This is an optimization exercise on Yosys and OpenROAD, whose aim is small area and a short achievable clock period, not a production implementation. Where RTL was checked, it was by simulation tests only, not by an equivalence proof against the original. Some runs may be left out. An edit can pass the tests and still lose a function that they never use. Function not checked in runs 1 to 4: the RTL went through the layout flow alone. No activity file was given, so power comes from the tool's default toggle rates.

===== design/flow/flow/run.sh =====
#!/bin/bash
# Standard layout, with a plain buffer (buf_2) on every input and output port,
# a clock tree of clkbuf_8 cells and no dummy clock loads.
set -euo pipefail
bash standard.sh "BUFFER_PORTS_ARGS=-buffer_cell sky130_fd_sc_hd__buf_2" \
  "CTS_ARGS=-sink_clustering_enable -repair_clock_nets -dont_use_dummy_load -buf_list sky130_fd_sc_hd__clkbuf_8" \
  finish > make_finish.log 2>&1

===== design/flow/standard.sh =====
#!/bin/bash
# synth_recipe.tcl (not shown) runs the flow's synth.tcl, then flattens the netlist and writes it again
# the make line also repeats each setting of config.mk as NAME=value (left out here)
make -C /OpenROAD-flow-scripts/flow DESIGN_CONFIG=/design/flow/config.mk WORK_HOME=/design/flow/orfs CLKGATE_MAP_FILE= SYNTH_SCRIPT=/design/flow/synth_recipe.tcl "${@:-finish}"

===== design/flow/config.mk =====
export PLATFORM = sky130hd
export DESIGN_NAME = fp_multiplier
export DESIGN_NICKNAME = fp_multiplier
export VERILOG_FILES = /design/flow/design.v
export SDC_FILE = /design/flow/constraint.sdc
export NUM_CORES = 4
export LEC_CHECK = 0
export CAP_MARGIN = 20
export CORE_MARGIN = 2
export CORE_UTILIZATION = 40
export SETUP_SLACK_MARGIN = 4.8
export SLEW_MARGIN = 20
export SYNTH_HIERARCHICAL = 1

===== design/flow/constraint.sdc =====
create_clock -name core_clock -period 8.0 [get_ports {clk}]
set_input_delay 1.6000 -clock core_clock [delete_from_list [all_inputs] [get_ports {clk}]]
set_output_delay 1.6000 -clock core_clock [all_outputs]
set_load 0.01 [all_outputs]

===== design/flow/design.v =====
module fp_multiplier (
    input         sign,
    input         clk,
    input         rst,
    input  [16:0] a,
    input  [16:0] b,
    output [17:0] out,
    output        overflow,
    output        underflow
);
  wire [17:0] xa = {sign & a[16], a};
  wire [17:0] yb = {sign & b[16], b};
  wire [19:0] x3 = {{2{xa[17]}}, xa} + {xa[17], xa, 1'b0};
  wire [5:0] neg_d, m1_d, m2_d, m3_d, m4_d;
  wire [18:0] ybz = {yb, 1'b0};
  genvar gi;
  generate for (gi = 0; gi < 6; gi = gi + 1) begin : benc
    wire y2 = ybz[3*gi+3], y1 = ybz[3*gi+2], y0 = ybz[3*gi+1], ym = ybz[3*gi];
    assign neg_d[gi] = y2 & ~(y1 & y0 & ym);
    assign m1_d[gi] = ~(y2 ^ y1) & (y0 ^ ym);
    assign m2_d[gi] = ~(y0 ^ ym) & (y1 ^ y0);
    assign m3_d[gi] = (y2 ^ y1) & (y0 ^ ym);
    assign m4_d[gi] = (y2 ^ y1) & ~(y1 ^ y0) & ~(y0 ^ ym);
  end endgenerate
  wire [7:0] r5sel = ({8{m1_d[5]}} & xa[7:0]) | ({8{m2_d[5]}} & {xa[6:0], 1'b0}) | ({8{m3_d[5]}} & x3[7:0]) | ({8{m4_d[5]}} & {xa[5:0], 2'b00});
  wire [8:0] r5sum = {1'b0, r5sel ^ {8{neg_d[5]}}} + neg_d[5];
  reg [17:0] xr;
  reg [19:0] tr;
  reg [5:0] negr, m1r, m2r, m3r, m4r;
  reg [8:0] r5r;
  reg s1;
  always @(posedge clk) begin
    xr <= xa; tr <= x3; negr <= neg_d; m1r <= m1_d; m2r <= m2_d; m3r <= m3_d; m4r <= m4_d;
    r5r <= r5sum; s1 <= sign;
  end
  wire pp172, pp173, pp174, pp175, pp176, pp177, pp178, pp179, pp180, pp181, pp182, pp183;
  wire pp184, pp185, pp186, pp187, pp188, pp189, pp190, pp191, pp192, pp193, pp194, pp195;
  wire pp196, pp197, pp198, pp199, pp200, pp201, pp202, pp203, pp204, pp205, pp206, pp207;
  wire pp208, pp209, pp210, pp211, pp212, pp213, pp214, pp215, pp216, pp217, pp218, pp219;
  wire pp220, pp221, pp222, pp223, pp224, pp225, pp226, pp227, pp228, pp229, pp230, pp231;
  wire pp232, pp233, pp234, pp235, pp236, pp237, pp238, pp239, pp240, pp241, pp242, pp243;
  wire pp244, pp245, pp246, pp247, pp248, pp249, pp250, pp251, pp252, pp253, pp254, pp255;
  wire pp256, pp257, pp258, pp259, pp260, pp261, pp262, pp263, pp264, pp265, pp266, pp267;
  wire pp268, pp269, pp270, pp271, pp272, pp273, pp274, pp275, pp276, pp277, pp278, pp279;
  wire pp280, pp281, pp282, pp283, s284, c285, s286, c287, s288, c289, s290, c291;
  wire s292, c293, s294, c295, s296, c297, s298, c299, s300, c301, s302, c303;
  wire s304, c305, s306, c307, s308, c309, s310, c311, s312, c313, s314, c315;
  wire s316, c317, s318, c319, s320, c321, s322, c323, s324, c325, s326, c327;
  wire s328, c329, s330, c331, s332, c333, s334, c335, s336, c337, s338, c339;
  wire s340, c341, s342, c343, s344, s345, s346, c347, s348, c349, s350, c351;
  wire s352, c353, s354, c355, s356, c357, s358, c359, s360, c361, s362, c363;
  wire s364, c365, s366, c367, s368, c369, s370, c371, s372, c373, s374, c375;
  wire s376, c377, s378, c379, s380, c381, s382, c383, s384, c385, s386, c387;
  wire s388, c389, s390, c391, s392, s393, s394, c395, s396, c397, s398, c399;
  wire s400, c401, s402, c403, s404, c405, s406, c407, s408, c409, s410, c411;
  wire s412, c413, s414, c415, s416, c417, s418, c419, s420, c421, s422, c423;
  wire s424, c425, s426, c427, s428, c429, s430, c431, s432, c433, s434, c435;
  wire s436, c437, s438, c439, s440, c441, s442, c443, s444, c445, s446, c447;
  wire s448, c449, s450, c451, s452, s453, lg454, lp455, lg456, lp457, lg458, lp459;
  wire lg460, lp461, lg462, lp463, lg464, lp465, lg466, lp467, lg468, lp469, lg470, lp471;
  wire lg472, lp473, lG474, lP475, lG476, lP477, lG478, lP479, lG480, lP481, lG482, lP483;
  wire lG484, lP485, lG486, lP487, lG488, lP489, lG490, lP491, lG492, lP493, lG494, lP495;
  wire lG496, lP497, lG498, lP499, lG500, lP501, lG502, lP503, hg504, hp505, hg506, hp507;
  wire hg508, hp509, hg510, hp511, hg512, hp513, hg514, hp515, hg516, hp517, hg518, hp519;
  wire hg520, hp521, hg522, hp523, hg524, hp525, hg526, hp527, hg528, hp529, hg530, hp531;
  wire hg532, hp533, hg534, hp535, hg536, hp537, hg538, hp539, hg540, hp541, hg542, hp543;
  wire hg544, hp545, hg546, hp547, hg548, hp549, hg550, hp551, hg552, hp553, hG554, hP555;
  wire hG556, hP557, hG558, hP559, hG560, hP561, hG562, hP563, hG564, hP565, hG566, hP567;
  wire hG568, hP569, hG570, hP571, hG572, hP573, hG574, hP575, hG576, hP577, hG578, hP579;
  wire hG580, hP581, hG582, hP583, hG584, hP585, hG586, hP587, hG588, hP589, hG590, hP591;
  wire hG592, hP593, hG594, hP595, hG596, hP597, hG598, hP599, hG600, hP601, hG602, hP603;
  wire hG604, hP605, hG606, hP607, hG608, hP609, hG610, hP611, hG612, hP613, hG614, hP615;
  wire hG616, hP617, hG618, hP619, hG620, hP621, hG622, hP623, hG624, hP625, hG626, hP627;
  wire hG628, hP629, hG630, hP631, hG632, hP633, hG634, hP635, hG636, hP637, hG638, hP639;
  wire hG640, hP641, hG642, hP643, hG644, hP645, hG646, hP647, hG648, hP649, hG650, hP651;
  wire hG652, hP653, hG654, hP655, hG656, hP657, hG658, hP659, hG660, hP661;
  assign pp172 = ((m1r[0] & xr[0]) | (m3r[0] & tr[0])) ^ negr[0];
  assign pp173 = ((m1r[0] & xr[1]) | (m2r[0] & xr[0]) | (m3r[0] & tr[1])) ^ negr[0];
  assign pp174 = ((m1r[0] & xr[2]) | (m2r[0] & xr[1]) | (m3r[0] & tr[2]) | (m4r[0] & xr[0])) ^ negr[0];
  assign pp175 = ((m1r[0] & xr[3]) | (m2r[0] & xr[2]) | (m3r[0] & tr[3]) | (m4r[0] & xr[1])) ^ negr[0];
  assign pp176 = ((m1r[0] & xr[4]) | (m2r[0] & xr[3]) | (m3r[0] & tr[4]) | (m4r[0] & xr[2])) ^ negr[0];
  assign pp177 = ((m1r[0] & xr[5]) | (m2r[0] & xr[4]) | (m3r[0] & tr[5]) | (m4r[0] & xr[3])) ^ negr[0];
  assign pp178 = ((m1r[0] & xr[6]) | (m2r[0] & xr[5]) | (m3r[0] & tr[6]) | (m4r[0] & xr[4])) ^ negr[0];
  assign pp179 = ((m1r[0] & xr[7]) | (m2r[0] & xr[6]) | (m3r[0] & tr[7]) | (m4r[0] & xr[5])) ^ negr[0];
  assign pp180 = ((m1r[0] & xr[8]) | (m2r[0] & xr[7]) | (m3r[0] & tr[8]) | (m4r[0] & xr[6])) ^ negr[0];
  assign pp181 = ((m1r[0] & xr[9]) | (m2r[0] & xr[8]) | (m3r[0] & tr[9]) | (m4r[0] & xr[7])) ^ negr[0];
  assign pp182 = ((m1r[0] & xr[10]) | (m2r[0] & xr[9]) | (m3r[0] & tr[10]) | (m4r[0] & xr[8])) ^ negr[0];
  assign pp183 = ((m1r[0] & xr[11]) | (m2r[0] & xr[10]) | (m3r[0] & tr[11]) | (m4r[0] & xr[9])) ^ negr[0];
  assign pp184 = ((m1r[0] & xr[12]) | (m2r[0] & xr[11]) | (m3r[0] & tr[12]) | (m4r[0] & xr[10])) ^ negr[0];
  assign pp185 = ((m1r[0] & xr[13]) | (m2r[0] & xr[12]) | (m3r[0] & tr[13]) | (m4r[0] & xr[11])) ^ negr[0];
  assign pp186 = ((m1r[0] & xr[14]) | (m2r[0] & xr[13]) | (m3r[0] & tr[14]) | (m4r[0] & xr[12])) ^ negr[0];
  assign pp187 = ((m1r[0] & xr[15]) | (m2r[0] & xr[14]) | (m3r[0] & tr[15]) | (m4r[0] & xr[13])) ^ negr[0];
  assign pp188 = ((m1r[0] & xr[16]) | (m2r[0] & xr[15]) | (m3r[0] & tr[16]) | (m4r[0] & xr[14])) ^ negr[0];
  assign pp189 = ((m1r[0] & xr[17]) | (m2r[0] & xr[16]) | (m3r[0] & tr[17]) | (m4r[0] & xr[15])) ^ negr[0];
  assign pp190 = ((m1r[0] & xr[17]) | (m2r[0] & xr[17]) | (m3r[0] & tr[18]) | (m4r[0] & xr[16])) ^ negr[0];
  assign pp191 = ((m1r[0] & xr[17]) | (m2r[0] & xr[17]) | (m3r[0] & tr[19]) | (m4r[0] & xr[17])) ^ negr[0];
  assign pp192 = ~pp191;
  assign pp193 = ((m1r[1] & xr[0]) | (m3r[1] & tr[0])) ^ negr[1];
  assign pp194 = ((m1r[1] & xr[1]) | (m2r[1] & xr[0]) | (m3r[1] & tr[1])) ^ negr[1];
  assign pp195 = ((m1r[1] & xr[2]) | (m2r[1] & xr[1]) | (m3r[1] & tr[2]) | (m4r[1] & xr[0])) ^ negr[1];
  assign pp196 = ((m1r[1] & xr[3]) | (m2r[1] & xr[2]) | (m3r[1] & tr[3]) | (m4r[1] & xr[1])) ^ negr[1];
  assign pp197 = ((m1r[1] & xr[4]) | (m2r[1] & xr[3]) | (m3r[1] & tr[4]) | (m4r[1] & xr[2])) ^ negr[1];
  assign pp198 = ((m1r[1] & xr[5]) | (m2r[1] & xr[4]) | (m3r[1] & tr[5]) | (m4r[1] & xr[3])) ^ negr[1];
  assign pp199 = ((m1r[1] & xr[6]) | (m2r[1] & xr[5]) | (m3r[1] & tr[6]) | (m4r[1] & xr[4])) ^ negr[1];
  assign pp200 = ((m1r[1] & xr[7]) | (m2r[1] & xr[6]) | (m3r[1] & tr[7]) | (m4r[1] & xr[5])) ^ negr[1];
  assign pp201 = ((m1r[1] & xr[8]) | (m2r[1] & xr[7]) | (m3r[1] & tr[8]) | (m4r[1] & xr[6])) ^ negr[1];
  assign pp202 = ((m1r[1] & xr[9]) | (m2r[1] & xr[8]) | (m3r[1] & tr[9]) | (m4r[1] & xr[7])) ^ negr[1];
  assign pp203 = ((m1r[1] & xr[10]) | (m2r[1] & xr[9]) | (m3r[1] & tr[10]) | (m4r[1] & xr[8])) ^ negr[1];
  assign pp204 = ((m1r[1] & xr[11]) | (m2r[1] & xr[10]) | (m3r[1] & tr[11]) | (m4r[1] & xr[9])) ^ negr[1];
  assign pp205 = ((m1r[1] & xr[12]) | (m2r[1] & xr[11]) | (m3r[1] & tr[12]) | (m4r[1] & xr[10])) ^ negr[1];
  assign pp206 = ((m1r[1] & xr[13]) | (m2r[1] & xr[12]) | (m3r[1] & tr[13]) | (m4r[1] & xr[11])) ^ negr[1];
  assign pp207 = ((m1r[1] & xr[14]) | (m2r[1] & xr[13]) | (m3r[1] & tr[14]) | (m4r[1] & xr[12])) ^ negr[1];
  assign pp208 = ((m1r[1] & xr[15]) | (m2r[1] & xr[14]) | (m3r[1] & tr[15]) | (m4r[1] & xr[13])) ^ negr[1];
  assign pp209 = ((m1r[1] & xr[16]) | (m2r[1] & xr[15]) | (m3r[1] & tr[16]) | (m4r[1] & xr[14])) ^ negr[1];
  assign pp210 = ((m1r[1] & xr[17]) | (m2r[1] & xr[16]) | (m3r[1] & tr[17]) | (m4r[1] & xr[15])) ^ negr[1];
  assign pp211 = ((m1r[1] & xr[17]) | (m2r[1] & xr[17]) | (m3r[1] & tr[18]) | (m4r[1] & xr[16])) ^ negr[1];
  assign pp212 = ~(((m1r[1] & xr[17]) | (m2r[1] & xr[17]) | (m3r[1] & tr[19]) | (m4r[1] & xr[17])) ^ negr[1]);
  assign pp213 = ((m1r[2] & xr[0]) | (m3r[2] & tr[0])) ^ negr[2];
  assign pp214 = ((m1r[2] & xr[1]) | (m2r[2] & xr[0]) | (m3r[2] & tr[1])) ^ negr[2];
  assign pp215 = ((m1r[2] & xr[2]) | (m2r[2] & xr[1]) | (m3r[2] & tr[2]) | (m4r[2] & xr[0])) ^ negr[2];
  assign pp216 = ((m1r[2] & xr[3]) | (m2r[2] & xr[2]) | (m3r[2] & tr[3]) | (m4r[2] & xr[1])) ^ negr[2];
  assign pp217 = ((m1r[2] & xr[4]) | (m2r[2] & xr[3]) | (m3r[2] & tr[4]) | (m4r[2] & xr[2])) ^ negr[2];
  assign pp218 = ((m1r[2] & xr[5]) | (m2r[2] & xr[4]) | (m3r[2] & tr[5]) | (m4r[2] & xr[3])) ^ negr[2];
  assign pp219 = ((m1r[2] & xr[6]) | (m2r[2] & xr[5]) | (m3r[2] & tr[6]) | (m4r[2] & xr[4])) ^ negr[2];
  assign pp220 = ((m1r[2] & xr[7]) | (m2r[2] & xr[6]) | (m3r[2] & tr[7]) | (m4r[2] & xr[5])) ^ negr[2];
  assign pp221 = ((m1r[2] & xr[8]) | (m2r[2] & xr[7]) | (m3r[2] & tr[8]) | (m4r[2] & xr[6])) ^ negr[2];
  assign pp222 = ((m1r[2] & xr[9]) | (m2r[2] & xr[8]) | (m3r[2] & tr[9]) | (m4r[2] & xr[7])) ^ negr[2];
  assign pp223 = ((m1r[2] & xr[10]) | (m2r[2] & xr[9]) | (m3r[2] & tr[10]) | (m4r[2] & xr[8])) ^ negr[2];
  assign pp224 = ((m1r[2] & xr[11]) | (m2r[2] & xr[10]) | (m3r[2] & tr[11]) | (m4r[2] & xr[9])) ^ negr[2];
  assign pp225 = ((m1r[2] & xr[12]) | (m2r[2] & xr[11]) | (m3r[2] & tr[12]) | (m4r[2] & xr[10])) ^ negr[2];
  assign pp226 = ((m1r[2] & xr[13]) | (m2r[2] & xr[12]) | (m3r[2] & tr[13]) | (m4r[2] & xr[11])) ^ negr[2];
  assign pp227 = ((m1r[2] & xr[14]) | (m2r[2] & xr[13]) | (m3r[2] & tr[14]) | (m4r[2] & xr[12])) ^ negr[2];
  assign pp228 = ((m1r[2] & xr[15]) | (m2r[2] & xr[14]) | (m3r[2] & tr[15]) | (m4r[2] & xr[13])) ^ negr[2];
  assign pp229 = ((m1r[2] & xr[16]) | (m2r[2] & xr[15]) | (m3r[2] & tr[16]) | (m4r[2] & xr[14])) ^ negr[2];
  assign pp230 = ((m1r[2] & xr[17]) | (m2r[2] & xr[16]) | (m3r[2] & tr[17]) | (m4r[2] & xr[15])) ^ negr[2];
  assign pp231 = ((m1r[2] & xr[17]) | (m2r[2] & xr[17]) | (m3r[2] & tr[18]) | (m4r[2] & xr[16])) ^ negr[2];
  assign pp232 = ~(((m1r[2] & xr[17]) | (m2r[2] & xr[17]) | (m3r[2] & tr[19]) | (m4r[2] & xr[17])) ^ negr[2]);
  assign pp233 = ((m1r[3] & xr[0]) | (m3r[3] & tr[0])) ^ negr[3];
  assign pp234 = ((m1r[3] & xr[1]) | (m2r[3] & xr[0]) | (m3r[3] & tr[1])) ^ negr[3];
  assign pp235 = ((m1r[3] & xr[2]) | (m2r[3] & xr[1]) | (m3r[3] & tr[2]) | (m4r[3] & xr[0])) ^ negr[3];
  assign pp236 = ((m1r[3] & xr[3]) | (m2r[3] & xr[2]) | (m3r[3] & tr[3]) | (m4r[3] & xr[1])) ^ negr[3];
  assign pp237 = ((m1r[3] & xr[4]) | (m2r[3] & xr[3]) | (m3r[3] & tr[4]) | (m4r[3] & xr[2])) ^ negr[3];
  assign pp238 = ((m1r[3] & xr[5]) | (m2r[3] & xr[4]) | (m3r[3] & tr[5]) | (m4r[3] & xr[3])) ^ negr[3];
  assign pp239 = ((m1r[3] & xr[6]) | (m2r[3] & xr[5]) | (m3r[3] & tr[6]) | (m4r[3] & xr[4])) ^ negr[3];
  assign pp240 = ((m1r[3] & xr[7]) | (m2r[3] & xr[6]) | (m3r[3] & tr[7]) | (m4r[3] & xr[5])) ^ negr[3];
  assign pp241 = ((m1r[3] & xr[8]) | (m2r[3] & xr[7]) | (m3r[3] & tr[8]) | (m4r[3] & xr[6])) ^ negr[3];
  assign pp242 = ((m1r[3] & xr[9]) | (m2r[3] & xr[8]) | (m3r[3] & tr[9]) | (m4r[3] & xr[7])) ^ negr[3];
  assign pp243 = ((m1r[3] & xr[10]) | (m2r[3] & xr[9]) | (m3r[3] & tr[10]) | (m4r[3] & xr[8])) ^ negr[3];
  assign pp244 = ((m1r[3] & xr[11]) | (m2r[3] & xr[10]) | (m3r[3] & tr[11]) | (m4r[3] & xr[9])) ^ negr[3];
  assign pp245 = ((m1r[3] & xr[12]) | (m2r[3] & xr[11]) | (m3r[3] & tr[12]) | (m4r[3] & xr[10])) ^ negr[3];
  assign pp246 = ((m1r[3] & xr[13]) | (m2r[3] & xr[12]) | (m3r[3] & tr[13]) | (m4r[3] & xr[11])) ^ negr[3];
  assign pp247 = ((m1r[3] & xr[14]) | (m2r[3] & xr[13]) | (m3r[3] & tr[14]) | (m4r[3] & xr[12])) ^ negr[3];
  assign pp248 = ((m1r[3] & xr[15]) | (m2r[3] & xr[14]) | (m3r[3] & tr[15]) | (m4r[3] & xr[13])) ^ negr[3];
  assign pp249 = ((m1r[3] & xr[16]) | (m2r[3] & xr[15]) | (m3r[3] & tr[16]) | (m4r[3] & xr[14])) ^ negr[3];
  assign pp250 = ((m1r[3] & xr[17]) | (m2r[3] & xr[16]) | (m3r[3] & tr[17]) | (m4r[3] & xr[15])) ^ negr[3];
  assign pp251 = ((m1r[3] & xr[17]) | (m2r[3] & xr[17]) | (m3r[3] & tr[18]) | (m4r[3] & xr[16])) ^ negr[3];
  assign pp252 = ~(((m1r[3] & xr[17]) | (m2r[3] & xr[17]) | (m3r[3] & tr[19]) | (m4r[3] & xr[17])) ^ negr[3]);
  assign pp253 = ((m1r[4] & xr[0]) | (m3r[4] & tr[0])) ^ negr[4];
  assign pp254 = ((m1r[4] & xr[1]) | (m2r[4] & xr[0]) | (m3r[4] & tr[1])) ^ negr[4];
  assign pp255 = ((m1r[4] & xr[2]) | (m2r[4] & xr[1]) | (m3r[4] & tr[2]) | (m4r[4] & xr[0])) ^ negr[4];
  assign pp256 = ((m1r[4] & xr[3]) | (m2r[4] & xr[2]) | (m3r[4] & tr[3]) | (m4r[4] & xr[1])) ^ negr[4];
  assign pp257 = ((m1r[4] & xr[4]) | (m2r[4] & xr[3]) | (m3r[4] & tr[4]) | (m4r[4] & xr[2])) ^ negr[4];
  assign pp258 = ((m1r[4] & xr[5]) | (m2r[4] & xr[4]) | (m3r[4] & tr[5]) | (m4r[4] & xr[3])) ^ negr[4];
  assign pp259 = ((m1r[4] & xr[6]) | (m2r[4] & xr[5]) | (m3r[4] & tr[6]) | (m4r[4] & xr[4])) ^ negr[4];
  assign pp260 = ((m1r[4] & xr[7]) | (m2r[4] & xr[6]) | (m3r[4] & tr[7]) | (m4r[4] & xr[5])) ^ negr[4];
  assign pp261 = ((m1r[4] & xr[8]) | (m2r[4] & xr[7]) | (m3r[4] & tr[8]) | (m4r[4] & xr[6])) ^ negr[4];
  assign pp262 = ((m1r[4] & xr[9]) | (m2r[4] & xr[8]) | (m3r[4] & tr[9]) | (m4r[4] & xr[7])) ^ negr[4];
  assign pp263 = ((m1r[4] & xr[10]) | (m2r[4] & xr[9]) | (m3r[4] & tr[10]) | (m4r[4] & xr[8])) ^ negr[4];
  assign pp264 = ((m1r[4] & xr[11]) | (m2r[4] & xr[10]) | (m3r[4] & tr[11]) | (m4r[4] & xr[9])) ^ negr[4];
  assign pp265 = ((m1r[4] & xr[12]) | (m2r[4] & xr[11]) | (m3r[4] & tr[12]) | (m4r[4] & xr[10])) ^ negr[4];
  assign pp266 = ((m1r[4] & xr[13]) | (m2r[4] & xr[12]) | (m3r[4] & tr[13]) | (m4r[4] & xr[11])) ^ negr[4];
  assign pp267 = ((m1r[4] & xr[14]) | (m2r[4] & xr[13]) | (m3r[4] & tr[14]) | (m4r[4] & xr[12])) ^ negr[4];
  assign pp268 = ((m1r[4] & xr[15]) | (m2r[4] & xr[14]) | (m3r[4] & tr[15]) | (m4r[4] & xr[13])) ^ negr[4];
  assign pp269 = ((m1r[4] & xr[16]) | (m2r[4] & xr[15]) | (m3r[4] & tr[16]) | (m4r[4] & xr[14])) ^ negr[4];
  assign pp270 = ((m1r[4] & xr[17]) | (m2r[4] & xr[16]) | (m3r[4] & tr[17]) | (m4r[4] & xr[15])) ^ negr[4];
  assign pp271 = ((m1r[4] & xr[17]) | (m2r[4] & xr[17]) | (m3r[4] & tr[18]) | (m4r[4] & xr[16])) ^ negr[4];
  assign pp272 = ~(((m1r[4] & xr[17]) | (m2r[4] & xr[17]) | (m3r[4] & tr[19]) | (m4r[4] & xr[17])) ^ negr[4]);
  assign pp273 = ((m1r[5] & xr[8]) | (m2r[5] & xr[7]) | (m3r[5] & tr[8]) | (m4r[5] & xr[6])) ^ negr[5];
  assign pp274 = ((m1r[5] & xr[9]) | (m2r[5] & xr[8]) | (m3r[5] & tr[9]) | (m4r[5] & xr[7])) ^ negr[5];
  assign pp275 = ((m1r[5] & xr[10]) | (m2r[5] & xr[9]) | (m3r[5] & tr[10]) | (m4r[5] & xr[8])) ^ negr[5];
  assign pp276 = ((m1r[5] & xr[11]) | (m2r[5] & xr[10]) | (m3r[5] & tr[11]) | (m4r[5] & xr[9])) ^ negr[5];
  assign pp277 = ((m1r[5] & xr[12]) | (m2r[5] & xr[11]) | (m3r[5] & tr[12]) | (m4r[5] & xr[10])) ^ negr[5];
  assign pp278 = ((m1r[5] & xr[13]) | (m2r[5] & xr[12]) | (m3r[5] & tr[13]) | (m4r[5] & xr[11])) ^ negr[5];
  assign pp279 = ((m1r[5] & xr[14]) | (m2r[5] & xr[13]) | (m3r[5] & tr[14]) | (m4r[5] & xr[12])) ^ negr[5];
  assign pp280 = ((m1r[5] & xr[15]) | (m2r[5] & xr[14]) | (m3r[5] & tr[15]) | (m4r[5] & xr[13])) ^ negr[5];
  assign pp281 = ((m1r[5] & xr[16]) | (m2r[5] & xr[15]) | (m3r[5] & tr[16]) | (m4r[5] & xr[14])) ^ negr[5];
  assign pp282 = ((m1r[5] & xr[17]) | (m2r[5] & xr[16]) | (m3r[5] & tr[17]) | (m4r[5] & xr[15])) ^ negr[5];
  assign pp283 = ((m1r[5] & xr[17]) | (m2r[5] & xr[17]) | (m3r[5] & tr[18]) | (m4r[5] & xr[16])) ^ negr[5];
  fp_ha u_s284 (.a(negr[3]), .b(pp181), .s(s284), .co(c285));
  fp_ha u_s286 (.a(pp182), .b(pp200), .s(s286), .co(c287));
  fp_ha u_s288 (.a(pp183), .b(pp201), .s(s288), .co(c289));
  fp_fa u_s290 (.a(negr[4]), .b(pp184), .c(pp202), .s(s290), .co(c291));
  fp_ha u_s292 (.a(pp219), .b(pp236), .s(s292), .co(c293));
  fp_fa u_s294 (.a(pp185), .b(pp203), .c(pp220), .s(s294), .co(c295));
  fp_ha u_s296 (.a(pp237), .b(pp254), .s(s296), .co(c297));
  fp_fa u_s298 (.a(pp186), .b(pp204), .c(pp221), .s(s298), .co(c299));
  fp_ha u_s300 (.a(pp238), .b(pp255), .s(s300), .co(c301));
  fp_fa u_s302 (.a(r5r[0]), .b(pp187), .c(pp205), .s(s302), .co(c303));
  fp_fa u_s304 (.a(pp222), .b(pp239), .c(pp256), .s(s304), .co(c305));
  fp_fa u_s306 (.a(r5r[1]), .b(pp188), .c(pp206), .s(s306), .co(c307));
  fp_fa u_s308 (.a(pp223), .b(pp240), .c(pp257), .s(s308), .co(c309));
  fp_fa u_s310 (.a(r5r[2]), .b(pp189), .c(pp207), .s(s310), .co(c311));
  fp_fa u_s312 (.a(pp224), .b(pp241), .c(pp258), .s(s312), .co(c313));
  fp_fa u_s314 (.a(r5r[3]), .b(pp190), .c(pp208), .s(s314), .co(c315));
  fp_fa u_s316 (.a(pp225), .b(pp242), .c(pp259), .s(s316), .co(c317));
  fp_fa u_s318 (.a(r5r[4]), .b(pp191), .c(pp209), .s(s318), .co(c319));
  fp_fa u_s320 (.a(pp226), .b(pp243), .c(pp260), .s(s320), .co(c321));
  fp_fa u_s322 (.a(r5r[5]), .b(pp191), .c(pp210), .s(s322), .co(c323));
  fp_fa u_s324 (.a(pp227), .b(pp244), .c(pp261), .s(s324), .co(c325));
  fp_fa u_s326 (.a(r5r[6]), .b(pp191), .c(pp211), .s(s326), .co(c327));
  fp_fa u_s328 (.a(pp228), .b(pp245), .c(pp262), .s(s328), .co(c329));
  fp_fa u_s330 (.a(r5r[7]), .b(pp212), .c(pp229), .s(s330), .co(c331));
  fp_fa u_s332 (.a(pp246), .b(pp263), .c(pp192), .s(s332), .co(c333));
  assign s334 = ~(r5r[8] ^ pp230);
  assign c335 = r5r[8] | pp230;
  fp_fa u_s336 (.a(pp247), .b(pp264), .c(pp273), .s(s336), .co(c337));
  assign s338 = ~(pp231 ^ pp248);
  assign c339 = pp231 | pp248;
  fp_ha u_s340 (.a(pp265), .b(pp274), .s(s340), .co(c341));
  fp_fa u_s342 (.a(pp232), .b(pp249), .c(pp266), .s(s342), .co(c343));
  assign s344 = ~pp250;
  assign s345 = ~pp251;
  fp_ha u_s346 (.a(negr[2]), .b(pp178), .s(s346), .co(c347));
  fp_ha u_s348 (.a(pp179), .b(pp197), .s(s348), .co(c349));
  fp_ha u_s350 (.a(pp180), .b(pp198), .s(s350), .co(c351));
  fp_fa u_s352 (.a(pp199), .b(pp216), .c(pp233), .s(s352), .co(c353));
  fp_fa u_s354 (.a(pp217), .b(pp234), .c(c285), .s(s354), .co(c355));
  fp_fa u_s356 (.a(pp218), .b(pp235), .c(c287), .s(s356), .co(c357));
  fp_fa u_s358 (.a(pp253), .b(c289), .c(s292), .s(s358), .co(c359));
  fp_fa u_s360 (.a(c293), .b(s296), .c(c291), .s(s360), .co(c361));
  fp_fa u_s362 (.a(c297), .b(s300), .c(c295), .s(s362), .co(c363));
  fp_fa u_s364 (.a(c301), .b(c299), .c(s302), .s(s364), .co(c365));
  fp_fa u_s366 (.a(c303), .b(c305), .c(s306), .s(s366), .co(c367));
  fp_fa u_s368 (.a(c307), .b(c309), .c(s310), .s(s368), .co(c369));
  fp_fa u_s370 (.a(c311), .b(c313), .c(s314), .s(s370), .co(c371));
  fp_fa u_s372 (.a(c315), .b(c317), .c(s318), .s(s372), .co(c373));
  fp_fa u_s374 (.a(c319), .b(c321), .c(s322), .s(s374), .co(c375));
  fp_fa u_s376 (.a(c323), .b(c325), .c(s326), .s(s376), .co(c377));
  fp_fa u_s378 (.a(c327), .b(c329), .c(s330), .s(s378), .co(c379));
  fp_fa u_s380 (.a(s334), .b(c331), .c(c333), .s(s380), .co(c381));
  fp_fa u_s382 (.a(c335), .b(s338), .c(s340), .s(s382), .co(c383));
  fp_fa u_s384 (.a(pp275), .b(c339), .c(c341), .s(s384), .co(c385));
  fp_fa u_s386 (.a(pp267), .b(pp276), .c(s344), .s(s386), .co(c387));
  fp_fa u_s388 (.a(pp250), .b(pp268), .c(pp277), .s(s388), .co(c389));
  fp_fa u_s390 (.a(pp251), .b(pp252), .c(pp269), .s(s390), .co(c391));
  assign s392 = ~pp270;
  assign s393 = ~pp271;
  fp_ha u_s394 (.a(negr[1]), .b(pp175), .s(s394), .co(c395));
  fp_ha u_s396 (.a(pp176), .b(pp194), .s(s396), .co(c397));
  fp_ha u_s398 (.a(pp177), .b(pp195), .s(s398), .co(c399));
  fp_fa u_s400 (.a(pp196), .b(pp213), .c(s346), .s(s400), .co(c401));
  fp_fa u_s402 (.a(pp214), .b(c347), .c(s348), .s(s402), .co(c403));
  fp_fa u_s404 (.a(pp215), .b(c349), .c(s350), .s(s404), .co(c405));
  fp_fa u_s406 (.a(c351), .b(s284), .c(s352), .s(s406), .co(c407));
  fp_fa u_s408 (.a(s286), .b(c353), .c(s354), .s(s408), .co(c409));
  fp_fa u_s410 (.a(s288), .b(c355), .c(s356), .s(s410), .co(c411));
  fp_fa u_s412 (.a(s290), .b(c357), .c(s358), .s(s412), .co(c413));
  fp_fa u_s414 (.a(s294), .b(c359), .c(s360), .s(s414), .co(c415));
  fp_fa u_s416 (.a(s298), .b(c361), .c(s362), .s(s416), .co(c417));
  fp_fa u_s418 (.a(s304), .b(c363), .c(s364), .s(s418), .co(c419));
  fp_fa u_s420 (.a(s308), .b(c365), .c(s366), .s(s420), .co(c421));
  fp_fa u_s422 (.a(s312), .b(c367), .c(s368), .s(s422), .co(c423));
  fp_fa u_s424 (.a(s316), .b(c369), .c(s370), .s(s424), .co(c425));
  fp_fa u_s426 (.a(s320), .b(c371), .c(s372), .s(s426), .co(c427));
  fp_fa u_s428 (.a(s324), .b(c373), .c(s374), .s(s428), .co(c429));
  fp_fa u_s430 (.a(s328), .b(c375), .c(s376), .s(s430), .co(c431));
  fp_fa u_s432 (.a(s332), .b(c377), .c(s378), .s(s432), .co(c433));
  fp_fa u_s434 (.a(s336), .b(c379), .c(s380), .s(s434), .co(c435));
  fp_fa u_s436 (.a(c337), .b(s382), .c(c381), .s(s436), .co(c437));
  fp_fa u_s438 (.a(s342), .b(c383), .c(s384), .s(s438), .co(c439));
  fp_fa u_s440 (.a(c343), .b(s386), .c(c385), .s(s440), .co(c441));
  fp_fa u_s442 (.a(s345), .b(c387), .c(s388), .s(s442), .co(c443));
  fp_fa u_s444 (.a(pp278), .b(c389), .c(s390), .s(s444), .co(c445));
  fp_fa u_s446 (.a(pp279), .b(s392), .c(c391), .s(s446), .co(c447));
  fp_fa u_s448 (.a(pp270), .b(pp280), .c(s393), .s(s448), .co(c449));
  fp_fa u_s450 (.a(pp271), .b(pp272), .c(pp281), .s(s450), .co(c451));
  assign s452 = ~pp282;
  assign s453 = ~pp283;
  assign lg454 = (negr[0] & pp172);
  assign lp455 = (negr[0] ^ pp172);
  assign lg456 = (pp173 & 1'b0);
  assign lp457 = (pp173 ^ 1'b0);
  assign lg458 = (pp174 & 1'b0);
  assign lp459 = (pp174 ^ 1'b0);
  assign lg460 = (s394 & pp193);
  assign lp461 = (s394 ^ pp193);
  assign lg462 = (c395 & s396);
  assign lp463 = (c395 ^ s396);
  assign lg464 = (c397 & s398);
  assign lp465 = (c397 ^ s398);
  assign lg466 = (c399 & s400);
  assign lp467 = (c399 ^ s400);
  assign lg468 = (c401 & s402);
  assign lp469 = (c401 ^ s402);
  assign lg470 = (c403 & s404);
  assign lp471 = (c403 ^ s404);
  assign lg472 = (c405 & s406);
  assign lp473 = (c405 ^ s406);
  assign lG474 = lg456 | (lp457 & lg454);
  assign lP475 = lp457 & lp455;
  assign lG476 = lg460 | (lp461 & lg458);
  assign lP477 = lp461 & lp459;
  assign lG478 = lg464 | (lp465 & lg462);
  assign lP479 = lp465 & lp463;
  assign lG480 = lg468 | (lp469 & lg466);
  assign lP481 = lp469 & lp467;
  assign lG482 = lg472 | (lp473 & lg470);
  assign lP483 = lp473 & lp471;
  assign lG484 = lg458 | (lp459 & lG474);
  assign lP485 = lp459 & lP475;
  assign lG486 = lG476 | (lP477 & lG474);
  assign lP487 = lP477 & lP475;
  assign lG488 = lg466 | (lp467 & lG478);
  assign lP489 = lp467 & lP479;
  assign lG490 = lG480 | (lP481 & lG478);
  assign lP491 = lP481 & lP479;
  assign lG492 = lg462 | (lp463 & lG486);
  assign lP493 = lp463 & lP487;
  assign lG494 = lG478 | (lP479 & lG486);
  assign lP495 = lP479 & lP487;
  assign lG496 = lG488 | (lP489 & lG486);
  assign lP497 = lP489 & lP487;
  assign lG498 = lG490 | (lP491 & lG486);
  assign lP499 = lP491 & lP487;
  assign lG500 = lg470 | (lp471 & lG498);
  assign lP501 = lp471 & lP499;
  assign lG502 = lG482 | (lP483 & lG498);
  assign lP503 = lP483 & lP499;
  wire ck_w = lG502;
  wire [9:0] lzt = {((c405 ^ s406) ~^ (c403 | s404)), ((c403 ^ s404) ~^ (c401 | s402)), ((c401 ^ s402) ~^ (c399 | s400)), ((c399 ^ s400) ~^ (c397 | s398)), ((c397 ^ s398) ~^ (c395 | s396)), ((c395 ^ s396) ~^ (s394 | pp193)), ((s394 ^ pp193) ~^ (pp174 | 1'b0)), ((pp174 ^ 1'b0) ~^ (pp173 | 1'b0)), ((pp173 ^ 1'b0) ~^ (negr[0] | pp172)), ~(negr[0] ^ pp172)};
  wire [9:0] lot = {(c405 ^ s406), (c403 ^ s404), (c401 ^ s402), (c399 ^ s400), (c397 ^ s398), (c395 ^ s396), (s394 ^ pp193), (pp174 ^ 1'b0), (pp173 ^ 1'b0), (negr[0] ^ pp172)};
  wire [23:0] ha_w = {pp282, c451, c449, c447, c445, c443, c441, c439, c437, c435, c433, c431, c429, c427, c425, c423, c421, c419, c417, c415, c413, c411, c409, c407};
  wire [23:0] hb_w = {s453, s452, s450, s448, s446, s444, s442, s440, s438, s436, s434, s432, s430, s428, s426, s424, s422, s420, s418, s416, s414, s412, s410, s408};
  reg [23:0] ra;
  reg [23:0] rb;
  reg lor, land, ck, s2, rst_d;
  always @(posedge clk) begin
    ra <= ha_w; rb <= hb_w; s2 <= s1; rst_d <= rst;
    lor <= ~&lzt; land <= &lot; ck <= ck_w;
  end
  assign hg504 = (ck & ck);
  assign hp505 = (ck ^ ck);
  assign hg506 = (ra[0] & rb[0]);
  assign hp507 = (ra[0] ^ rb[0]);
  assign hg508 = (ra[1] & rb[1]);
  assign hp509 = (ra[1] ^ rb[1]);
  assign hg510 = (ra[2] & rb[2]);
  assign hp511 = (ra[2] ^ rb[2]);
  assign hg512 = (ra[3] & rb[3]);
  assign hp513 = (ra[3] ^ rb[3]);
  assign hg514 = (ra[4] & rb[4]);
  assign hp515 = (ra[4] ^ rb[4]);
  assign hg516 = (ra[5] & rb[5]);
  assign hp517 = (ra[5] ^ rb[5]);
  assign hg518 = (ra[6] & rb[6]);
  assign hp519 = (ra[6] ^ rb[6]);
  assign hg520 = (ra[7] & rb[7]);
  assign hp521 = (ra[7] ^ rb[7]);
  assign hg522 = (ra[8] & rb[8]);
  assign hp523 = (ra[8] ^ rb[8]);
  assign hg524 = (ra[9] & rb[9]);
  assign hp525 = (ra[9] ^ rb[9]);
  assign hg526 = (ra[10] & rb[10]);
  assign hp527 = (ra[10] ^ rb[10]);
  assign hg528 = (ra[11] & rb[11]);
  assign hp529 = (ra[11] ^ rb[11]);
  assign hg530 = (ra[12] & rb[12]);
  assign hp531 = (ra[12] ^ rb[12]);
  assign hg532 = (ra[13] & rb[13]);
  assign hp533 = (ra[13] ^ rb[13]);
  assign hg534 = (ra[14] & rb[14]);
  assign hp535 = (ra[14] ^ rb[14]);
  assign hg536 = (ra[15] & rb[15]);
  assign hp537 = (ra[15] ^ rb[15]);
  assign hg538 = (ra[16] & rb[16]);
  assign hp539 = (ra[16] ^ rb[16]);
  assign hg540 = (ra[17] & rb[17]);
  assign hp541 = (ra[17] ^ rb[17]);
  assign hg542 = (ra[18] & rb[18]);
  assign hp543 = (ra[18] ^ rb[18]);
  assign hg544 = (ra[19] & rb[19]);
  assign hp545 = (ra[19] ^ rb[19]);
  assign hg546 = (ra[20] & rb[20]);
  assign hp547 = (ra[20] ^ rb[20]);
  assign hg548 = (ra[21] & rb[21]);
  assign hp549 = (ra[21] ^ rb[21]);
  assign hg550 = (ra[22] & rb[22]);
  assign hp551 = (ra[22] ^ rb[22]);
  assign hg552 = (ra[23] & rb[23]);
  assign hp553 = (ra[23] ^ rb[23]);
  assign hG554 = hg506 | (hp507 & hg504);
  assign hP555 = hp507 & hp505;
  assign hG556 = hg510 | (hp511 & hg508);
  assign hP557 = hp511 & hp509;
  assign hG558 = hg514 | (hp515 & hg512);
  assign hP559 = hp515 & hp513;
  assign hG560 = hg518 | (hp519 & hg516);
  assign hP561 = hp519 & hp517;
  assign hG562 = hg522 | (hp523 & hg520);
  assign hP563 = hp523 & hp521;
  assign hG564 = hg526 | (hp527 & hg524);
  assign hP565 = hp527 & hp525;
  assign hG566 = hg530 | (hp531 & hg528);
  assign hP567 = hp531 & hp529;
  assign hG568 = hg534 | (hp535 & hg532);
  assign hP569 = hp535 & hp533;
  assign hG570 = hg538 | (hp539 & hg536);
  assign hP571 = hp539 & hp537;
  assign hG572 = hg542 | (hp543 & hg540);
  assign hP573 = hp543 & hp541;
  assign hG574 = hg546 | (hp547 & hg544);
  assign hP575 = hp547 & hp545;
  assign hG576 = hg550 | (hp551 & hg548);
  assign hP577 = hp551 & hp549;
  assign hG578 = hg508 | (hp509 & hG554);
  assign hP579 = hp509 & hP555;
  assign hG580 = hG556 | (hP557 & hG554);
  assign hP581 = hP557 & hP555;
  assign hG582 = hg516 | (hp517 & hG558);
  assign hP583 = hp517 & hP559;
  assign hG584 = hG560 | (hP561 & hG558);
  assign hP585 = hP561 & hP559;
  assign hG586 = hg524 | (hp525 & hG562);
  assign hP587 = hp525 & hP563;
  assign hG588 = hG564 | (hP565 & hG562);
  assign hP589 = hP565 & hP563;
  assign hG590 = hg532 | (hp533 & hG566);
  assign hP591 = hp533 & hP567;
  assign hG592 = hG568 | (hP569 & hG566);
  assign hP593 = hP569 & hP567;
  assign hG594 = hg540 | (hp541 & hG570);
  assign hP595 = hp541 & hP571;
  assign hG596 = hG572 | (hP573 & hG570);
  assign hP597 = hP573 & hP571;
  assign hG598 = hg548 | (hp549 & hG574);
  assign hP599 = hp549 & hP575;
  assign hG600 = hG576 | (hP577 & hG574);
  assign hP601 = hP577 & hP575;
  assign hG602 = hg512 | (hp513 & hG580);
  assign hP603 = hp513 & hP581;
  assign hG604 = hG558 | (hP559 & hG580);
  assign hP605 = hP559 & hP581;
  assign hG606 = hG582 | (hP583 & hG580);
  assign hP607 = hP583 & hP581;
  assign hG608 = hG584 | (hP585 & hG580);
  assign hP609 = hP585 & hP581;
  assign hG610 = hg528 | (hp529 & hG588);
  assign hP611 = hp529 & hP589;
  assign hG612 = hG566 | (hP567 & hG588);
  assign hP613 = hP567 & hP589;
  assign hG614 = hG590 | (hP591 & hG588);
  assign hP615 = hP591 & hP589;
  assign hG616 = hG592 | (hP593 & hG588);
  assign hP617 = hP593 & hP589;
  assign hG618 = hg544 | (hp545 & hG596);
  assign hP619 = hp545 & hP597;
  assign hG620 = hG574 | (hP575 & hG596);
  assign hP621 = hP575 & hP597;
  assign hG622 = hG598 | (hP599 & hG596);
  assign hP623 = hP599 & hP597;
  assign hG624 = hG600 | (hP601 & hG596);
  assign hP625 = hP601 & hP597;
  assign hG626 = hg520 | (hp521 & hG608);
  assign hP627 = hp521 & hP609;
  assign hG628 = hG562 | (hP563 & hG608);
  assign hP629 = hP563 & hP609;
  assign hG630 = hG586 | (hP587 & hG608);
  assign hP631 = hP587 & hP609;
  assign hG632 = hG588 | (hP589 & hG608);
  assign hP633 = hP589 & hP609;
  assign hG634 = hG610 | (hP611 & hG608);
  assign hP635 = hP611 & hP609;
  assign hG636 = hG612 | (hP613 & hG608);
  assign hP637 = hP613 & hP609;
  assign hG638 = hG614 | (hP615 & hG608);
  assign hP639 = hP615 & hP609;
  assign hG640 = hG616 | (hP617 & hG608);
  assign hP641 = hP617 & hP609;
  assign hG642 = hg552 | (hp553 & hG624);
  assign hP643 = hp553 & hP625;
  assign hG644 = hg536 | (hp537 & hG640);
  assign hP645 = hp537 & hP641;
  assign hG646 = hG570 | (hP571 & hG640);
  assign hP647 = hP571 & hP641;
  assign hG648 = hG594 | (hP595 & hG640);
  assign hP649 = hP595 & hP641;
  assign hG650 = hG596 | (hP597 & hG640);
  assign hP651 = hP597 & hP641;
  assign hG652 = hG618 | (hP619 & hG640);
  assign hP653 = hP619 & hP641;
  assign hG654 = hG620 | (hP621 & hG640);
  assign hP655 = hP621 & hP641;
  assign hG656 = hG622 | (hP623 & hG640);
  assign hP657 = hP623 & hP641;
  assign hG658 = hG624 | (hP625 & hG640);
  assign hP659 = hP625 & hP641;
  assign hG660 = hG642 | (hP643 & hG640);
  assign hP661 = hP643 & hP641;
  wire [33:10] ph = {(hp553 ^ hG658), (hp551 ^ hG656), (hp549 ^ hG654), (hp547 ^ hG652), (hp545 ^ hG650), (hp543 ^ hG648), (hp541 ^ hG646), (hp539 ^ hG644), (hp537 ^ hG640), (hp535 ^ hG638), (hp533 ^ hG636), (hp531 ^ hG634), (hp529 ^ hG632), (hp527 ^ hG630), (hp525 ^ hG628), (hp523 ^ hG626), (hp521 ^ hG608), (hp519 ^ hG606), (hp517 ^ hG604), (hp515 ^ hG602), (hp513 ^ hG580), (hp511 ^ hG578), (hp509 ^ hG554), (hp507 ^ hg504)};
  wire neg = s2 & ph[33];
  wire ovf_w = neg ? ~&ph[33:25] : |ph[33:24];
  wire unf_w = neg ? ~(&ph[15:10] & land) : (|ph[15:10] | lor);
  wire clr = rst | rst_d;
  reg [17:0] out_r;
  reg overflow_r, underflow_r;
  always @(posedge clk) begin
    out_r       <= clr ? 18'd0 : ph[31:14];
    overflow_r  <= clr ? 1'b0 : ovf_w;
    underflow_r <= clr ? 1'b0 : unf_w;
  end
  assign overflow = overflow_r;
  assign underflow = underflow_r;
  assign out = out_r;
endmodule
module fp_fa (input a, input b, input c, output s, output co);
  assign s = a ^ b ^ c;
  assign co = (a & b) | (c & (a ^ b));
endmodule
module fp_ha (input a, input b, output s, output co);
  assign s = a ^ b;
  assign co = a & b;
endmodule

==> run_1/clock_map.png <==
Scale: 3 px per µm.
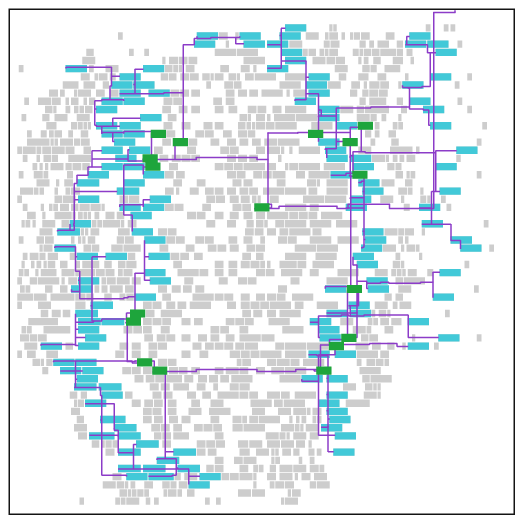
legend:
  cells driving clock nets:
    colour: green
    count: 17
  flip-flops:
    colour: cyan
    count: 149
  clock wires:
    colour: purple
    length: 1790 µm
routed clock nets: 18
flops lie: all over the die

==> run_1/drive_strength.png <==
Scale: 3 px per µm.
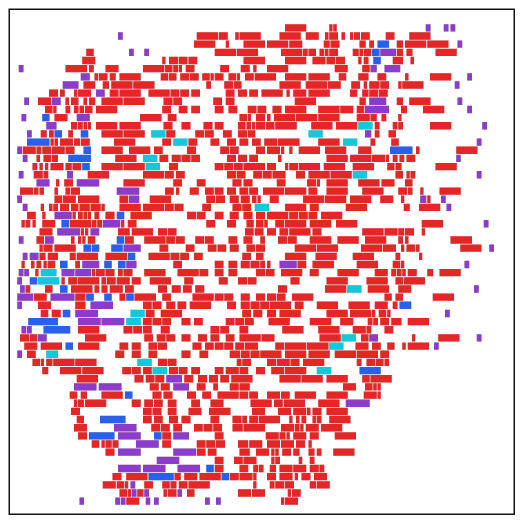
legend:
  drive 6 and up:
    colour: cyan
    cells: 20
    share: 1.8%
  drive 3 to 4:
    colour: blue
    cells: 39
    share: 3.6%
  drive 1 or less:
    colour: red
    cells: 917
    share: 85%
  drive 2:
    colour: purple
    cells: 107
    share: 9.9%

==> impl_results.md, run 1 <==
* Maximum VDD drop at 0.000111 V
* Post-synth EDFFs at 0
* Sequential area share after synthesis at 27.8%
* PortBufs at 56
* Most used routing layer: met2
* Leak pwr at 4.73 nW
* Relative max-transition margin at 43.0%
* Met2 WL at 11500 µm
* Wire per inst at 18.7 µm
* Arr. time, crit path at 3.89 ns
* Synth Area in Simple Gates at 7.63%
* Final Critical Period at 3.55 ns
* CP endpoint kind: flop
* Num rows at 59
* Worst Hold Class: flop to flop
* Die footprint at 28200 µm²
* Synthesized area at 10700 µm²
* Final period util at 44.3%
* Pwr/cell area at 318 nW/µm²
* Die Span Y at 168 µm
* Post-Synth XOR/XNOR Area at 14.0%
* #FFs+latches synth at 149
* First drt pass iteration count at 7
* Max Cap Viol at 0
* Synth Area in Adders at 22.7%
* Worst skew pair latency at 0.45 ns
* DRT Wirelength at 26500 µm
* CP startpoint: a[1]
* Synth Flop Type: dfxtp_1
* Iter 0 DRT Violations at 743
* Max Clock Freq at 282 MHz
* ANT cells at 0
* DR vias/cell at 5.72
* Vias at 8108
* Fillers at 2474
* CTS tree: yes
* Worst endpoint required time at 8.35 ns
* Vias in the first global route at 8003
* Mean post-synth cell area at 10.0 µm²
* Dpl cells at 1379
* Met1 Wirelength at 12800 µm
* Remaining DRCs at 0
* Worst-Margin Slew at 0.854 ns
* Post-DRT Antenna Nets at 0
* Asr flop ratio synth at 0%
* All-Layer GR Usage at 19.3%
* Layout cells sized above 1 at 15.3%
* Crit Path Max Fanout at 6
* Clock sink total at 149
* Final-stage net count at 1273
* Setup TNS after final layout at 0 ns
* M2 GR Usage at 30.3%
* Die W at 168 µm
* Complex-gate fraction of the synthesized area at 22.9%
* Final setup vio count at 0
* Post-Syn Instances at 1072
* M3 GR Usage at 3.13%
* Clock-pin slew on the worst setup and hold paths at 0.08 ns
* Critical path class: primary input to flop
* Setup Skew at 0.0404 ns
* Post-synthesis mux area share at 0.560%
* Hold path start: s1$_DFF_P_
* Initial Util at 41.0%
* First-pass GRT wire length at 43800 µm
* Final Core Density at 45.1%
* Post-Syn Nets at 1260
* Gpl congestion at 0.870
* Largest net degree at the start of global routing at 22
* GRT Residual Overflow at 0
* Final Max Slew Viols at 0
* Largest family of logic cells by synthesized area: compound AO/OA/AOI/OAI gates
* Commonest non-fill, non-tap cells in the layout: xnor2_1 (130), dfxtp_1 (128), a22o_1 (88)
* Unique masters post-synth at 61
* CTS Buffer Depth at 2
* Cell Count, Final, Fillers Out at 1418
* I/O pin count at 57
* Syn. warnings at 7
* WHS at 0.402 ns
* Initial antenna violation count at 0
* Top Metal Used: met4
* Core area at 26200 µm²
* Outcome: complete, no violations
* Critical path launch point type: primary input
* Post-DP HPWL at 20200 µm
* R2r startpoint: m3r[0]$_DFF_P_
* Final hold vios at 0
* RSZ-0062 raised after global routing: true
* Routed wl met3 at 1830 µm
* Area grow syn2layout at 10.2%
==> run_1/met1.png <==
Scale: 3 px per µm. Supply wires on this layer in grey. Cells faint in the background.
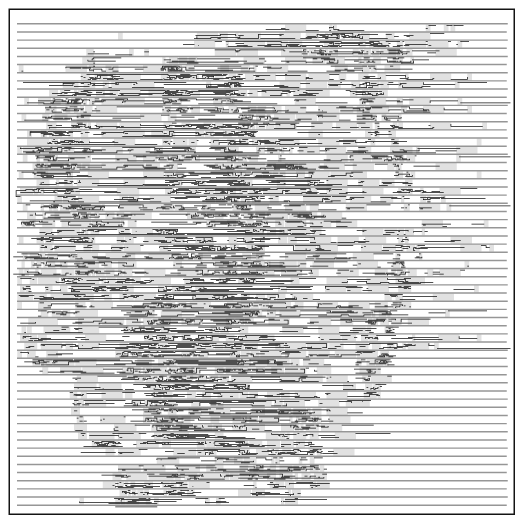
nets with wire on the layer: 1180
share of all routed wire: 48%
main direction: horizontal

==> run_1/cts_layout.png <==
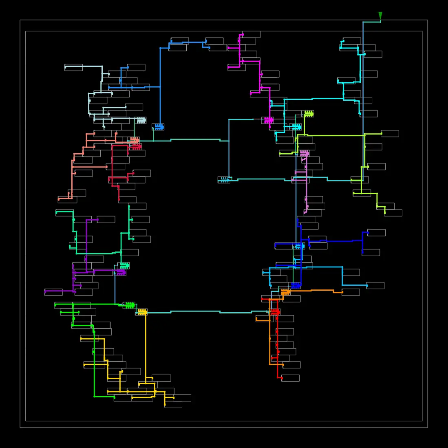
FF+latch count: 149
cts bufs inserted: 17
root buffer cell: clkbuf_8
htree depth: 4

## run 1: area by class of cell
type | instances | area, µm² | share of cell area, %
multi-input combinational | 798 | 7510 | 63.5
sequential | 149 | 3020 | 25.5
timing repair buffer | 84 | 519 | 4.39
tap | 335 | 419 | 3.54
clock buffer | 17 | 234 | 1.98
inverter | 35 | 131 | 1.11
## run 1: path summary, 6_finish.rpt
check,end,slack (ns),depth (start not counted)
worst min-delay path,s2$_DFF_P_,0.40,0
worst min register to register,s2$_DFF_P_,0.40,0
worst max-delay path,tr[17]$_DFF_P_,4.45,12
worst max register to register,lor$_DFF_P_,4.92,10
## run 1: power breakdown
part           switching (mW)  total (mW)  internal [mW]  leakage (nW)
registers               0.205        1.17          0.970          1.25
logic                    1.14        2.16           1.02          3.36
clock network           0.237       0.424          0.187         0.122
total                    1.58        3.76           2.18          4.73
## run 1: flip-flops by register name (all words and copies together), names as in the netlist, 9 cells and up
register	flops
out_r	18
r5r	9
rb	24
ra	24
xr	17
tr	19
## run 1: metrics by stage
stage / area, µm² / power, mW / setup WS [ns]
2_1_floorplan: 10800 / 2.75 / 4.20
3_3_place_gp: 11200 / 3.23 / 3.77
3_5_place_dp: 11200 / 3.27 / 3.70
4_1_cts: 11600 / 3.75 / 4.42
5_1_grt: 11800 / 4.16 / 4.37
6_report: 11800 / 3.76 / 4.45
## run 1: cells in the mapped netlist (25+ instances only)
library cell    n  area [µm²]
nor2_1         37         139
inv_1          35         131
fa_1           73        1460
dfxtp_1       149        2980
a21oi_1        25         125
nand2_1        40         150
a221oi_1       88         771
xnor2_1       135        1180
clkbuf_1       78         293
a22o_1         88         771
xor2_1         37         324
ha_1           78         976
## run 1: what timing repair did
action | CTS | global route
pin swaps | 21 | 22
hold buffers | 0 | 0
setup endpoints to repair | 15 | 26
gates resized for setup | 35 | 30
buffers inserted | 11 | 11
## run 1: critical path: stages
cell and delay (ns):
buf_12 0.10, buf_6 0.12, fa_2 0.38, a21o_1 0.18, a21oi_2 0.14, o21bai_1 0.11
a211o_1 0.31, a31oi_4 0.19, a211oi_2 0.09, or3_1 0.39, a21oi_2 0.14, xnor2_1 0.13
## run 1: per-module statistics from Yosys (local to each module, per instance)
module	cell area [µm²]	cells inside
fp_fa	20.0	1
fp_ha	12.5	1
fp_multiplier	9230	992
==> run_1/port_nets.png <==
Scale: 3 px per µm.
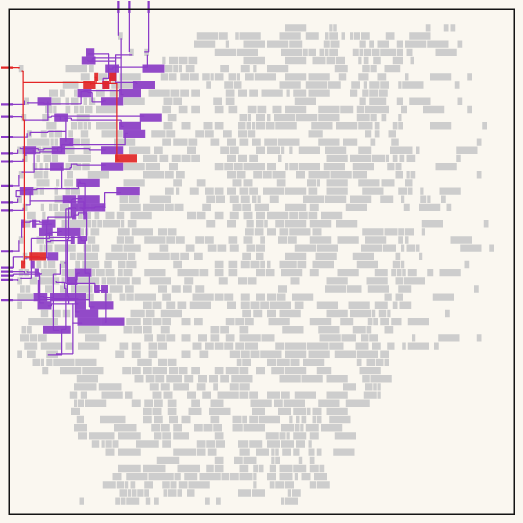

--- run 2 (changed files replaced; the others as in run 1) ---
==> design/flow/design.v <==
module fp_multiplier (
    input         sign,
    input         clk,
    input         rst,
    input  [16:0] a,
    input  [16:0] b,
    output [17:0] out,
    output        overflow,
    output        underflow
);
  wire [17:0] xa = {sign & a[16], a};
  wire [17:0] yb = {sign & b[16], b};
  wire [19:0] x3;
  wire [5:0] neg_d, m1_d, m2_d, m3_d, m4_d;
  wire [18:0] ybz = {yb, 1'b0};
  genvar gi;
  generate for (gi = 0; gi < 6; gi = gi + 1) begin : benc
    wire y2 = ybz[3*gi+3], y1 = ybz[3*gi+2], y0 = ybz[3*gi+1], ym = ybz[3*gi];
    assign neg_d[gi] = y2 & ~(y1 & y0 & ym);
    assign m1_d[gi] = ~(y2 ^ y1) & (y0 ^ ym);
    assign m2_d[gi] = ~(y0 ^ ym) & (y1 ^ y0);
    assign m3_d[gi] = (y2 ^ y1) & (y0 ^ ym);
    assign m4_d[gi] = (y2 ^ y1) & ~(y1 ^ y0) & ~(y0 ^ ym);
  end endgenerate
  wire [7:0] r5sel = ({8{m1_d[5]}} & xa[7:0]) | ({8{m2_d[5]}} & {xa[6:0], 1'b0}) | ({8{m3_d[5]}} & x3[7:0]) | ({8{m4_d[5]}} & {xa[5:0], 2'b00});
  wire [8:0] r5sum = {1'b0, r5sel ^ {8{neg_d[5]}}} + neg_d[5];
  reg [17:0] xr;
  reg [19:0] tr;
  reg [5:0] negr, m1r, m2r, m3r, m4r;
  reg [8:0] r5r;
  reg s1;
  always @(posedge clk) begin
    xr <= xa; tr <= x3; negr <= neg_d; m1r <= m1_d; m2r <= m2_d; m3r <= m3_d; m4r <= m4_d;
    r5r <= r5sum; s1 <= sign;
  end
  wire xg172, xp173, xg174, xp175, xg176, xp177, xg178, xp179, xg180, xp181, xg182, xp183;
  wire xg184, xp185, xg186, xp187, xg188, xp189, xg190, xp191, xg192, xp193, xg194, xp195;
  wire xg196, xp197, xg198, xp199, xg200, xp201, xg202, xp203, xg204, xp205, xg206, xp207;
  wire xg208, xp209, xG210, xP211, xG212, xP213, xG214, xP215, xG216, xP217, xG218, xP219;
  wire xG220, xP221, xG222, xP223, xG224, xP225, xG226, xP227, xG228, xP229, xG230, xP231;
  wire xG232, xP233, xG234, xP235, xG236, xP237, xG238, xP239, xG240, xP241, xG242, xP243;
  wire xG244, xP245, xG246, xP247, xG248, xP249, xG250, xP251, xG252, xP253, xG254, xP255;
  wire xG256, xP257, xG258, xP259, xG260, xP261, xG262, xP263, xG264, xP265, xG266, xP267;
  wire xG268, xP269, xG270, xP271, xG272, xP273, xG274, xP275, xG276, xP277, xG278, xP279;
  wire xG280, xP281, xG282, xP283, pp284, pp285, pp286, pp287, pp288, pp289, pp290, pp291;
  wire pp292, pp293, pp294, pp295, pp296, pp297, pp298, pp299, pp300, pp301, pp302, pp303;
  wire pp304, pp305, pp306, pp307, pp308, pp309, pp310, pp311, pp312, pp313, pp314, pp315;
  wire pp316, pp317, pp318, pp319, pp320, pp321, pp322, pp323, pp324, pp325, pp326, pp327;
  wire pp328, pp329, pp330, pp331, pp332, pp333, pp334, pp335, pp336, pp337, pp338, pp339;
  wire pp340, pp341, pp342, pp343, pp344, pp345, pp346, pp347, pp348, pp349, pp350, pp351;
  wire pp352, pp353, pp354, pp355, pp356, pp357, pp358, pp359, pp360, pp361, pp362, pp363;
  wire pp364, pp365, pp366, pp367, pp368, pp369, pp370, pp371, pp372, pp373, pp374, pp375;
  wire pp376, pp377, pp378, pp379, pp380, pp381, pp382, pp383, pp384, pp385, pp386, pp387;
  wire pp388, pp389, pp390, pp391, pp392, pp393, pp394, pp395, s396, c397, s398, c399;
  wire s400, c401, s402, c403, s404, c405, s406, c407, s408, c409, s410, c411;
  wire s412, c413, s414, c415, s416, c417, s418, c419, s420, c421, s422, c423;
  wire s424, c425, s426, c427, s428, c429, s430, c431, s432, c433, s434, c435;
  wire s436, c437, s438, c439, s440, c441, s442, c443, s444, c445, s446, c447;
  wire s448, c449, s450, c451, s452, c453, s454, c455, s456, s457, s458, c459;
  wire s460, c461, s462, c463, s464, c465, s466, c467, s468, c469, s470, c471;
  wire s472, c473, s474, c475, s476, c477, s478, c479, s480, c481, s482, c483;
  wire s484, c485, s486, c487, s488, c489, s490, c491, s492, c493, s494, c495;
  wire s496, c497, s498, c499, s500, c501, s502, c503, s504, s505, s506, c507;
  wire s508, c509, s510, c511, s512, c513, s514, c515, s516, c517, s518, c519;
  wire s520, c521, s522, c523, s524, c525, s526, c527, s528, c529, s530, c531;
  wire s532, c533, s534, c535, s536, c537, s538, c539, s540, c541, s542, c543;
  wire s544, c545, s546, c547, s548, c549, s550, c551, s552, c553, s554, c555;
  wire s556, c557, s558, c559, s560, c561, s562, c563, s564, s565, lg566, lp567;
  wire lg568, lp569, lg570, lp571, lg572, lp573, lg574, lp575, lg576, lp577, lg578, lp579;
  wire lg580, lp581, lg582, lp583, lg584, lp585, lG586, lP587, lG588, lP589, lG590, lP591;
  wire lG592, lP593, lG594, lP595, lG596, lP597, lG598, lP599, lG600, lP601, lG602, lP603;
  wire lG604, lP605, lG606, lP607, lG608, lP609, lG610, lP611, lG612, lP613, lG614, lP615;
  wire hg616, hp617, hg618, hp619, hg620, hp621, hg622, hp623, hg624, hp625, hg626, hp627;
  wire hg628, hp629, hg630, hp631, hg632, hp633, hg634, hp635, hg636, hp637, hg638, hp639;
  wire hg640, hp641, hg642, hp643, hg644, hp645, hg646, hp647, hg648, hp649, hg650, hp651;
  wire hg652, hp653, hg654, hp655, hg656, hp657, hg658, hp659, hg660, hp661, hg662, hp663;
  wire hg664, hp665, hG666, hP667, hG668, hP669, hG670, hP671, hG672, hP673, hG674, hP675;
  wire hG676, hP677, hG678, hP679, hG680, hP681, hG682, hP683, hG684, hP685, hG686, hP687;
  wire hG688, hP689, hG690, hP691, hG692, hP693, hG694, hP695, hG696, hP697, hG698, hP699;
  wire hG700, hP701, hG702, hP703, hG704, hP705, hG706, hP707, hG708, hP709, hG710, hP711;
  wire hG712, hP713, hG714, hP715, hG716, hP717, hG718, hP719, hG720, hP721, hG722, hP723;
  wire hG724, hP725, hG726, hP727, hG728, hP729, hG730, hP731, hG732, hP733, hG734, hP735;
  wire hG736, hP737, hG738, hP739, hG740, hP741, hG742, hP743, hG744, hP745, hG746, hP747;
  wire hG748, hP749, hG750, hP751, hG752, hP753, hG754, hP755, hG756, hP757, hG758, hP759;
  wire hG760, hP761, hG762, hP763, hG764, hP765, hG766, hP767, hG768, hP769, hG770, hP771;
  wire hG772, hP773;
  assign xg172 = (xa[1] & xa[0]);
  assign xp173 = (xa[1] ^ xa[0]);
  assign xg174 = (xa[2] & xa[1]);
  assign xp175 = (xa[2] ^ xa[1]);
  assign xg176 = (xa[3] & xa[2]);
  assign xp177 = (xa[3] ^ xa[2]);
  assign xg178 = (xa[4] & xa[3]);
  assign xp179 = (xa[4] ^ xa[3]);
  assign xg180 = (xa[5] & xa[4]);
  assign xp181 = (xa[5] ^ xa[4]);
  assign xg182 = (xa[6] & xa[5]);
  assign xp183 = (xa[6] ^ xa[5]);
  assign xg184 = (xa[7] & xa[6]);
  assign xp185 = (xa[7] ^ xa[6]);
  assign xg186 = (xa[8] & xa[7]);
  assign xp187 = (xa[8] ^ xa[7]);
  assign xg188 = (xa[9] & xa[8]);
  assign xp189 = (xa[9] ^ xa[8]);
  assign xg190 = (xa[10] & xa[9]);
  assign xp191 = (xa[10] ^ xa[9]);
  assign xg192 = (xa[11] & xa[10]);
  assign xp193 = (xa[11] ^ xa[10]);
  assign xg194 = (xa[12] & xa[11]);
  assign xp195 = (xa[12] ^ xa[11]);
  assign xg196 = (xa[13] & xa[12]);
  assign xp197 = (xa[13] ^ xa[12]);
  assign xg198 = (xa[14] & xa[13]);
  assign xp199 = (xa[14] ^ xa[13]);
  assign xg200 = (xa[15] & xa[14]);
  assign xp201 = (xa[15] ^ xa[14]);
  assign xg202 = (xa[16] & xa[15]);
  assign xp203 = (xa[16] ^ xa[15]);
  assign xg204 = (xa[17] & xa[16]);
  assign xp205 = (xa[17] ^ xa[16]);
  assign xg206 = (xa[17] & xa[17]);
  assign xp207 = (xa[17] ^ xa[17]);
  assign xg208 = (xa[17] & xa[17]);
  assign xp209 = (xa[17] ^ xa[17]);
  assign xG210 = xg174 | (xp175 & xg172);
  assign xP211 = xp175 & xp173;
  assign xG212 = xg178 | (xp179 & xg176);
  assign xP213 = xp179 & xp177;
  assign xG214 = xg182 | (xp183 & xg180);
  assign xP215 = xp183 & xp181;
  assign xG216 = xg186 | (xp187 & xg184);
  assign xP217 = xp187 & xp185;
  assign xG218 = xg190 | (xp191 & xg188);
  assign xP219 = xp191 & xp189;
  assign xG220 = xg194 | (xp195 & xg192);
  assign xP221 = xp195 & xp193;
  assign xG222 = xg198 | (xp199 & xg196);
  assign xP223 = xp199 & xp197;
  assign xG224 = xg202 | (xp203 & xg200);
  assign xP225 = xp203 & xp201;
  assign xG226 = xg206 | (xp207 & xg204);
  assign xP227 = xp207 & xp205;
  assign xG228 = xg176 | (xp177 & xG210);
  assign xP229 = xp177 & xP211;
  assign xG230 = xG212 | (xP213 & xG210);
  assign xP231 = xP213 & xP211;
  assign xG232 = xg184 | (xp185 & xG214);
  assign xP233 = xp185 & xP215;
  assign xG234 = xG216 | (xP217 & xG214);
  assign xP235 = xP217 & xP215;
  assign xG236 = xg192 | (xp193 & xG218);
  assign xP237 = xp193 & xP219;
  assign xG238 = xG220 | (xP221 & xG218);
  assign xP239 = xP221 & xP219;
  assign xG240 = xg200 | (xp201 & xG222);
  assign xP241 = xp201 & xP223;
  assign xG242 = xG224 | (xP225 & xG222);
  assign xP243 = xP225 & xP223;
  assign xG244 = xg208 | (xp209 & xG226);
  assign xP245 = xp209 & xP227;
  assign xG246 = xg180 | (xp181 & xG230);
  assign xP247 = xp181 & xP231;
  assign xG248 = xG214 | (xP215 & xG230);
  assign xP249 = xP215 & xP231;
  assign xG250 = xG232 | (xP233 & xG230);
  assign xP251 = xP233 & xP231;
  assign xG252 = xG234 | (xP235 & xG230);
  assign xP253 = xP235 & xP231;
  assign xG254 = xg196 | (xp197 & xG238);
  assign xP255 = xp197 & xP239;
  assign xG256 = xG222 | (xP223 & xG238);
  assign xP257 = xP223 & xP239;
  assign xG258 = xG240 | (xP241 & xG238);
  assign xP259 = xP241 & xP239;
  assign xG260 = xG242 | (xP243 & xG238);
  assign xP261 = xP243 & xP239;
  assign xG262 = xg188 | (xp189 & xG252);
  assign xP263 = xp189 & xP253;
  assign xG264 = xG218 | (xP219 & xG252);
  assign xP265 = xP219 & xP253;
  assign xG266 = xG236 | (xP237 & xG252);
  assign xP267 = xP237 & xP253;
  assign xG268 = xG238 | (xP239 & xG252);
  assign xP269 = xP239 & xP253;
  assign xG270 = xG254 | (xP255 & xG252);
  assign xP271 = xP255 & xP253;
  assign xG272 = xG256 | (xP257 & xG252);
  assign xP273 = xP257 & xP253;
  assign xG274 = xG258 | (xP259 & xG252);
  assign xP275 = xP259 & xP253;
  assign xG276 = xG260 | (xP261 & xG252);
  assign xP277 = xP261 & xP253;
  assign xG278 = xg204 | (xp205 & xG276);
  assign xP279 = xp205 & xP277;
  assign xG280 = xG226 | (xP227 & xG276);
  assign xP281 = xP227 & xP277;
  assign xG282 = xG244 | (xP245 & xG276);
  assign xP283 = xP245 & xP277;
  assign x3 = {(xp209 ^ xG280), (xp207 ^ xG278), (xp205 ^ xG276), (xp203 ^ xG274), (xp201 ^ xG272), (xp199 ^ xG270), (xp197 ^ xG268), (xp195 ^ xG266), (xp193 ^ xG264), (xp191 ^ xG262), (xp189 ^ xG252), (xp187 ^ xG250), (xp185 ^ xG248), (xp183 ^ xG246), (xp181 ^ xG230), (xp179 ^ xG228), (xp177 ^ xG210), (xp175 ^ xg172), xp173, xa[0]};
  assign pp284 = ((m1r[0] & xr[0]) | (m3r[0] & tr[0])) ^ negr[0];
  assign pp285 = ((m1r[0] & xr[1]) | (m2r[0] & xr[0]) | (m3r[0] & tr[1])) ^ negr[0];
  assign pp286 = ((m1r[0] & xr[2]) | (m2r[0] & xr[1]) | (m3r[0] & tr[2]) | (m4r[0] & xr[0])) ^ negr[0];
  assign pp287 = ((m1r[0] & xr[3]) | (m2r[0] & xr[2]) | (m3r[0] & tr[3]) | (m4r[0] & xr[1])) ^ negr[0];
  assign pp288 = ((m1r[0] & xr[4]) | (m2r[0] & xr[3]) | (m3r[0] & tr[4]) | (m4r[0] & xr[2])) ^ negr[0];
  assign pp289 = ((m1r[0] & xr[5]) | (m2r[0] & xr[4]) | (m3r[0] & tr[5]) | (m4r[0] & xr[3])) ^ negr[0];
  assign pp290 = ((m1r[0] & xr[6]) | (m2r[0] & xr[5]) | (m3r[0] & tr[6]) | (m4r[0] & xr[4])) ^ negr[0];
  assign pp291 = ((m1r[0] & xr[7]) | (m2r[0] & xr[6]) | (m3r[0] & tr[7]) | (m4r[0] & xr[5])) ^ negr[0];
  assign pp292 = ((m1r[0] & xr[8]) | (m2r[0] & xr[7]) | (m3r[0] & tr[8]) | (m4r[0] & xr[6])) ^ negr[0];
  assign pp293 = ((m1r[0] & xr[9]) | (m2r[0] & xr[8]) | (m3r[0] & tr[9]) | (m4r[0] & xr[7])) ^ negr[0];
  assign pp294 = ((m1r[0] & xr[10]) | (m2r[0] & xr[9]) | (m3r[0] & tr[10]) | (m4r[0] & xr[8])) ^ negr[0];
  assign pp295 = ((m1r[0] & xr[11]) | (m2r[0] & xr[10]) | (m3r[0] & tr[11]) | (m4r[0] & xr[9])) ^ negr[0];
  assign pp296 = ((m1r[0] & xr[12]) | (m2r[0] & xr[11]) | (m3r[0] & tr[12]) | (m4r[0] & xr[10])) ^ negr[0];
  assign pp297 = ((m1r[0] & xr[13]) | (m2r[0] & xr[12]) | (m3r[0] & tr[13]) | (m4r[0] & xr[11])) ^ negr[0];
  assign pp298 = ((m1r[0] & xr[14]) | (m2r[0] & xr[13]) | (m3r[0] & tr[14]) | (m4r[0] & xr[12])) ^ negr[0];
  assign pp299 = ((m1r[0] & xr[15]) | (m2r[0] & xr[14]) | (m3r[0] & tr[15]) | (m4r[0] & xr[13])) ^ negr[0];
  assign pp300 = ((m1r[0] & xr[16]) | (m2r[0] & xr[15]) | (m3r[0] & tr[16]) | (m4r[0] & xr[14])) ^ negr[0];
  assign pp301 = ((m1r[0] & xr[17]) | (m2r[0] & xr[16]) | (m3r[0] & tr[17]) | (m4r[0] & xr[15])) ^ negr[0];
  assign pp302 = ((m1r[0] & xr[17]) | (m2r[0] & xr[17]) | (m3r[0] & tr[18]) | (m4r[0] & xr[16])) ^ negr[0];
  assign pp303 = ((m1r[0] & xr[17]) | (m2r[0] & xr[17]) | (m3r[0] & tr[19]) | (m4r[0] & xr[17])) ^ negr[0];
  assign pp304 = ~pp303;
  assign pp305 = ((m1r[1] & xr[0]) | (m3r[1] & tr[0])) ^ negr[1];
  assign pp306 = ((m1r[1] & xr[1]) | (m2r[1] & xr[0]) | (m3r[1] & tr[1])) ^ negr[1];
  assign pp307 = ((m1r[1] & xr[2]) | (m2r[1] & xr[1]) | (m3r[1] & tr[2]) | (m4r[1] & xr[0])) ^ negr[1];
  assign pp308 = ((m1r[1] & xr[3]) | (m2r[1] & xr[2]) | (m3r[1] & tr[3]) | (m4r[1] & xr[1])) ^ negr[1];
  assign pp309 = ((m1r[1] & xr[4]) | (m2r[1] & xr[3]) | (m3r[1] & tr[4]) | (m4r[1] & xr[2])) ^ negr[1];
  assign pp310 = ((m1r[1] & xr[5]) | (m2r[1] & xr[4]) | (m3r[1] & tr[5]) | (m4r[1] & xr[3])) ^ negr[1];
  assign pp311 = ((m1r[1] & xr[6]) | (m2r[1] & xr[5]) | (m3r[1] & tr[6]) | (m4r[1] & xr[4])) ^ negr[1];
  assign pp312 = ((m1r[1] & xr[7]) | (m2r[1] & xr[6]) | (m3r[1] & tr[7]) | (m4r[1] & xr[5])) ^ negr[1];
  assign pp313 = ((m1r[1] & xr[8]) | (m2r[1] & xr[7]) | (m3r[1] & tr[8]) | (m4r[1] & xr[6])) ^ negr[1];
  assign pp314 = ((m1r[1] & xr[9]) | (m2r[1] & xr[8]) | (m3r[1] & tr[9]) | (m4r[1] & xr[7])) ^ negr[1];
  assign pp315 = ((m1r[1] & xr[10]) | (m2r[1] & xr[9]) | (m3r[1] & tr[10]) | (m4r[1] & xr[8])) ^ negr[1];
  assign pp316 = ((m1r[1] & xr[11]) | (m2r[1] & xr[10]) | (m3r[1] & tr[11]) | (m4r[1] & xr[9])) ^ negr[1];
  assign pp317 = ((m1r[1] & xr[12]) | (m2r[1] & xr[11]) | (m3r[1] & tr[12]) | (m4r[1] & xr[10])) ^ negr[1];
  assign pp318 = ((m1r[1] & xr[13]) | (m2r[1] & xr[12]) | (m3r[1] & tr[13]) | (m4r[1] & xr[11])) ^ negr[1];
  assign pp319 = ((m1r[1] & xr[14]) | (m2r[1] & xr[13]) | (m3r[1] & tr[14]) | (m4r[1] & xr[12])) ^ negr[1];
  assign pp320 = ((m1r[1] & xr[15]) | (m2r[1] & xr[14]) | (m3r[1] & tr[15]) | (m4r[1] & xr[13])) ^ negr[1];
  assign pp321 = ((m1r[1] & xr[16]) | (m2r[1] & xr[15]) | (m3r[1] & tr[16]) | (m4r[1] & xr[14])) ^ negr[1];
  assign pp322 = ((m1r[1] & xr[17]) | (m2r[1] & xr[16]) | (m3r[1] & tr[17]) | (m4r[1] & xr[15])) ^ negr[1];
  assign pp323 = ((m1r[1] & xr[17]) | (m2r[1] & xr[17]) | (m3r[1] & tr[18]) | (m4r[1] & xr[16])) ^ negr[1];
  assign pp324 = ~(((m1r[1] & xr[17]) | (m2r[1] & xr[17]) | (m3r[1] & tr[19]) | (m4r[1] & xr[17])) ^ negr[1]);
  assign pp325 = ((m1r[2] & xr[0]) | (m3r[2] & tr[0])) ^ negr[2];
  assign pp326 = ((m1r[2] & xr[1]) | (m2r[2] & xr[0]) | (m3r[2] & tr[1])) ^ negr[2];
  assign pp327 = ((m1r[2] & xr[2]) | (m2r[2] & xr[1]) | (m3r[2] & tr[2]) | (m4r[2] & xr[0])) ^ negr[2];
  assign pp328 = ((m1r[2] & xr[3]) | (m2r[2] & xr[2]) | (m3r[2] & tr[3]) | (m4r[2] & xr[1])) ^ negr[2];
  assign pp329 = ((m1r[2] & xr[4]) | (m2r[2] & xr[3]) | (m3r[2] & tr[4]) | (m4r[2] & xr[2])) ^ negr[2];
  assign pp330 = ((m1r[2] & xr[5]) | (m2r[2] & xr[4]) | (m3r[2] & tr[5]) | (m4r[2] & xr[3])) ^ negr[2];
  assign pp331 = ((m1r[2] & xr[6]) | (m2r[2] & xr[5]) | (m3r[2] & tr[6]) | (m4r[2] & xr[4])) ^ negr[2];
  assign pp332 = ((m1r[2] & xr[7]) | (m2r[2] & xr[6]) | (m3r[2] & tr[7]) | (m4r[2] & xr[5])) ^ negr[2];
  assign pp333 = ((m1r[2] & xr[8]) | (m2r[2] & xr[7]) | (m3r[2] & tr[8]) | (m4r[2] & xr[6])) ^ negr[2];
  assign pp334 = ((m1r[2] & xr[9]) | (m2r[2] & xr[8]) | (m3r[2] & tr[9]) | (m4r[2] & xr[7])) ^ negr[2];
  assign pp335 = ((m1r[2] & xr[10]) | (m2r[2] & xr[9]) | (m3r[2] & tr[10]) | (m4r[2] & xr[8])) ^ negr[2];
  assign pp336 = ((m1r[2] & xr[11]) | (m2r[2] & xr[10]) | (m3r[2] & tr[11]) | (m4r[2] & xr[9])) ^ negr[2];
  assign pp337 = ((m1r[2] & xr[12]) | (m2r[2] & xr[11]) | (m3r[2] & tr[12]) | (m4r[2] & xr[10])) ^ negr[2];
  assign pp338 = ((m1r[2] & xr[13]) | (m2r[2] & xr[12]) | (m3r[2] & tr[13]) | (m4r[2] & xr[11])) ^ negr[2];
  assign pp339 = ((m1r[2] & xr[14]) | (m2r[2] & xr[13]) | (m3r[2] & tr[14]) | (m4r[2] & xr[12])) ^ negr[2];
  assign pp340 = ((m1r[2] & xr[15]) | (m2r[2] & xr[14]) | (m3r[2] & tr[15]) | (m4r[2] & xr[13])) ^ negr[2];
  assign pp341 = ((m1r[2] & xr[16]) | (m2r[2] & xr[15]) | (m3r[2] & tr[16]) | (m4r[2] & xr[14])) ^ negr[2];
  assign pp342 = ((m1r[2] & xr[17]) | (m2r[2] & xr[16]) | (m3r[2] & tr[17]) | (m4r[2] & xr[15])) ^ negr[2];
  assign pp343 = ((m1r[2] & xr[17]) | (m2r[2] & xr[17]) | (m3r[2] & tr[18]) | (m4r[2] & xr[16])) ^ negr[2];
  assign pp344 = ~(((m1r[2] & xr[17]) | (m2r[2] & xr[17]) | (m3r[2] & tr[19]) | (m4r[2] & xr[17])) ^ negr[2]);
  assign pp345 = ((m1r[3] & xr[0]) | (m3r[3] & tr[0])) ^ negr[3];
  assign pp346 = ((m1r[3] & xr[1]) | (m2r[3] & xr[0]) | (m3r[3] & tr[1])) ^ negr[3];
  assign pp347 = ((m1r[3] & xr[2]) | (m2r[3] & xr[1]) | (m3r[3] & tr[2]) | (m4r[3] & xr[0])) ^ negr[3];
  assign pp348 = ((m1r[3] & xr[3]) | (m2r[3] & xr[2]) | (m3r[3] & tr[3]) | (m4r[3] & xr[1])) ^ negr[3];
  assign pp349 = ((m1r[3] & xr[4]) | (m2r[3] & xr[3]) | (m3r[3] & tr[4]) | (m4r[3] & xr[2])) ^ negr[3];
  assign pp350 = ((m1r[3] & xr[5]) | (m2r[3] & xr[4]) | (m3r[3] & tr[5]) | (m4r[3] & xr[3])) ^ negr[3];
  assign pp351 = ((m1r[3] & xr[6]) | (m2r[3] & xr[5]) | (m3r[3] & tr[6]) | (m4r[3] & xr[4])) ^ negr[3];
  assign pp352 = ((m1r[3] & xr[7]) | (m2r[3] & xr[6]) | (m3r[3] & tr[7]) | (m4r[3] & xr[5])) ^ negr[3];
  assign pp353 = ((m1r[3] & xr[8]) | (m2r[3] & xr[7]) | (m3r[3] & tr[8]) | (m4r[3] & xr[6])) ^ negr[3];
  assign pp354 = ((m1r[3] & xr[9]) | (m2r[3] & xr[8]) | (m3r[3] & tr[9]) | (m4r[3] & xr[7])) ^ negr[3];
  assign pp355 = ((m1r[3] & xr[10]) | (m2r[3] & xr[9]) | (m3r[3] & tr[10]) | (m4r[3] & xr[8])) ^ negr[3];
  assign pp356 = ((m1r[3] & xr[11]) | (m2r[3] & xr[10]) | (m3r[3] & tr[11]) | (m4r[3] & xr[9])) ^ negr[3];
  assign pp357 = ((m1r[3] & xr[12]) | (m2r[3] & xr[11]) | (m3r[3] & tr[12]) | (m4r[3] & xr[10])) ^ negr[3];
  assign pp358 = ((m1r[3] & xr[13]) | (m2r[3] & xr[12]) | (m3r[3] & tr[13]) | (m4r[3] & xr[11])) ^ negr[3];
  assign pp359 = ((m1r[3] & xr[14]) | (m2r[3] & xr[13]) | (m3r[3] & tr[14]) | (m4r[3] & xr[12])) ^ negr[3];
  assign pp360 = ((m1r[3] & xr[15]) | (m2r[3] & xr[14]) | (m3r[3] & tr[15]) | (m4r[3] & xr[13])) ^ negr[3];
  assign pp361 = ((m1r[3] & xr[16]) | (m2r[3] & xr[15]) | (m3r[3] & tr[16]) | (m4r[3] & xr[14])) ^ negr[3];
  assign pp362 = ((m1r[3] & xr[17]) | (m2r[3] & xr[16]) | (m3r[3] & tr[17]) | (m4r[3] & xr[15])) ^ negr[3];
  assign pp363 = ((m1r[3] & xr[17]) | (m2r[3] & xr[17]) | (m3r[3] & tr[18]) | (m4r[3] & xr[16])) ^ negr[3];
  assign pp364 = ~(((m1r[3] & xr[17]) | (m2r[3] & xr[17]) | (m3r[3] & tr[19]) | (m4r[3] & xr[17])) ^ negr[3]);
  assign pp365 = ((m1r[4] & xr[0]) | (m3r[4] & tr[0])) ^ negr[4];
  assign pp366 = ((m1r[4] & xr[1]) | (m2r[4] & xr[0]) | (m3r[4] & tr[1])) ^ negr[4];
  assign pp367 = ((m1r[4] & xr[2]) | (m2r[4] & xr[1]) | (m3r[4] & tr[2]) | (m4r[4] & xr[0])) ^ negr[4];
  assign pp368 = ((m1r[4] & xr[3]) | (m2r[4] & xr[2]) | (m3r[4] & tr[3]) | (m4r[4] & xr[1])) ^ negr[4];
  assign pp369 = ((m1r[4] & xr[4]) | (m2r[4] & xr[3]) | (m3r[4] & tr[4]) | (m4r[4] & xr[2])) ^ negr[4];
  assign pp370 = ((m1r[4] & xr[5]) | (m2r[4] & xr[4]) | (m3r[4] & tr[5]) | (m4r[4] & xr[3])) ^ negr[4];
  assign pp371 = ((m1r[4] & xr[6]) | (m2r[4] & xr[5]) | (m3r[4] & tr[6]) | (m4r[4] & xr[4])) ^ negr[4];
  assign pp372 = ((m1r[4] & xr[7]) | (m2r[4] & xr[6]) | (m3r[4] & tr[7]) | (m4r[4] & xr[5])) ^ negr[4];
  assign pp373 = ((m1r[4] & xr[8]) | (m2r[4] & xr[7]) | (m3r[4] & tr[8]) | (m4r[4] & xr[6])) ^ negr[4];
  assign pp374 = ((m1r[4] & xr[9]) | (m2r[4] & xr[8]) | (m3r[4] & tr[9]) | (m4r[4] & xr[7])) ^ negr[4];
  assign pp375 = ((m1r[4] & xr[10]) | (m2r[4] & xr[9]) | (m3r[4] & tr[10]) | (m4r[4] & xr[8])) ^ negr[4];
  assign pp376 = ((m1r[4] & xr[11]) | (m2r[4] & xr[10]) | (m3r[4] & tr[11]) | (m4r[4] & xr[9])) ^ negr[4];
  assign pp377 = ((m1r[4] & xr[12]) | (m2r[4] & xr[11]) | (m3r[4] & tr[12]) | (m4r[4] & xr[10])) ^ negr[4];
  assign pp378 = ((m1r[4] & xr[13]) | (m2r[4] & xr[12]) | (m3r[4] & tr[13]) | (m4r[4] & xr[11])) ^ negr[4];
  assign pp379 = ((m1r[4] & xr[14]) | (m2r[4] & xr[13]) | (m3r[4] & tr[14]) | (m4r[4] & xr[12])) ^ negr[4];
  assign pp380 = ((m1r[4] & xr[15]) | (m2r[4] & xr[14]) | (m3r[4] & tr[15]) | (m4r[4] & xr[13])) ^ negr[4];
  assign pp381 = ((m1r[4] & xr[16]) | (m2r[4] & xr[15]) | (m3r[4] & tr[16]) | (m4r[4] & xr[14])) ^ negr[4];
  assign pp382 = ((m1r[4] & xr[17]) | (m2r[4] & xr[16]) | (m3r[4] & tr[17]) | (m4r[4] & xr[15])) ^ negr[4];
  assign pp383 = ((m1r[4] & xr[17]) | (m2r[4] & xr[17]) | (m3r[4] & tr[18]) | (m4r[4] & xr[16])) ^ negr[4];
  assign pp384 = ~(((m1r[4] & xr[17]) | (m2r[4] & xr[17]) | (m3r[4] & tr[19]) | (m4r[4] & xr[17])) ^ negr[4]);
  assign pp385 = ((m1r[5] & xr[8]) | (m2r[5] & xr[7]) | (m3r[5] & tr[8]) | (m4r[5] & xr[6])) ^ negr[5];
  assign pp386 = ((m1r[5] & xr[9]) | (m2r[5] & xr[8]) | (m3r[5] & tr[9]) | (m4r[5] & xr[7])) ^ negr[5];
  assign pp387 = ((m1r[5] & xr[10]) | (m2r[5] & xr[9]) | (m3r[5] & tr[10]) | (m4r[5] & xr[8])) ^ negr[5];
  assign pp388 = ((m1r[5] & xr[11]) | (m2r[5] & xr[10]) | (m3r[5] & tr[11]) | (m4r[5] & xr[9])) ^ negr[5];
  assign pp389 = ((m1r[5] & xr[12]) | (m2r[5] & xr[11]) | (m3r[5] & tr[12]) | (m4r[5] & xr[10])) ^ negr[5];
  assign pp390 = ((m1r[5] & xr[13]) | (m2r[5] & xr[12]) | (m3r[5] & tr[13]) | (m4r[5] & xr[11])) ^ negr[5];
  assign pp391 = ((m1r[5] & xr[14]) | (m2r[5] & xr[13]) | (m3r[5] & tr[14]) | (m4r[5] & xr[12])) ^ negr[5];
  assign pp392 = ((m1r[5] & xr[15]) | (m2r[5] & xr[14]) | (m3r[5] & tr[15]) | (m4r[5] & xr[13])) ^ negr[5];
  assign pp393 = ((m1r[5] & xr[16]) | (m2r[5] & xr[15]) | (m3r[5] & tr[16]) | (m4r[5] & xr[14])) ^ negr[5];
  assign pp394 = ((m1r[5] & xr[17]) | (m2r[5] & xr[16]) | (m3r[5] & tr[17]) | (m4r[5] & xr[15])) ^ negr[5];
  assign pp395 = ((m1r[5] & xr[17]) | (m2r[5] & xr[17]) | (m3r[5] & tr[18]) | (m4r[5] & xr[16])) ^ negr[5];
  fp_ha u_s396 (.a(negr[3]), .b(pp293), .s(s396), .co(c397));
  fp_ha u_s398 (.a(pp294), .b(pp312), .s(s398), .co(c399));
  fp_ha u_s400 (.a(pp295), .b(pp313), .s(s400), .co(c401));
  fp_fa u_s402 (.a(negr[4]), .b(pp296), .c(pp314), .s(s402), .co(c403));
  fp_ha u_s404 (.a(pp331), .b(pp348), .s(s404), .co(c405));
  fp_fa u_s406 (.a(pp297), .b(pp315), .c(pp332), .s(s406), .co(c407));
  fp_ha u_s408 (.a(pp349), .b(pp366), .s(s408), .co(c409));
  fp_fa u_s410 (.a(pp298), .b(pp316), .c(pp333), .s(s410), .co(c411));
  fp_ha u_s412 (.a(pp350), .b(pp367), .s(s412), .co(c413));
  fp_fa u_s414 (.a(r5r[0]), .b(pp299), .c(pp317), .s(s414), .co(c415));
  fp_fa u_s416 (.a(pp334), .b(pp351), .c(pp368), .s(s416), .co(c417));
  fp_fa u_s418 (.a(r5r[1]), .b(pp300), .c(pp318), .s(s418), .co(c419));
  fp_fa u_s420 (.a(pp335), .b(pp352), .c(pp369), .s(s420), .co(c421));
  fp_fa u_s422 (.a(r5r[2]), .b(pp301), .c(pp319), .s(s422), .co(c423));
  fp_fa u_s424 (.a(pp336), .b(pp353), .c(pp370), .s(s424), .co(c425));
  fp_fa u_s426 (.a(r5r[3]), .b(pp302), .c(pp320), .s(s426), .co(c427));
  fp_fa u_s428 (.a(pp337), .b(pp354), .c(pp371), .s(s428), .co(c429));
  fp_fa u_s430 (.a(r5r[4]), .b(pp303), .c(pp321), .s(s430), .co(c431));
  fp_fa u_s432 (.a(pp338), .b(pp355), .c(pp372), .s(s432), .co(c433));
  fp_fa u_s434 (.a(r5r[5]), .b(pp303), .c(pp322), .s(s434), .co(c435));
  fp_fa u_s436 (.a(pp339), .b(pp356), .c(pp373), .s(s436), .co(c437));
  fp_fa u_s438 (.a(r5r[6]), .b(pp303), .c(pp323), .s(s438), .co(c439));
  fp_fa u_s440 (.a(pp340), .b(pp357), .c(pp374), .s(s440), .co(c441));
  fp_fa u_s442 (.a(r5r[7]), .b(pp324), .c(pp341), .s(s442), .co(c443));
  fp_fa u_s444 (.a(pp358), .b(pp375), .c(pp304), .s(s444), .co(c445));
  assign s446 = ~(r5r[8] ^ pp342);
  assign c447 = r5r[8] | pp342;
  fp_fa u_s448 (.a(pp359), .b(pp376), .c(pp385), .s(s448), .co(c449));
  assign s450 = ~(pp343 ^ pp360);
  assign c451 = pp343 | pp360;
  fp_ha u_s452 (.a(pp377), .b(pp386), .s(s452), .co(c453));
  fp_fa u_s454 (.a(pp344), .b(pp361), .c(pp378), .s(s454), .co(c455));
  assign s456 = ~pp362;
  assign s457 = ~pp363;
  fp_ha u_s458 (.a(negr[2]), .b(pp290), .s(s458), .co(c459));
  fp_ha u_s460 (.a(pp291), .b(pp309), .s(s460), .co(c461));
  fp_ha u_s462 (.a(pp292), .b(pp310), .s(s462), .co(c463));
  fp_fa u_s464 (.a(pp311), .b(pp328), .c(pp345), .s(s464), .co(c465));
  fp_fa u_s466 (.a(pp329), .b(pp346), .c(c397), .s(s466), .co(c467));
  fp_fa u_s468 (.a(pp330), .b(pp347), .c(c399), .s(s468), .co(c469));
  fp_fa u_s470 (.a(pp365), .b(c401), .c(s404), .s(s470), .co(c471));
  fp_fa u_s472 (.a(c405), .b(s408), .c(c403), .s(s472), .co(c473));
  fp_fa u_s474 (.a(c409), .b(s412), .c(c407), .s(s474), .co(c475));
  fp_fa u_s476 (.a(c413), .b(c411), .c(s414), .s(s476), .co(c477));
  fp_fa u_s478 (.a(c415), .b(c417), .c(s418), .s(s478), .co(c479));
  fp_fa u_s480 (.a(c419), .b(c421), .c(s422), .s(s480), .co(c481));
  fp_fa u_s482 (.a(c423), .b(c425), .c(s426), .s(s482), .co(c483));
  fp_fa u_s484 (.a(c427), .b(c429), .c(s430), .s(s484), .co(c485));
  fp_fa u_s486 (.a(c431), .b(c433), .c(s434), .s(s486), .co(c487));
  fp_fa u_s488 (.a(c435), .b(c437), .c(s438), .s(s488), .co(c489));
  fp_fa u_s490 (.a(c439), .b(c441), .c(s442), .s(s490), .co(c491));
  fp_fa u_s492 (.a(s446), .b(c443), .c(c445), .s(s492), .co(c493));
  fp_fa u_s494 (.a(c447), .b(s450), .c(s452), .s(s494), .co(c495));
  fp_fa u_s496 (.a(pp387), .b(c451), .c(c453), .s(s496), .co(c497));
  fp_fa u_s498 (.a(pp379), .b(pp388), .c(s456), .s(s498), .co(c499));
  fp_fa u_s500 (.a(pp362), .b(pp380), .c(pp389), .s(s500), .co(c501));
  fp_fa u_s502 (.a(pp363), .b(pp364), .c(pp381), .s(s502), .co(c503));
  assign s504 = ~pp382;
  assign s505 = ~pp383;
  fp_ha u_s506 (.a(negr[1]), .b(pp287), .s(s506), .co(c507));
  fp_ha u_s508 (.a(pp288), .b(pp306), .s(s508), .co(c509));
  fp_ha u_s510 (.a(pp289), .b(pp307), .s(s510), .co(c511));
  fp_fa u_s512 (.a(pp308), .b(pp325), .c(s458), .s(s512), .co(c513));
  fp_fa u_s514 (.a(pp326), .b(c459), .c(s460), .s(s514), .co(c515));
  fp_fa u_s516 (.a(pp327), .b(c461), .c(s462), .s(s516), .co(c517));
  fp_fa u_s518 (.a(c463), .b(s396), .c(s464), .s(s518), .co(c519));
  fp_fa u_s520 (.a(s398), .b(c465), .c(s466), .s(s520), .co(c521));
  fp_fa u_s522 (.a(s400), .b(c467), .c(s468), .s(s522), .co(c523));
  fp_fa u_s524 (.a(s402), .b(c469), .c(s470), .s(s524), .co(c525));
  fp_fa u_s526 (.a(s406), .b(c471), .c(s472), .s(s526), .co(c527));
  fp_fa u_s528 (.a(s410), .b(c473), .c(s474), .s(s528), .co(c529));
  fp_fa u_s530 (.a(s416), .b(c475), .c(s476), .s(s530), .co(c531));
  fp_fa u_s532 (.a(s420), .b(c477), .c(s478), .s(s532), .co(c533));
  fp_fa u_s534 (.a(s424), .b(c479), .c(s480), .s(s534), .co(c535));
  fp_fa u_s536 (.a(s428), .b(c481), .c(s482), .s(s536), .co(c537));
  fp_fa u_s538 (.a(s432), .b(c483), .c(s484), .s(s538), .co(c539));
  fp_fa u_s540 (.a(s436), .b(c485), .c(s486), .s(s540), .co(c541));
  fp_fa u_s542 (.a(s440), .b(c487), .c(s488), .s(s542), .co(c543));
  fp_fa u_s544 (.a(s444), .b(c489), .c(s490), .s(s544), .co(c545));
  fp_fa u_s546 (.a(s448), .b(c491), .c(s492), .s(s546), .co(c547));
  fp_fa u_s548 (.a(c449), .b(s494), .c(c493), .s(s548), .co(c549));
  fp_fa u_s550 (.a(s454), .b(c495), .c(s496), .s(s550), .co(c551));
  fp_fa u_s552 (.a(c455), .b(s498), .c(c497), .s(s552), .co(c553));
  fp_fa u_s554 (.a(s457), .b(c499), .c(s500), .s(s554), .co(c555));
  fp_fa u_s556 (.a(pp390), .b(c501), .c(s502), .s(s556), .co(c557));
  fp_fa u_s558 (.a(pp391), .b(s504), .c(c503), .s(s558), .co(c559));
  fp_fa u_s560 (.a(pp382), .b(pp392), .c(s505), .s(s560), .co(c561));
  fp_fa u_s562 (.a(pp383), .b(pp384), .c(pp393), .s(s562), .co(c563));
  assign s564 = ~pp394;
  assign s565 = ~pp395;
  assign lg566 = (negr[0] & pp284);
  assign lp567 = (negr[0] ^ pp284);
  assign lg568 = (pp285 & 1'b0);
  assign lp569 = (pp285 ^ 1'b0);
  assign lg570 = (pp286 & 1'b0);
  assign lp571 = (pp286 ^ 1'b0);
  assign lg572 = (s506 & pp305);
  assign lp573 = (s506 ^ pp305);
  assign lg574 = (c507 & s508);
  assign lp575 = (c507 ^ s508);
  assign lg576 = (c509 & s510);
  assign lp577 = (c509 ^ s510);
  assign lg578 = (c511 & s512);
  assign lp579 = (c511 ^ s512);
  assign lg580 = (c513 & s514);
  assign lp581 = (c513 ^ s514);
  assign lg582 = (c515 & s516);
  assign lp583 = (c515 ^ s516);
  assign lg584 = (c517 & s518);
  assign lp585 = (c517 ^ s518);
  assign lG586 = lg568 | (lp569 & lg566);
  assign lP587 = lp569 & lp567;
  assign lG588 = lg572 | (lp573 & lg570);
  assign lP589 = lp573 & lp571;
  assign lG590 = lg576 | (lp577 & lg574);
  assign lP591 = lp577 & lp575;
  assign lG592 = lg580 | (lp581 & lg578);
  assign lP593 = lp581 & lp579;
  assign lG594 = lg584 | (lp585 & lg582);
  assign lP595 = lp585 & lp583;
  assign lG596 = lg570 | (lp571 & lG586);
  assign lP597 = lp571 & lP587;
  assign lG598 = lG588 | (lP589 & lG586);
  assign lP599 = lP589 & lP587;
  assign lG600 = lg578 | (lp579 & lG590);
  assign lP601 = lp579 & lP591;
  assign lG602 = lG592 | (lP593 & lG590);
  assign lP603 = lP593 & lP591;
  assign lG604 = lg574 | (lp575 & lG598);
  assign lP605 = lp575 & lP599;
  assign lG606 = lG590 | (lP591 & lG598);
  assign lP607 = lP591 & lP599;
  assign lG608 = lG600 | (lP601 & lG598);
  assign lP609 = lP601 & lP599;
  assign lG610 = lG602 | (lP603 & lG598);
  assign lP611 = lP603 & lP599;
  assign lG612 = lg582 | (lp583 & lG610);
  assign lP613 = lp583 & lP611;
  assign lG614 = lG594 | (lP595 & lG610);
  assign lP615 = lP595 & lP611;
  wire ck_w = lG614;
  wire [9:0] lzt = {((c517 ^ s518) ~^ (c515 | s516)), ((c515 ^ s516) ~^ (c513 | s514)), ((c513 ^ s514) ~^ (c511 | s512)), ((c511 ^ s512) ~^ (c509 | s510)), ((c509 ^ s510) ~^ (c507 | s508)), ((c507 ^ s508) ~^ (s506 | pp305)), ((s506 ^ pp305) ~^ (pp286 | 1'b0)), ((pp286 ^ 1'b0) ~^ (pp285 | 1'b0)), ((pp285 ^ 1'b0) ~^ (negr[0] | pp284)), ~(negr[0] ^ pp284)};
  wire [9:0] lot = {(c517 ^ s518), (c515 ^ s516), (c513 ^ s514), (c511 ^ s512), (c509 ^ s510), (c507 ^ s508), (s506 ^ pp305), (pp286 ^ 1'b0), (pp285 ^ 1'b0), (negr[0] ^ pp284)};
  wire [23:0] ha_w = {pp394, c563, c561, c559, c557, c555, c553, c551, c549, c547, c545, c543, c541, c539, c537, c535, c533, c531, c529, c527, c525, c523, c521, c519};
  wire [23:0] hb_w = {s565, s564, s562, s560, s558, s556, s554, s552, s550, s548, s546, s544, s542, s540, s538, s536, s534, s532, s530, s528, s526, s524, s522, s520};
  reg [23:0] ra;
  reg [23:0] rb;
  reg lor, land, ck, s2, rst_d;
  always @(posedge clk) begin
    ra <= ha_w; rb <= hb_w; s2 <= s1; rst_d <= rst;
    lor <= ~&lzt; land <= &lot; ck <= ck_w;
  end
  assign hg616 = (ck & ck);
  assign hp617 = (ck ^ ck);
  assign hg618 = (ra[0] & rb[0]);
  assign hp619 = (ra[0] ^ rb[0]);
  assign hg620 = (ra[1] & rb[1]);
  assign hp621 = (ra[1] ^ rb[1]);
  assign hg622 = (ra[2] & rb[2]);
  assign hp623 = (ra[2] ^ rb[2]);
  assign hg624 = (ra[3] & rb[3]);
  assign hp625 = (ra[3] ^ rb[3]);
  assign hg626 = (ra[4] & rb[4]);
  assign hp627 = (ra[4] ^ rb[4]);
  assign hg628 = (ra[5] & rb[5]);
  assign hp629 = (ra[5] ^ rb[5]);
  assign hg630 = (ra[6] & rb[6]);
  assign hp631 = (ra[6] ^ rb[6]);
  assign hg632 = (ra[7] & rb[7]);
  assign hp633 = (ra[7] ^ rb[7]);
  assign hg634 = (ra[8] & rb[8]);
  assign hp635 = (ra[8] ^ rb[8]);
  assign hg636 = (ra[9] & rb[9]);
  assign hp637 = (ra[9] ^ rb[9]);
  assign hg638 = (ra[10] & rb[10]);
  assign hp639 = (ra[10] ^ rb[10]);
  assign hg640 = (ra[11] & rb[11]);
  assign hp641 = (ra[11] ^ rb[11]);
  assign hg642 = (ra[12] & rb[12]);
  assign hp643 = (ra[12] ^ rb[12]);
  assign hg644 = (ra[13] & rb[13]);
  assign hp645 = (ra[13] ^ rb[13]);
  assign hg646 = (ra[14] & rb[14]);
  assign hp647 = (ra[14] ^ rb[14]);
  assign hg648 = (ra[15] & rb[15]);
  assign hp649 = (ra[15] ^ rb[15]);
  assign hg650 = (ra[16] & rb[16]);
  assign hp651 = (ra[16] ^ rb[16]);
  assign hg652 = (ra[17] & rb[17]);
  assign hp653 = (ra[17] ^ rb[17]);
  assign hg654 = (ra[18] & rb[18]);
  assign hp655 = (ra[18] ^ rb[18]);
  assign hg656 = (ra[19] & rb[19]);
  assign hp657 = (ra[19] ^ rb[19]);
  assign hg658 = (ra[20] & rb[20]);
  assign hp659 = (ra[20] ^ rb[20]);
  assign hg660 = (ra[21] & rb[21]);
  assign hp661 = (ra[21] ^ rb[21]);
  assign hg662 = (ra[22] & rb[22]);
  assign hp663 = (ra[22] ^ rb[22]);
  assign hg664 = (ra[23] & rb[23]);
  assign hp665 = (ra[23] ^ rb[23]);
  assign hG666 = hg618 | (hp619 & hg616);
  assign hP667 = hp619 & hp617;
  assign hG668 = hg622 | (hp623 & hg620);
  assign hP669 = hp623 & hp621;
  assign hG670 = hg626 | (hp627 & hg624);
  assign hP671 = hp627 & hp625;
  assign hG672 = hg630 | (hp631 & hg628);
  assign hP673 = hp631 & hp629;
  assign hG674 = hg634 | (hp635 & hg632);
  assign hP675 = hp635 & hp633;
  assign hG676 = hg638 | (hp639 & hg636);
  assign hP677 = hp639 & hp637;
  assign hG678 = hg642 | (hp643 & hg640);
  assign hP679 = hp643 & hp641;
  assign hG680 = hg646 | (hp647 & hg644);
  assign hP681 = hp647 & hp645;
  assign hG682 = hg650 | (hp651 & hg648);
  assign hP683 = hp651 & hp649;
  assign hG684 = hg654 | (hp655 & hg652);
  assign hP685 = hp655 & hp653;
  assign hG686 = hg658 | (hp659 & hg656);
  assign hP687 = hp659 & hp657;
  assign hG688 = hg662 | (hp663 & hg660);
  assign hP689 = hp663 & hp661;
  assign hG690 = hg620 | (hp621 & hG666);
  assign hP691 = hp621 & hP667;
  assign hG692 = hG668 | (hP669 & hG666);
  assign hP693 = hP669 & hP667;
  assign hG694 = hg628 | (hp629 & hG670);
  assign hP695 = hp629 & hP671;
  assign hG696 = hG672 | (hP673 & hG670);
  assign hP697 = hP673 & hP671;
  assign hG698 = hg636 | (hp637 & hG674);
  assign hP699 = hp637 & hP675;
  assign hG700 = hG676 | (hP677 & hG674);
  assign hP701 = hP677 & hP675;
  assign hG702 = hg644 | (hp645 & hG678);
  assign hP703 = hp645 & hP679;
  assign hG704 = hG680 | (hP681 & hG678);
  assign hP705 = hP681 & hP679;
  assign hG706 = hg652 | (hp653 & hG682);
  assign hP707 = hp653 & hP683;
  assign hG708 = hG684 | (hP685 & hG682);
  assign hP709 = hP685 & hP683;
  assign hG710 = hg660 | (hp661 & hG686);
  assign hP711 = hp661 & hP687;
  assign hG712 = hG688 | (hP689 & hG686);
  assign hP713 = hP689 & hP687;
  assign hG714 = hg624 | (hp625 & hG692);
  assign hP715 = hp625 & hP693;
  assign hG716 = hG670 | (hP671 & hG692);
  assign hP717 = hP671 & hP693;
  assign hG718 = hG694 | (hP695 & hG692);
  assign hP719 = hP695 & hP693;
  assign hG720 = hG696 | (hP697 & hG692);
  assign hP721 = hP697 & hP693;
  assign hG722 = hg640 | (hp641 & hG700);
  assign hP723 = hp641 & hP701;
  assign hG724 = hG678 | (hP679 & hG700);
  assign hP725 = hP679 & hP701;
  assign hG726 = hG702 | (hP703 & hG700);
  assign hP727 = hP703 & hP701;
  assign hG728 = hG704 | (hP705 & hG700);
  assign hP729 = hP705 & hP701;
  assign hG730 = hg656 | (hp657 & hG708);
  assign hP731 = hp657 & hP709;
  assign hG732 = hG686 | (hP687 & hG708);
  assign hP733 = hP687 & hP709;
  assign hG734 = hG710 | (hP711 & hG708);
  assign hP735 = hP711 & hP709;
  assign hG736 = hG712 | (hP713 & hG708);
  assign hP737 = hP713 & hP709;
  assign hG738 = hg632 | (hp633 & hG720);
  assign hP739 = hp633 & hP721;
  assign hG740 = hG674 | (hP675 & hG720);
  assign hP741 = hP675 & hP721;
  assign hG742 = hG698 | (hP699 & hG720);
  assign hP743 = hP699 & hP721;
  assign hG744 = hG700 | (hP701 & hG720);
  assign hP745 = hP701 & hP721;
  assign hG746 = hG722 | (hP723 & hG720);
  assign hP747 = hP723 & hP721;
  assign hG748 = hG724 | (hP725 & hG720);
  assign hP749 = hP725 & hP721;
  assign hG750 = hG726 | (hP727 & hG720);
  assign hP751 = hP727 & hP721;
  assign hG752 = hG728 | (hP729 & hG720);
  assign hP753 = hP729 & hP721;
  assign hG754 = hg664 | (hp665 & hG736);
  assign hP755 = hp665 & hP737;
  assign hG756 = hg648 | (hp649 & hG752);
  assign hP757 = hp649 & hP753;
  assign hG758 = hG682 | (hP683 & hG752);
  assign hP759 = hP683 & hP753;
  assign hG760 = hG706 | (hP707 & hG752);
  assign hP761 = hP707 & hP753;
  assign hG762 = hG708 | (hP709 & hG752);
  assign hP763 = hP709 & hP753;
  assign hG764 = hG730 | (hP731 & hG752);
  assign hP765 = hP731 & hP753;
  assign hG766 = hG732 | (hP733 & hG752);
  assign hP767 = hP733 & hP753;
  assign hG768 = hG734 | (hP735 & hG752);
  assign hP769 = hP735 & hP753;
  assign hG770 = hG736 | (hP737 & hG752);
  assign hP771 = hP737 & hP753;
  assign hG772 = hG754 | (hP755 & hG752);
  assign hP773 = hP755 & hP753;
  wire [33:10] ph = {(hp665 ^ hG770), (hp663 ^ hG768), (hp661 ^ hG766), (hp659 ^ hG764), (hp657 ^ hG762), (hp655 ^ hG760), (hp653 ^ hG758), (hp651 ^ hG756), (hp649 ^ hG752), (hp647 ^ hG750), (hp645 ^ hG748), (hp643 ^ hG746), (hp641 ^ hG744), (hp639 ^ hG742), (hp637 ^ hG740), (hp635 ^ hG738), (hp633 ^ hG720), (hp631 ^ hG718), (hp629 ^ hG716), (hp627 ^ hG714), (hp625 ^ hG692), (hp623 ^ hG690), (hp621 ^ hG666), (hp619 ^ hg616)};
  wire neg = s2 & ph[33];
  wire ovf_w = neg ? ~&ph[33:25] : |ph[33:24];
  wire unf_w = neg ? ~(&ph[15:10] & land) : (|ph[15:10] | lor);
  wire clr = rst | rst_d;
  reg [17:0] out_r;
  reg overflow_r, underflow_r;
  always @(posedge clk) begin
    out_r       <= clr ? 18'd0 : ph[31:14];
    overflow_r  <= clr ? 1'b0 : ovf_w;
    underflow_r <= clr ? 1'b0 : unf_w;
  end
  assign overflow = overflow_r;
  assign underflow = underflow_r;
  assign out = out_r;
endmodule
module fp_fa (input a, input b, input c, output s, output co);
  assign s = a ^ b ^ c;
  assign co = (a & b) | (c & (a ^ b));
endmodule
module fp_ha (input a, input b, output s, output co);
  assign s = a ^ b;
  assign co = a & b;
endmodule
==> run_2/port_nets.png <==
Scale: 3 px per µm.
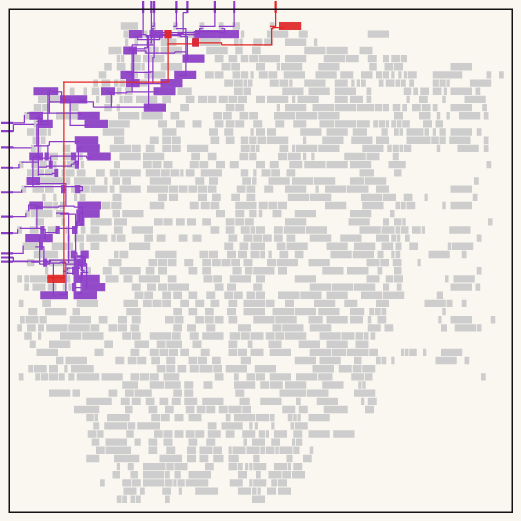
legend:
  sign:
    colour: red
    bits: 1
    direction: input
    end_cells: 6
    buffers: 1
    wire: 177 µm
  a:
    colour: purple
    bits: 17
    direction: input
    end_cells: 54
    buffers: 21
    wire: 886 µm

==> run_2/clock_map.png <==
Scale: 3 px per µm.
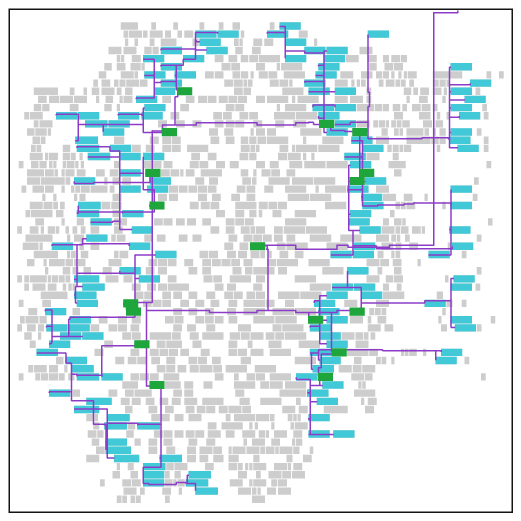
legend:
  clock wires:
    colour: purple
    length: 1790 µm
  cells driving clock nets:
    colour: green
    count: 17
  flip-flops:
    colour: cyan
    count: 149
flops lie: all over the die
routed clock nets: 18

==> run_2/drive_strength.png <==
Scale: 3 px per µm.
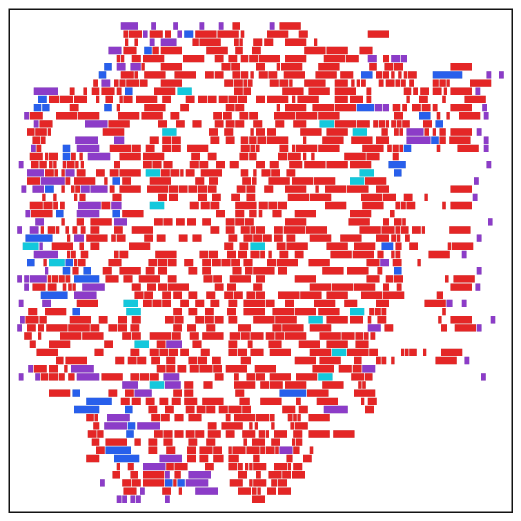
legend:
  drive 2:
    colour: purple
    cells: 113
    share: 11%
  drive 3 to 4:
    colour: blue
    cells: 45
    share: 4.2%
  drive 1 or less:
    colour: red
    cells: 893
    share: 83%
  drive 6 and up:
    colour: cyan
    cells: 19
    share: 1.8%

==> run_2/cts_layout.png <==
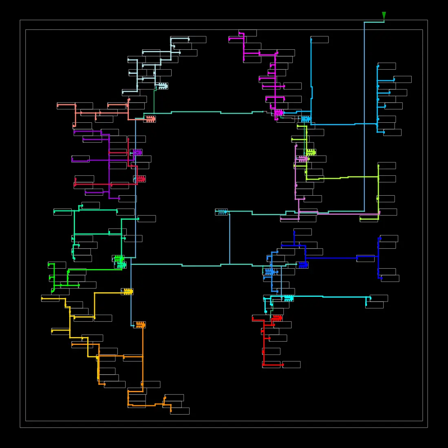
clock sink total: 149

==> impl_results.md, run 2 <==
* Outcome: complete, no violations
* Worst Hold Class: flop to flop
* Critical path launch point type: primary input
* R2r startpoint: ck$_DFF_P_
* Wire per inst at 18.3 µm (-2.2%)
* WP buf/inv at 2 (unchanged)
* DR vias/cell at 5.73 (+0.19%)
* Initial Util at 40.7% (-0.20 points)
* Vias in the first global route at 7921 (-1.0%)
* Asr flop ratio synth at 0% (unchanged)
* Critical path class: primary input to flop
* Arr. time, crit path at 3.95 ns (+0.06 ns)
* CP endpoint kind: flop
* ANT cells at 0 (unchanged)
* RSZ-0062 raised after global routing: true
* Fillers at 2571 (+3.9%)
* Largest net degree at the start of global routing at 22 (unchanged)
* Post-synth top cells: dfxtp_1 (149), xnor2_1 (130), a221oi_1 (87), a22o_1 (87), ha_1 (78)
* Synthesized area at 10600 µm² (-0.77%)
* Initial antenna violation count at 0 (unchanged)
* Pre-CTS WS at 3.69 ns (-0.0117 ns)
* Crit-path leading delay family: compound AO/OA/AOI/OAI gates
* Mean post-synth cell area at 10.0 µm² (about the same)
* Min-Delay Path Depth at 0 (unchanged)
* Yosys top cell by area: dfxtp_1
* Core area at 26100 µm² (-0.28%)
* Iter 0 DRT Violations at 762 (+2.6%)
* Synth Flop Type: dfxtp_1
* Final Max Slew Viols at 0 (unchanged)
* Worst skew pair latency at 0.46 ns (about the same)
* Sequential area share after synthesis at 28.0% (+0.22 points)
* Setup Skew at 0.0346 ns (-0.00577 ns)
* Hold path start: s1$_DFF_P_
* Post-Syn Nets at 1254 (-0.48%)
* Top Registers: ra: 24 flops, rb: 24 flops, tr: 19 flops
* First drt pass iteration count at 16 (+9)
* Commonest non-fill, non-tap cells in the layout: xnor2_1 (126), dfxtp_1 (126), a22o_1 (87)
* Top cells by area, synth: dfxtp_1 (28%), fa_1 (14%), xnor2_1 (11%)
* Syn. warnings at 7 (unchanged)
* Multi-input logic area at 7370 µm² (-1.9%)
* FF/Latch Area at 3020 µm² (+0.25%)
* Most common cell in the netlist: dfxtp_1
* Final Critical Period at 3.60 ns (+0.0582 ns)
* Leak pwr at 4.66 nW (-1.6%)
* Crit Path Max Fanout at 3 (-3)
* Max Cap Viol at 0 (unchanged)
* Gpl congestion at 0.898 (+3.2%)
* Post-DRT Antenna Nets at 0 (unchanged)
* Die footprint at 27900 µm² (-0.75%)
* Final period util at 45.0% (+0.73 points)
* Die W at 167 µm (-0.38%)
* Clock-pin slew on the worst setup and hold paths at 0.09 ns (about the same)
* Post-Syn Instances at 1063 (-0.84%)
* I/O pin count at 57 (unchanged)
* Max Clock Freq at 278 MHz (-1.6%)
* GRT Residual Overflow at 0 (unchanged)
* CTS Buffer Depth at 2 (unchanged)
* Relative max-transition margin at 46.7% (+3.7 points)
* Cts bufs inserted at 17 (unchanged)
* #FFs+latches synth at 149 (unchanged)
* Maximum VDD drop at 0.000116 V (+4.3%)
* First-pass GRT wire length at 42100 µm (-3.8%)
* CTS hold repair buffers at 0 (unchanged)
* Htree depth at 4 (unchanged)
* All-Layer GR Usage at 18.5% (-0.72 points)
* Crit path cell chain: buf_8 > ha_4 > inv_2 > fa_2 > nor2b_2 > o21ai_2 > a21boi_2 > o41a_1 > o211a_1 > o21ai_2 > a21oi_2 > a41oi_2 > nand2b_1 > ha_2 > or2_4
* Top cell type's share of synthesized area at 28.0% (+0.22 points)
* Final setup vio count at 0 (unchanged)
* Worst-Margin Slew at 0.799 ns (-0.0559 ns)
* Reg2reg path depth at 11 (+1)
* Final hold vios at 0 (unchanged)
* Pwr/cell area at 324 nW/µm² (+1.8%)
* Post-DP HPWL at 19700 µm (-2.7%)
* Num rows at 59 (unchanged)
* Root buffer cell: clkbuf_8
* Most used cell along the critical path: o21ai_2
* Setup TNS after final layout at 0 ns (unchanged)
* Slowest CP cell: o41a_1
* WHS at 0.371 ns (-0.0305 ns)
* DRT Wirelength at 25700 µm (-3.1%)
* Flop2flop setup slack at 4.90 ns (-0.02 ns)
* Post-synth EDFFs at 0 (unchanged)
* Final worst slack at 4.40 ns (-0.0582 ns)
* Die Span Y at 167 µm (-0.38%)
* Final-stage net count at 1263 (-0.79%)
* Total power at 3.79 mW (+0.83%)
* Remaining DRCs at 0 (unchanged)
* PortBufs at 56 (unchanged)
* Unique masters post-synth at 59 (-3.3%)
* Area grow syn2layout at 9.98%
* Worst endpoint required time at 8.35 ns (about the same)
* CTS tree: yes
[run 2: cell types whose count changed after synthesis, moves of 5 or more]
cell     before  now
xnor2_1     135  130
inv_1        35   43
nor2_1       37   42
nand2_1      40   33
mux2i_1       6    0
o21a_1        2   10
a21o_1       13    4
buf_1        11   17
o21ai_0      22   17
[run 2: layer usage]
layer / vias to the layer above / routed length, µm / part of all wire (%) / global-route usage [%]
met4: 0 / 579 / 2.3 / 6.47
met3: 47 / 1630 / 6.3 / 3.62
met2: 314 / 11100 / 43 / 28.2
li1: 3844 / - / - / -
met1: 3844 / 12400 / 48 / 26.3
met5: - / 0 / 0 / 0
[run 2: final cells by class]
class                           instances  area share (%)
Timing Repair Buffer                   83            4.32
Tap cell                              335            3.58
Clock buffer                           17            2.00
Inverter                               43            1.38
Multi-Input combinational cell        778            62.9
Sequential cell                       149            25.8
[run 2: where the power goes]
part / internal, mW / leakage [nW] / total, mW / switching, mW
Combinational: 1.05 / 3.28 / 2.21 / 1.16
Sequential: 0.964 / 1.25 / 1.16 / 0.193
Clock: 0.187 / 0.122 / 0.425 / 0.238
Total: 2.20 / 4.66 / 3.79 / 1.59
[run 2: timing repair]
| action | CTS | global route |
|---|---|---|
| endpoints found under the setup margin | 18 | 28 |
| resized for setup | 38 | 35 |
| pin swaps | 20 | 30 |
| gates cloned | 0 | 0 |
| buffers inserted | 8 | 14 |
[run 2: cells by family (layout without fill, tap and decap cells)]
family / Yosys count / after routing / synth area share [%]
AO/OA/AOI/OAI: 294 / 294 / 22.1
XOR/XNOR: 167 / 167 / 13.7
AND/OR/NAND/NOR: 163 / 163 / 7.72
adder cells (fa/ha/maj): 154 / 154 / 23.5
flip-flops: 149 / 149 / 28.0
buffers and inverters: 136 / 143 / 4.93
[run 2: final timing paths]
| path | to |
|---|---|
| worst min-delay path | s2$_DFF_P_ |
| worst min register to register | s2$_DFF_P_ |
| worst max-delay path | tr[18]$_DFF_P_ |
| worst max register to register | overflow_r$_SDFF_PP0_ |
[run 2: stage by stage]
| step | area (µm²) | utilization (%) | instances |
|---|---|---|---|
| 2_1_floorplan | 10700 | - | 1063 |
| 3_3_place_gp | 11000 | 42.3 | 1366 |
| 3_5_place_dp | 11000 | 42.3 | 1366 |
| 4_1_cts | 11500 | 43.8 | 1391 |
| 5_1_grt | 11700 | 44.8 | 1405 |
| 6_report | 11700 | 44.8 | 1405 |
==> run_2/met1.png <==
Scale: 3 px per µm. Supply wires on this layer in grey. Cells faint in the background.
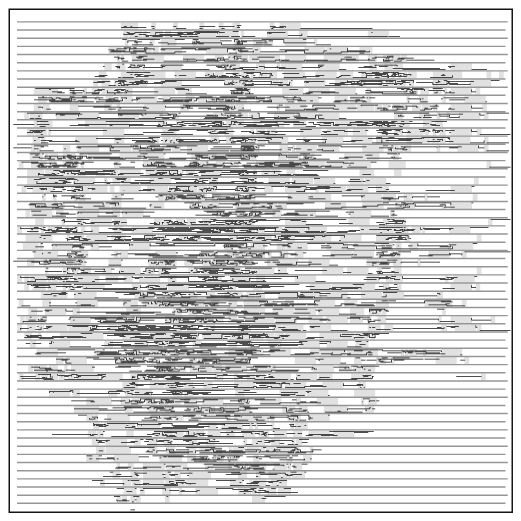

## Run 3: files that changed since run 2, shown whole
removed: design/flow/flow/run.sh
removed: design/flow/standard.sh
==> design/flow/design.v <==
module fp_multiplier (
    input         sign,
    input         clk,
    input         rst,
    input  [16:0] a,
    input  [16:0] b,
    output [17:0] out,
    output reg    overflow,
    output reg    underflow
);
  wire [17:0] xa = {sign & a[16], a};
  wire [17:0] yb = {sign & b[16], b};
  wire [8:0] neg_d, one_d, two_d;
  wire [18:0] ybz = {yb, 1'b0};
  genvar gi;
  generate for (gi = 0; gi < 9; gi = gi + 1) begin : benc
    wire y2 = ybz[2*gi+2], y1 = ybz[2*gi+1], y0 = ybz[2*gi];
    assign neg_d[gi] = y2 & ~(y1 & y0);
    assign one_d[gi] = y1 ^ y0;
    assign two_d[gi] = (y2 & ~y1 & ~y0) | (~y2 & y1 & y0);
  end endgenerate
  reg [17:0] xr;
  reg [8:0] negr, oner, twor;
  reg s1;
  always @(posedge clk) begin
    xr <= xa; negr <= neg_d; oner <= one_d; twor <= two_d; s1 <= sign;
  end
  wire [4:0] r8sel = one_d[8] ? xa[4:0] : two_d[8] ? {xa[3:0], 1'b0} : 5'd0;
  wire [5:0] r8sum = {1'b0, r8sel ^ {5{neg_d[8]}}} + neg_d[8];
  reg [5:0] r8r;
  always @(posedge clk) r8r <= r8sum;
  wire pp1, pp2, pp3, pp4, pp5, pp6, pp7, pp8, pp9, pp10, pp11, pp12;
  wire pp13, pp14, pp15, pp16, pp17, pp18, pp19, pp20, pp21, pp22, pp23, pp24;
  wire pp25, pp26, pp27, pp28, pp29, pp30, pp31, pp32, pp33, pp34, pp35, pp36;
  wire pp37, pp38, pp39, pp40, pp41, pp42, pp43, pp44, pp45, pp46, pp47, pp48;
  wire pp49, pp50, pp51, pp52, pp53, pp54, pp55, pp56, pp57, pp58, pp59, pp60;
  wire pp61, pp62, pp63, pp64, pp65, pp66, pp67, pp68, pp69, pp70, pp71, pp72;
  wire pp73, pp74, pp75, pp76, pp77, pp78, pp79, pp80, pp81, pp82, pp83, pp84;
  wire pp85, pp86, pp87, pp88, pp89, pp90, pp91, pp92, pp93, pp94, pp95, pp96;
  wire pp97, pp98, pp99, pp100, pp101, pp102, pp103, pp104, pp105, pp106, pp107, pp108;
  wire pp109, pp110, pp111, pp112, pp113, pp114, pp115, pp116, pp117, pp118, pp119, pp120;
  wire pp121, pp122, pp123, pp124, pp125, pp126, pp127, pp128, pp129, pp130, pp131, pp132;
  wire pp133, pp134, pp135, pp136, pp137, pp138, pp139, pp140, pp141, pp142, pp143, pp144;
  wire pp145, pp146, pp147, pp148, pp149, pp150, pp151, pp152, pp153, pp154, pp155, pp156;
  wire pp157, pp158, pp159, pp160, pp161, pp162, pp163, pp164, pp165, pp166, s167, c168;
  wire s169, c170, s171, c172, s173, c174, s175, c176, s177, c178, s179, c180;
  wire s181, c182, s183, c184, s185, c186, s187, c188, s189, c190, s191, c192;
  wire s193, c194, s195, c196, s197, c198, s199, c200, s201, c202, s203, c204;
  wire s205, c206, s207, c208, s209, c210, s211, c212, s213, c214, s215, c216;
  wire s217, c218, s219, c220, s221, c222, s223, c224, s225, c226, s227, c228;
  wire s229, c230, s231, c232, s233, c234, s235, c236, s237, s238, c239, s240;
  wire c241, s242, c243, s244, c245, s246, c247, s248, c249, s250, c251, s252;
  wire c253, s254, c255, s256, c257, s258, c259, s260, c261, s262, c263, s264;
  wire c265, s266, c267, s268, c269, s270, c271, s272, c273, s274, c275, s276;
  wire c277, s278, c279, s280, c281, s282, c283, s284, c285, s286, c287, s288;
  wire c289, s290, c291, s292, c293, s294, c295, s296, c297, s298, c299, s300;
  wire c301, s302, c303, s304, c305, s306, c307, s308, c309, s310, c311, s312;
  wire c313, s314, c315, s316, c317, s318, c319, s320, c321, s322, c323, s324;
  wire s325, c326, s327, c328, s329, c330, s331, c332, s333, c334, s335, c336;
  wire s337, c338, s339, c340, s341, c342, s343, c344, s345, c346, s347, c348;
  wire s349, c350, s351, c352, s353, c354, s355, c356, s357, c358, s359, c360;
  wire s361, c362, s363, c364, s365, c366, s367, c368, s369, c370, s371, c372;
  wire s373, c374, s375, c376, s377, c378, s379, s380, c381, s382, c383, s384;
  wire c385, s386, c387, s388, c389, s390, c391, s392, c393, s394, c395, s396;
  wire c397, s398, c399, s400, c401, s402, c403, s404, c405, s406, c407, s408;
  wire c409, s410, c411, s412, c413, s414, c415, s416, c417, s418, c419, s420;
  wire c421, s422, c423, s424, c425, s426, c427, s428, c429, s430, c431, s432;
  wire c433, s434, c435, s436, c437, s438, c439, s440, c441, s442, lg443, lp444;
  wire lg445, lp446, lg447, lp448, lg449, lp450, lg451, lp452, lg453, lp454, lg455, lp456;
  wire lg457, lp458, lG459, lP460, lG461, lP462, lG463, lP464, lG465, lP466, lG467, lP468;
  wire lG469, lP470, lG471, lP472, lG473, lP474, lG475, lP476, lG477, lP478, lG479, lP480;
  wire lG481, lP482, hg483, hp484, hg485, hp486, hg487, hp488, hg489, hp490, hg491, hp492;
  wire hg493, hp494, hg495, hp496, hg497, hp498, hg499, hp500, hg501, hp502, hg503, hp504;
  wire hg505, hp506, hg507, hp508, hg509, hp510, hg511, hp512, hg513, hp514, hg515, hp516;
  wire hg517, hp518, hg519, hp520, hg521, hp522, hg523, hp524, hg525, hp526, hg527, hp528;
  wire hg529, hp530, hg531, hp532, hg533, hp534, hg535, hp536, hG537, hP538, hG539, hP540;
  wire hG541, hP542, hG543, hP544, hG545, hP546, hG547, hP548, hG549, hP550, hG551, hP552;
  wire hG553, hP554, hG555, hP556, hG557, hP558, hG559, hP560, hG561, hP562, hG563, hP564;
  wire hG565, hP566, hG567, hP568, hG569, hP570, hG571, hP572, hG573, hP574, hG575, hP576;
  wire hG577, hP578, hG579, hP580, hG581, hP582, hG583, hP584, hG585, hP586, hG587, hP588;
  wire hG589, hP590, hG591, hP592, hG593, hP594, hG595, hP596, hG597, hP598, hG599, hP600;
  wire hG601, hP602, hG603, hP604, hG605, hP606, hG607, hP608, hG609, hP610, hG611, hP612;
  wire hG613, hP614, hG615, hP616, hG617, hP618, hG619, hP620, hG621, hP622, hG623, hP624;
  wire hG625, hP626, hG627, hP628, hG629, hP630, hG631, hP632, hG633, hP634, hG635, hP636;
  wire hG637, hP638, hG639, hP640, hG641, hP642, hG643, hP644, hG645, hP646, hG647, hP648;
  wire hG649, hP650, hG651, hP652, hG653, hP654, hG655, hP656;
  assign pp1 = ((oner[0] & xr[0])) ^ negr[0];
  assign pp2 = ((oner[0] & xr[1]) | (twor[0] & xr[0])) ^ negr[0];
  assign pp3 = ((oner[0] & xr[2]) | (twor[0] & xr[1])) ^ negr[0];
  assign pp4 = ((oner[0] & xr[3]) | (twor[0] & xr[2])) ^ negr[0];
  assign pp5 = ((oner[0] & xr[4]) | (twor[0] & xr[3])) ^ negr[0];
  assign pp6 = ((oner[0] & xr[5]) | (twor[0] & xr[4])) ^ negr[0];
  assign pp7 = ((oner[0] & xr[6]) | (twor[0] & xr[5])) ^ negr[0];
  assign pp8 = ((oner[0] & xr[7]) | (twor[0] & xr[6])) ^ negr[0];
  assign pp9 = ((oner[0] & xr[8]) | (twor[0] & xr[7])) ^ negr[0];
  assign pp10 = ((oner[0] & xr[9]) | (twor[0] & xr[8])) ^ negr[0];
  assign pp11 = ((oner[0] & xr[10]) | (twor[0] & xr[9])) ^ negr[0];
  assign pp12 = ((oner[0] & xr[11]) | (twor[0] & xr[10])) ^ negr[0];
  assign pp13 = ((oner[0] & xr[12]) | (twor[0] & xr[11])) ^ negr[0];
  assign pp14 = ((oner[0] & xr[13]) | (twor[0] & xr[12])) ^ negr[0];
  assign pp15 = ((oner[0] & xr[14]) | (twor[0] & xr[13])) ^ negr[0];
  assign pp16 = ((oner[0] & xr[15]) | (twor[0] & xr[14])) ^ negr[0];
  assign pp17 = ((oner[0] & xr[16]) | (twor[0] & xr[15])) ^ negr[0];
  assign pp18 = ((oner[0] & xr[17]) | (twor[0] & xr[16])) ^ negr[0];
  assign pp19 = ((oner[0] & xr[17]) | (twor[0] & xr[17])) ^ negr[0];
  assign pp20 = ~pp19;
  assign pp21 = ((oner[1] & xr[0])) ^ negr[1];
  assign pp22 = ((oner[1] & xr[1]) | (twor[1] & xr[0])) ^ negr[1];
  assign pp23 = ((oner[1] & xr[2]) | (twor[1] & xr[1])) ^ negr[1];
  assign pp24 = ((oner[1] & xr[3]) | (twor[1] & xr[2])) ^ negr[1];
  assign pp25 = ((oner[1] & xr[4]) | (twor[1] & xr[3])) ^ negr[1];
  assign pp26 = ((oner[1] & xr[5]) | (twor[1] & xr[4])) ^ negr[1];
  assign pp27 = ((oner[1] & xr[6]) | (twor[1] & xr[5])) ^ negr[1];
  assign pp28 = ((oner[1] & xr[7]) | (twor[1] & xr[6])) ^ negr[1];
  assign pp29 = ((oner[1] & xr[8]) | (twor[1] & xr[7])) ^ negr[1];
  assign pp30 = ((oner[1] & xr[9]) | (twor[1] & xr[8])) ^ negr[1];
  assign pp31 = ((oner[1] & xr[10]) | (twor[1] & xr[9])) ^ negr[1];
  assign pp32 = ((oner[1] & xr[11]) | (twor[1] & xr[10])) ^ negr[1];
  assign pp33 = ((oner[1] & xr[12]) | (twor[1] & xr[11])) ^ negr[1];
  assign pp34 = ((oner[1] & xr[13]) | (twor[1] & xr[12])) ^ negr[1];
  assign pp35 = ((oner[1] & xr[14]) | (twor[1] & xr[13])) ^ negr[1];
  assign pp36 = ((oner[1] & xr[15]) | (twor[1] & xr[14])) ^ negr[1];
  assign pp37 = ((oner[1] & xr[16]) | (twor[1] & xr[15])) ^ negr[1];
  assign pp38 = ((oner[1] & xr[17]) | (twor[1] & xr[16])) ^ negr[1];
  assign pp39 = ~(((oner[1] & xr[17]) | (twor[1] & xr[17])) ^ negr[1]);
  assign pp40 = ((oner[2] & xr[0])) ^ negr[2];
  assign pp41 = ((oner[2] & xr[1]) | (twor[2] & xr[0])) ^ negr[2];
  assign pp42 = ((oner[2] & xr[2]) | (twor[2] & xr[1])) ^ negr[2];
  assign pp43 = ((oner[2] & xr[3]) | (twor[2] & xr[2])) ^ negr[2];
  assign pp44 = ((oner[2] & xr[4]) | (twor[2] & xr[3])) ^ negr[2];
  assign pp45 = ((oner[2] & xr[5]) | (twor[2] & xr[4])) ^ negr[2];
  assign pp46 = ((oner[2] & xr[6]) | (twor[2] & xr[5])) ^ negr[2];
  assign pp47 = ((oner[2] & xr[7]) | (twor[2] & xr[6])) ^ negr[2];
  assign pp48 = ((oner[2] & xr[8]) | (twor[2] & xr[7])) ^ negr[2];
  assign pp49 = ((oner[2] & xr[9]) | (twor[2] & xr[8])) ^ negr[2];
  assign pp50 = ((oner[2] & xr[10]) | (twor[2] & xr[9])) ^ negr[2];
  assign pp51 = ((oner[2] & xr[11]) | (twor[2] & xr[10])) ^ negr[2];
  assign pp52 = ((oner[2] & xr[12]) | (twor[2] & xr[11])) ^ negr[2];
  assign pp53 = ((oner[2] & xr[13]) | (twor[2] & xr[12])) ^ negr[2];
  assign pp54 = ((oner[2] & xr[14]) | (twor[2] & xr[13])) ^ negr[2];
  assign pp55 = ((oner[2] & xr[15]) | (twor[2] & xr[14])) ^ negr[2];
  assign pp56 = ((oner[2] & xr[16]) | (twor[2] & xr[15])) ^ negr[2];
  assign pp57 = ((oner[2] & xr[17]) | (twor[2] & xr[16])) ^ negr[2];
  assign pp58 = ~(((oner[2] & xr[17]) | (twor[2] & xr[17])) ^ negr[2]);
  assign pp59 = ((oner[3] & xr[0])) ^ negr[3];
  assign pp60 = ((oner[3] & xr[1]) | (twor[3] & xr[0])) ^ negr[3];
  assign pp61 = ((oner[3] & xr[2]) | (twor[3] & xr[1])) ^ negr[3];
  assign pp62 = ((oner[3] & xr[3]) | (twor[3] & xr[2])) ^ negr[3];
  assign pp63 = ((oner[3] & xr[4]) | (twor[3] & xr[3])) ^ negr[3];
  assign pp64 = ((oner[3] & xr[5]) | (twor[3] & xr[4])) ^ negr[3];
  assign pp65 = ((oner[3] & xr[6]) | (twor[3] & xr[5])) ^ negr[3];
  assign pp66 = ((oner[3] & xr[7]) | (twor[3] & xr[6])) ^ negr[3];
  assign pp67 = ((oner[3] & xr[8]) | (twor[3] & xr[7])) ^ negr[3];
  assign pp68 = ((oner[3] & xr[9]) | (twor[3] & xr[8])) ^ negr[3];
  assign pp69 = ((oner[3] & xr[10]) | (twor[3] & xr[9])) ^ negr[3];
  assign pp70 = ((oner[3] & xr[11]) | (twor[3] & xr[10])) ^ negr[3];
  assign pp71 = ((oner[3] & xr[12]) | (twor[3] & xr[11])) ^ negr[3];
  assign pp72 = ((oner[3] & xr[13]) | (twor[3] & xr[12])) ^ negr[3];
  assign pp73 = ((oner[3] & xr[14]) | (twor[3] & xr[13])) ^ negr[3];
  assign pp74 = ((oner[3] & xr[15]) | (twor[3] & xr[14])) ^ negr[3];
  assign pp75 = ((oner[3] & xr[16]) | (twor[3] & xr[15])) ^ negr[3];
  assign pp76 = ((oner[3] & xr[17]) | (twor[3] & xr[16])) ^ negr[3];
  assign pp77 = ~(((oner[3] & xr[17]) | (twor[3] & xr[17])) ^ negr[3]);
  assign pp78 = ((oner[4] & xr[0])) ^ negr[4];
  assign pp79 = ((oner[4] & xr[1]) | (twor[4] & xr[0])) ^ negr[4];
  assign pp80 = ((oner[4] & xr[2]) | (twor[4] & xr[1])) ^ negr[4];
  assign pp81 = ((oner[4] & xr[3]) | (twor[4] & xr[2])) ^ negr[4];
  assign pp82 = ((oner[4] & xr[4]) | (twor[4] & xr[3])) ^ negr[4];
  assign pp83 = ((oner[4] & xr[5]) | (twor[4] & xr[4])) ^ negr[4];
  assign pp84 = ((oner[4] & xr[6]) | (twor[4] & xr[5])) ^ negr[4];
  assign pp85 = ((oner[4] & xr[7]) | (twor[4] & xr[6])) ^ negr[4];
  assign pp86 = ((oner[4] & xr[8]) | (twor[4] & xr[7])) ^ negr[4];
  assign pp87 = ((oner[4] & xr[9]) | (twor[4] & xr[8])) ^ negr[4];
  assign pp88 = ((oner[4] & xr[10]) | (twor[4] & xr[9])) ^ negr[4];
  assign pp89 = ((oner[4] & xr[11]) | (twor[4] & xr[10])) ^ negr[4];
  assign pp90 = ((oner[4] & xr[12]) | (twor[4] & xr[11])) ^ negr[4];
  assign pp91 = ((oner[4] & xr[13]) | (twor[4] & xr[12])) ^ negr[4];
  assign pp92 = ((oner[4] & xr[14]) | (twor[4] & xr[13])) ^ negr[4];
  assign pp93 = ((oner[4] & xr[15]) | (twor[4] & xr[14])) ^ negr[4];
  assign pp94 = ((oner[4] & xr[16]) | (twor[4] & xr[15])) ^ negr[4];
  assign pp95 = ((oner[4] & xr[17]) | (twor[4] & xr[16])) ^ negr[4];
  assign pp96 = ~(((oner[4] & xr[17]) | (twor[4] & xr[17])) ^ negr[4]);
  assign pp97 = ((oner[5] & xr[0])) ^ negr[5];
  assign pp98 = ((oner[5] & xr[1]) | (twor[5] & xr[0])) ^ negr[5];
  assign pp99 = ((oner[5] & xr[2]) | (twor[5] & xr[1])) ^ negr[5];
  assign pp100 = ((oner[5] & xr[3]) | (twor[5] & xr[2])) ^ negr[5];
  assign pp101 = ((oner[5] & xr[4]) | (twor[5] & xr[3])) ^ negr[5];
  assign pp102 = ((oner[5] & xr[5]) | (twor[5] & xr[4])) ^ negr[5];
  assign pp103 = ((oner[5] & xr[6]) | (twor[5] & xr[5])) ^ negr[5];
  assign pp104 = ((oner[5] & xr[7]) | (twor[5] & xr[6])) ^ negr[5];
  assign pp105 = ((oner[5] & xr[8]) | (twor[5] & xr[7])) ^ negr[5];
  assign pp106 = ((oner[5] & xr[9]) | (twor[5] & xr[8])) ^ negr[5];
  assign pp107 = ((oner[5] & xr[10]) | (twor[5] & xr[9])) ^ negr[5];
  assign pp108 = ((oner[5] & xr[11]) | (twor[5] & xr[10])) ^ negr[5];
  assign pp109 = ((oner[5] & xr[12]) | (twor[5] & xr[11])) ^ negr[5];
  assign pp110 = ((oner[5] & xr[13]) | (twor[5] & xr[12])) ^ negr[5];
  assign pp111 = ((oner[5] & xr[14]) | (twor[5] & xr[13])) ^ negr[5];
  assign pp112 = ((oner[5] & xr[15]) | (twor[5] & xr[14])) ^ negr[5];
  assign pp113 = ((oner[5] & xr[16]) | (twor[5] & xr[15])) ^ negr[5];
  assign pp114 = ((oner[5] & xr[17]) | (twor[5] & xr[16])) ^ negr[5];
  assign pp115 = ~(((oner[5] & xr[17]) | (twor[5] & xr[17])) ^ negr[5]);
  assign pp116 = ((oner[6] & xr[0])) ^ negr[6];
  assign pp117 = ((oner[6] & xr[1]) | (twor[6] & xr[0])) ^ negr[6];
  assign pp118 = ((oner[6] & xr[2]) | (twor[6] & xr[1])) ^ negr[6];
  assign pp119 = ((oner[6] & xr[3]) | (twor[6] & xr[2])) ^ negr[6];
  assign pp120 = ((oner[6] & xr[4]) | (twor[6] & xr[3])) ^ negr[6];
  assign pp121 = ((oner[6] & xr[5]) | (twor[6] & xr[4])) ^ negr[6];
  assign pp122 = ((oner[6] & xr[6]) | (twor[6] & xr[5])) ^ negr[6];
  assign pp123 = ((oner[6] & xr[7]) | (twor[6] & xr[6])) ^ negr[6];
  assign pp124 = ((oner[6] & xr[8]) | (twor[6] & xr[7])) ^ negr[6];
  assign pp125 = ((oner[6] & xr[9]) | (twor[6] & xr[8])) ^ negr[6];
  assign pp126 = ((oner[6] & xr[10]) | (twor[6] & xr[9])) ^ negr[6];
  assign pp127 = ((oner[6] & xr[11]) | (twor[6] & xr[10])) ^ negr[6];
  assign pp128 = ((oner[6] & xr[12]) | (twor[6] & xr[11])) ^ negr[6];
  assign pp129 = ((oner[6] & xr[13]) | (twor[6] & xr[12])) ^ negr[6];
  assign pp130 = ((oner[6] & xr[14]) | (twor[6] & xr[13])) ^ negr[6];
  assign pp131 = ((oner[6] & xr[15]) | (twor[6] & xr[14])) ^ negr[6];
  assign pp132 = ((oner[6] & xr[16]) | (twor[6] & xr[15])) ^ negr[6];
  assign pp133 = ((oner[6] & xr[17]) | (twor[6] & xr[16])) ^ negr[6];
  assign pp134 = ~(((oner[6] & xr[17]) | (twor[6] & xr[17])) ^ negr[6]);
  assign pp135 = ((oner[7] & xr[0])) ^ negr[7];
  assign pp136 = ((oner[7] & xr[1]) | (twor[7] & xr[0])) ^ negr[7];
  assign pp137 = ((oner[7] & xr[2]) | (twor[7] & xr[1])) ^ negr[7];
  assign pp138 = ((oner[7] & xr[3]) | (twor[7] & xr[2])) ^ negr[7];
  assign pp139 = ((oner[7] & xr[4]) | (twor[7] & xr[3])) ^ negr[7];
  assign pp140 = ((oner[7] & xr[5]) | (twor[7] & xr[4])) ^ negr[7];
  assign pp141 = ((oner[7] & xr[6]) | (twor[7] & xr[5])) ^ negr[7];
  assign pp142 = ((oner[7] & xr[7]) | (twor[7] & xr[6])) ^ negr[7];
  assign pp143 = ((oner[7] & xr[8]) | (twor[7] & xr[7])) ^ negr[7];
  assign pp144 = ((oner[7] & xr[9]) | (twor[7] & xr[8])) ^ negr[7];
  assign pp145 = ((oner[7] & xr[10]) | (twor[7] & xr[9])) ^ negr[7];
  assign pp146 = ((oner[7] & xr[11]) | (twor[7] & xr[10])) ^ negr[7];
  assign pp147 = ((oner[7] & xr[12]) | (twor[7] & xr[11])) ^ negr[7];
  assign pp148 = ((oner[7] & xr[13]) | (twor[7] & xr[12])) ^ negr[7];
  assign pp149 = ((oner[7] & xr[14]) | (twor[7] & xr[13])) ^ negr[7];
  assign pp150 = ((oner[7] & xr[15]) | (twor[7] & xr[14])) ^ negr[7];
  assign pp151 = ((oner[7] & xr[16]) | (twor[7] & xr[15])) ^ negr[7];
  assign pp152 = ((oner[7] & xr[17]) | (twor[7] & xr[16])) ^ negr[7];
  assign pp153 = ~(((oner[7] & xr[17]) | (twor[7] & xr[17])) ^ negr[7]);
  assign pp154 = ((oner[8] & xr[5]) | (twor[8] & xr[4])) ^ negr[8];
  assign pp155 = ((oner[8] & xr[6]) | (twor[8] & xr[5])) ^ negr[8];
  assign pp156 = ((oner[8] & xr[7]) | (twor[8] & xr[6])) ^ negr[8];
  assign pp157 = ((oner[8] & xr[8]) | (twor[8] & xr[7])) ^ negr[8];
  assign pp158 = ((oner[8] & xr[9]) | (twor[8] & xr[8])) ^ negr[8];
  assign pp159 = ((oner[8] & xr[10]) | (twor[8] & xr[9])) ^ negr[8];
  assign pp160 = ((oner[8] & xr[11]) | (twor[8] & xr[10])) ^ negr[8];
  assign pp161 = ((oner[8] & xr[12]) | (twor[8] & xr[11])) ^ negr[8];
  assign pp162 = ((oner[8] & xr[13]) | (twor[8] & xr[12])) ^ negr[8];
  assign pp163 = ((oner[8] & xr[14]) | (twor[8] & xr[13])) ^ negr[8];
  assign pp164 = ((oner[8] & xr[15]) | (twor[8] & xr[14])) ^ negr[8];
  assign pp165 = ((oner[8] & xr[16]) | (twor[8] & xr[15])) ^ negr[8];
  assign pp166 = ((oner[8] & xr[17]) | (twor[8] & xr[16])) ^ negr[8];
  fp_ha u_s167 (.a(negr[5]), .b(pp11), .s(s167), .co(c168));
  fp_ha u_s169 (.a(pp12), .b(pp30), .s(s169), .co(c170));
  fp_fa u_s171 (.a(negr[6]), .b(pp13), .c(pp31), .s(s171), .co(c172));
  fp_ha u_s173 (.a(pp48), .b(pp65), .s(s173), .co(c174));
  fp_fa u_s175 (.a(pp14), .b(pp32), .c(pp49), .s(s175), .co(c176));
  fp_ha u_s177 (.a(pp66), .b(pp83), .s(s177), .co(c178));
  fp_fa u_s179 (.a(negr[7]), .b(pp15), .c(pp33), .s(s179), .co(c180));
  fp_fa u_s181 (.a(pp50), .b(pp67), .c(pp84), .s(s181), .co(c182));
  fp_ha u_s183 (.a(pp101), .b(pp118), .s(s183), .co(c184));
  fp_fa u_s185 (.a(pp16), .b(pp34), .c(pp51), .s(s185), .co(c186));
  fp_fa u_s187 (.a(pp68), .b(pp85), .c(pp102), .s(s187), .co(c188));
  fp_ha u_s189 (.a(pp119), .b(pp136), .s(s189), .co(c190));
  fp_fa u_s191 (.a(r8r[0]), .b(pp17), .c(pp35), .s(s191), .co(c192));
  fp_fa u_s193 (.a(pp52), .b(pp69), .c(pp86), .s(s193), .co(c194));
  fp_fa u_s195 (.a(pp103), .b(pp120), .c(pp137), .s(s195), .co(c196));
  fp_fa u_s197 (.a(r8r[1]), .b(pp18), .c(pp36), .s(s197), .co(c198));
  fp_fa u_s199 (.a(pp53), .b(pp70), .c(pp87), .s(s199), .co(c200));
  fp_fa u_s201 (.a(pp104), .b(pp121), .c(pp138), .s(s201), .co(c202));
  fp_fa u_s203 (.a(r8r[2]), .b(pp19), .c(pp37), .s(s203), .co(c204));
  fp_fa u_s205 (.a(pp54), .b(pp71), .c(pp88), .s(s205), .co(c206));
  fp_fa u_s207 (.a(pp105), .b(pp122), .c(pp139), .s(s207), .co(c208));
  fp_fa u_s209 (.a(r8r[3]), .b(pp19), .c(pp38), .s(s209), .co(c210));
  fp_fa u_s211 (.a(pp55), .b(pp72), .c(pp89), .s(s211), .co(c212));
  fp_fa u_s213 (.a(pp106), .b(pp123), .c(pp140), .s(s213), .co(c214));
  fp_fa u_s215 (.a(r8r[4]), .b(pp39), .c(pp56), .s(s215), .co(c216));
  fp_fa u_s217 (.a(pp73), .b(pp90), .c(pp107), .s(s217), .co(c218));
  fp_fa u_s219 (.a(pp124), .b(pp141), .c(pp20), .s(s219), .co(c220));
  assign s221 = ~(r8r[5] ^ pp57);
  assign c222 = r8r[5] | pp57;
  fp_fa u_s223 (.a(pp74), .b(pp91), .c(pp108), .s(s223), .co(c224));
  fp_fa u_s225 (.a(pp125), .b(pp142), .c(pp154), .s(s225), .co(c226));
  fp_fa u_s227 (.a(pp58), .b(pp75), .c(pp92), .s(s227), .co(c228));
  fp_fa u_s229 (.a(pp109), .b(pp126), .c(pp143), .s(s229), .co(c230));
  assign s231 = ~(pp76 ^ pp93);
  assign c232 = pp76 | pp93;
  fp_ha u_s233 (.a(pp110), .b(pp127), .s(s233), .co(c234));
  fp_fa u_s235 (.a(pp77), .b(pp94), .c(pp111), .s(s235), .co(c236));
  assign s237 = ~pp95;
  fp_ha u_s238 (.a(negr[3]), .b(pp7), .s(s238), .co(c239));
  fp_ha u_s240 (.a(pp8), .b(pp26), .s(s240), .co(c241));
  fp_fa u_s242 (.a(negr[4]), .b(pp9), .c(pp27), .s(s242), .co(c243));
  fp_ha u_s244 (.a(pp44), .b(pp61), .s(s244), .co(c245));
  fp_fa u_s246 (.a(pp10), .b(pp28), .c(pp45), .s(s246), .co(c247));
  fp_ha u_s248 (.a(pp62), .b(pp79), .s(s248), .co(c249));
  fp_fa u_s250 (.a(pp29), .b(pp46), .c(pp63), .s(s250), .co(c251));
  fp_fa u_s252 (.a(pp80), .b(pp97), .c(s167), .s(s252), .co(c253));
  fp_fa u_s254 (.a(pp47), .b(pp64), .c(pp81), .s(s254), .co(c255));
  fp_fa u_s256 (.a(pp98), .b(c168), .c(s169), .s(s256), .co(c257));
  fp_fa u_s258 (.a(pp82), .b(pp99), .c(pp116), .s(s258), .co(c259));
  fp_fa u_s260 (.a(c170), .b(s173), .c(s171), .s(s260), .co(c261));
  fp_fa u_s262 (.a(pp100), .b(pp117), .c(c174), .s(s262), .co(c263));
  fp_fa u_s264 (.a(s177), .b(c172), .c(s175), .s(s264), .co(c265));
  fp_fa u_s266 (.a(pp135), .b(c178), .c(s183), .s(s266), .co(c267));
  fp_fa u_s268 (.a(c176), .b(s179), .c(s181), .s(s268), .co(c269));
  fp_fa u_s270 (.a(c184), .b(s189), .c(c180), .s(s270), .co(c271));
  fp_fa u_s272 (.a(c182), .b(s185), .c(s187), .s(s272), .co(c273));
  fp_fa u_s274 (.a(c190), .b(c186), .c(c188), .s(s274), .co(c275));
  fp_fa u_s276 (.a(s191), .b(s193), .c(s195), .s(s276), .co(c277));
  fp_fa u_s278 (.a(c192), .b(c194), .c(c196), .s(s278), .co(c279));
  fp_fa u_s280 (.a(s197), .b(s199), .c(s201), .s(s280), .co(c281));
  fp_fa u_s282 (.a(c198), .b(c200), .c(c202), .s(s282), .co(c283));
  fp_fa u_s284 (.a(s203), .b(s205), .c(s207), .s(s284), .co(c285));
  fp_fa u_s286 (.a(c204), .b(c206), .c(c208), .s(s286), .co(c287));
  fp_fa u_s288 (.a(s209), .b(s211), .c(s213), .s(s288), .co(c289));
  fp_fa u_s290 (.a(c210), .b(c212), .c(c214), .s(s290), .co(c291));
  fp_fa u_s292 (.a(s215), .b(s217), .c(s219), .s(s292), .co(c293));
  fp_fa u_s294 (.a(s221), .b(c216), .c(c218), .s(s294), .co(c295));
  fp_fa u_s296 (.a(c220), .b(s223), .c(s225), .s(s296), .co(c297));
  fp_fa u_s298 (.a(pp155), .b(c222), .c(c224), .s(s298), .co(c299));
  fp_fa u_s300 (.a(c226), .b(s227), .c(s229), .s(s300), .co(c301));
  fp_fa u_s302 (.a(pp144), .b(pp156), .c(s231), .s(s302), .co(c303));
  fp_fa u_s304 (.a(s233), .b(c228), .c(c230), .s(s304), .co(c305));
  fp_fa u_s306 (.a(pp128), .b(pp145), .c(pp157), .s(s306), .co(c307));
  fp_fa u_s308 (.a(c232), .b(c234), .c(s235), .s(s308), .co(c309));
  fp_fa u_s310 (.a(pp112), .b(pp129), .c(pp146), .s(s310), .co(c311));
  fp_fa u_s312 (.a(pp158), .b(s237), .c(c236), .s(s312), .co(c313));
  fp_fa u_s314 (.a(pp95), .b(pp96), .c(pp113), .s(s314), .co(c315));
  fp_fa u_s316 (.a(pp130), .b(pp147), .c(pp159), .s(s316), .co(c317));
  assign s318 = ~(pp114 ^ pp131);
  assign c319 = pp114 | pp131;
  fp_ha u_s320 (.a(pp148), .b(pp160), .s(s320), .co(c321));
  fp_fa u_s322 (.a(pp115), .b(pp132), .c(pp149), .s(s322), .co(c323));
  assign s324 = ~pp133;
  fp_ha u_s325 (.a(negr[2]), .b(pp5), .s(s325), .co(c326));
  fp_ha u_s327 (.a(pp6), .b(pp24), .s(s327), .co(c328));
  fp_fa u_s329 (.a(pp25), .b(pp42), .c(pp59), .s(s329), .co(c330));
  fp_fa u_s331 (.a(pp43), .b(pp60), .c(c239), .s(s331), .co(c332));
  fp_fa u_s333 (.a(pp78), .b(c241), .c(s244), .s(s333), .co(c334));
  fp_fa u_s335 (.a(c245), .b(s248), .c(c243), .s(s335), .co(c336));
  fp_fa u_s337 (.a(c249), .b(c247), .c(s250), .s(s337), .co(c338));
  fp_fa u_s339 (.a(c251), .b(s254), .c(c253), .s(s339), .co(c340));
  fp_fa u_s341 (.a(c255), .b(s258), .c(c257), .s(s341), .co(c342));
  fp_fa u_s343 (.a(c259), .b(s262), .c(c261), .s(s343), .co(c344));
  fp_fa u_s345 (.a(c263), .b(s266), .c(c265), .s(s345), .co(c346));
  fp_fa u_s347 (.a(c267), .b(c269), .c(s270), .s(s347), .co(c348));
  fp_fa u_s349 (.a(c271), .b(c273), .c(s274), .s(s349), .co(c350));
  fp_fa u_s351 (.a(c275), .b(c277), .c(s278), .s(s351), .co(c352));
  fp_fa u_s353 (.a(c279), .b(c281), .c(s282), .s(s353), .co(c354));
  fp_fa u_s355 (.a(c283), .b(c285), .c(s286), .s(s355), .co(c356));
  fp_fa u_s357 (.a(c287), .b(c289), .c(s290), .s(s357), .co(c358));
  fp_fa u_s359 (.a(c291), .b(s294), .c(c293), .s(s359), .co(c360));
  fp_fa u_s361 (.a(c295), .b(c297), .c(s298), .s(s361), .co(c362));
  fp_fa u_s363 (.a(s302), .b(c299), .c(c301), .s(s363), .co(c364));
  fp_fa u_s365 (.a(s306), .b(c303), .c(c305), .s(s365), .co(c366));
  fp_fa u_s367 (.a(c307), .b(s310), .c(c309), .s(s367), .co(c368));
  fp_fa u_s369 (.a(c311), .b(s314), .c(s316), .s(s369), .co(c370));
  fp_fa u_s371 (.a(s318), .b(s320), .c(c315), .s(s371), .co(c372));
  fp_fa u_s373 (.a(pp161), .b(c319), .c(c321), .s(s373), .co(c374));
  fp_fa u_s375 (.a(pp150), .b(pp162), .c(s324), .s(s375), .co(c376));
  fp_fa u_s377 (.a(pp133), .b(pp134), .c(pp151), .s(s377), .co(c378));
  assign s379 = ~pp152;
  fp_ha u_s380 (.a(negr[1]), .b(pp3), .s(s380), .co(c381));
  fp_ha u_s382 (.a(pp4), .b(pp22), .s(s382), .co(c383));
  fp_fa u_s384 (.a(pp23), .b(pp40), .c(s325), .s(s384), .co(c385));
  fp_fa u_s386 (.a(pp41), .b(c326), .c(s327), .s(s386), .co(c387));
  fp_fa u_s388 (.a(c328), .b(s238), .c(s329), .s(s388), .co(c389));
  fp_fa u_s390 (.a(s240), .b(c330), .c(s331), .s(s390), .co(c391));
  fp_fa u_s392 (.a(s242), .b(c332), .c(s333), .s(s392), .co(c393));
  fp_fa u_s394 (.a(s246), .b(c334), .c(s335), .s(s394), .co(c395));
  fp_fa u_s396 (.a(s252), .b(c336), .c(s337), .s(s396), .co(c397));
  fp_fa u_s398 (.a(s256), .b(c338), .c(s339), .s(s398), .co(c399));
  fp_fa u_s400 (.a(s260), .b(c340), .c(s341), .s(s400), .co(c401));
  fp_fa u_s402 (.a(s264), .b(c342), .c(s343), .s(s402), .co(c403));
  fp_fa u_s404 (.a(s268), .b(c344), .c(s345), .s(s404), .co(c405));
  fp_fa u_s406 (.a(s272), .b(c346), .c(s347), .s(s406), .co(c407));
  fp_fa u_s408 (.a(s276), .b(c348), .c(s349), .s(s408), .co(c409));
  fp_fa u_s410 (.a(s280), .b(c350), .c(s351), .s(s410), .co(c411));
  fp_fa u_s412 (.a(s284), .b(c352), .c(s353), .s(s412), .co(c413));
  fp_fa u_s414 (.a(s288), .b(c354), .c(s355), .s(s414), .co(c415));
  fp_fa u_s416 (.a(s292), .b(c356), .c(s357), .s(s416), .co(c417));
  fp_fa u_s418 (.a(s296), .b(c358), .c(s359), .s(s418), .co(c419));
  fp_fa u_s420 (.a(s300), .b(c360), .c(s361), .s(s420), .co(c421));
  fp_fa u_s422 (.a(s304), .b(c362), .c(s363), .s(s422), .co(c423));
  fp_fa u_s424 (.a(s308), .b(s365), .c(c364), .s(s424), .co(c425));
  fp_fa u_s426 (.a(s312), .b(c366), .c(s367), .s(s426), .co(c427));
  fp_fa u_s428 (.a(c313), .b(s369), .c(c368), .s(s428), .co(c429));
  fp_fa u_s430 (.a(c317), .b(c370), .c(s371), .s(s430), .co(c431));
  fp_fa u_s432 (.a(s322), .b(s373), .c(c372), .s(s432), .co(c433));
  fp_fa u_s434 (.a(c323), .b(s375), .c(c374), .s(s434), .co(c435));
  fp_fa u_s436 (.a(pp163), .b(c376), .c(s377), .s(s436), .co(c437));
  fp_fa u_s438 (.a(pp164), .b(s379), .c(c378), .s(s438), .co(c439));
  fp_fa u_s440 (.a(pp152), .b(pp153), .c(pp165), .s(s440), .co(c441));
  assign s442 = ~pp166;
  assign lg443 = (negr[0] & pp1);
  assign lp444 = (negr[0] ^ pp1);
  assign lg445 = (pp2 & 1'b0);
  assign lp446 = (pp2 ^ 1'b0);
  assign lg447 = (s380 & pp21);
  assign lp448 = (s380 ^ pp21);
  assign lg449 = (c381 & s382);
  assign lp450 = (c381 ^ s382);
  assign lg451 = (c383 & s384);
  assign lp452 = (c383 ^ s384);
  assign lg453 = (c385 & s386);
  assign lp454 = (c385 ^ s386);
  assign lg455 = (c387 & s388);
  assign lp456 = (c387 ^ s388);
  assign lg457 = (c389 & s390);
  assign lp458 = (c389 ^ s390);
  assign lG459 = lg445 | (lp446 & lg443);
  assign lP460 = lp446 & lp444;
  assign lG461 = lg449 | (lp450 & lg447);
  assign lP462 = lp450 & lp448;
  assign lG463 = lg453 | (lp454 & lg451);
  assign lP464 = lp454 & lp452;
  assign lG465 = lg457 | (lp458 & lg455);
  assign lP466 = lp458 & lp456;
  assign lG467 = lg447 | (lp448 & lG459);
  assign lP468 = lp448 & lP460;
  assign lG469 = lG461 | (lP462 & lG459);
  assign lP470 = lP462 & lP460;
  assign lG471 = lg455 | (lp456 & lG463);
  assign lP472 = lp456 & lP464;
  assign lG473 = lG465 | (lP466 & lG463);
  assign lP474 = lP466 & lP464;
  assign lG475 = lg451 | (lp452 & lG469);
  assign lP476 = lp452 & lP470;
  assign lG477 = lG463 | (lP464 & lG469);
  assign lP478 = lP464 & lP470;
  assign lG479 = lG471 | (lP472 & lG469);
  assign lP480 = lP472 & lP470;
  assign lG481 = lG473 | (lP474 & lG469);
  assign lP482 = lP474 & lP470;
  wire ck_w = lG481;
  wire [7:0] lzt = {((c389 ^ s390) ~^ (c387 | s388)), ((c387 ^ s388) ~^ (c385 | s386)), ((c385 ^ s386) ~^ (c383 | s384)), ((c383 ^ s384) ~^ (c381 | s382)), ((c381 ^ s382) ~^ (s380 | pp21)), ((s380 ^ pp21) ~^ (pp2 | 1'b0)), ((pp2 ^ 1'b0) ~^ (negr[0] | pp1)), ~(negr[0] ^ pp1)};
  wire [7:0] lot = {(c389 ^ s390), (c387 ^ s388), (c385 ^ s386), (c383 ^ s384), (c381 ^ s382), (s380 ^ pp21), (pp2 ^ 1'b0), (negr[0] ^ pp1)};
  wire [25:0] ha_w = {c441, c439, c437, c435, c433, c431, c429, c427, c425, c423, c421, c419, c417, c415, c413, c411, c409, c407, c405, c403, c401, c399, c397, c395, c393, c391};
  wire [25:0] hb_w = {s442, s440, s438, s436, s434, s432, s430, s428, s426, s424, s422, s420, s418, s416, s414, s412, s410, s408, s406, s404, s402, s400, s398, s396, s394, s392};
  reg [25:0] ra, rb;
  reg lor, land, ck, s2, rst_d;
  always @(posedge clk) begin
    ra <= ha_w; rb <= hb_w; s2 <= s1; rst_d <= rst;
    lor <= ~&lzt; land <= &lot; ck <= ck_w;
  end
  assign hg483 = (ck & ck);
  assign hp484 = (ck ^ ck);
  assign hg485 = (ra[0] & rb[0]);
  assign hp486 = (ra[0] ^ rb[0]);
  assign hg487 = (ra[1] & rb[1]);
  assign hp488 = (ra[1] ^ rb[1]);
  assign hg489 = (ra[2] & rb[2]);
  assign hp490 = (ra[2] ^ rb[2]);
  assign hg491 = (ra[3] & rb[3]);
  assign hp492 = (ra[3] ^ rb[3]);
  assign hg493 = (ra[4] & rb[4]);
  assign hp494 = (ra[4] ^ rb[4]);
  assign hg495 = (ra[5] & rb[5]);
  assign hp496 = (ra[5] ^ rb[5]);
  assign hg497 = (ra[6] & rb[6]);
  assign hp498 = (ra[6] ^ rb[6]);
  assign hg499 = (ra[7] & rb[7]);
  assign hp500 = (ra[7] ^ rb[7]);
  assign hg501 = (ra[8] & rb[8]);
  assign hp502 = (ra[8] ^ rb[8]);
  assign hg503 = (ra[9] & rb[9]);
  assign hp504 = (ra[9] ^ rb[9]);
  assign hg505 = (ra[10] & rb[10]);
  assign hp506 = (ra[10] ^ rb[10]);
  assign hg507 = (ra[11] & rb[11]);
  assign hp508 = (ra[11] ^ rb[11]);
  assign hg509 = (ra[12] & rb[12]);
  assign hp510 = (ra[12] ^ rb[12]);
  assign hg511 = (ra[13] & rb[13]);
  assign hp512 = (ra[13] ^ rb[13]);
  assign hg513 = (ra[14] & rb[14]);
  assign hp514 = (ra[14] ^ rb[14]);
  assign hg515 = (ra[15] & rb[15]);
  assign hp516 = (ra[15] ^ rb[15]);
  assign hg517 = (ra[16] & rb[16]);
  assign hp518 = (ra[16] ^ rb[16]);
  assign hg519 = (ra[17] & rb[17]);
  assign hp520 = (ra[17] ^ rb[17]);
  assign hg521 = (ra[18] & rb[18]);
  assign hp522 = (ra[18] ^ rb[18]);
  assign hg523 = (ra[19] & rb[19]);
  assign hp524 = (ra[19] ^ rb[19]);
  assign hg525 = (ra[20] & rb[20]);
  assign hp526 = (ra[20] ^ rb[20]);
  assign hg527 = (ra[21] & rb[21]);
  assign hp528 = (ra[21] ^ rb[21]);
  assign hg529 = (ra[22] & rb[22]);
  assign hp530 = (ra[22] ^ rb[22]);
  assign hg531 = (ra[23] & rb[23]);
  assign hp532 = (ra[23] ^ rb[23]);
  assign hg533 = (ra[24] & rb[24]);
  assign hp534 = (ra[24] ^ rb[24]);
  assign hg535 = (ra[25] & rb[25]);
  assign hp536 = (ra[25] ^ rb[25]);
  assign hG537 = hg485 | (hp486 & hg483);
  assign hP538 = hp486 & hp484;
  assign hG539 = hg489 | (hp490 & hg487);
  assign hP540 = hp490 & hp488;
  assign hG541 = hg493 | (hp494 & hg491);
  assign hP542 = hp494 & hp492;
  assign hG543 = hg497 | (hp498 & hg495);
  assign hP544 = hp498 & hp496;
  assign hG545 = hg501 | (hp502 & hg499);
  assign hP546 = hp502 & hp500;
  assign hG547 = hg505 | (hp506 & hg503);
  assign hP548 = hp506 & hp504;
  assign hG549 = hg509 | (hp510 & hg507);
  assign hP550 = hp510 & hp508;
  assign hG551 = hg513 | (hp514 & hg511);
  assign hP552 = hp514 & hp512;
  assign hG553 = hg517 | (hp518 & hg515);
  assign hP554 = hp518 & hp516;
  assign hG555 = hg521 | (hp522 & hg519);
  assign hP556 = hp522 & hp520;
  assign hG557 = hg525 | (hp526 & hg523);
  assign hP558 = hp526 & hp524;
  assign hG559 = hg529 | (hp530 & hg527);
  assign hP560 = hp530 & hp528;
  assign hG561 = hg533 | (hp534 & hg531);
  assign hP562 = hp534 & hp532;
  assign hG563 = hg487 | (hp488 & hG537);
  assign hP564 = hp488 & hP538;
  assign hG565 = hG539 | (hP540 & hG537);
  assign hP566 = hP540 & hP538;
  assign hG567 = hg495 | (hp496 & hG541);
  assign hP568 = hp496 & hP542;
  assign hG569 = hG543 | (hP544 & hG541);
  assign hP570 = hP544 & hP542;
  assign hG571 = hg503 | (hp504 & hG545);
  assign hP572 = hp504 & hP546;
  assign hG573 = hG547 | (hP548 & hG545);
  assign hP574 = hP548 & hP546;
  assign hG575 = hg511 | (hp512 & hG549);
  assign hP576 = hp512 & hP550;
  assign hG577 = hG551 | (hP552 & hG549);
  assign hP578 = hP552 & hP550;
  assign hG579 = hg519 | (hp520 & hG553);
  assign hP580 = hp520 & hP554;
  assign hG581 = hG555 | (hP556 & hG553);
  assign hP582 = hP556 & hP554;
  assign hG583 = hg527 | (hp528 & hG557);
  assign hP584 = hp528 & hP558;
  assign hG585 = hG559 | (hP560 & hG557);
  assign hP586 = hP560 & hP558;
  assign hG587 = hg535 | (hp536 & hG561);
  assign hP588 = hp536 & hP562;
  assign hG589 = hg491 | (hp492 & hG565);
  assign hP590 = hp492 & hP566;
  assign hG591 = hG541 | (hP542 & hG565);
  assign hP592 = hP542 & hP566;
  assign hG593 = hG567 | (hP568 & hG565);
  assign hP594 = hP568 & hP566;
  assign hG595 = hG569 | (hP570 & hG565);
  assign hP596 = hP570 & hP566;
  assign hG597 = hg507 | (hp508 & hG573);
  assign hP598 = hp508 & hP574;
  assign hG599 = hG549 | (hP550 & hG573);
  assign hP600 = hP550 & hP574;
  assign hG601 = hG575 | (hP576 & hG573);
  assign hP602 = hP576 & hP574;
  assign hG603 = hG577 | (hP578 & hG573);
  assign hP604 = hP578 & hP574;
  assign hG605 = hg523 | (hp524 & hG581);
  assign hP606 = hp524 & hP582;
  assign hG607 = hG557 | (hP558 & hG581);
  assign hP608 = hP558 & hP582;
  assign hG609 = hG583 | (hP584 & hG581);
  assign hP610 = hP584 & hP582;
  assign hG611 = hG585 | (hP586 & hG581);
  assign hP612 = hP586 & hP582;
  assign hG613 = hg499 | (hp500 & hG595);
  assign hP614 = hp500 & hP596;
  assign hG615 = hG545 | (hP546 & hG595);
  assign hP616 = hP546 & hP596;
  assign hG617 = hG571 | (hP572 & hG595);
  assign hP618 = hP572 & hP596;
  assign hG619 = hG573 | (hP574 & hG595);
  assign hP620 = hP574 & hP596;
  assign hG621 = hG597 | (hP598 & hG595);
  assign hP622 = hP598 & hP596;
  assign hG623 = hG599 | (hP600 & hG595);
  assign hP624 = hP600 & hP596;
  assign hG625 = hG601 | (hP602 & hG595);
  assign hP626 = hP602 & hP596;
  assign hG627 = hG603 | (hP604 & hG595);
  assign hP628 = hP604 & hP596;
  assign hG629 = hg531 | (hp532 & hG611);
  assign hP630 = hp532 & hP612;
  assign hG631 = hG561 | (hP562 & hG611);
  assign hP632 = hP562 & hP612;
  assign hG633 = hG587 | (hP588 & hG611);
  assign hP634 = hP588 & hP612;
  assign hG635 = hg515 | (hp516 & hG627);
  assign hP636 = hp516 & hP628;
  assign hG637 = hG553 | (hP554 & hG627);
  assign hP638 = hP554 & hP628;
  assign hG639 = hG579 | (hP580 & hG627);
  assign hP640 = hP580 & hP628;
  assign hG641 = hG581 | (hP582 & hG627);
  assign hP642 = hP582 & hP628;
  assign hG643 = hG605 | (hP606 & hG627);
  assign hP644 = hP606 & hP628;
  assign hG645 = hG607 | (hP608 & hG627);
  assign hP646 = hP608 & hP628;
  assign hG647 = hG609 | (hP610 & hG627);
  assign hP648 = hP610 & hP628;
  assign hG649 = hG611 | (hP612 & hG627);
  assign hP650 = hP612 & hP628;
  assign hG651 = hG629 | (hP630 & hG627);
  assign hP652 = hP630 & hP628;
  assign hG653 = hG631 | (hP632 & hG627);
  assign hP654 = hP632 & hP628;
  assign hG655 = hG633 | (hP634 & hG627);
  assign hP656 = hP634 & hP628;
  wire [33:8] ph = {(hp536 ^ hG653), (hp534 ^ hG651), (hp532 ^ hG649), (hp530 ^ hG647), (hp528 ^ hG645), (hp526 ^ hG643), (hp524 ^ hG641), (hp522 ^ hG639), (hp520 ^ hG637), (hp518 ^ hG635), (hp516 ^ hG627), (hp514 ^ hG625), (hp512 ^ hG623), (hp510 ^ hG621), (hp508 ^ hG619), (hp506 ^ hG617), (hp504 ^ hG615), (hp502 ^ hG613), (hp500 ^ hG595), (hp498 ^ hG593), (hp496 ^ hG591), (hp494 ^ hG589), (hp492 ^ hG565), (hp490 ^ hG563), (hp488 ^ hG537), (hp486 ^ hg483)};
  wire neg = s2 & ph[33];
  wire ovf_w = neg ? ~&ph[33:25] : |ph[33:24];
  wire unf_w = neg ? ~(&ph[15:8] & land) : (|ph[15:8] | lor);
  wire clr = rst | rst_d;
  reg [17:0] out_r;
  always @(posedge clk) begin
    out_r     <= clr ? 18'd0 : ph[31:14];
    overflow  <= clr ? 1'b0 : ovf_w;
    underflow <= clr ? 1'b0 : unf_w;
  end
  assign out = out_r;
endmodule
module fp_fa (input a, input b, input c, output s, output co);
  assign s = a ^ b ^ c;
  assign co = (a & b) | (c & (a ^ b));
endmodule
module fp_ha (input a, input b, output s, output co);
  assign s = a ^ b;
  assign co = a & b;
endmodule
==> design/flow/run.sh <==
#!/bin/bash
# synth_recipe.tcl (not shown) runs the flow's synth.tcl, then flattens the netlist and writes it again
# the make line also repeats each setting of config.mk as NAME=value (left out here)
make -C /OpenROAD-flow-scripts/flow DESIGN_CONFIG=/design/flow/config.mk WORK_HOME=/design/flow/orfs CLKGATE_MAP_FILE= SYNTH_SCRIPT=/design/flow/synth_recipe.tcl finish
==> design/flow/config.mk <==
export PLATFORM = sky130hd
export DESIGN_NAME = fp_multiplier
export DESIGN_NICKNAME = fp_multiplier
export VERILOG_FILES = /design/flow/design.v
export SDC_FILE = /design/flow/constraint.sdc
export NUM_CORES = 4
export LEC_CHECK = 0
export CAP_MARGIN = 20
export CORE_MARGIN = 2
export CORE_UTILIZATION = 40
export SETUP_SLACK_MARGIN = 5
export SLEW_MARGIN = 20
export SYNTH_HIERARCHICAL = 1
==> run_3/met1.png <==
Scale: 3 px per µm. Supply wires on this layer in grey. Cells faint in the background.
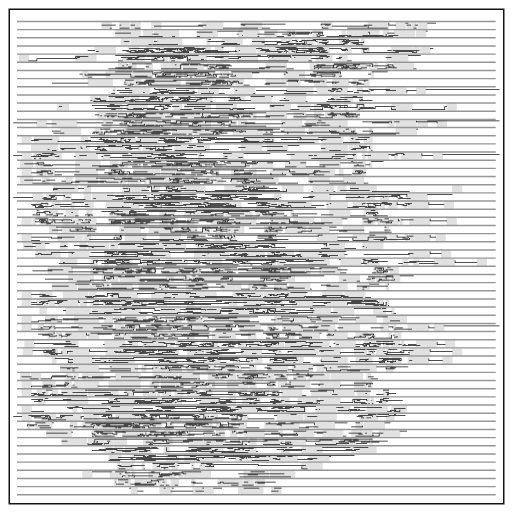
longest straight run: 62.1 µm
share of all routed wire: 46%
main direction: horizontal
nets with wire on the layer: 1147

==> run_3/cts_layout.png <==
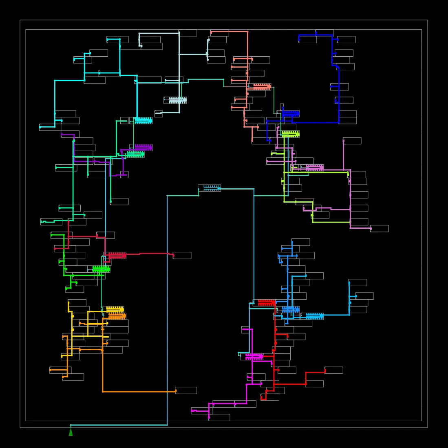
root buffer cell: clkbuf_16
FF+latch count: 129
clock sink total: 129

==> run_3/drive_strength.png <==
Scale: 3 px per µm.
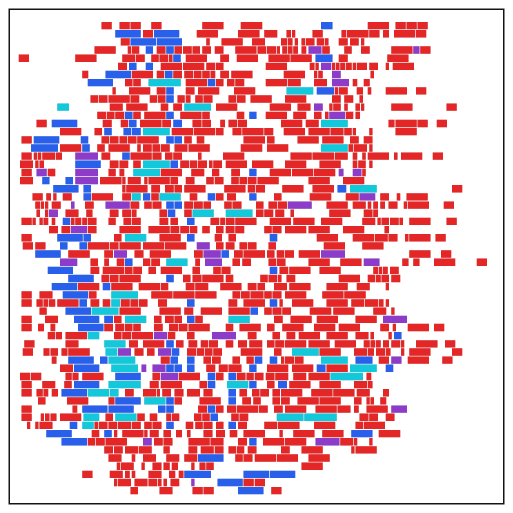
legend:
  drive 6 and up:
    colour: cyan
    cells: 40
    share: 3.7%
  drive 2:
    colour: purple
    cells: 39
    share: 3.6%
  drive 1 or less:
    colour: red
    cells: 870
    share: 81%
  drive 3 to 4:
    colour: blue
    cells: 125
    share: 12%

==> run_3/clock_map.png <==
Scale: 3 px per µm.
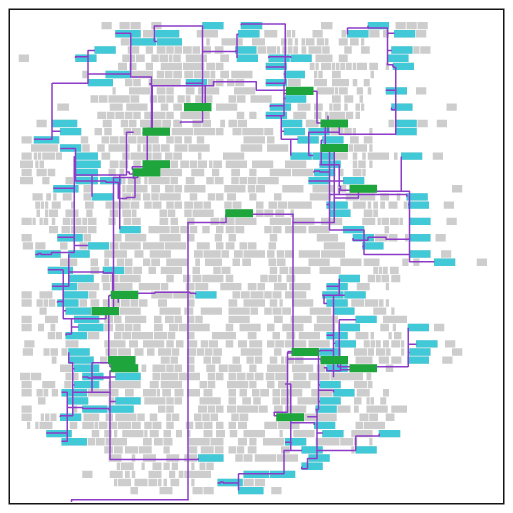
Clk. pwr: 0.841 mW
worst skew pair latency: 0.44 ns

==> impl_results.md, run 3 <==
* Crit path cell chain: buf_4 > a22oi_1 > xnor2_1 > fa_1 > fa_1 > fa_1 > fa_1
* Final worst slack at 4.99 ns (+0.589 ns)
* Final setup vio count at 0 (unchanged)
* M2 GR Usage at 30.4% (+2.2 points)
* Wire per inst at 19.1 µm (+4.5%)
* Largest net degree at the start of global routing at 22 (unchanged)
* CP endpoint kind: flop
* Area grow syn2layout at 23.7%
* Synthesized area at 10300 µm² (-3.5%)
* Setup Skew at 0.0230 ns (-0.0116 ns)
* Post-DRT Antenna Nets at 0 (unchanged)
* Worst endpoint required time at 8.29 ns (-0.06 ns)
* Die W at 164 µm (-1.7%)
* Critical path class: flop to flop
* Remaining DRCs at 0 (unchanged)
* Fillers at 2212 (-14%)
* I/O pin count at 57 (unchanged)
* Worst-Margin Slew at 0.454 ns (-0.345 ns)
* WP buf/inv at 1 (-1)
* All-Layer GR Usage at 20.2% (+1.7 points)
* Crit-path leading delay family: adder cells
* #FFs+latches synth at 129 (-13%)
* Critical path launch point type: flop
* CTS Buffer Depth at 2 (unchanged)
* Top cells by area, synth: dfxtp_1 (25%), fa_1 (24%), xnor2_1 (15%)
* Clock-pin slew on the worst setup and hold paths at 0.07 ns (-0.02 ns)
* First drt pass iteration count at 5 (-11)
* Iter 0 DRT Violations at 701 (-8.0%)
* WHS at 0.327 ns (-0.0445 ns)
* Gpl congestion at 0.844 (-6.0%)
* Synth Flop Type: dfxtp_1
* Relative max-transition margin at 69.8% (+23 points)
* Post-DP HPWL at 17500 µm (-11%)
* Core area at 25200 µm² (-3.6%)
* Htree depth at 4 (unchanged)
* DP Area at 11000 µm² (-0.71%)
* Top Registers: ra: 26 flops, rb: 26 flops
* CTS tree: yes
* Die Span Y at 164 µm (-1.7%)
* Initial antenna violation count at 0 (unchanged)
* Post-Syn Nets at 1207 (-3.7%)
* Final-stage net count at 1285 (+1.7%)
* Dpl cells at 1285 (-5.9%)
* Most used routing layer: met2
* Final hold vios at 0 (unchanged)
* Global Route met1 Usage at 28.9% (+2.6 points)
* Max Cap Viol at 0 (unchanged)
* CTS hold repair buffers at 0 (unchanged)
* Most common cell in the netlist: xnor2_1
* Mean post-synth cell area at 10.5 µm² (+4.4%)
* Final Critical Period at 3.01 ns (-0.589 ns)
* Total power at 4.39 mW (+16%)
* # resized after CTS at 73 (+92%)
* Crit Path Max Fanout at 7 (+4)
* Max Clock Freq at 332 MHz (+20%)
* GRT Residual Overflow at 0 (unchanged)
* Arr. time, crit path at 3.31 ns (-0.64 ns)
* Slowest CP cell: fa_1
* Final Core Density at 50.5% (+5.7 points)
* Yosys top cell by area: dfxtp_1
* Final Max Slew Viols at 0 (unchanged)
* Setup TNS after final layout at 0 ns (unchanged)
* Unique masters post-synth at 52 (-12%)
* Post-synth EDFFs at 0 (unchanged)
* Num rows at 58 (-1.7%)
* Outcome: complete, no violations
* Post-Syn Instances at 983 (-7.5%)
* Cell Count, Final, Fillers Out at 1404 (-0.071%)
* Final design instance area without fill at 12700 µm² (+8.6%)
* Most used cell along the critical path: fa_1
* First-pass GRT wire length at 41600 µm (-1.4%)
* Min-Delay Path Depth at 0 (unchanged)
* Cts bufs inserted at 17 (unchanged)
* Sequential area share after synthesis at 25.1% (-2.9 points)
* Pre-CTS WS at 4.34 ns (+0.658 ns)
* Leak pwr at 5.03 nW (+8.0%)
* Pwr/cell area at 345 nW/µm² (+6.7%)
* Commonest non-fill, non-tap cells in the layout: xnor2_1 (167), a22oi_1 (143), fa_1 (116)
* Vias in the first global route at 7516 (-5.1%)
* Final period util at 37.7% (-7.4 points)
* Post-synth top cells: xnor2_1 (172), a22oi_1 (149), dfxtp_1 (129), fa_1 (122), clkbuf_1 (77)
* PortBufs at 56 (unchanged)
* Top cell type's share of synthesized area at 25.1% (-2.9 points)
* DR vias/cell at 5.36 (-6.4%)
* Syn. warnings at 7 (unchanged)
* Worst Hold Class: flop to flop
* # Post-CTS Setup Buffers at 5 (-3)
* Asr flop ratio synth at 0% (unchanged)
* Die footprint at 27000 µm² (-3.4%)
* M3 GR Usage at 3.64% (+0.020 points)
* ANT cells at 0 (unchanged)
* RSZ-0062 raised after global routing: true
* DRT Wirelength at 26800 µm (+4.4%)
* Maximum VDD drop at 0.000154 V (+33%)
* Reg2reg path depth at 7 (-4)
* Initial Util at 40.8% (+0.073 points)
[run 3: changes by cell type in the layout (fill, tap and decap cells not counted), moves of 15 or more]
| cell | previous run | this run |
|---|---|---|
| a22oi_1 | 15 | 143 |
| a22o_1 | 87 | 0 |
| a221oi_1 | 83 | 0 |
| clkdlybuf4s50_1 | 0 | 54 |
| buf_2 | 53 | 1 |
| buf_4 | 28 | 77 |
| fa_1 | 71 | 116 |
| xnor2_1 | 126 | 167 |
| dfxtp_1 | 126 | 92 |
| dfxtp_4 | 5 | 34 |
| clkbuf_16 | 0 | 17 |
| clkbuf_8 | 17 | 0 |
| nor2_1 | 42 | 25 |
| dfxtp_2 | 18 | 3 |
[run 3: area by class of cell]
cell class                      instances  area (µm²)  area share (%)
Clock inverter                         14         204            1.60
Timing Repair Buffer                  151        1440            11.3
Multi-Input combinational cell        726        7380            58.1
Inverter                               36         135            1.06
Tap cell                              330         413            3.25
Clock buffer                           18         429            3.38
Sequential cell                       129        2710            21.3
[run 3: modules after synthesis (local to each module, per instance)]
module,cells inside,flip-flops and latches,times used,cell area (µm²)
fp_multiplier,850,129,1,7740
fp_fa,1,0,117,20.0
fp_ha,1,0,16,12.5
[run 3: kinds of logic after synthesis]
logic type / synth area share [%]
buffers and inverters: 4.67
xor gates and xnor gates: 16.9
muxes: 0.0974
AOI/OAI and AO/OA: 15.4
and+or+nand+nor: 6.21
DFF: 25.1
adders and majority gates: 31.7
[run 3: worst reg2reg max path: cells and delay by family, from the launching register on]
kind            cells  cell delay, ns
compound gates      1            0.23
xor+xnor            1            0.20
fa+ha+maj           4            1.92
buf+inv             1            0.14
flops               1            0.38
[run 3: worst paths after layout]
path	startpoint	endpoint	slack, ns
worst max register to register	xr[4]$_DFF_P_	rb[10]$_DFF_P_	4.99
worst min-delay path	s1$_DFF_P_	s2$_DFF_P_	0.33
worst min register to register	s1$_DFF_P_	s2$_DFF_P_	0.33
worst max-delay path	xr[4]$_DFF_P_	rb[10]$_DFF_P_	4.99
[run 3: routing by layer]
metal / routed length, µm / vias up
met1: 12300 / 3677
met4: 412 / 0
met3: 1960 / 39
li1: - / 3511
met5: 0 / -
met2: 12200 / 300
[run 3: where the power goes]
part / internal, mW / leakage, nW / switching (mW)
Clock: 0.526 / 0.309 / 0.314
Combinational: 1.21 / 3.62 / 1.35
Sequential: 0.866 / 1.10 / 0.128
Total: 2.60 / 5.03 / 1.79
==> run_3/port_nets.png <==
Scale: 3 px per µm.
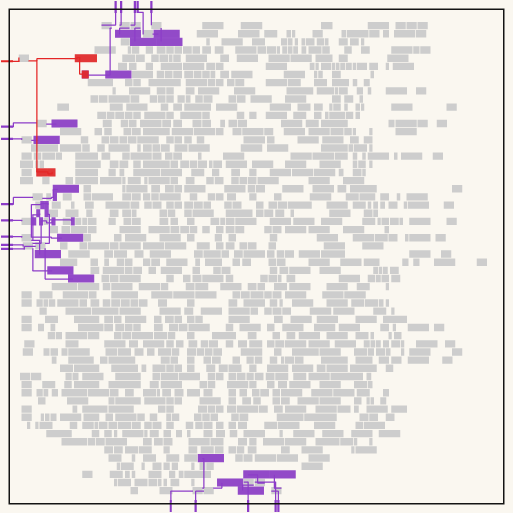

==> run 3 -> run 4 <==
--- a/design/flow/design.v
+++ b/design/flow/design.v
@@ -6,6 +6,6 @@
     input  [16:0] b,
     output [17:0] out,
-    output reg    overflow,
-    output reg    underflow
+    output        overflow,
+    output        underflow
 );
   wire [17:0] xa = {sign & a[16], a};
@@ -30,4 +30,7 @@
   reg [5:0] r8r;
   always @(posedge clk) r8r <= r8sum;
+  wire lz_d = (1'b1 & ~|yb[7:0]) | (~|xa[0:0] & ~|yb[6:0]) | (~|xa[1:0] & ~|yb[5:0]) | (~|xa[2:0] & ~|yb[4:0]) | (~|xa[3:0] & ~|yb[3:0]) | (~|xa[4:0] & ~|yb[2:0]) | (~|xa[5:0] & ~|yb[1:0]) | (~|xa[6:0] & ~|yb[0:0]) | (~|xa[7:0] & 1'b1);
+  reg lz1;
+  always @(posedge clk) lz1 <= lz_d;
   wire pp1, pp2, pp3, pp4, pp5, pp6, pp7, pp8, pp9, pp10, pp11, pp12;
   wire pp13, pp14, pp15, pp16, pp17, pp18, pp19, pp20, pp21, pp22, pp23, pp24;
@@ -435,13 +438,13 @@
   assign lP482 = lP474 & lP470;
   wire ck_w = lG481;
-  wire [7:0] lzt = {((c389 ^ s390) ~^ (c387 | s388)), ((c387 ^ s388) ~^ (c385 | s386)), ((c385 ^ s386) ~^ (c383 | s384)), ((c383 ^ s384) ~^ (c381 | s382)), ((c381 ^ s382) ~^ (s380 | pp21)), ((s380 ^ pp21) ~^ (pp2 | 1'b0)), ((pp2 ^ 1'b0) ~^ (negr[0] | pp1)), ~(negr[0] ^ pp1)};
-  wire [7:0] lot = {(c389 ^ s390), (c387 ^ s388), (c385 ^ s386), (c383 ^ s384), (c381 ^ s382), (s380 ^ pp21), (pp2 ^ 1'b0), (negr[0] ^ pp1)};
+  wire [7:0] lot = {lp458, lp456, lp454, lp452, lp450, lp448, lp446, lp444};
   wire [25:0] ha_w = {c441, c439, c437, c435, c433, c431, c429, c427, c425, c423, c421, c419, c417, c415, c413, c411, c409, c407, c405, c403, c401, c399, c397, c395, c393, c391};
   wire [25:0] hb_w = {s442, s440, s438, s436, s434, s432, s430, s428, s426, s424, s422, s420, s418, s416, s414, s412, s410, s408, s406, s404, s402, s400, s398, s396, s394, s392};
-  reg [25:0] ra, rb;
+  reg [25:0] ra;
+  reg [25:0] rb;
   reg lor, land, ck, s2, rst_d;
   always @(posedge clk) begin
     ra <= ha_w; rb <= hb_w; s2 <= s1; rst_d <= rst;
-    lor <= ~&lzt; land <= &lot; ck <= ck_w;
+    lor <= ~lz1; land <= &lot; ck <= ck_w;
   end
   assign hg483 = (ck & ck);
@@ -625,9 +628,12 @@
   wire clr = rst | rst_d;
   reg [17:0] out_r;
+  reg overflow_r, underflow_r;
   always @(posedge clk) begin
-    out_r     <= clr ? 18'd0 : ph[31:14];
-    overflow  <= clr ? 1'b0 : ovf_w;
-    underflow <= clr ? 1'b0 : unf_w;
+    out_r       <= clr ? 18'd0 : ph[31:14];
+    overflow_r  <= clr ? 1'b0 : ovf_w;
+    underflow_r <= clr ? 1'b0 : unf_w;
   end
+  assign overflow = overflow_r;
+  assign underflow = underflow_r;
   assign out = out_r;
 endmodule
==> design/flow/flow/run.sh (new file) <==
#!/bin/bash
# Standard layout, with a plain buffer (buf_2) on every input and output port,
# a clock tree of clkbuf_8 cells and no dummy clock loads.
set -euo pipefail
bash standard.sh "BUFFER_PORTS_ARGS=-buffer_cell sky130_fd_sc_hd__buf_2" \
  "CTS_ARGS=-sink_clustering_enable -repair_clock_nets -dont_use_dummy_load -buf_list sky130_fd_sc_hd__clkbuf_8" \
  finish > make_finish.log 2>&1
==> design/flow/standard.sh (new file) <==
#!/bin/bash
# synth_recipe.tcl (not shown) runs the flow's synth.tcl, then flattens the netlist and writes it again
# the make line also repeats each setting of config.mk as NAME=value (left out here)
make -C /OpenROAD-flow-scripts/flow DESIGN_CONFIG=/design/flow/config.mk WORK_HOME=/design/flow/orfs CLKGATE_MAP_FILE= SYNTH_SCRIPT=/design/flow/synth_recipe.tcl "${@:-finish}"
--- a/design/flow/config.mk
+++ b/design/flow/config.mk
@@ -9,5 +9,5 @@
 export CORE_MARGIN = 2
 export CORE_UTILIZATION = 40
-export SETUP_SLACK_MARGIN = 5
+export SETUP_SLACK_MARGIN = 4.9
 export SLEW_MARGIN = 20
 export SYNTH_HIERARCHICAL = 1
removed: design/flow/run.sh
==> run_4/port_nets.png <==
Scale: 3 px per µm.
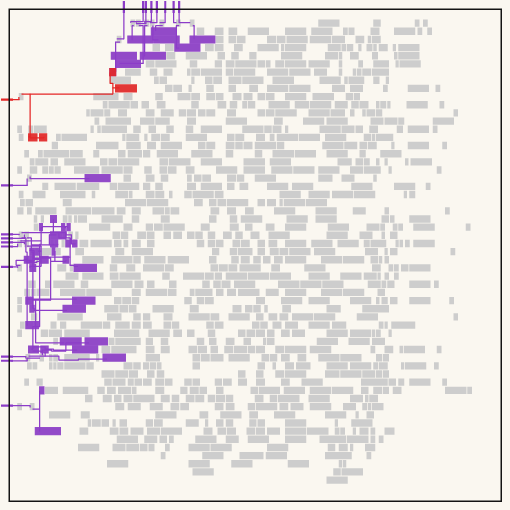
legend:
  a:
    colour: purple
    bits: 17
    direction: input
    end_cells: 43
    buffers: 17
    wire: 602 µm
  sign:
    colour: red
    bits: 1
    direction: input
    end_cells: 4
    buffers: 1
    wire: 64.0 µm

==> run_4/met1.png <==
Scale: 3 px per µm. Supply wires on this layer in grey. Cells faint in the background.
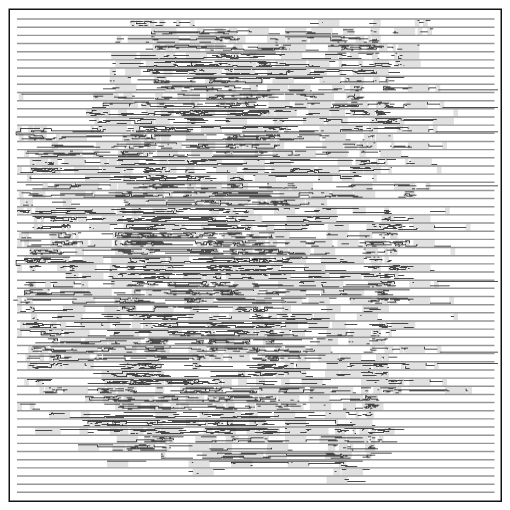
Global Route met1 Usage: 28.6%
Vias: 7169
DRT Wirelength: 25700 µm

==> run_4/drive_strength.png <==
Scale: 3 px per µm.
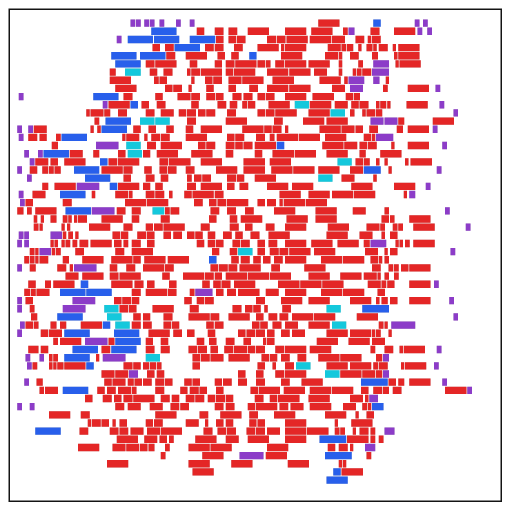
legend:
  drive 2:
    colour: purple
    cells: 86
    share: 8.9%
  drive 1 or less:
    colour: red
    cells: 818
    share: 84%
  drive 6 and up:
    colour: cyan
    cells: 19
    share: 2.0%
  drive 3 to 4:
    colour: blue
    cells: 46
    share: 4.7%

==> run_4/clock_map.png <==
Scale: 3 px per µm.
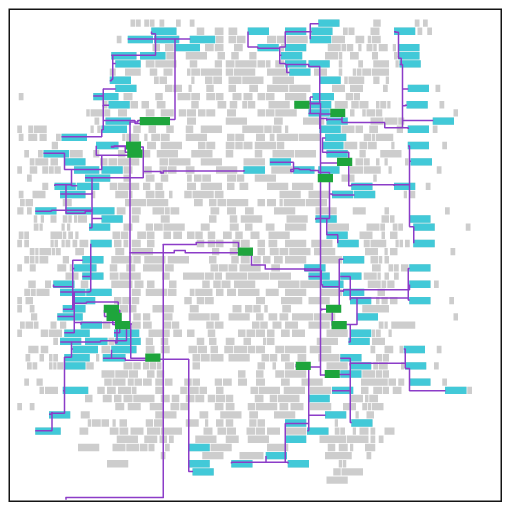
Setup Skew: 0.0243 ns
Clk. pwr: 0.404 mW
clock share of power: 10.7%

==> impl_results.md, run 4 <==
* Worst endpoint required time at 8.30 ns (about the same)
* First drt pass iteration count at 5 (unchanged)
* Core area at 25100 µm² (-0.29%)
* Commonest non-fill, non-tap cells in the layout: xnor2_1 (161), a22oi_1 (148), fa_1 (120)
* Post-DRT Antenna Nets at 0 (unchanged)
* CTS tree: yes
* Total power at 3.76 mW (-14%)
* #FFs+latches synth at 130 (+0.78%)
* Die footprint at 26700 µm² (-0.98%)
* CTS Buffer Depth at 2 (unchanged)
* DP Area at 10600 µm² (-3.5%)
* Iter 0 DRT Violations at 635 (-9.4%)
* Remaining DRCs at 0 (unchanged)
* Post-Syn Nets at 1192 (-1.2%)
* Hold path start: s1$_DFF_P_
* Crit Path Max Fanout at 18 (+11)
* Max Cap Viol at 0 (unchanged)
* Htree depth at 4 (unchanged)
* Outcome: complete, no violations
* Dpl cells at 1277 (-0.62%)
* CP endpoint kind: flop
* Worst-Margin Slew at 0.671 ns (+0.218 ns)
* Die W at 164 µm (-0.49%)
* Num rows at 58 (unchanged)
* Synthesized area at 10200 µm² (-1.0%)
* Syn. warnings at 7 (unchanged)
* GRT Residual Overflow at 0 (unchanged)
* Pwr/cell area at 338 nW/µm² (-2.0%)
* Final period util at 37.6% (-0.094 points)
* WHS at 0.374 ns (+0.0477 ns)
* Sequential area share after synthesis at 25.6% (+0.45 points)
* Initial antenna violation count at 0 (unchanged)
* Max Clock Freq at 333 MHz (+0.25%)
* WP buf/inv at 0 (-1)
* Final design instance area without fill at 11100 µm² (-13%)
* Relative max-transition margin at 55.2% (-15 points)
* Fillers at 2474 (+12%)
* Wire per inst at 19.8 µm (+3.6%)
* Critical path launch point type: flop
* Post-synth top cells: xnor2_1 (162), a22oi_1 (148), dfxtp_1 (130), fa_1 (122), clkbuf_1 (72)
* Crit path cell chain: a22oi_1 > xnor2_1 > fa_1 > fa_1 > fa_1 > fa_1
* All-Layer GR Usage at 20.2% (about the same)
* Final Critical Period at 3.01 ns (-0.00749 ns)
* Unique masters post-synth at 50 (-3.8%)
* Final hold vios at 0 (unchanged)
* Top cell type's share of synthesized area at 25.6% (+0.45 points)
* Setup TNS after final layout at 0 ns (unchanged)
* Final Core Density at 44.2% (-6.3 points)
* Crit-path leading delay family: adder cells
* CP startpoint: xr[6]$_DFF_P_
* Clock sink total at 130 (+0.78%)
* Leak pwr at 4.29 nW (-15%)
* Mean post-synth cell area at 10.4 µm² (-0.20%)
* Post-Syn Instances at 975 (-0.81%)
* Critical path class: flop to flop
* Vias in the first global route at 7290 (-3.0%)
* Gpl congestion at 0.844 (-0.11%)
* Slowest CP cell: fa_1
* Cell Count, Final, Fillers Out at 1299 (-7.5%)
* Final setup vio count at 0 (unchanged)
* Root buffer cell: clkbuf_8
* Arr. time, crit path at 3.31 ns (about the same)
* Initial Util at 40.5% (-0.30 points)
* Final-stage net count at 1188 (-7.5%)
* Clock-pin slew on the worst setup and hold paths at 0.07 ns (about the same)
* RSZ-0062 raised after global routing: true
* # resized after CTS at 48 (-34%)
* I/O pin count at 57 (unchanged)
* Asr flop ratio synth at 0% (unchanged)
* R2r startpoint: xr[6]$_DFF_P_
* Top Registers: ra: 26 flops, rb: 26 flops
* Top cells by area, synth: dfxtp_1 (26%), fa_1 (24%), xnor2_1 (14%)
* Final worst slack at 4.99 ns (+0.00749 ns)
* ANT cells at 0 (unchanged)
* CTS hold repair buffers at 0 (unchanged)
==> run 4: changes by cell type after synthesis, sizes merged, moves of 4 or more <==
cell    delta
nor3       +9
clkbuf     -5
nor2b      -4
xnor2      -9
buf        +5
inv        -8
ha         -7
nand3      -4
==> run 4: layout make-up <==
| cell class | count | area (µm²) | area share, % |
|---|---|---|---|
| inverter | 28 | 105 | 0.947 |
| multi-input combinational | 725 | 7240 | 65.2 |
| tap | 330 | 413 | 3.72 |
| sequential | 130 | 2720 | 24.5 |
| timing repair buffer | 69 | 389 | 3.51 |
| clock buffer | 17 | 234 | 2.11 |
==> run 4: metal layers <==
| layer | up-vias | wire length, µm | global-route usage (%) | part of all wire, % |
|---|---|---|---|---|
| met1 | 3488 | 11800 | 28.6 | 46 |
| met3 | 53 | 2130 | 4.09 | 8.3 |
| met4 | 0 | 609 | 6.82 | 2.4 |
| li1 | 3326 | - | - | - |
| met5 | - | 0 | 0 | 0 |
| met2 | 302 | 11200 | 30.8 | 43 |
==> run 4: worst paths after layout <==
path                    endpoint  slack (ns)  cells past startpoint
setup / recovery  rb[10]$_DFF_P_        4.99                      6
hold reg to reg       s2$_DFF_P_        0.37                      0
hold / removal        s2$_DFF_P_        0.37                      0
setup reg to reg  rb[10]$_DFF_P_        4.99                      6
==> run 4: worst register-to-register path, stage by stage (launching register included) <==
cell and delay (ns):
dfxtp_2 0.58, a22oi_1 0.17, xnor2_1 0.17, fa_1 0.51, fa_1 0.40, fa_1 0.60, fa_1 0.44
==> run 4: logic make-up (layout without fill, tap and decap cells) <==
| logic type | after synthesis | in the layout | share of synthesized area [%] |
|---|---|---|---|
| compound gates | 227 | 227 | 15.9 |
| simple gates | 130 | 130 | 6.63 |
| mux | 2 | 2 | 0.221 |
| flops | 130 | 130 | 25.6 |
| xor+xnor | 186 | 186 | 16.1 |
| fa+ha+maj | 180 | 180 | 31.1 |
| buf+inv | 120 | 114 | 4.43 |
==> run 4: report_power, final <==
group / switching [mW] / leakage [nW] / total (mW) / internal (mW)
Clock: 0.217 / 0.122 / 0.404 / 0.187
Combinational: 1.23 / 3.07 / 2.32 / 1.09
Sequential: 0.162 / 1.10 / 1.04 / 0.876
Total: 1.61 / 4.29 / 3.76 / 2.15
==> run 4: per-module statistics from Yosys, one instance, submodules excluded <==
module,flip-flops and latches,cells inside
fp_fa,0,1
fp_ha,0,1
fp_multiplier,130,842
==> run_4/cts_layout.png <==
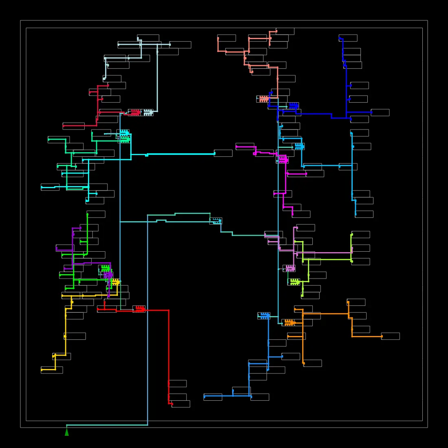

## Run 5: large edit since run 4, in outline
design/flow/design.v: 647 -> 635 lines; modules unchanged: 2
  fp_multiplier: edited, 639 -> 627 lines
==> design/flow/run.sh (new file) <==
#!/bin/bash
# synth_recipe.tcl (not shown) runs the flow's synth.tcl, then flattens the netlist and writes it again
# the make line also repeats each setting of config.mk as NAME=value (left out here)
make -C /OpenROAD-flow-scripts/flow DESIGN_CONFIG=/design/flow/config.mk WORK_HOME=/design/flow/orfs CLKGATE_MAP_FILE= SYNTH_SCRIPT=/design/flow/synth_recipe.tcl finish
--- a/design/flow/config.mk
+++ b/design/flow/config.mk
@@ -6,8 +6,9 @@
 export NUM_CORES = 4
 export LEC_CHECK = 0
+export ABC_AREA = 1
 export CAP_MARGIN = 20
 export CORE_MARGIN = 2
 export CORE_UTILIZATION = 40
-export SETUP_SLACK_MARGIN = 4.9
+export SETUP_SLACK_MARGIN = 5
 export SLEW_MARGIN = 20
 export SYNTH_HIERARCHICAL = 1
removed: design/flow/flow/run.sh
removed: design/flow/standard.sh
==> run_5/cts_layout.png <==
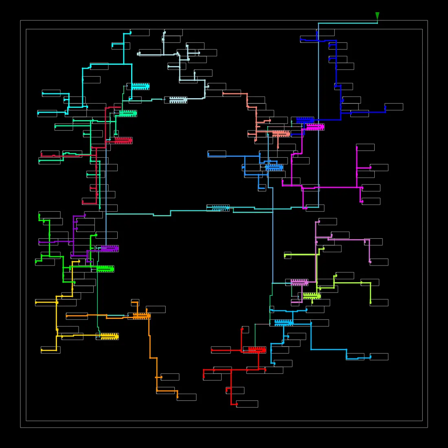
FF+latch count: 125
clock sink total: 125

==> run_5/port_nets.png <==
Scale: 3 px per µm.
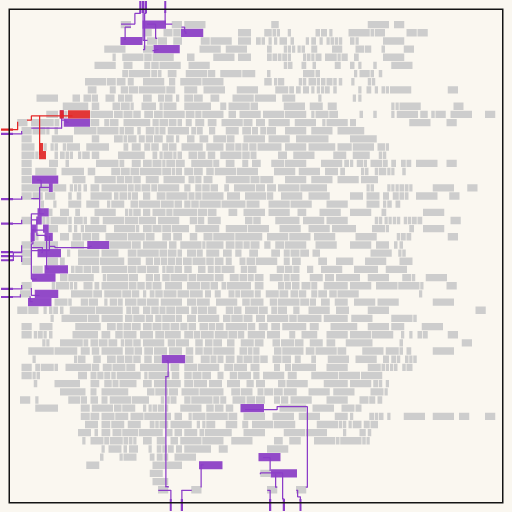
legend:
  sign:
    colour: red
    bits: 1
    direction: input
    end_cells: 4
    buffers: 1
    wire: 34.3 µm
  a:
    colour: purple
    bits: 17
    direction: input
    end_cells: 27
    buffers: 17
    wire: 388 µm

==> impl_results.md, run 5 <==
* Outcome: complete, no violations
* Most used routing layer: met2
* Synth Area in Simple Gates at 9.67% (+3.0 points)
* Commonest non-fill, non-tap cells in the layout: xor2_1 (158), buf_4 (128), o22ai_1 (103)
* Leak pwr at 6.09 nW (+42%)
* M3 GR Usage at 5.83% (+1.7 points)
* I/O pin count at 57 (unchanged)
* Flop2flop setup slack at 4.87 ns (-0.13 ns)
* Relative max-transition margin at 60.0% (+4.8 points)
* Hold path start: s1$_DFF_P_
* Routed wl met3 at 3150 µm (+48%)
* Die W at 164 µm (+0.31%)
* CTS Buffer Depth at 2 (unchanged)
* Post-Syn Nets at 1309 (+9.8%)
* CTS tree: yes
* Worst-Margin Slew at 0.599 ns (-0.0726 ns)
* Unique masters post-synth at 41 (-18%)
* Post-Synth XOR/XNOR Area at 15.4% (-0.69 points)
* Top cells by area, synth: dfxtp_1 (24%), fa_1 (24%), xor2_1 (15%)
* Top Metal Used: met4
* Post-Syn Instances at 1083 (+11%)
* Min-Delay Path Depth at 0 (unchanged)
* Setup Skew at 0.0110 ns (-0.0133 ns)
* Final hold vios at 0 (unchanged)
* R2r startpoint: xr[16]$_DFF_P_
* DP Area at 11100 µm² (+4.4%)
* Initial Util at 40.7% (+0.14 points)
* Synthesized area at 10200 µm² (+0.63%)
* Top Registers: ra: 24 flops, rb: 24 flops
* Initial antenna violation count at 0 (unchanged)
* DRT Wirelength at 31300 µm (+22%)
* Top cell type's share of synthesized area at 24.4% (-1.1 points)
* Synth Area in Adders at 32.0% (+0.91 points)
* WHS at 0.339 ns (-0.0353 ns)
* Final Critical Period at 3.13 ns (+0.125 ns)
* CTS hold repair buffers at 0 (unchanged)
* Clock share of power at 16.5% (+5.8 points)
* Die footprint at 26900 µm² (+0.61%)
* Arr. time, crit path at 3.43 ns (+0.12 ns)
* Clock-pin slew on the worst setup and hold paths at 0.06 ns (about the same)
* Max Clock Freq at 319 MHz (-4.0%)
* First drt pass iteration count at 8 (+3)
* P_int at 2.55 mW (+18%)
* Remaining DRCs at 0 (unchanged)
* Sequential area share after synthesis at 24.4% (-1.1 points)
* Syn. warnings at 7 (unchanged)
* Sequential Power Share at 21.0% (-6.6 points)
* Setup TNS after final layout at 0 ns (unchanged)
* Cell Count, Final, Fillers Out at 1602 (+23%)
* Vias in the first global route at 8235 (+13%)
* Max Cap Viol at 0 (unchanged)
* CP endpoint kind: flop
* Global Route met1 Usage at 28.3% (-0.23 points)
* M2 GR Usage at 33.4% (+2.6 points)
* Critical path launch point type: flop
* Wire per inst at 19.5 µm (-1.3%)
* Combinational share of power at 62.4% (+0.8 points)
* Reg2reg path depth at 9 (+3)
* Final-stage net count at 1485 (+25%)
* Post-DRT Antenna Nets at 0 (unchanged)
* RSZ-0062 raised after global routing: true
* Root buffer cell: clkbuf_16
* Final Core Density at 54.3% (+10 points)
* All-Layer GR Usage at 21.5% (+1.3 points)
* Post-synth top cells: xor2_1 (172), o22ai_1 (150), dfxtp_1 (125), fa_1 (122), nand2_1 (98)
* Critical path class: flop to flop
* Worst endpoint required time at 8.30 ns (about the same)
==> run_5/met1.png <==
Scale: 3 px per µm. Supply wires on this layer in grey. Cells faint in the background.
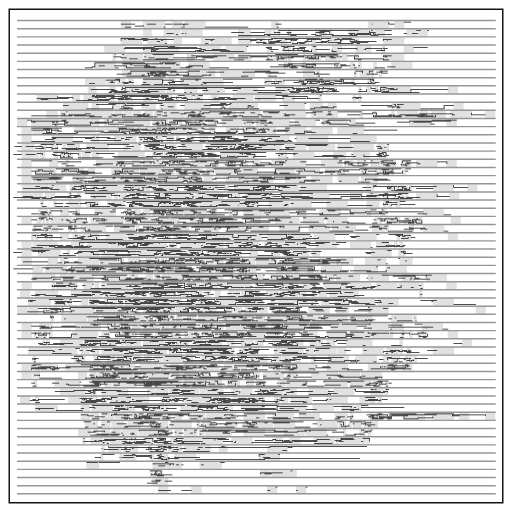
nets with wire on the layer: 1363
longest straight run: 46.5 µm
main direction: horizontal
wire length on this layer: 12700 µm

==> run_5/clock_map.png <==
Scale: 3 px per µm.
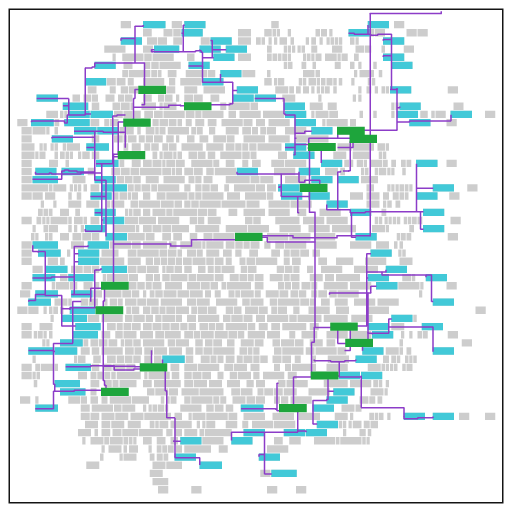
legend:
  clock wires:
    colour: purple
    length: 1880 µm
  flip-flops:
    colour: cyan
    count: 125
  cells driving clock nets:
    colour: green
    count: 17
flops lie: all over the die
routed clock nets: 18

run 5: changes by cell type in the layout (fill, tap and decap cells not counted), moves of 50 or more:
cell | before | now
a22oi_1 | 148 | 0
buf_2 | 56 | 0
buf_4 | 11 | 128
clkdlybuf4s50_1 | 0 | 54
inv_1 | 28 | 78
nand2_1 | 32 | 98
o22ai_1 | 2 | 103
xnor2_1 | 161 | 8
xor2_1 | 22 | 158
run 5: how the worst max path moves through the flow:
stage	from	to	slack [ns]
6_report	xr[16]$_DFF_P_	rb[13]$_DFF_P_	4.87
5_1_grt	xr[1]$_DFF_P_	lor$_DFF_P_	4.80
4_1_cts	xr[1]$_DFF_P_	lor$_DFF_P_	4.98
3_5_place_dp	negr[0]$_DFF_P_	rb[9]$_DFF_P_	4.37
3_3_place_gp	negr[0]$_DFF_P_	rb[10]$_DFF_P_	4.40
2_1_floorplan	oner[2]$_DFF_P_	lor$_DFF_P_	4.94
run 5: critical path: stages (launching register included):
cell	delay, ns
dfxtp_4	0.37
clkinv_4	0.09
buf_4	0.14
o22ai_1	0.20
xor2_1	0.41
ha_1	0.32
inv_1	0.08
fa_1	0.43
fa_1	0.54
fa_1	0.41
run 5: area by class of cell:
| cell class | instances | area, µm² | share of cell area [%] |
|---|---|---|---|
| clock buffers | 19 | 453 | 3.31 |
| clock inverters | 13 | 116 | 0.851 |
| inverters | 118 | 633 | 4.63 |
| multi-input cells | 786 | 7660 | 56.0 |
| flip-flops and latches | 125 | 2590 | 18.9 |
| well taps | 330 | 413 | 3.02 |
| repair buffers | 198 | 1740 | 12.7 |
| repair inverters | 13 | 71.3 | 0.522 |
run 5: power groups by stage:
stage | Combinational [mW] | Clock (mW) | Sequential, mW
floorplan | 1.91 | 0 | 0.937
global placement | 2.50 | 0 | 0.950
detailed placement | 2.57 | 0 | 0.955
CTS | 2.72 | 0.760 | 0.947
global route | 3.21 | 0.790 | 0.973
finish | 2.82 | 0.747 | 0.951
run 5: Yosys stat by module, one instance, submodules excluded:
module	cells	area (µm²)	flip-flops and latches	copies in the design
fp_multiplier	950	7700	125	1
fp_ha	1	12.5	0	16
fp_fa	1	20.0	0	117
run 5: cells by family after synthesis:
| logic type | count (synthesis) |
|---|---|
| AND/OR/NAND/NOR | 216 |
| adder cells (fa/ha/maj) | 189 |
| flip-flops | 125 |
| XOR/XNOR | 180 |
| AO/OA/AOI/OAI | 201 |
| buffers and inverters | 172 |
==> run_5/drive_strength.png <==
Scale: 3 px per µm.
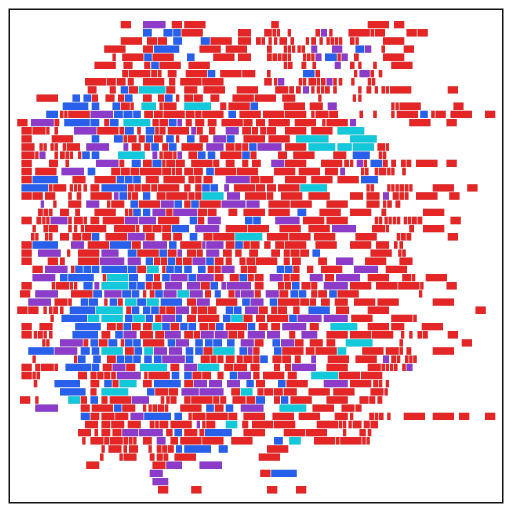

==> run 5 -> run 6 <==
--- a/design/flow/config.mk
+++ b/design/flow/config.mk
@@ -6,9 +6,7 @@
 export NUM_CORES = 4
 export LEC_CHECK = 0
-export ABC_AREA = 1
 export CAP_MARGIN = 20
 export CORE_MARGIN = 2
 export CORE_UTILIZATION = 40
-export SETUP_SLACK_MARGIN = 5
 export SLEW_MARGIN = 20
 export SYNTH_HIERARCHICAL = 1
==> run_6/drive_strength.png <==
Scale: 3 px per µm.
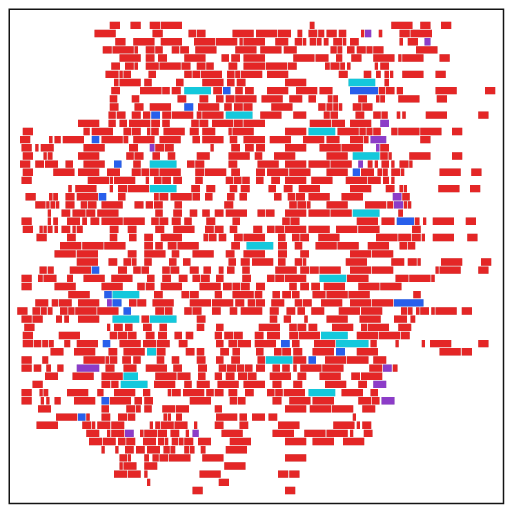
legend:
  drive 6 and up:
    colour: cyan
    cells: 20
    share: 2.0%
  drive 3 to 4:
    colour: blue
    cells: 20
    share: 2.0%
  drive 1 or less:
    colour: red
    cells: 927
    share: 94%
  drive 2:
    colour: purple
    cells: 16
    share: 1.6%

==> run_6/port_nets.png <==
Scale: 3 px per µm.
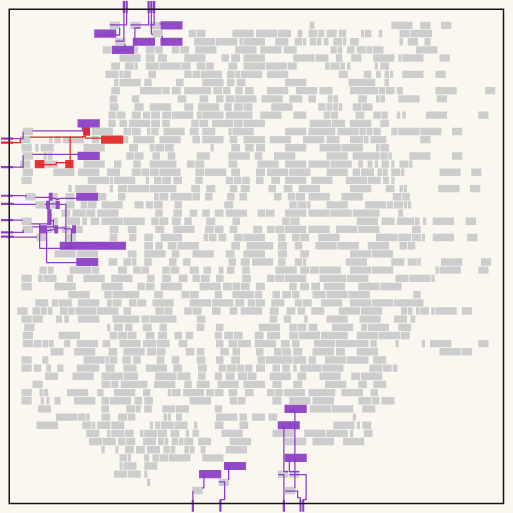
legend:
  a:
    colour: purple
    bits: 17
    direction: input
    end_cells: 27
    buffers: 17
    wire: 401 µm
  sign:
    colour: red
    bits: 1
    direction: input
    end_cells: 4
    buffers: 1
    wire: 52.9 µm

==> impl_results.md, run 6 <==
* CTS tree: yes
* Crit path largest cell delay at 0.80 ns (+0.26 ns)
* # Post-CTS Setup Buffers at 0
* Top Consumer: combinational cells
* Slowest CP cell: dfxtp_1
* Post-synth EDFFs at 0
* Worst Hold Class: flop to flop
* Post-synth top cells: xnor2_1 (173), a22oi_1 (149), dfxtp_1 (125), fa_1 (122), clkbuf_1 (70)
* Clk. pwr at 0.734 mW (-2%)
* First drt pass iteration count at 6 (-2)
* Met1 Wirelength at 11900 µm
* Post-Syn Nets at 1206 (-7.9%)
* Worst-Margin Slew at 0.893 ns (+0.295 ns)
* Most used cell along the critical path: fa_1
* Unique masters post-synth at 51 (+24%)
* Top Metal Used: met4
* Post-DP HPWL at 17600 µm
* Switching power total at 1.76 mW
* Post-Syn Instances at 980 (-9.5%)
* DRT Wirelength at 24800 µm (-21%)
* Vias in the first global route at 7128 (-13%)
* Crit Path Max Fanout at 21
* Outcome: complete, no violations
* DR vias/cell at 5.38
* Top Registers: ra: 24 flops, rb: 24 flops
* Die footprint at 27000 µm² (+0.31%)
* Critical path class: flop to flop
* Sequential area share after synthesis at 24.4% (-0.077 points)
* Final Critical Period at 3.66 ns (+0.531 ns)
* Commonest non-fill, non-tap cells in the layout: xnor2_1 (173), a22oi_1 (149), dfxtp_1 (124)
* Initial Util at 40.8% (+0.13 points)
* Final setup vio count at 0
* Wire per inst at 18.9 µm (-3.4%)
* Combinational share of power at 59.3% (-3.1 points)
* Final Max Slew Viols at 0
* Post-DRT Antenna Nets at 0 (unchanged)
* Seq power at 0.976 mW (+2.6%)
* Synth Flop Type: dfxtp_1
* CP endpoint kind: flop
* All-Layer GR Usage at 19.3% (-2.1 points)
* Iter 0 DRT Violations at 759
* Final hold vios at 0 (unchanged)
* Final-stage net count at 1197 (-19%)
* ANT cells at 0
* Top cells by area, synth: dfxtp_1 (24%), fa_1 (24%), xnor2_1 (15%)
* Syn. warnings at 7 (unchanged)
* Setup Skew at 0.00780 ns (-0.00322 ns)
* Clock-pin slew on the worst setup and hold paths at 0.06 ns (about the same)
* Worst endpoint required time at 8.30 ns (about the same)
* I/O pin count at 57 (unchanged)
* Die Span Y at 164 µm
* CTS hold repair buffers at 0 (unchanged)
* M3 GR Usage at 3.79% (-2.0 points)
* Root buffer cell: clkbuf_16
* Setup TNS after final layout at 0 ns (unchanged)
* Yosys top cell by area: dfxtp_1
* Max Cap Viol at 0 (unchanged)
* P_int at 2.45 mW (-4.0%)
* Sequential Power Share at 23.2% (+2.2 points)
* Leak pwr at 4.42 nW (-27%)
* Global Route met1 Usage at 28.4% (+0.11 points)
* Die W at 164 µm (+0.15%)
* Remaining DRCs at 0 (unchanged)
* #FFs+latches synth at 125
* M2 GR Usage at 28.5% (-4.9 points)
* Most used routing layer: met2
* Initial antenna violation count at 0 (unchanged)
* Most common cell in the netlist: xnor2_1
* Mean post-synth cell area at 10.5 µm²
* Critical path launch point type: flop
* Clock sink total at 125 (unchanged)
* Crit path cell chain: o21ai_0 > xnor2_1 > fa_1 > fa_1 > fa_1 > fa_1
* Arr. time, crit path at 3.97 ns (+0.54 ns)
* Vias at 7068
* Synthesized area at 10300 µm² (+0.32%)
* Top cell type's share of synthesized area at 24.4% (-0.077 points)
* Clock share of power at 17.5% (+1.0 points)
* Routed wl met3 at 1800 µm (-43%)
* CTS Buffer Depth at 2 (unchanged)
* RSZ-0062 raised after global routing: false
* Max Clock Freq at 273 MHz (-14%)
* Relative max-transition margin at 40.4% (-20 points)
* P_comb at 2.49 mW (-12%)
* Final period util at 45.8%
* Pwr/cell area at 365 nW/µm²
==> run_6/cts_layout.png <==
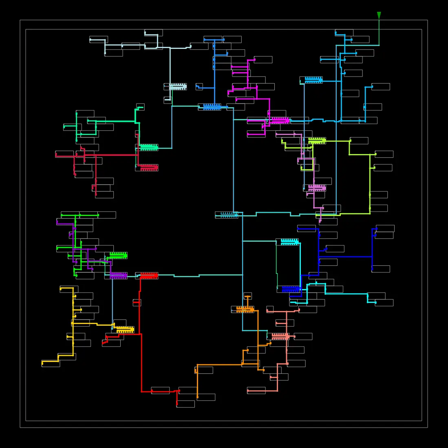

==> run_6/met1.png <==
Scale: 3 px per µm. Supply wires on this layer in grey. Cells faint in the background.
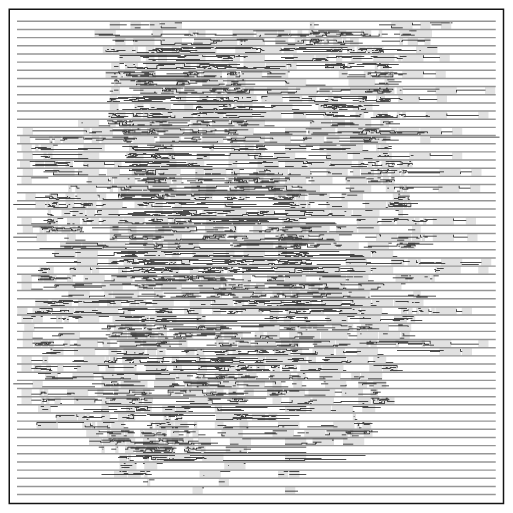
longest straight run: 59.3 µm
share of all routed wire: 48%
wire length on this layer: 11900 µm
nets with wire on the layer: 1058

[run 6: cell types whose count changed in the layout (fill, tap and decap cells not counted), sizes merged, moves of 21 or more]
| cell | change |
|---|---|
| xnor2 | +165 |
| o22ai | -150 |
| a22oi | +149 |
| xor2 | -149 |
| buf | -133 |
| nand2 | -85 |
| inv | -53 |
| clkinv | -36 |
| nor2 | -34 |
| nand3 | -21 |
[run 6: modules after synthesis, one instance, submodules excluded]
module         times used  cell area [µm²]  flops+latches  cells inside
fp_multiplier           1             7730            125           847
fp_fa                 117             20.0              0             1
fp_ha                  16             12.5              0             1
[run 6: final cells by class]
class	instances	area, µm²
clock buffer	18	439
clock inverter	13	120
fill	2369	13700
inverter	36	135
multi-input combinational	726	7290
sequential	125	2500
tap	330	413
timing repair buffer	65	628
[run 6: path summary, 6_finish.rpt]
path	startpoint	to	cells after the start	slack (ns)
worst max-delay path	oner[0]$_DFF_P_	rb[9]$_DFF_P_	6	4.34
worst min-delay path	s1$_DFF_P_	s2$_DFF_P_	0	0.40
worst max register to register	oner[0]$_DFF_P_	rb[9]$_DFF_P_	6	4.34
worst min register to register	s1$_DFF_P_	s2$_DFF_P_	0	0.40
[run 6: critical path, delay by kind of cell (launching register included)]
family | cells | cell delay [ns]
flops | 1 | 0.80
xor+xnor | 1 | 0.52
fa+ha+maj | 4 | 1.95
compound gates | 1 | 0.25
[run 6: kinds of logic (layout without fill, tap and decap cells)]
group | Yosys count | after routing | share of synthesized area, %
AOI/OAI and AO/OA | 220 | 220 | 15.9
xor gates and xnor gates | 196 | 196 | 16.7
adders and majority gates | 189 | 189 | 31.9
buffers and inverters | 129 | 132 | 4.71
DFF | 125 | 125 | 24.4
muxes | 3 | 3 | 0.292
and+or+nand+nor | 118 | 118 | 6.09
[run 6: stage by stage]
stage / cells / hold WS (ns) / instance area (µm²) / utilization [%] / worst slack, ns
floorplan: 980 / 0.310 / 10300 / - / 4.46
global placement: 1282 / 0.398 / 11000 / 43.5 / 4.43
detailed placement: 1282 / 0.397 / 11000 / 43.5 / 4.38
CTS: 1313 / 0.396 / 11500 / 45.8 / 4.36
global route: 1313 / 0.404 / 11500 / 45.8 / 4.18
finish: 1313 / 0.397 / 11500 / 45.8 / 4.34
==> run_6/clock_map.png <==
Scale: 3 px per µm.
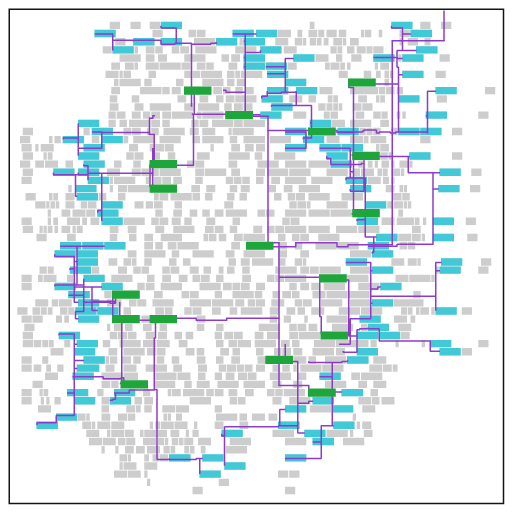

==> run 6 -> run 7 <==
--- a/design/flow/config.mk
+++ b/design/flow/config.mk
@@ -9,4 +9,5 @@
 export CORE_MARGIN = 2
 export CORE_UTILIZATION = 40
+export SETUP_SLACK_MARGIN = 4.5
 export SLEW_MARGIN = 20
 export SYNTH_HIERARCHICAL = 1
==> run_7/clock_map.png <==
Scale: 3 px per µm.
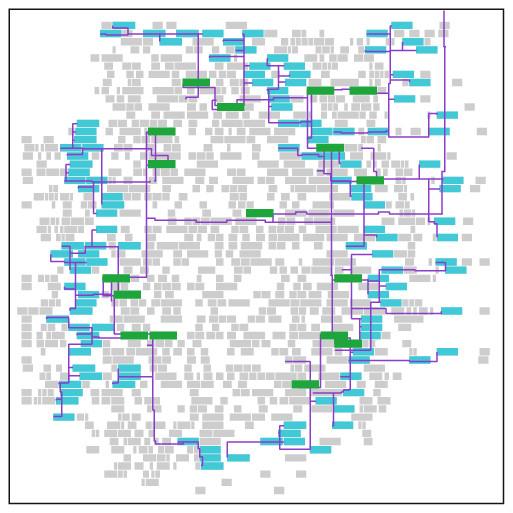
legend:
  clock wires:
    colour: purple
    length: 1770 µm
  flip-flops:
    colour: cyan
    count: 125
  cells driving clock nets:
    colour: green
    count: 17
routed clock nets: 18
flops lie: all over the die

==> run_7/met1.png <==
Scale: 3 px per µm. Supply wires on this layer in grey. Cells faint in the background.
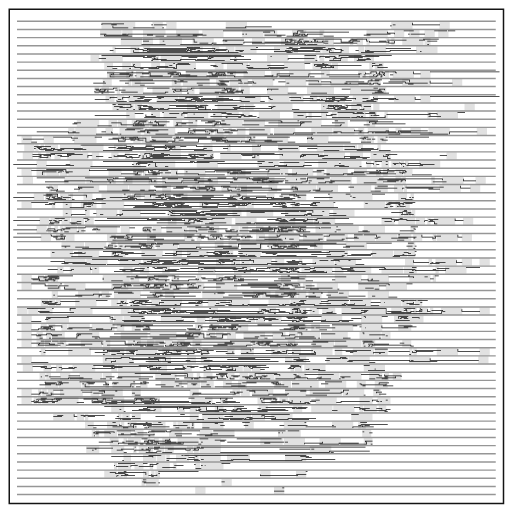
longest straight run: 59.8 µm
main direction: horizontal
nets with wire on the layer: 1050

==> run_7/drive_strength.png <==
Scale: 3 px per µm.
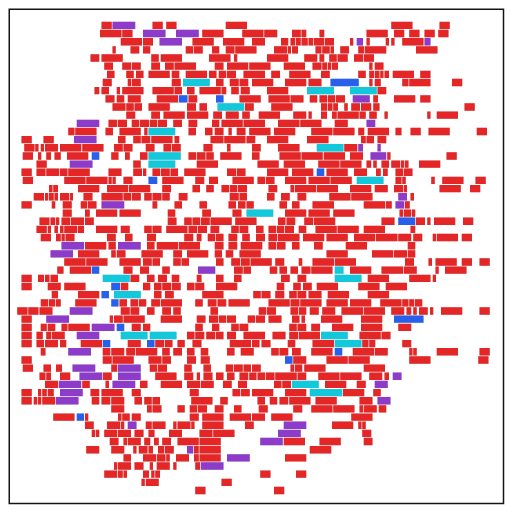
legend:
  drive 3 to 4:
    colour: blue
    cells: 18
    share: 1.8%
  drive 1 or less:
    colour: red
    cells: 898
    share: 92%
  drive 2:
    colour: purple
    cells: 44
    share: 4.5%
  drive 6 and up:
    colour: cyan
    cells: 20
    share: 2.0%

==> run_7/port_nets.png <==
Scale: 3 px per µm.
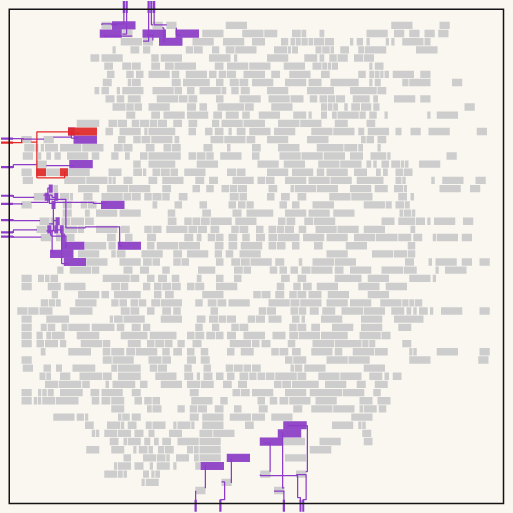
legend:
  sign:
    colour: red
    bits: 1
    direction: input
    end_cells: 4
    buffers: 1
    wire: 47.5 µm
  a:
    colour: purple
    bits: 17
    direction: input
    end_cells: 27
    buffers: 17
    wire: 402 µm

==> impl_results.md, run 7 <==
* Top Registers: ra: 24 flops, rb: 24 flops
* Worst Hold Class: flop to flop
* DP Area at 10900 µm² (-0.21%)
* WP buf/inv at 0 (unchanged)
* Critical path launch point type: flop
* # Post-CTS Setup Buffers at 0 (unchanged)
* Top cell type's share of synthesized area at 24.4% (unchanged)
* Flop2flop setup slack at 4.63 ns (+0.30 ns)
* Maximum VDD drop at 0.000134 V
* Vias at 7044 (-0.34%)
* Final setup vio count at 0 (unchanged)
* First drt pass iteration count at 5 (-1)
* Dpl cells at 1279 (-0.23%)
* DRT Wirelength at 24900 µm (+0.35%)
* Vias in the first global route at 7267 (+2.0%)
* All-Layer GR Usage at 19.5% (+0.19 points)
* Final Max Slew Viols at 0 (unchanged)
* Setup Skew at 0.0104 ns (+0.00262 ns)
* Crit Path Max Fanout at 18 (-14%)
* First-pass GRT wire length at 40700 µm
* Reg2reg path depth at 6 (unchanged)
* RSZ-0062 raised after global routing: true
* Gpl congestion at 0.847
* Final design instance area without fill at 11600 µm² (+0.37%)
* Crit path cell chain: a22oi_1 > xnor2_1 > fa_1 > fa_1 > fa_1 > fa_1
* Post-Syn Instances at 980 (unchanged)
* CTS Buffer Depth at 2 (unchanged)
* Pre-CTS WS at 4.30 ns (-0.0736 ns)
* GRT Residual Overflow at 0
* Worst endpoint required time at 8.29 ns (about the same)
* Min-Delay Path Depth at 0 (unchanged)
* Wire per inst at 19.0 µm (+0.58%)
* Post-synth EDFFs at 0 (unchanged)
* Final period util at 42.1% (-3.7 points)
* Clock-pin slew on the worst setup and hold paths at 0.06 ns (about the same)
* CTS tree: yes
* Worst-Margin Slew at 0.890 ns (-0.00284 ns)
* Die Span Y at 164 µm (unchanged)
* Final worst slack at 4.63 ns (+0.295 ns)
* Critical path class: flop to flop
* Sequential area share after synthesis at 24.4% (unchanged)
* Arr. time, crit path at 3.66 ns (-0.31 ns)
* Most used cell along the critical path: fa_1
* Htree depth at 4
* Cell Count, Final, Fillers Out at 1310 (-0.23%)
* Post-DRT Antenna Nets at 0 (unchanged)
* Initial Util at 40.8% (unchanged)
* CP endpoint kind: flop
* Die W at 164 µm (unchanged)
* Synth Flop Type: dfxtp_1
* Remaining DRCs at 0 (unchanged)
* Top cells by area, synth: dfxtp_1 (24%), fa_1 (24%), xnor2_1 (15%)
* Post-synth top cells: xnor2_1 (173), a22oi_1 (149), dfxtp_1 (125), fa_1 (122), clkbuf_1 (70)
* Pwr/cell area at 369 nW/µm² (+1.0%)
* DR vias/cell at 5.38 (-0.11%)
* Final hold vios at 0 (unchanged)
* Fillers at 2331 (-1.6%)
* Root buffer cell: clkbuf_16
* Outcome: complete, no violations
* Initial antenna violation count at 1 (+1)
* Yosys top cell by area: dfxtp_1
* Slowest CP cell: dfxtp_1
* Synthesized area at 10300 µm² (unchanged)
* Final Critical Period at 3.37 ns (-0.295 ns)
* Max Cap Viol at 0 (unchanged)
* Iter 0 DRT Violations at 677 (-11%)
* Asr flop ratio synth at 0%
* Post-Syn Nets at 1206 (unchanged)
* ANT cells at 0 (unchanged)
* #FFs+latches synth at 125 (unchanged)
* Leak pwr at 4.41 nW (-0.29%)
* I/O pin count at 57 (unchanged)
* Crit-path leading delay family: adder cells
* Worst path depth at 6 (unchanged)
* Crit path largest cell delay at 0.85 ns (+0.05 ns)
* Setup TNS after final layout at 0 ns (unchanged)
* Syn. warnings at 7 (unchanged)
* WHS at 0.409 ns (+0.0127 ns)
* Max Clock Freq at 297 MHz (+8.8%)
* Final Core Density at 45.9% (+0.17 points)
* Final-stage net count at 1194 (-0.25%)
* Mean post-synth cell area at 10.5 µm² (unchanged)
* Most common cell in the netlist: xnor2_1
* Unique masters post-synth at 51 (unchanged)
* Post-DP HPWL at 17700 µm (+0.59%)
* Clock sink total at 125 (unchanged)
* Commonest non-fill, non-tap cells in the layout: xnor2_1 (172), a22oi_1 (149), fa_1 (122)
* Die footprint at 27000 µm² (unchanged)
* Relative max-transition margin at 40.6% (+0.19 points)
-- run 7: cell types whose count changed in the layout (fill, tap and decap cells not counted), moves of 2 or more --
cell,before,now
dfxtp_1,124,96
dfxtp_2,1,29
buf_4,9,6
clkinvlp_4,3,6
clkinv_2,3,1
clkinv_4,5,3
-- run 7: logic make-up (layout without fill, tap and decap cells) --
family / after synthesis / count (layout) / synth area share (%)
buffers and inverters: 129 / 129 / 4.71
AO/OA/AOI/OAI: 220 / 220 / 15.9
AND/OR/NAND/NOR: 118 / 118 / 6.09
XOR/XNOR: 196 / 196 / 16.7
adder cells (fa/ha/maj): 189 / 189 / 31.9
multiplexers: 3 / 3 / 0.292
flip-flops: 125 / 125 / 24.4
-- run 7: final timing paths --
path,end,start
max,rb[11]$_DFF_P_,xr[14]$_DFF_P_
max reg2reg,rb[11]$_DFF_P_,xr[14]$_DFF_P_
min,s2$_DFF_P_,s1$_DFF_P_
min reg2reg,s2$_DFF_P_,s1$_DFF_P_
-- run 7: timing repair --
item,4_1_cts,5_1_grt
pin swaps,0,1
endpoints found under the setup margin,11,14
hold buffers,0,0
resized for setup,7,24
-- run 7: cell type report --
class	count	area (µm²)	share of cell area, %
Timing Repair Buffer	62	606	5.24
Clock buffer	18	429	3.71
Inverter	36	135	1.17
Tap cell	330	413	3.57
Multi-Input combinational cell	726	7300	63.1
Clock inverter	13	145	1.25
Sequential cell	125	2540	21.9
-- run 7: worst reg2reg max path, stage by stage, from the launching register on --
cell and delay, ns:
dfxtp_1 0.85, a22oi_1 0.23, xnor2_1 0.19, fa_1 0.44, fa_1 0.55, fa_1 0.56
fa_1 0.41
-- run 7: per-module statistics from Yosys, one instance, submodules excluded --
module | copies in the design | cell area (µm²) | cells inside
fp_multiplier | 1 | 7730 | 847
fp_fa | 117 | 20.0 | 1
fp_ha | 16 | 12.5 | 1
-- run 7: report_power, final --
group | internal (mW) | switching, mW
sequential | 0.836 | 0.148
combinational | 1.20 | 1.33
clock | 0.457 | 0.293
total | 2.49 | 1.77
-- run 7: metal layers --
layer  share of wire (%)  up-vias  track usage, %
li1                    -     3319               -
met5               0.040        -               0
met4                 1.2        2            4.94
met1                  47     3410            28.5
met2                  44      287            29.3
met3                 7.2       26            4.24
==> run_7/cts_layout.png <==
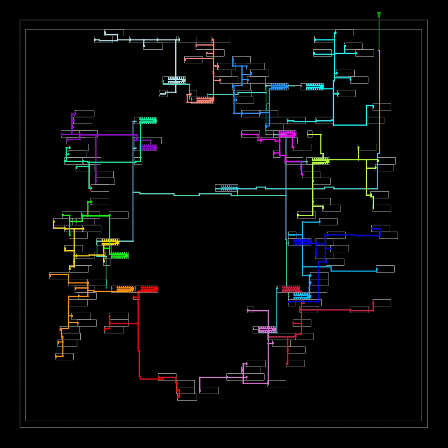

==> run 7 -> run 8 <==
--- a/design/flow/config.mk
+++ b/design/flow/config.mk
@@ -9,5 +9,7 @@
 export CORE_MARGIN = 2
 export CORE_UTILIZATION = 40
-export SETUP_SLACK_MARGIN = 4.5
+export CTS_BUF_LIST = sky130_fd_sc_hd__clkbuf_4 sky130_fd_sc_hd__clkbuf_8
+export CTS_CLUSTER_SIZE = 30
+export SETUP_SLACK_MARGIN = 5
 export SLEW_MARGIN = 20
 export SYNTH_HIERARCHICAL = 1
==> run_8/cts_layout.png <==
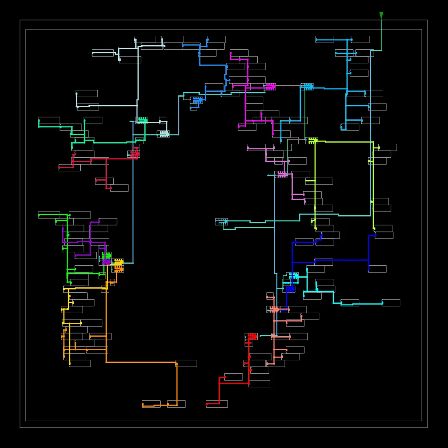
root buffer cell: clkbuf_8

==> run_8/met1.png <==
Scale: 3 px per µm. Supply wires on this layer in grey. Cells faint in the background.
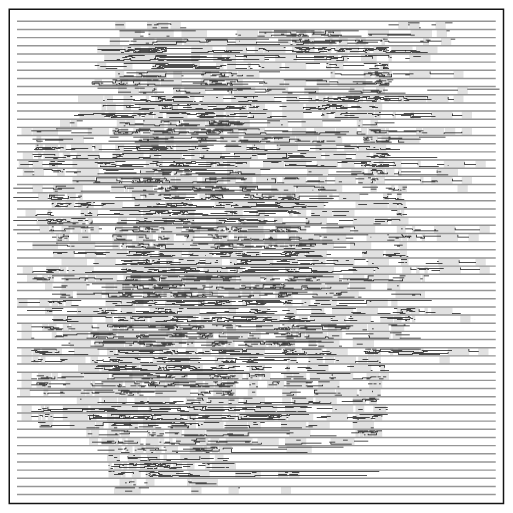
wire length on this layer: 12100 µm
main direction: horizontal

==> impl_results.md, run 8 <==
* Crit Path Max Fanout at 6 (-12)
* Iter 0 DRT Violations at 728 (+7.5%)
* Top Metal Used: met4
* RSZ-0062 raised after global routing: true
* ANT cells at 0 (unchanged)
* DR vias/cell at 5.38 (about the same)
* Top Consumer: combinational cells
* First drt pass iteration count at 5 (unchanged)
* Combinational share of power at 65.2% (+5.9 points)
* Asr flop ratio synth at 0% (unchanged)
* Pwr/cell area at 351 nW/µm² (-4.9%)
* All-Layer GR Usage at 19.9% (+0.41 points)
* Wire per inst at 19.2 µm (+1.4%)
* Crit path largest cell delay at 0.61 ns (-0.24 ns)
* Sw frac at 43.0% (+1.5 points)
* Clk. pwr at 0.545 mW (-27%)
* Post-Syn Instances at 980 (unchanged)
* Clock share of power at 12.6% (-5.0 points)
* Final hold vios at 0 (unchanged)
* Gpl congestion at 0.862 (+1.8%)
* Crit-path leading delay family: adder cells
* Outcome: complete, no violations
* Yosys top cell by area: dfxtp_1
* Dpl cells at 1282 (+0.23%)
* Switching power total at 1.87 mW (+5.4%)
* Critical path class: flop to flop
* WP buf/inv at 2 (+2)
* Synthesized area at 10300 µm² (unchanged)
* Sequential area share after synthesis at 24.4% (unchanged)
* Max Clock Freq at 321 MHz (+8.1%)
* CTS hold repair buffers at 0 (unchanged)
* Post-DRT Antenna Nets at 0 (unchanged)
* DRT Wirelength at 26400 µm (+6.3%)
* Arr. time, crit path at 3.51 ns (-0.15 ns)
* Worst-Margin Slew at 0.548 ns (-0.343 ns)
* Final-stage net count at 1257 (+5.3%)
* Worst Hold Class: flop to flop
* Post-Syn Nets at 1206 (unchanged)
* Most common cell in the netlist: xnor2_1
* Clock sink total at 125 (unchanged)
* Die Span Y at 164 µm (unchanged)
* GRT Residual Overflow at 0 (unchanged)
* Vias at 7393 (+5.0%)
* Final Max Slew Viols at 0 (unchanged)
* Cell Count, Final, Fillers Out at 1374 (+4.9%)
* Final worst slack at 4.88 ns (+0.251 ns)
* Most used cell along the critical path: fa_2
* CTS tree: yes
* #FFs+latches synth at 125 (unchanged)
* Top cells by area, synth: dfxtp_1 (24%), fa_1 (24%), xnor2_1 (15%)
* Remaining DRCs at 0 (unchanged)
* Leak pwr at 4.71 nW (+6.8%)
* Setup TNS after final layout at 0 ns (unchanged)
* Sequential Power Share at 22.2% (-0.9 points)
* Mean post-synth cell area at 10.5 µm² (unchanged)
* Max Cap Viol at 0 (unchanged)
* Post-synth top cells: xnor2_1 (173), a22oi_1 (149), dfxtp_1 (125), fa_1 (122), clkbuf_1 (70)
* Initial antenna violation count at 0 (-1)
* Worst endpoint required time at 8.40 ns (+0.11 ns)
* CTS Buffer Depth at 2 (unchanged)
* Top cell type's share of synthesized area at 24.4% (unchanged)
* Maximum VDD drop at 0.000137 V (+2.5%)
* Relative max-transition margin at 63.2% (+23 points)
* Met1 Wirelength at 12100 µm (+3.2%)
* WHS at 0.407 ns (-0.00230 ns)
* Pre-CTS WS at 4.45 ns (+0.144 ns)
* Met2 WL at 11900 µm (+7.4%)
* Post-synth EDFFs at 0 (unchanged)
* Final setup vio count at 0 (unchanged)
* Critical path launch point type: flop
* Unique masters post-synth at 51 (unchanged)
* Seq power at 0.963 mW (-2.1%)
* Final Critical Period at 3.12 ns (-0.251 ns)
* First-pass GRT wire length at 41300 µm (+1.6%)
* Final period util at 39.0% (-3.1 points)
* Setup Skew at 0.0314 ns (+0.0210 ns)
==> run_8/clock_map.png <==
Scale: 3 px per µm.
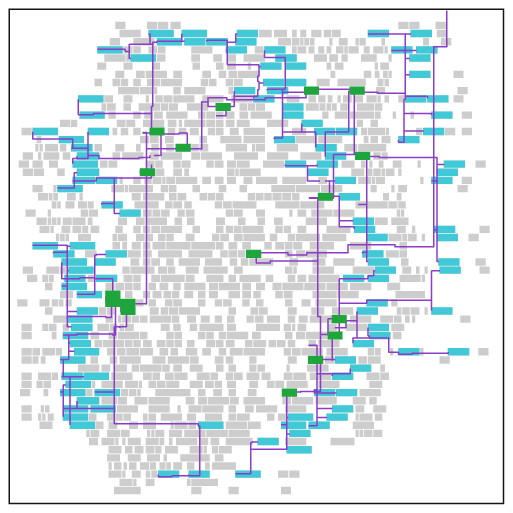
legend:
  flip-flops:
    colour: cyan
    count: 125
  clock wires:
    colour: purple
    length: 1820 µm
  cells driving clock nets:
    colour: green
    count: 17
flops lie: all over the die

==> run_8/port_nets.png <==
Scale: 3 px per µm.
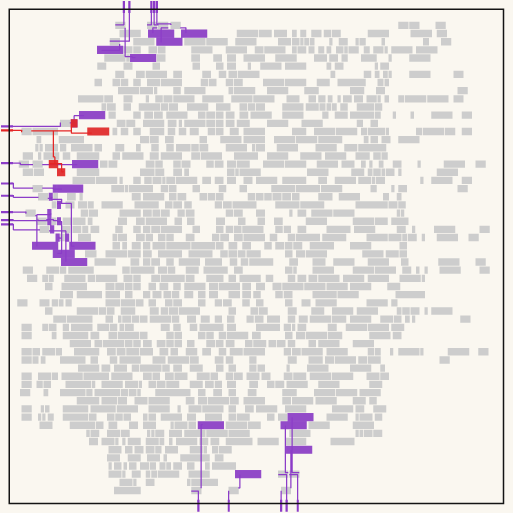
legend:
  sign:
    colour: red
    bits: 1
    direction: input
    end_cells: 4
    buffers: 1
    wire: 46.2 µm
  a:
    colour: purple
    bits: 17
    direction: input
    end_cells: 27
    buffers: 17
    wire: 369 µm

[run 8: cell count changes in the layout (fill, tap and decap cells not counted), sizes merged]
| cell | delta |
|---|---|
| bufinv | -1 |
| bufbuf | +1 |
| clkinv | -1 |
| buf | +61 |
| clkbuf | +1 |
| clkinvlp | -2 |
| inv | +5 |
[run 8: worst paths after layout]
kind / cells past startpoint / slack, ns / to / from
worst max-delay path: 8 / 4.88 / rb[7]$_DFF_P_ / oner[0]$_DFF_P_
worst min-delay path: 0 / 0.41 / s2$_DFF_P_ / s1$_DFF_P_
worst max register to register: 8 / 4.88 / rb[7]$_DFF_P_ / oner[0]$_DFF_P_
worst min register to register: 0 / 0.41 / s2$_DFF_P_ / s1$_DFF_P_
[run 8: timing repair]
item,CTS,global route
buffers inserted,31,28
endpoints found under the setup margin,37,26
pin swaps,6,46
resized for setup,83,70
gates cloned,1,0
hold endpoints to repair,0,0
[run 8: kinds of logic after synthesis]
family	Yosys count	synth area share (%)
AOI/OAI and AO/OA	220	15.9
xor gates and xnor gates	196	16.7
and+or+nand+nor	118	6.09
buffers and inverters	129	4.71
DFF	125	24.4
adders and majority gates	189	31.9
muxes	3	0.292
[run 8: final cells by class]
| class | instances | area, µm² |
|---|---|---|
| multi-input combinational | 726 | 7550 |
| timing repair buffer | 125 | 1250 |
| clock buffer | 18 | 248 |
| inverter | 36 | 135 |
| fill | 2277 | 12800 |
| sequential | 125 | 2640 |
| clock inverter | 14 | 135 |
| tap | 330 | 413 |
[run 8: layer usage]
metal	vias up	track usage [%]
li1	3445	-
met1	3582	29.0
met2	329	30.6
met3	37	3.41
met4	0	5.38
met5	-	0
[run 8: per-stage QoR]
| stage | instance area, µm² | util, % |
|---|---|---|
| floorplan | 10400 | - |
| global placement | 11000 | 43.6 |
| detailed placement | 11000 | 43.6 |
| CTS | 11900 | 47.3 |
| global route | 12400 | 49.1 |
| finish | 12400 | 49.1 |
[run 8: modules after synthesis, one instance, submodules excluded]
module,flops+latches,cells
fp_fa,0,1
fp_multiplier,125,847
fp_ha,0,1
[run 8: worst register-to-register path, cell delays in order, from the launching register on]
cell	delay [ns]
dfxtp_2	0.35
buf_8	0.13
buf_4	0.17
a22oi_1	0.23
xnor2_1	0.14
fa_2	0.44
fa_2	0.61
fa_1	0.44
fa_2	0.53
==> run_8/drive_strength.png <==
Scale: 3 px per µm.
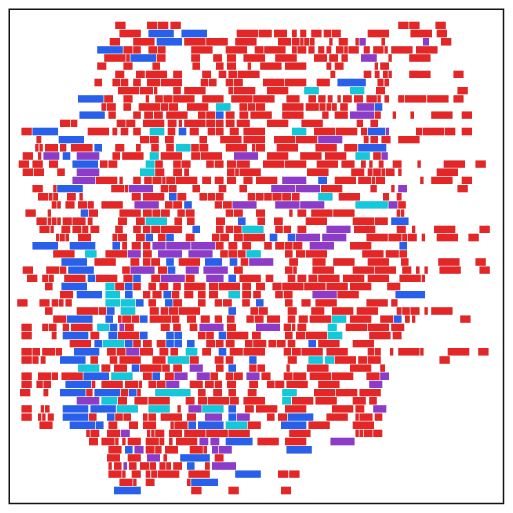

==> run 8 -> run 9 <==
--- a/design/flow/config.mk
+++ b/design/flow/config.mk
@@ -9,6 +9,4 @@
 export CORE_MARGIN = 2
 export CORE_UTILIZATION = 40
-export CTS_BUF_LIST = sky130_fd_sc_hd__clkbuf_4 sky130_fd_sc_hd__clkbuf_8
-export CTS_CLUSTER_SIZE = 30
 export SETUP_SLACK_MARGIN = 5
 export SLEW_MARGIN = 20
==> run_9/drive_strength.png <==
Scale: 3 px per µm.
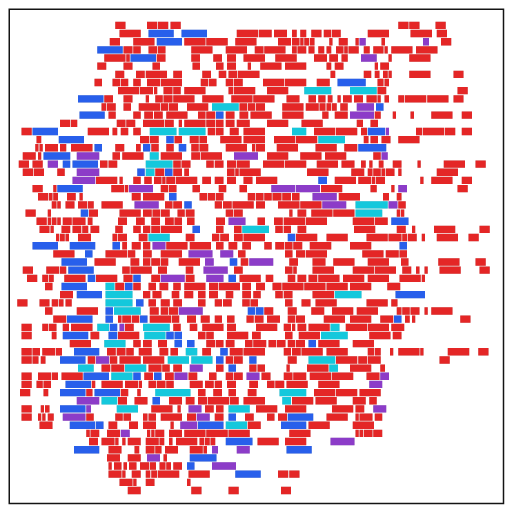
final worst slack: 4.97 ns
final design instance area without fill: 12400 µm²
nonclk buf count: 113

==> run_9/met1.png <==
Scale: 3 px per µm. Supply wires on this layer in grey. Cells faint in the background.
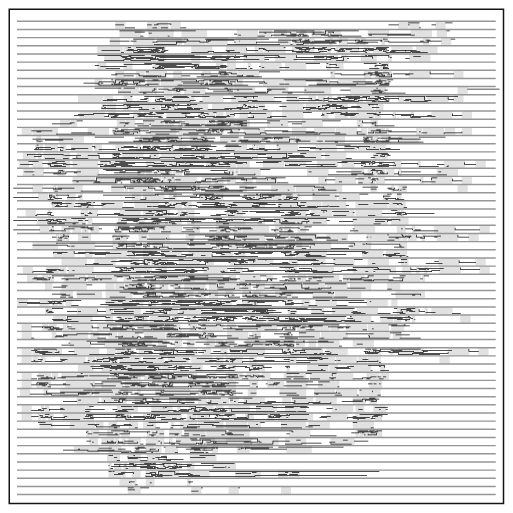
Global Route met1 Usage: 28.2%
DRT Wirelength: 26100 µm
Vias: 7390

==> run_9/clock_map.png <==
Scale: 3 px per µm.
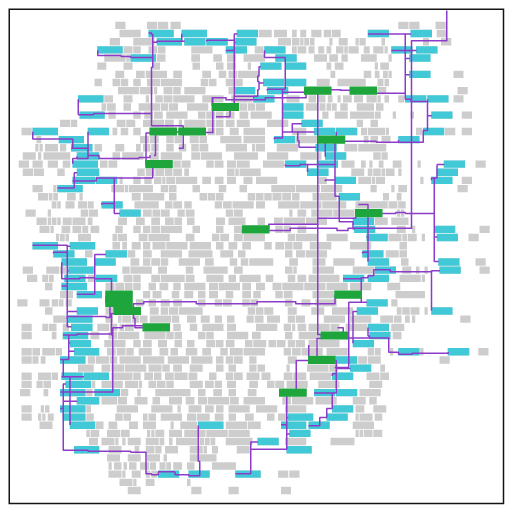
legend:
  flip-flops:
    colour: cyan
    count: 125
  clock wires:
    colour: purple
    length: 1800 µm
  cells driving clock nets:
    colour: green
    count: 17
flops lie: all over the die

==> run_9/port_nets.png <==
Scale: 3 px per µm.
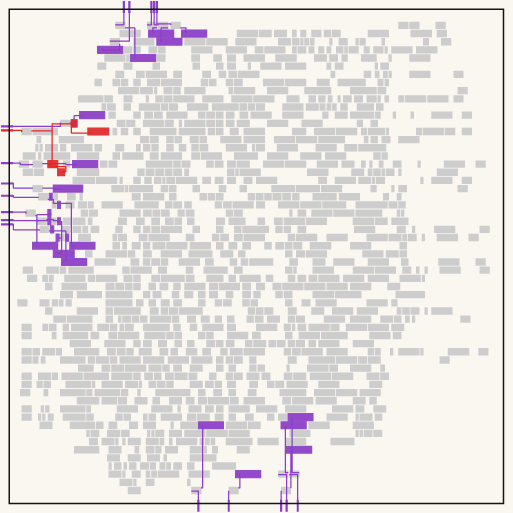
legend:
  sign:
    colour: red
    bits: 1
    direction: input
    end_cells: 4
    buffers: 1
    wire: 50.9 µm
  a:
    colour: purple
    bits: 17
    direction: input
    end_cells: 27
    buffers: 17
    wire: 368 µm

==> impl_results.md, run 9 <==
* Met2 WL at 11500 µm (-2.9%)
* Top Consumer: combinational cells
* Layout cells sized above 1 at 17.2%
* Root buffer cell: clkbuf_16
* DR vias/cell at 5.43 (+0.84%)
* Clock sink total at 125 (unchanged)
* Final Max Slew Viols at 0 (unchanged)
* Gpl congestion at 0.862 (unchanged)
* Post-synth EDFFs at 0 (unchanged)
* Setup Skew at 0.0165 ns (-0.0149 ns)
* Total power at 4.46 mW
* Crit Path Max Fanout at 7 (+1)
* CP endpoint kind: flop
* Dpl cells at 1282 (unchanged)
* RSZ-0062 raised after global routing: true
* I/O pin count at 57
* Final hold vios at 0 (unchanged)
* Combinational share of power at 61.6% (-3.6 points)
* GRT Residual Overflow at 0 (unchanged)
* Met1 Wirelength at 11800 µm (-2.0%)
* P_int at 2.60 mW
* Top Registers: ra: 24 flops, rb: 24 flops
* CTS Buffer Depth at 2 (unchanged)
* Reg2reg path depth at 8 (unchanged)
* Arr. time, crit path at 3.33 ns (-0.18 ns)
* Final-stage net count at 1245 (-0.95%)
* Hold path start: s1$_DFF_P_
* Htree depth at 4
* Setup TNS after final layout at 0 ns (unchanged)
* Top cells by area, synth: dfxtp_1 (24%), fa_1 (24%), xnor2_1 (15%)
* Mean post-synth cell area at 10.5 µm² (unchanged)
* Initial antenna violation count at 0 (unchanged)
* Seq power at 0.965 mW (about the same)
* First drt pass iteration count at 6 (+1)
* Max Clock Freq at 330 MHz (+2.7%)
* Clock share of power at 16.8% (+4.2 points)
* Hold Path End: s2$_DFF_P_
* DP Area at 11000 µm² (unchanged)
* All-Layer GR Usage at 19.8% (-0.11 points)
* Post-Syn Nets at 1206 (unchanged)
* Die Span Y at 164 µm (unchanged)
* Sequential area share after synthesis at 24.4% (unchanged)
* Final setup vio count at 0 (unchanged)
* Post-synth top cells: xnor2_1 (173), a22oi_1 (149), dfxtp_1 (125), fa_1 (122), clkbuf_1 (70)
* #FFs+latches synth at 125 (unchanged)
* Clk. pwr at 0.749 mW (+37%)
* CTS hold repair buffers at 0 (unchanged)
* Worst-Margin Slew at 0.549 ns (+0.00143 ns)
* Die W at 164 µm
* Critical path launch point type: flop
* Most common cell in the netlist: xnor2_1
* Worst Hold Class: flop to flop
* Synthesized area at 10300 µm² (unchanged)
* Max Cap Viol at 0 (unchanged)
* CTS tree: yes
* Fillers at 2260 (-0.75%)
* Post-DRT Antenna Nets at 0 (unchanged)
* Post-Syn Instances at 980 (unchanged)
* Maximum VDD drop at 0.000148 V (+7.8%)
* Min-Delay Path Depth at 0 (unchanged)
* Initial Util at 40.8%
* Iter 0 DRT Violations at 798 (+9.6%)
* Reg2reg end: rb[4]$_DFF_P_
* Final Critical Period at 3.03 ns (-0.0826 ns)
* Critical path class: flop to flop
* Top Metal Used: met4
* ANT cells at 0 (unchanged)
* Leak pwr at 4.75 nW (+0.99%)
* Area grow syn2layout at 20.6%
* Switching power total at 1.86 mW (-0.38%)
* Top cell type's share of synthesized area at 24.4% (unchanged)
* Outcome: complete, no violations
* Asr flop ratio synth at 0% (unchanged)
* Relative max-transition margin at 63.1% (-0.097 points)
* Num rows at 58
* Worst endpoint required time at 8.29 ns (-0.11 ns)
* Flop2flop setup slack at 4.97 ns (+0.08 ns)
* Unique masters post-synth at 51 (unchanged)
* First-pass GRT wire length at 41100 µm (-0.60%)
* Sequential Power Share at 21.6% (-0.6 points)
* Yosys top cell by area: dfxtp_1
* Sw frac at 41.7% (-1.3 points)
* Pwr/cell area at 360 nW/µm² (+2.6%)
* Cts bufs inserted at 17
* Final Core Density at 49.2% (+0.079 points)
* Commonest non-fill, non-tap cells in the layout: xnor2_1 (170), a22oi_1 (140), fa_1 (107)
* Cell Count, Final, Fillers Out at 1362 (-0.87%)
* Final period util at 37.9% (-1.0 points)
* Wire per inst at 19.2 µm (-0.37%)
* Remaining DRCs at 0 (unchanged)
* R2r startpoint: oner[2]$_DFF_P_
[run 9: per-module statistics from Yosys (local to each module, per instance)]
module         flip-flops and latches  times used  cells
fp_fa                               0         117      1
fp_ha                               0          16      1
fp_multiplier                     125           1    847
[run 9: how the worst max path moves through the flow]
stage / startpoint / endpoint
6_report: oner[2]$_DFF_P_ / rb[4]$_DFF_P_
5_1_grt: oner[2]$_DFF_P_ / rb[5]$_DFF_P_
4_1_cts: oner[0]$_DFF_P_ / rb[12]$_DFF_P_
3_5_place_dp: negr[0]$_DFF_P_ / lor$_DFF_P_
3_3_place_gp: twor[0]$_DFF_P_ / rb[12]$_DFF_P_
2_1_floorplan: xr[3]$_DFF_P_ / ck$_DFF_P_
[run 9: final cells by class]
type                    count  area (µm²)  share of cell area [%]
clock buffers              18         439                    3.54
clock inverters            14         135                    1.09
inverters                  36         135                    1.09
multi-input cells         726        7470                    60.3
flip-flops and latches    125        2630                    21.2
well taps                 330         413                    3.33
repair buffers            113        1160                    9.37
[run 9: kinds of logic after synthesis]
| kind of cell | Yosys count | share of synthesized area, % |
|---|---|---|
| adders and majority gates | 189 | 31.9 |
| xor gates and xnor gates | 196 | 16.7 |
| and+or+nand+nor | 118 | 6.09 |
| buffers and inverters | 129 | 4.71 |
| DFF | 125 | 24.4 |
| muxes | 3 | 0.292 |
| AOI/OAI and AO/OA | 220 | 15.9 |
[run 9: repair_timing]
action / in CTS / in global routing
endpoints found under the setup margin: 37 / 21
cloned: 1 / 0
buffers inserted: 32 / 15
gates resized for setup: 86 / 40
pin swaps: 7 / 24
endpoints found under the hold margin: 0 / 0
[run 9: layer usage]
metal / global-route usage (%) / vias to the layer above
met5: 0 / -
met4: 5.02 / 0
met3: 5.13 / 50
met2: 29.9 / 332
met1: 28.2 / 3582
li1: - / 3426
[run 9: stage by stage]
step / hold WS (ns) / setup WS [ns]
after floorplan: 0.310 / 4.99
after global placement: 0.401 / 4.49
after detailed placement: 0.399 / 4.45
after CTS: 0.397 / 5.00
after global routing: 0.407 / 4.90
final: 0.418 / 4.97
[run 9: worst max-delay path, cell delays in order (launching register included)]
cell and delay [ns]:
dfxtp_4 0.39, buf_12 0.14, buf_4 0.13, a22oi_1 0.21
xnor2_1 0.17, fa_1 0.49, fa_1 0.44, fa_1 0.52
fa_1 0.41
==> run 9 -> run 10 <==
--- a/design/flow/config.mk
+++ b/design/flow/config.mk
@@ -6,8 +6,8 @@
 export NUM_CORES = 4
 export LEC_CHECK = 0
-export CAP_MARGIN = 20
+export CAP_MARGIN = 0
 export CORE_MARGIN = 2
 export CORE_UTILIZATION = 40
 export SETUP_SLACK_MARGIN = 5
-export SLEW_MARGIN = 20
+export SLEW_MARGIN = 0
 export SYNTH_HIERARCHICAL = 1
==> run_10/cts_layout.png <==
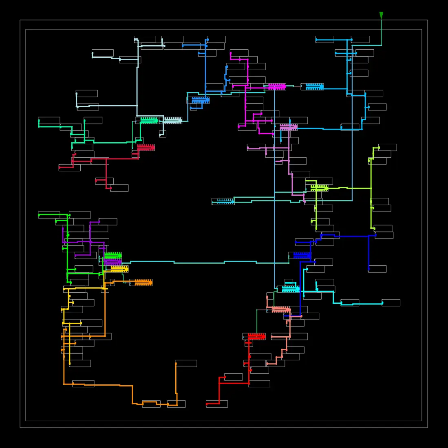
root buffer cell: clkbuf_16

==> impl_results.md, run 10 <==
* Max Cap Viol at 0 (unchanged)
* Top cells by area, synth: dfxtp_1 (24%), fa_1 (24%), xnor2_1 (15%)
* CP endpoint kind: flop
* Initial antenna violation count at 0 (unchanged)
* FF/Latch Area at 2630 µm² (unchanged)
* Leak pwr at 4.75 nW (unchanged)
* #FFs+latches synth at 125 (unchanged)
* Total power at 4.46 mW (unchanged)
* Commonest non-fill, non-tap cells in the layout: xnor2_1 (170), a22oi_1 (140), fa_1 (107)
* DP Area at 11000 µm² (unchanged)
* Cell Count, Final, Fillers Out at 1362 (unchanged)
* Worst endpoint required time at 8.29 ns (about the same)
* Gpl congestion at 0.862 (unchanged)
* Setup Skew at 0.0165 ns (unchanged)
* Initial Util at 40.8% (unchanged)
* Most used cell along the critical path: fa_1
* Post-synth top cells: xnor2_1 (173), a22oi_1 (149), dfxtp_1 (125), fa_1 (122), clkbuf_1 (70)
* M3 GR Usage at 5.13% (unchanged)
* Final period util at 37.9% (unchanged)
* Setup TNS after final layout at 0 ns (unchanged)
* GRT Residual Overflow at 0 (unchanged)
* Htree depth at 4 (unchanged)
* DRT Wirelength at 26100 µm (unchanged)
* Crit Path Max Fanout at 7 (unchanged)
* Most used routing layer: met2
* Synthesized area at 10300 µm² (unchanged)
* Global Route met1 Usage at 28.2% (unchanged)
* WP buf/inv at 2 (unchanged)
* Final hold vios at 0 (unchanged)
* Iter 0 DRT Violations at 798 (unchanged)
* Maximum VDD drop at 0.000148 V (unchanged)
* Outcome: complete, no violations
* Unique masters post-synth at 51 (unchanged)
* Pre-CTS WS at 4.45 ns (unchanged)
* Final Critical Period at 3.03 ns (unchanged)
* Sequential area share after synthesis at 24.4% (unchanged)
* Final Max Slew Viols at 0 (unchanged)
* Crit path largest cell delay at 0.52 ns (about the same)
* Crit path cell chain: buf_12 > buf_4 > a22oi_1 > xnor2_1 > fa_1 > fa_1 > fa_1 > fa_1
* WHS at 0.418 ns (unchanged)
* RSZ-0062 raised after global routing: true
* Fillers at 2260 (unchanged)
* Clock sink total at 125 (unchanged)
* Die Span Y at 164 µm (unchanged)
* Arr. time, crit path at 3.33 ns (about the same)
* Max Clock Freq at 330 MHz (unchanged)
* Mean post-synth cell area at 10.5 µm² (unchanged)
* Area grow syn2layout at 20.6% (unchanged)
* Yosys top cell by area: dfxtp_1
* Post-Syn Instances at 980 (unchanged)
* Asr flop ratio synth at 0% (unchanged)
* DR vias/cell at 5.43 (unchanged)
* Cts bufs inserted at 17 (unchanged)
* Final Core Density at 49.2% (unchanged)
* Most common cell in the netlist: xnor2_1
* All-Layer GR Usage at 19.8% (unchanged)
* Remaining DRCs at 0 (unchanged)
* Crit-path leading delay family: adder cells
* Critical path launch point type: flop
* Final worst slack at 4.97 ns (unchanged)
* Top cell type's share of synthesized area at 24.4% (unchanged)
* Vias at 7390 (unchanged)
* Top Registers: ra: 24 flops, rb: 24 flops
* Slowest CP cell: fa_1
* Final design instance area without fill at 12400 µm² (unchanged)
* Dpl cells at 1282 (unchanged)
* Final setup vio count at 0 (unchanged)
* Worst Hold Class: flop to flop
* Num rows at 58 (unchanged)
* First drt pass iteration count at 6 (unchanged)
* I/O pin count at 57 (unchanged)
* ANT cells at 0 (unchanged)
* Post-Syn Nets at 1206 (unchanged)
* Final-stage net count at 1245 (unchanged)
* Post-synth EDFFs at 0 (unchanged)
* Relative max-transition margin at 63.1% (unchanged)
* Critical path class: flop to flop
[run 10: cell counts in the layout (fill, tap and decap cells not counted)]
No cell type changed its count.
[run 10: repair_timing]
action | in CTS | in global routing
pin swaps | 7 | 24
setup endpoints to repair | 37 | 21
hold buffers | 0 | 0
resized for setup | 86 | 40
buffers inserted | 32 | 15
cloned | 1 | 0
[run 10: cells by family (layout without fill, tap and decap cells)]
logic type | count (synthesis) | in the layout | share of synthesized area (%)
adders and majority gates | 189 | 189 | 31.9
buffers and inverters | 129 | 181 | 4.71
xor gates and xnor gates | 196 | 196 | 16.7
AOI/OAI and AO/OA | 220 | 220 | 15.9
muxes | 3 | 3 | 0.292
and+or+nand+nor | 118 | 118 | 6.09
DFF | 125 | 125 | 24.4
[run 10: Yosys stat by module, one instance, submodules excluded]
module | cell area, µm² | flip-flops and latches | cells inside | times used
fp_ha | 12.5 | 0 | 1 | 16
fp_multiplier | 7730 | 125 | 847 | 1
fp_fa | 20.0 | 0 | 1 | 117
[run 10: cell type report]
cell class / instances / share of cell area [%]
Clock buffer: 18 / 3.54
Clock inverter: 14 / 1.09
Sequential cell: 125 / 21.2
Timing Repair Buffer: 113 / 9.37
Tap cell: 330 / 3.33
Multi-Input combinational cell: 726 / 60.3
Inverter: 36 / 1.09
[run 10: worst paths after layout]
| path | cells after the start | slack (ns) | startpoint | to |
|---|---|---|---|---|
| max | 8 | 4.97 | oner[2]$_DFF_P_ | rb[4]$_DFF_P_ |
| min | 0 | 0.42 | s1$_DFF_P_ | s2$_DFF_P_ |
| max reg2reg | 8 | 4.97 | oner[2]$_DFF_P_ | rb[4]$_DFF_P_ |
| min reg2reg | 0 | 0.42 | s1$_DFF_P_ | s2$_DFF_P_ |
[run 10: routing by layer]
layer	wire length, µm	share of wire [%]
met5	0	0
met4	484	1.9
met3	2250	8.6
met2	11500	44
met1	11800	45
[run 10: power breakdown]
group	internal, mW	switching, mW
registers	0.833	0.132
clock network	0.441	0.308
logic	1.33	1.42
[run 10: worst reg2reg max path: stages (launching register included)]
cell     delay (ns)
dfxtp_4        0.39
buf_12         0.14
buf_4          0.13
a22oi_1        0.21
xnor2_1        0.17
fa_1           0.49
fa_1           0.44
fa_1           0.52
fa_1           0.41
==> run 10 -> run 11 <==
--- a/design/flow/config.mk
+++ b/design/flow/config.mk
@@ -6,8 +6,10 @@
 export NUM_CORES = 4
 export LEC_CHECK = 0
-export CAP_MARGIN = 0
+export CAP_MARGIN = 20
 export CORE_MARGIN = 2
 export CORE_UTILIZATION = 40
+export CTS_CLUSTER_DIAMETER = 150
+export CTS_CLUSTER_SIZE = 60
 export SETUP_SLACK_MARGIN = 5
-export SLEW_MARGIN = 0
+export SLEW_MARGIN = 20
 export SYNTH_HIERARCHICAL = 1
==> impl_results.md, run 11 <==
* Final setup vio count at 0 (unchanged)
* Initial Util at 40.8% (unchanged)
* Worst Hold Class: flop to flop
* Cell Count, Final, Fillers Out at 1362 (unchanged)
* Final hold vios at 0 (unchanged)
* Maximum VDD drop at 0.000148 V (unchanged)
* #FFs+latches synth at 125 (unchanged)
* Critical path launch point type: flop
* Routed wl met3 at 2250 µm (unchanged)
* Synthesized area at 10300 µm² (unchanged)
* Top Registers: ra: 24 flops, rb: 24 flops
* Final worst slack at 4.97 ns (unchanged)
* I/O pin count at 57 (unchanged)
* Top Metal Used: met4
* Most common cell in the netlist: xnor2_1
* Pre-CTS WS at 4.45 ns (unchanged)
* Num rows at 58 (unchanged)
* Final period util at 37.9% (unchanged)
* Worst endpoint required time at 8.29 ns (about the same)
* Outcome: complete, no violations
* All-Layer GR Usage at 19.8% (unchanged)
* Crit-path leading delay family: adder cells
* Top cell type's share of synthesized area at 24.4% (unchanged)
* Setup TNS after final layout at 0 ns (unchanged)
* Cts bufs inserted at 17 (unchanged)
* Critical path class: flop to flop
* DRT Wirelength at 26100 µm (unchanged)
* Dpl cells at 1282 (unchanged)
* Post-Syn Nets at 1206 (unchanged)
* Yosys top cell by area: dfxtp_1
* Remaining DRCs at 0 (unchanged)
* Post-synth EDFFs at 0 (unchanged)
* Top cells by area, synth: dfxtp_1 (24%), fa_1 (24%), xnor2_1 (15%)
* Final Critical Period at 3.03 ns (unchanged)
* Crit path cell chain: buf_12 > buf_4 > a22oi_1 > xnor2_1 > fa_1 > fa_1 > fa_1 > fa_1
* Root buffer cell: clkbuf_16
* ANT cells at 0 (unchanged)
* Crit path largest cell delay at 0.52 ns (about the same)
* CP endpoint kind: flop
* Asr flop ratio synth at 0% (unchanged)
* Initial antenna violation count at 0 (unchanged)
* Crit Path Max Fanout at 7 (unchanged)
* Vias at 7390 (unchanged)
* RSZ-0062 raised after global routing: true
* Relative max-transition margin at 63.1% (unchanged)
* Unique masters post-synth at 51 (unchanged)
* Area grow syn2layout at 20.6% (unchanged)
* Arr. time, crit path at 3.33 ns (about the same)
* Htree depth at 4 (unchanged)
* Final Max Slew Viols at 0 (unchanged)
* DR vias/cell at 5.43 (unchanged)
* Leak pwr at 4.75 nW (unchanged)
* Met2 WL at 11500 µm (unchanged)
* Sequential area share after synthesis at 24.4% (unchanged)
* Max Cap Viol at 0 (unchanged)
[run 11: cell counts in the layout (fill, tap and decap cells not counted)]
No cell type changed its count.
[run 11: cells by family after synthesis]
logic type,Yosys count,synth area share [%]
compound gates,220,15.9
xor+xnor,196,16.7
fa+ha+maj,189,31.9
buf+inv,129,4.71
flops,125,24.4
mux,3,0.292
simple gates,118,6.09
[run 11: what timing repair did]
item	CTS	global route
pin swaps	7	24
buffers inserted	32	15
endpoints found under the setup margin	37	21
hold buffers	0	0
cloned	1	0
resized for setup	86	40
[run 11: report_power, final]
part	total, mW	switching [mW]	internal, mW
logic	2.75	1.42	1.33
clock network	0.749	0.308	0.441
registers	0.965	0.132	0.833
total	4.46	1.86	2.60
[run 11: area by class of cell]
| class | count | area (µm²) |
|---|---|---|
| Clock buffer | 18 | 439 |
| Clock inverter | 14 | 135 |
| Fill cell | 2260 | 12800 |
| Inverter | 36 | 135 |
| Multi-Input combinational cell | 726 | 7470 |
| Sequential cell | 125 | 2630 |
| Tap cell | 330 | 413 |
| Timing Repair Buffer | 113 | 1160 |
[run 11: layer usage]
metal / track usage, % / vias to the layer above
met2: 29.9 / 332
met1: 28.2 / 3582
met3: 5.13 / 50
li1: - / 3426
met4: 5.02 / 0
met5: 0 / -
[run 11: worst register-to-register path: stages (launching register included)]
cell,delay (ns)
dfxtp_4,0.39
buf_12,0.14
buf_4,0.13
a22oi_1,0.21
xnor2_1,0.17
fa_1,0.49
fa_1,0.44
fa_1,0.52
fa_1,0.41
[run 11: worst paths after layout]
path / slack, ns / end / start / cells after the start
hold / removal: 0.42 / s2$_DFF_P_ / s1$_DFF_P_ / 0
setup / recovery: 4.97 / rb[4]$_DFF_P_ / oner[2]$_DFF_P_ / 8
setup reg to reg: 4.97 / rb[4]$_DFF_P_ / oner[2]$_DFF_P_ / 8
hold reg to reg: 0.42 / s2$_DFF_P_ / s1$_DFF_P_ / 0
[run 11: Yosys stat by module, one instance, submodules excluded]
module,cells inside,flops+latches
fp_multiplier,847,125
fp_fa,1,0
fp_ha,1,0

[static timing again, ports no longer ideal]
No port has a modelled driver above. Below, the same layouts with a new extraction and two added sets of constraints. Step 1, drivers: a clkbuf_16 drives clk and a buf_2 each remaining input, both assumed. Step 2 adds t to the input delays and takes it off the output delays; t is the mean of the earliest and latest rising clock arrival at the registers after step 1. Input paths then give back, and output paths get back, about the clock's delay inside the block. Three values: ideal ports, drivers, drivers and shift; two values: the first two.
run | t, ns | slack for setup (ns) | hold slack, ns | worst setup path at the end | latest minus earliest clock arrival (ns)
run 1 | 0.472 | 4.455 / 4.443 / 3.972 | 0.402 / 0.402 / 0.402 | input to register | 0.041 / 0.041
run 2 | 0.483 | 4.397 / 4.399 / 3.917 | 0.371 / 0.371 / 0.371 | input to register | 0.037 / 0.037
run 3 | 0.475 | 4.985 / 4.985 / 4.681 | 0.327 / 0.327 / 0.327 | input to register | 0.023 / 0.023
run 4 | 0.474 | 4.993 / 4.993 / 4.753 | 0.374 / 0.374 / 0.374 | input to register | 0.025 / 0.025
run 5 | 0.468 | 4.868 / 4.868 / 4.690 | 0.339 / 0.339 / 0.339 | input to register | 0.011 / 0.011
run 6 | 0.477 | 4.337 / 4.337 / 4.337 | 0.397 / 0.397 / 0.397 | register to register | 0.008 / 0.008
run 7 | 0.463 | 4.632 / 4.632 / 4.504 | 0.409 / 0.409 / 0.409 | input to register | 0.011 / 0.010
run 8 | 0.496 | 4.883 / 4.883 / 4.601 | 0.407 / 0.407 / 0.407 | input to register | 0.031 / 0.032
run 9 | 0.464 | 4.966 / 4.966 / 4.659 | 0.418 / 0.418 / 0.418 | input to register | 0.017 / 0.017
run 10 | 0.464 | 4.966 / 4.966 / 4.659 | 0.418 / 0.418 / 0.418 | input to register | 0.017 / 0.017
run 11 | 0.464 | 4.966 / 4.966 / 4.659 | 0.418 / 0.418 / 0.418 | input to register | 0.017 / 0.017
After both steps every run listed still meets setup and hold. The setup slack of run 1, which loses most, moves by -0.012 ns with the drivers and by -0.483 ns with both steps.
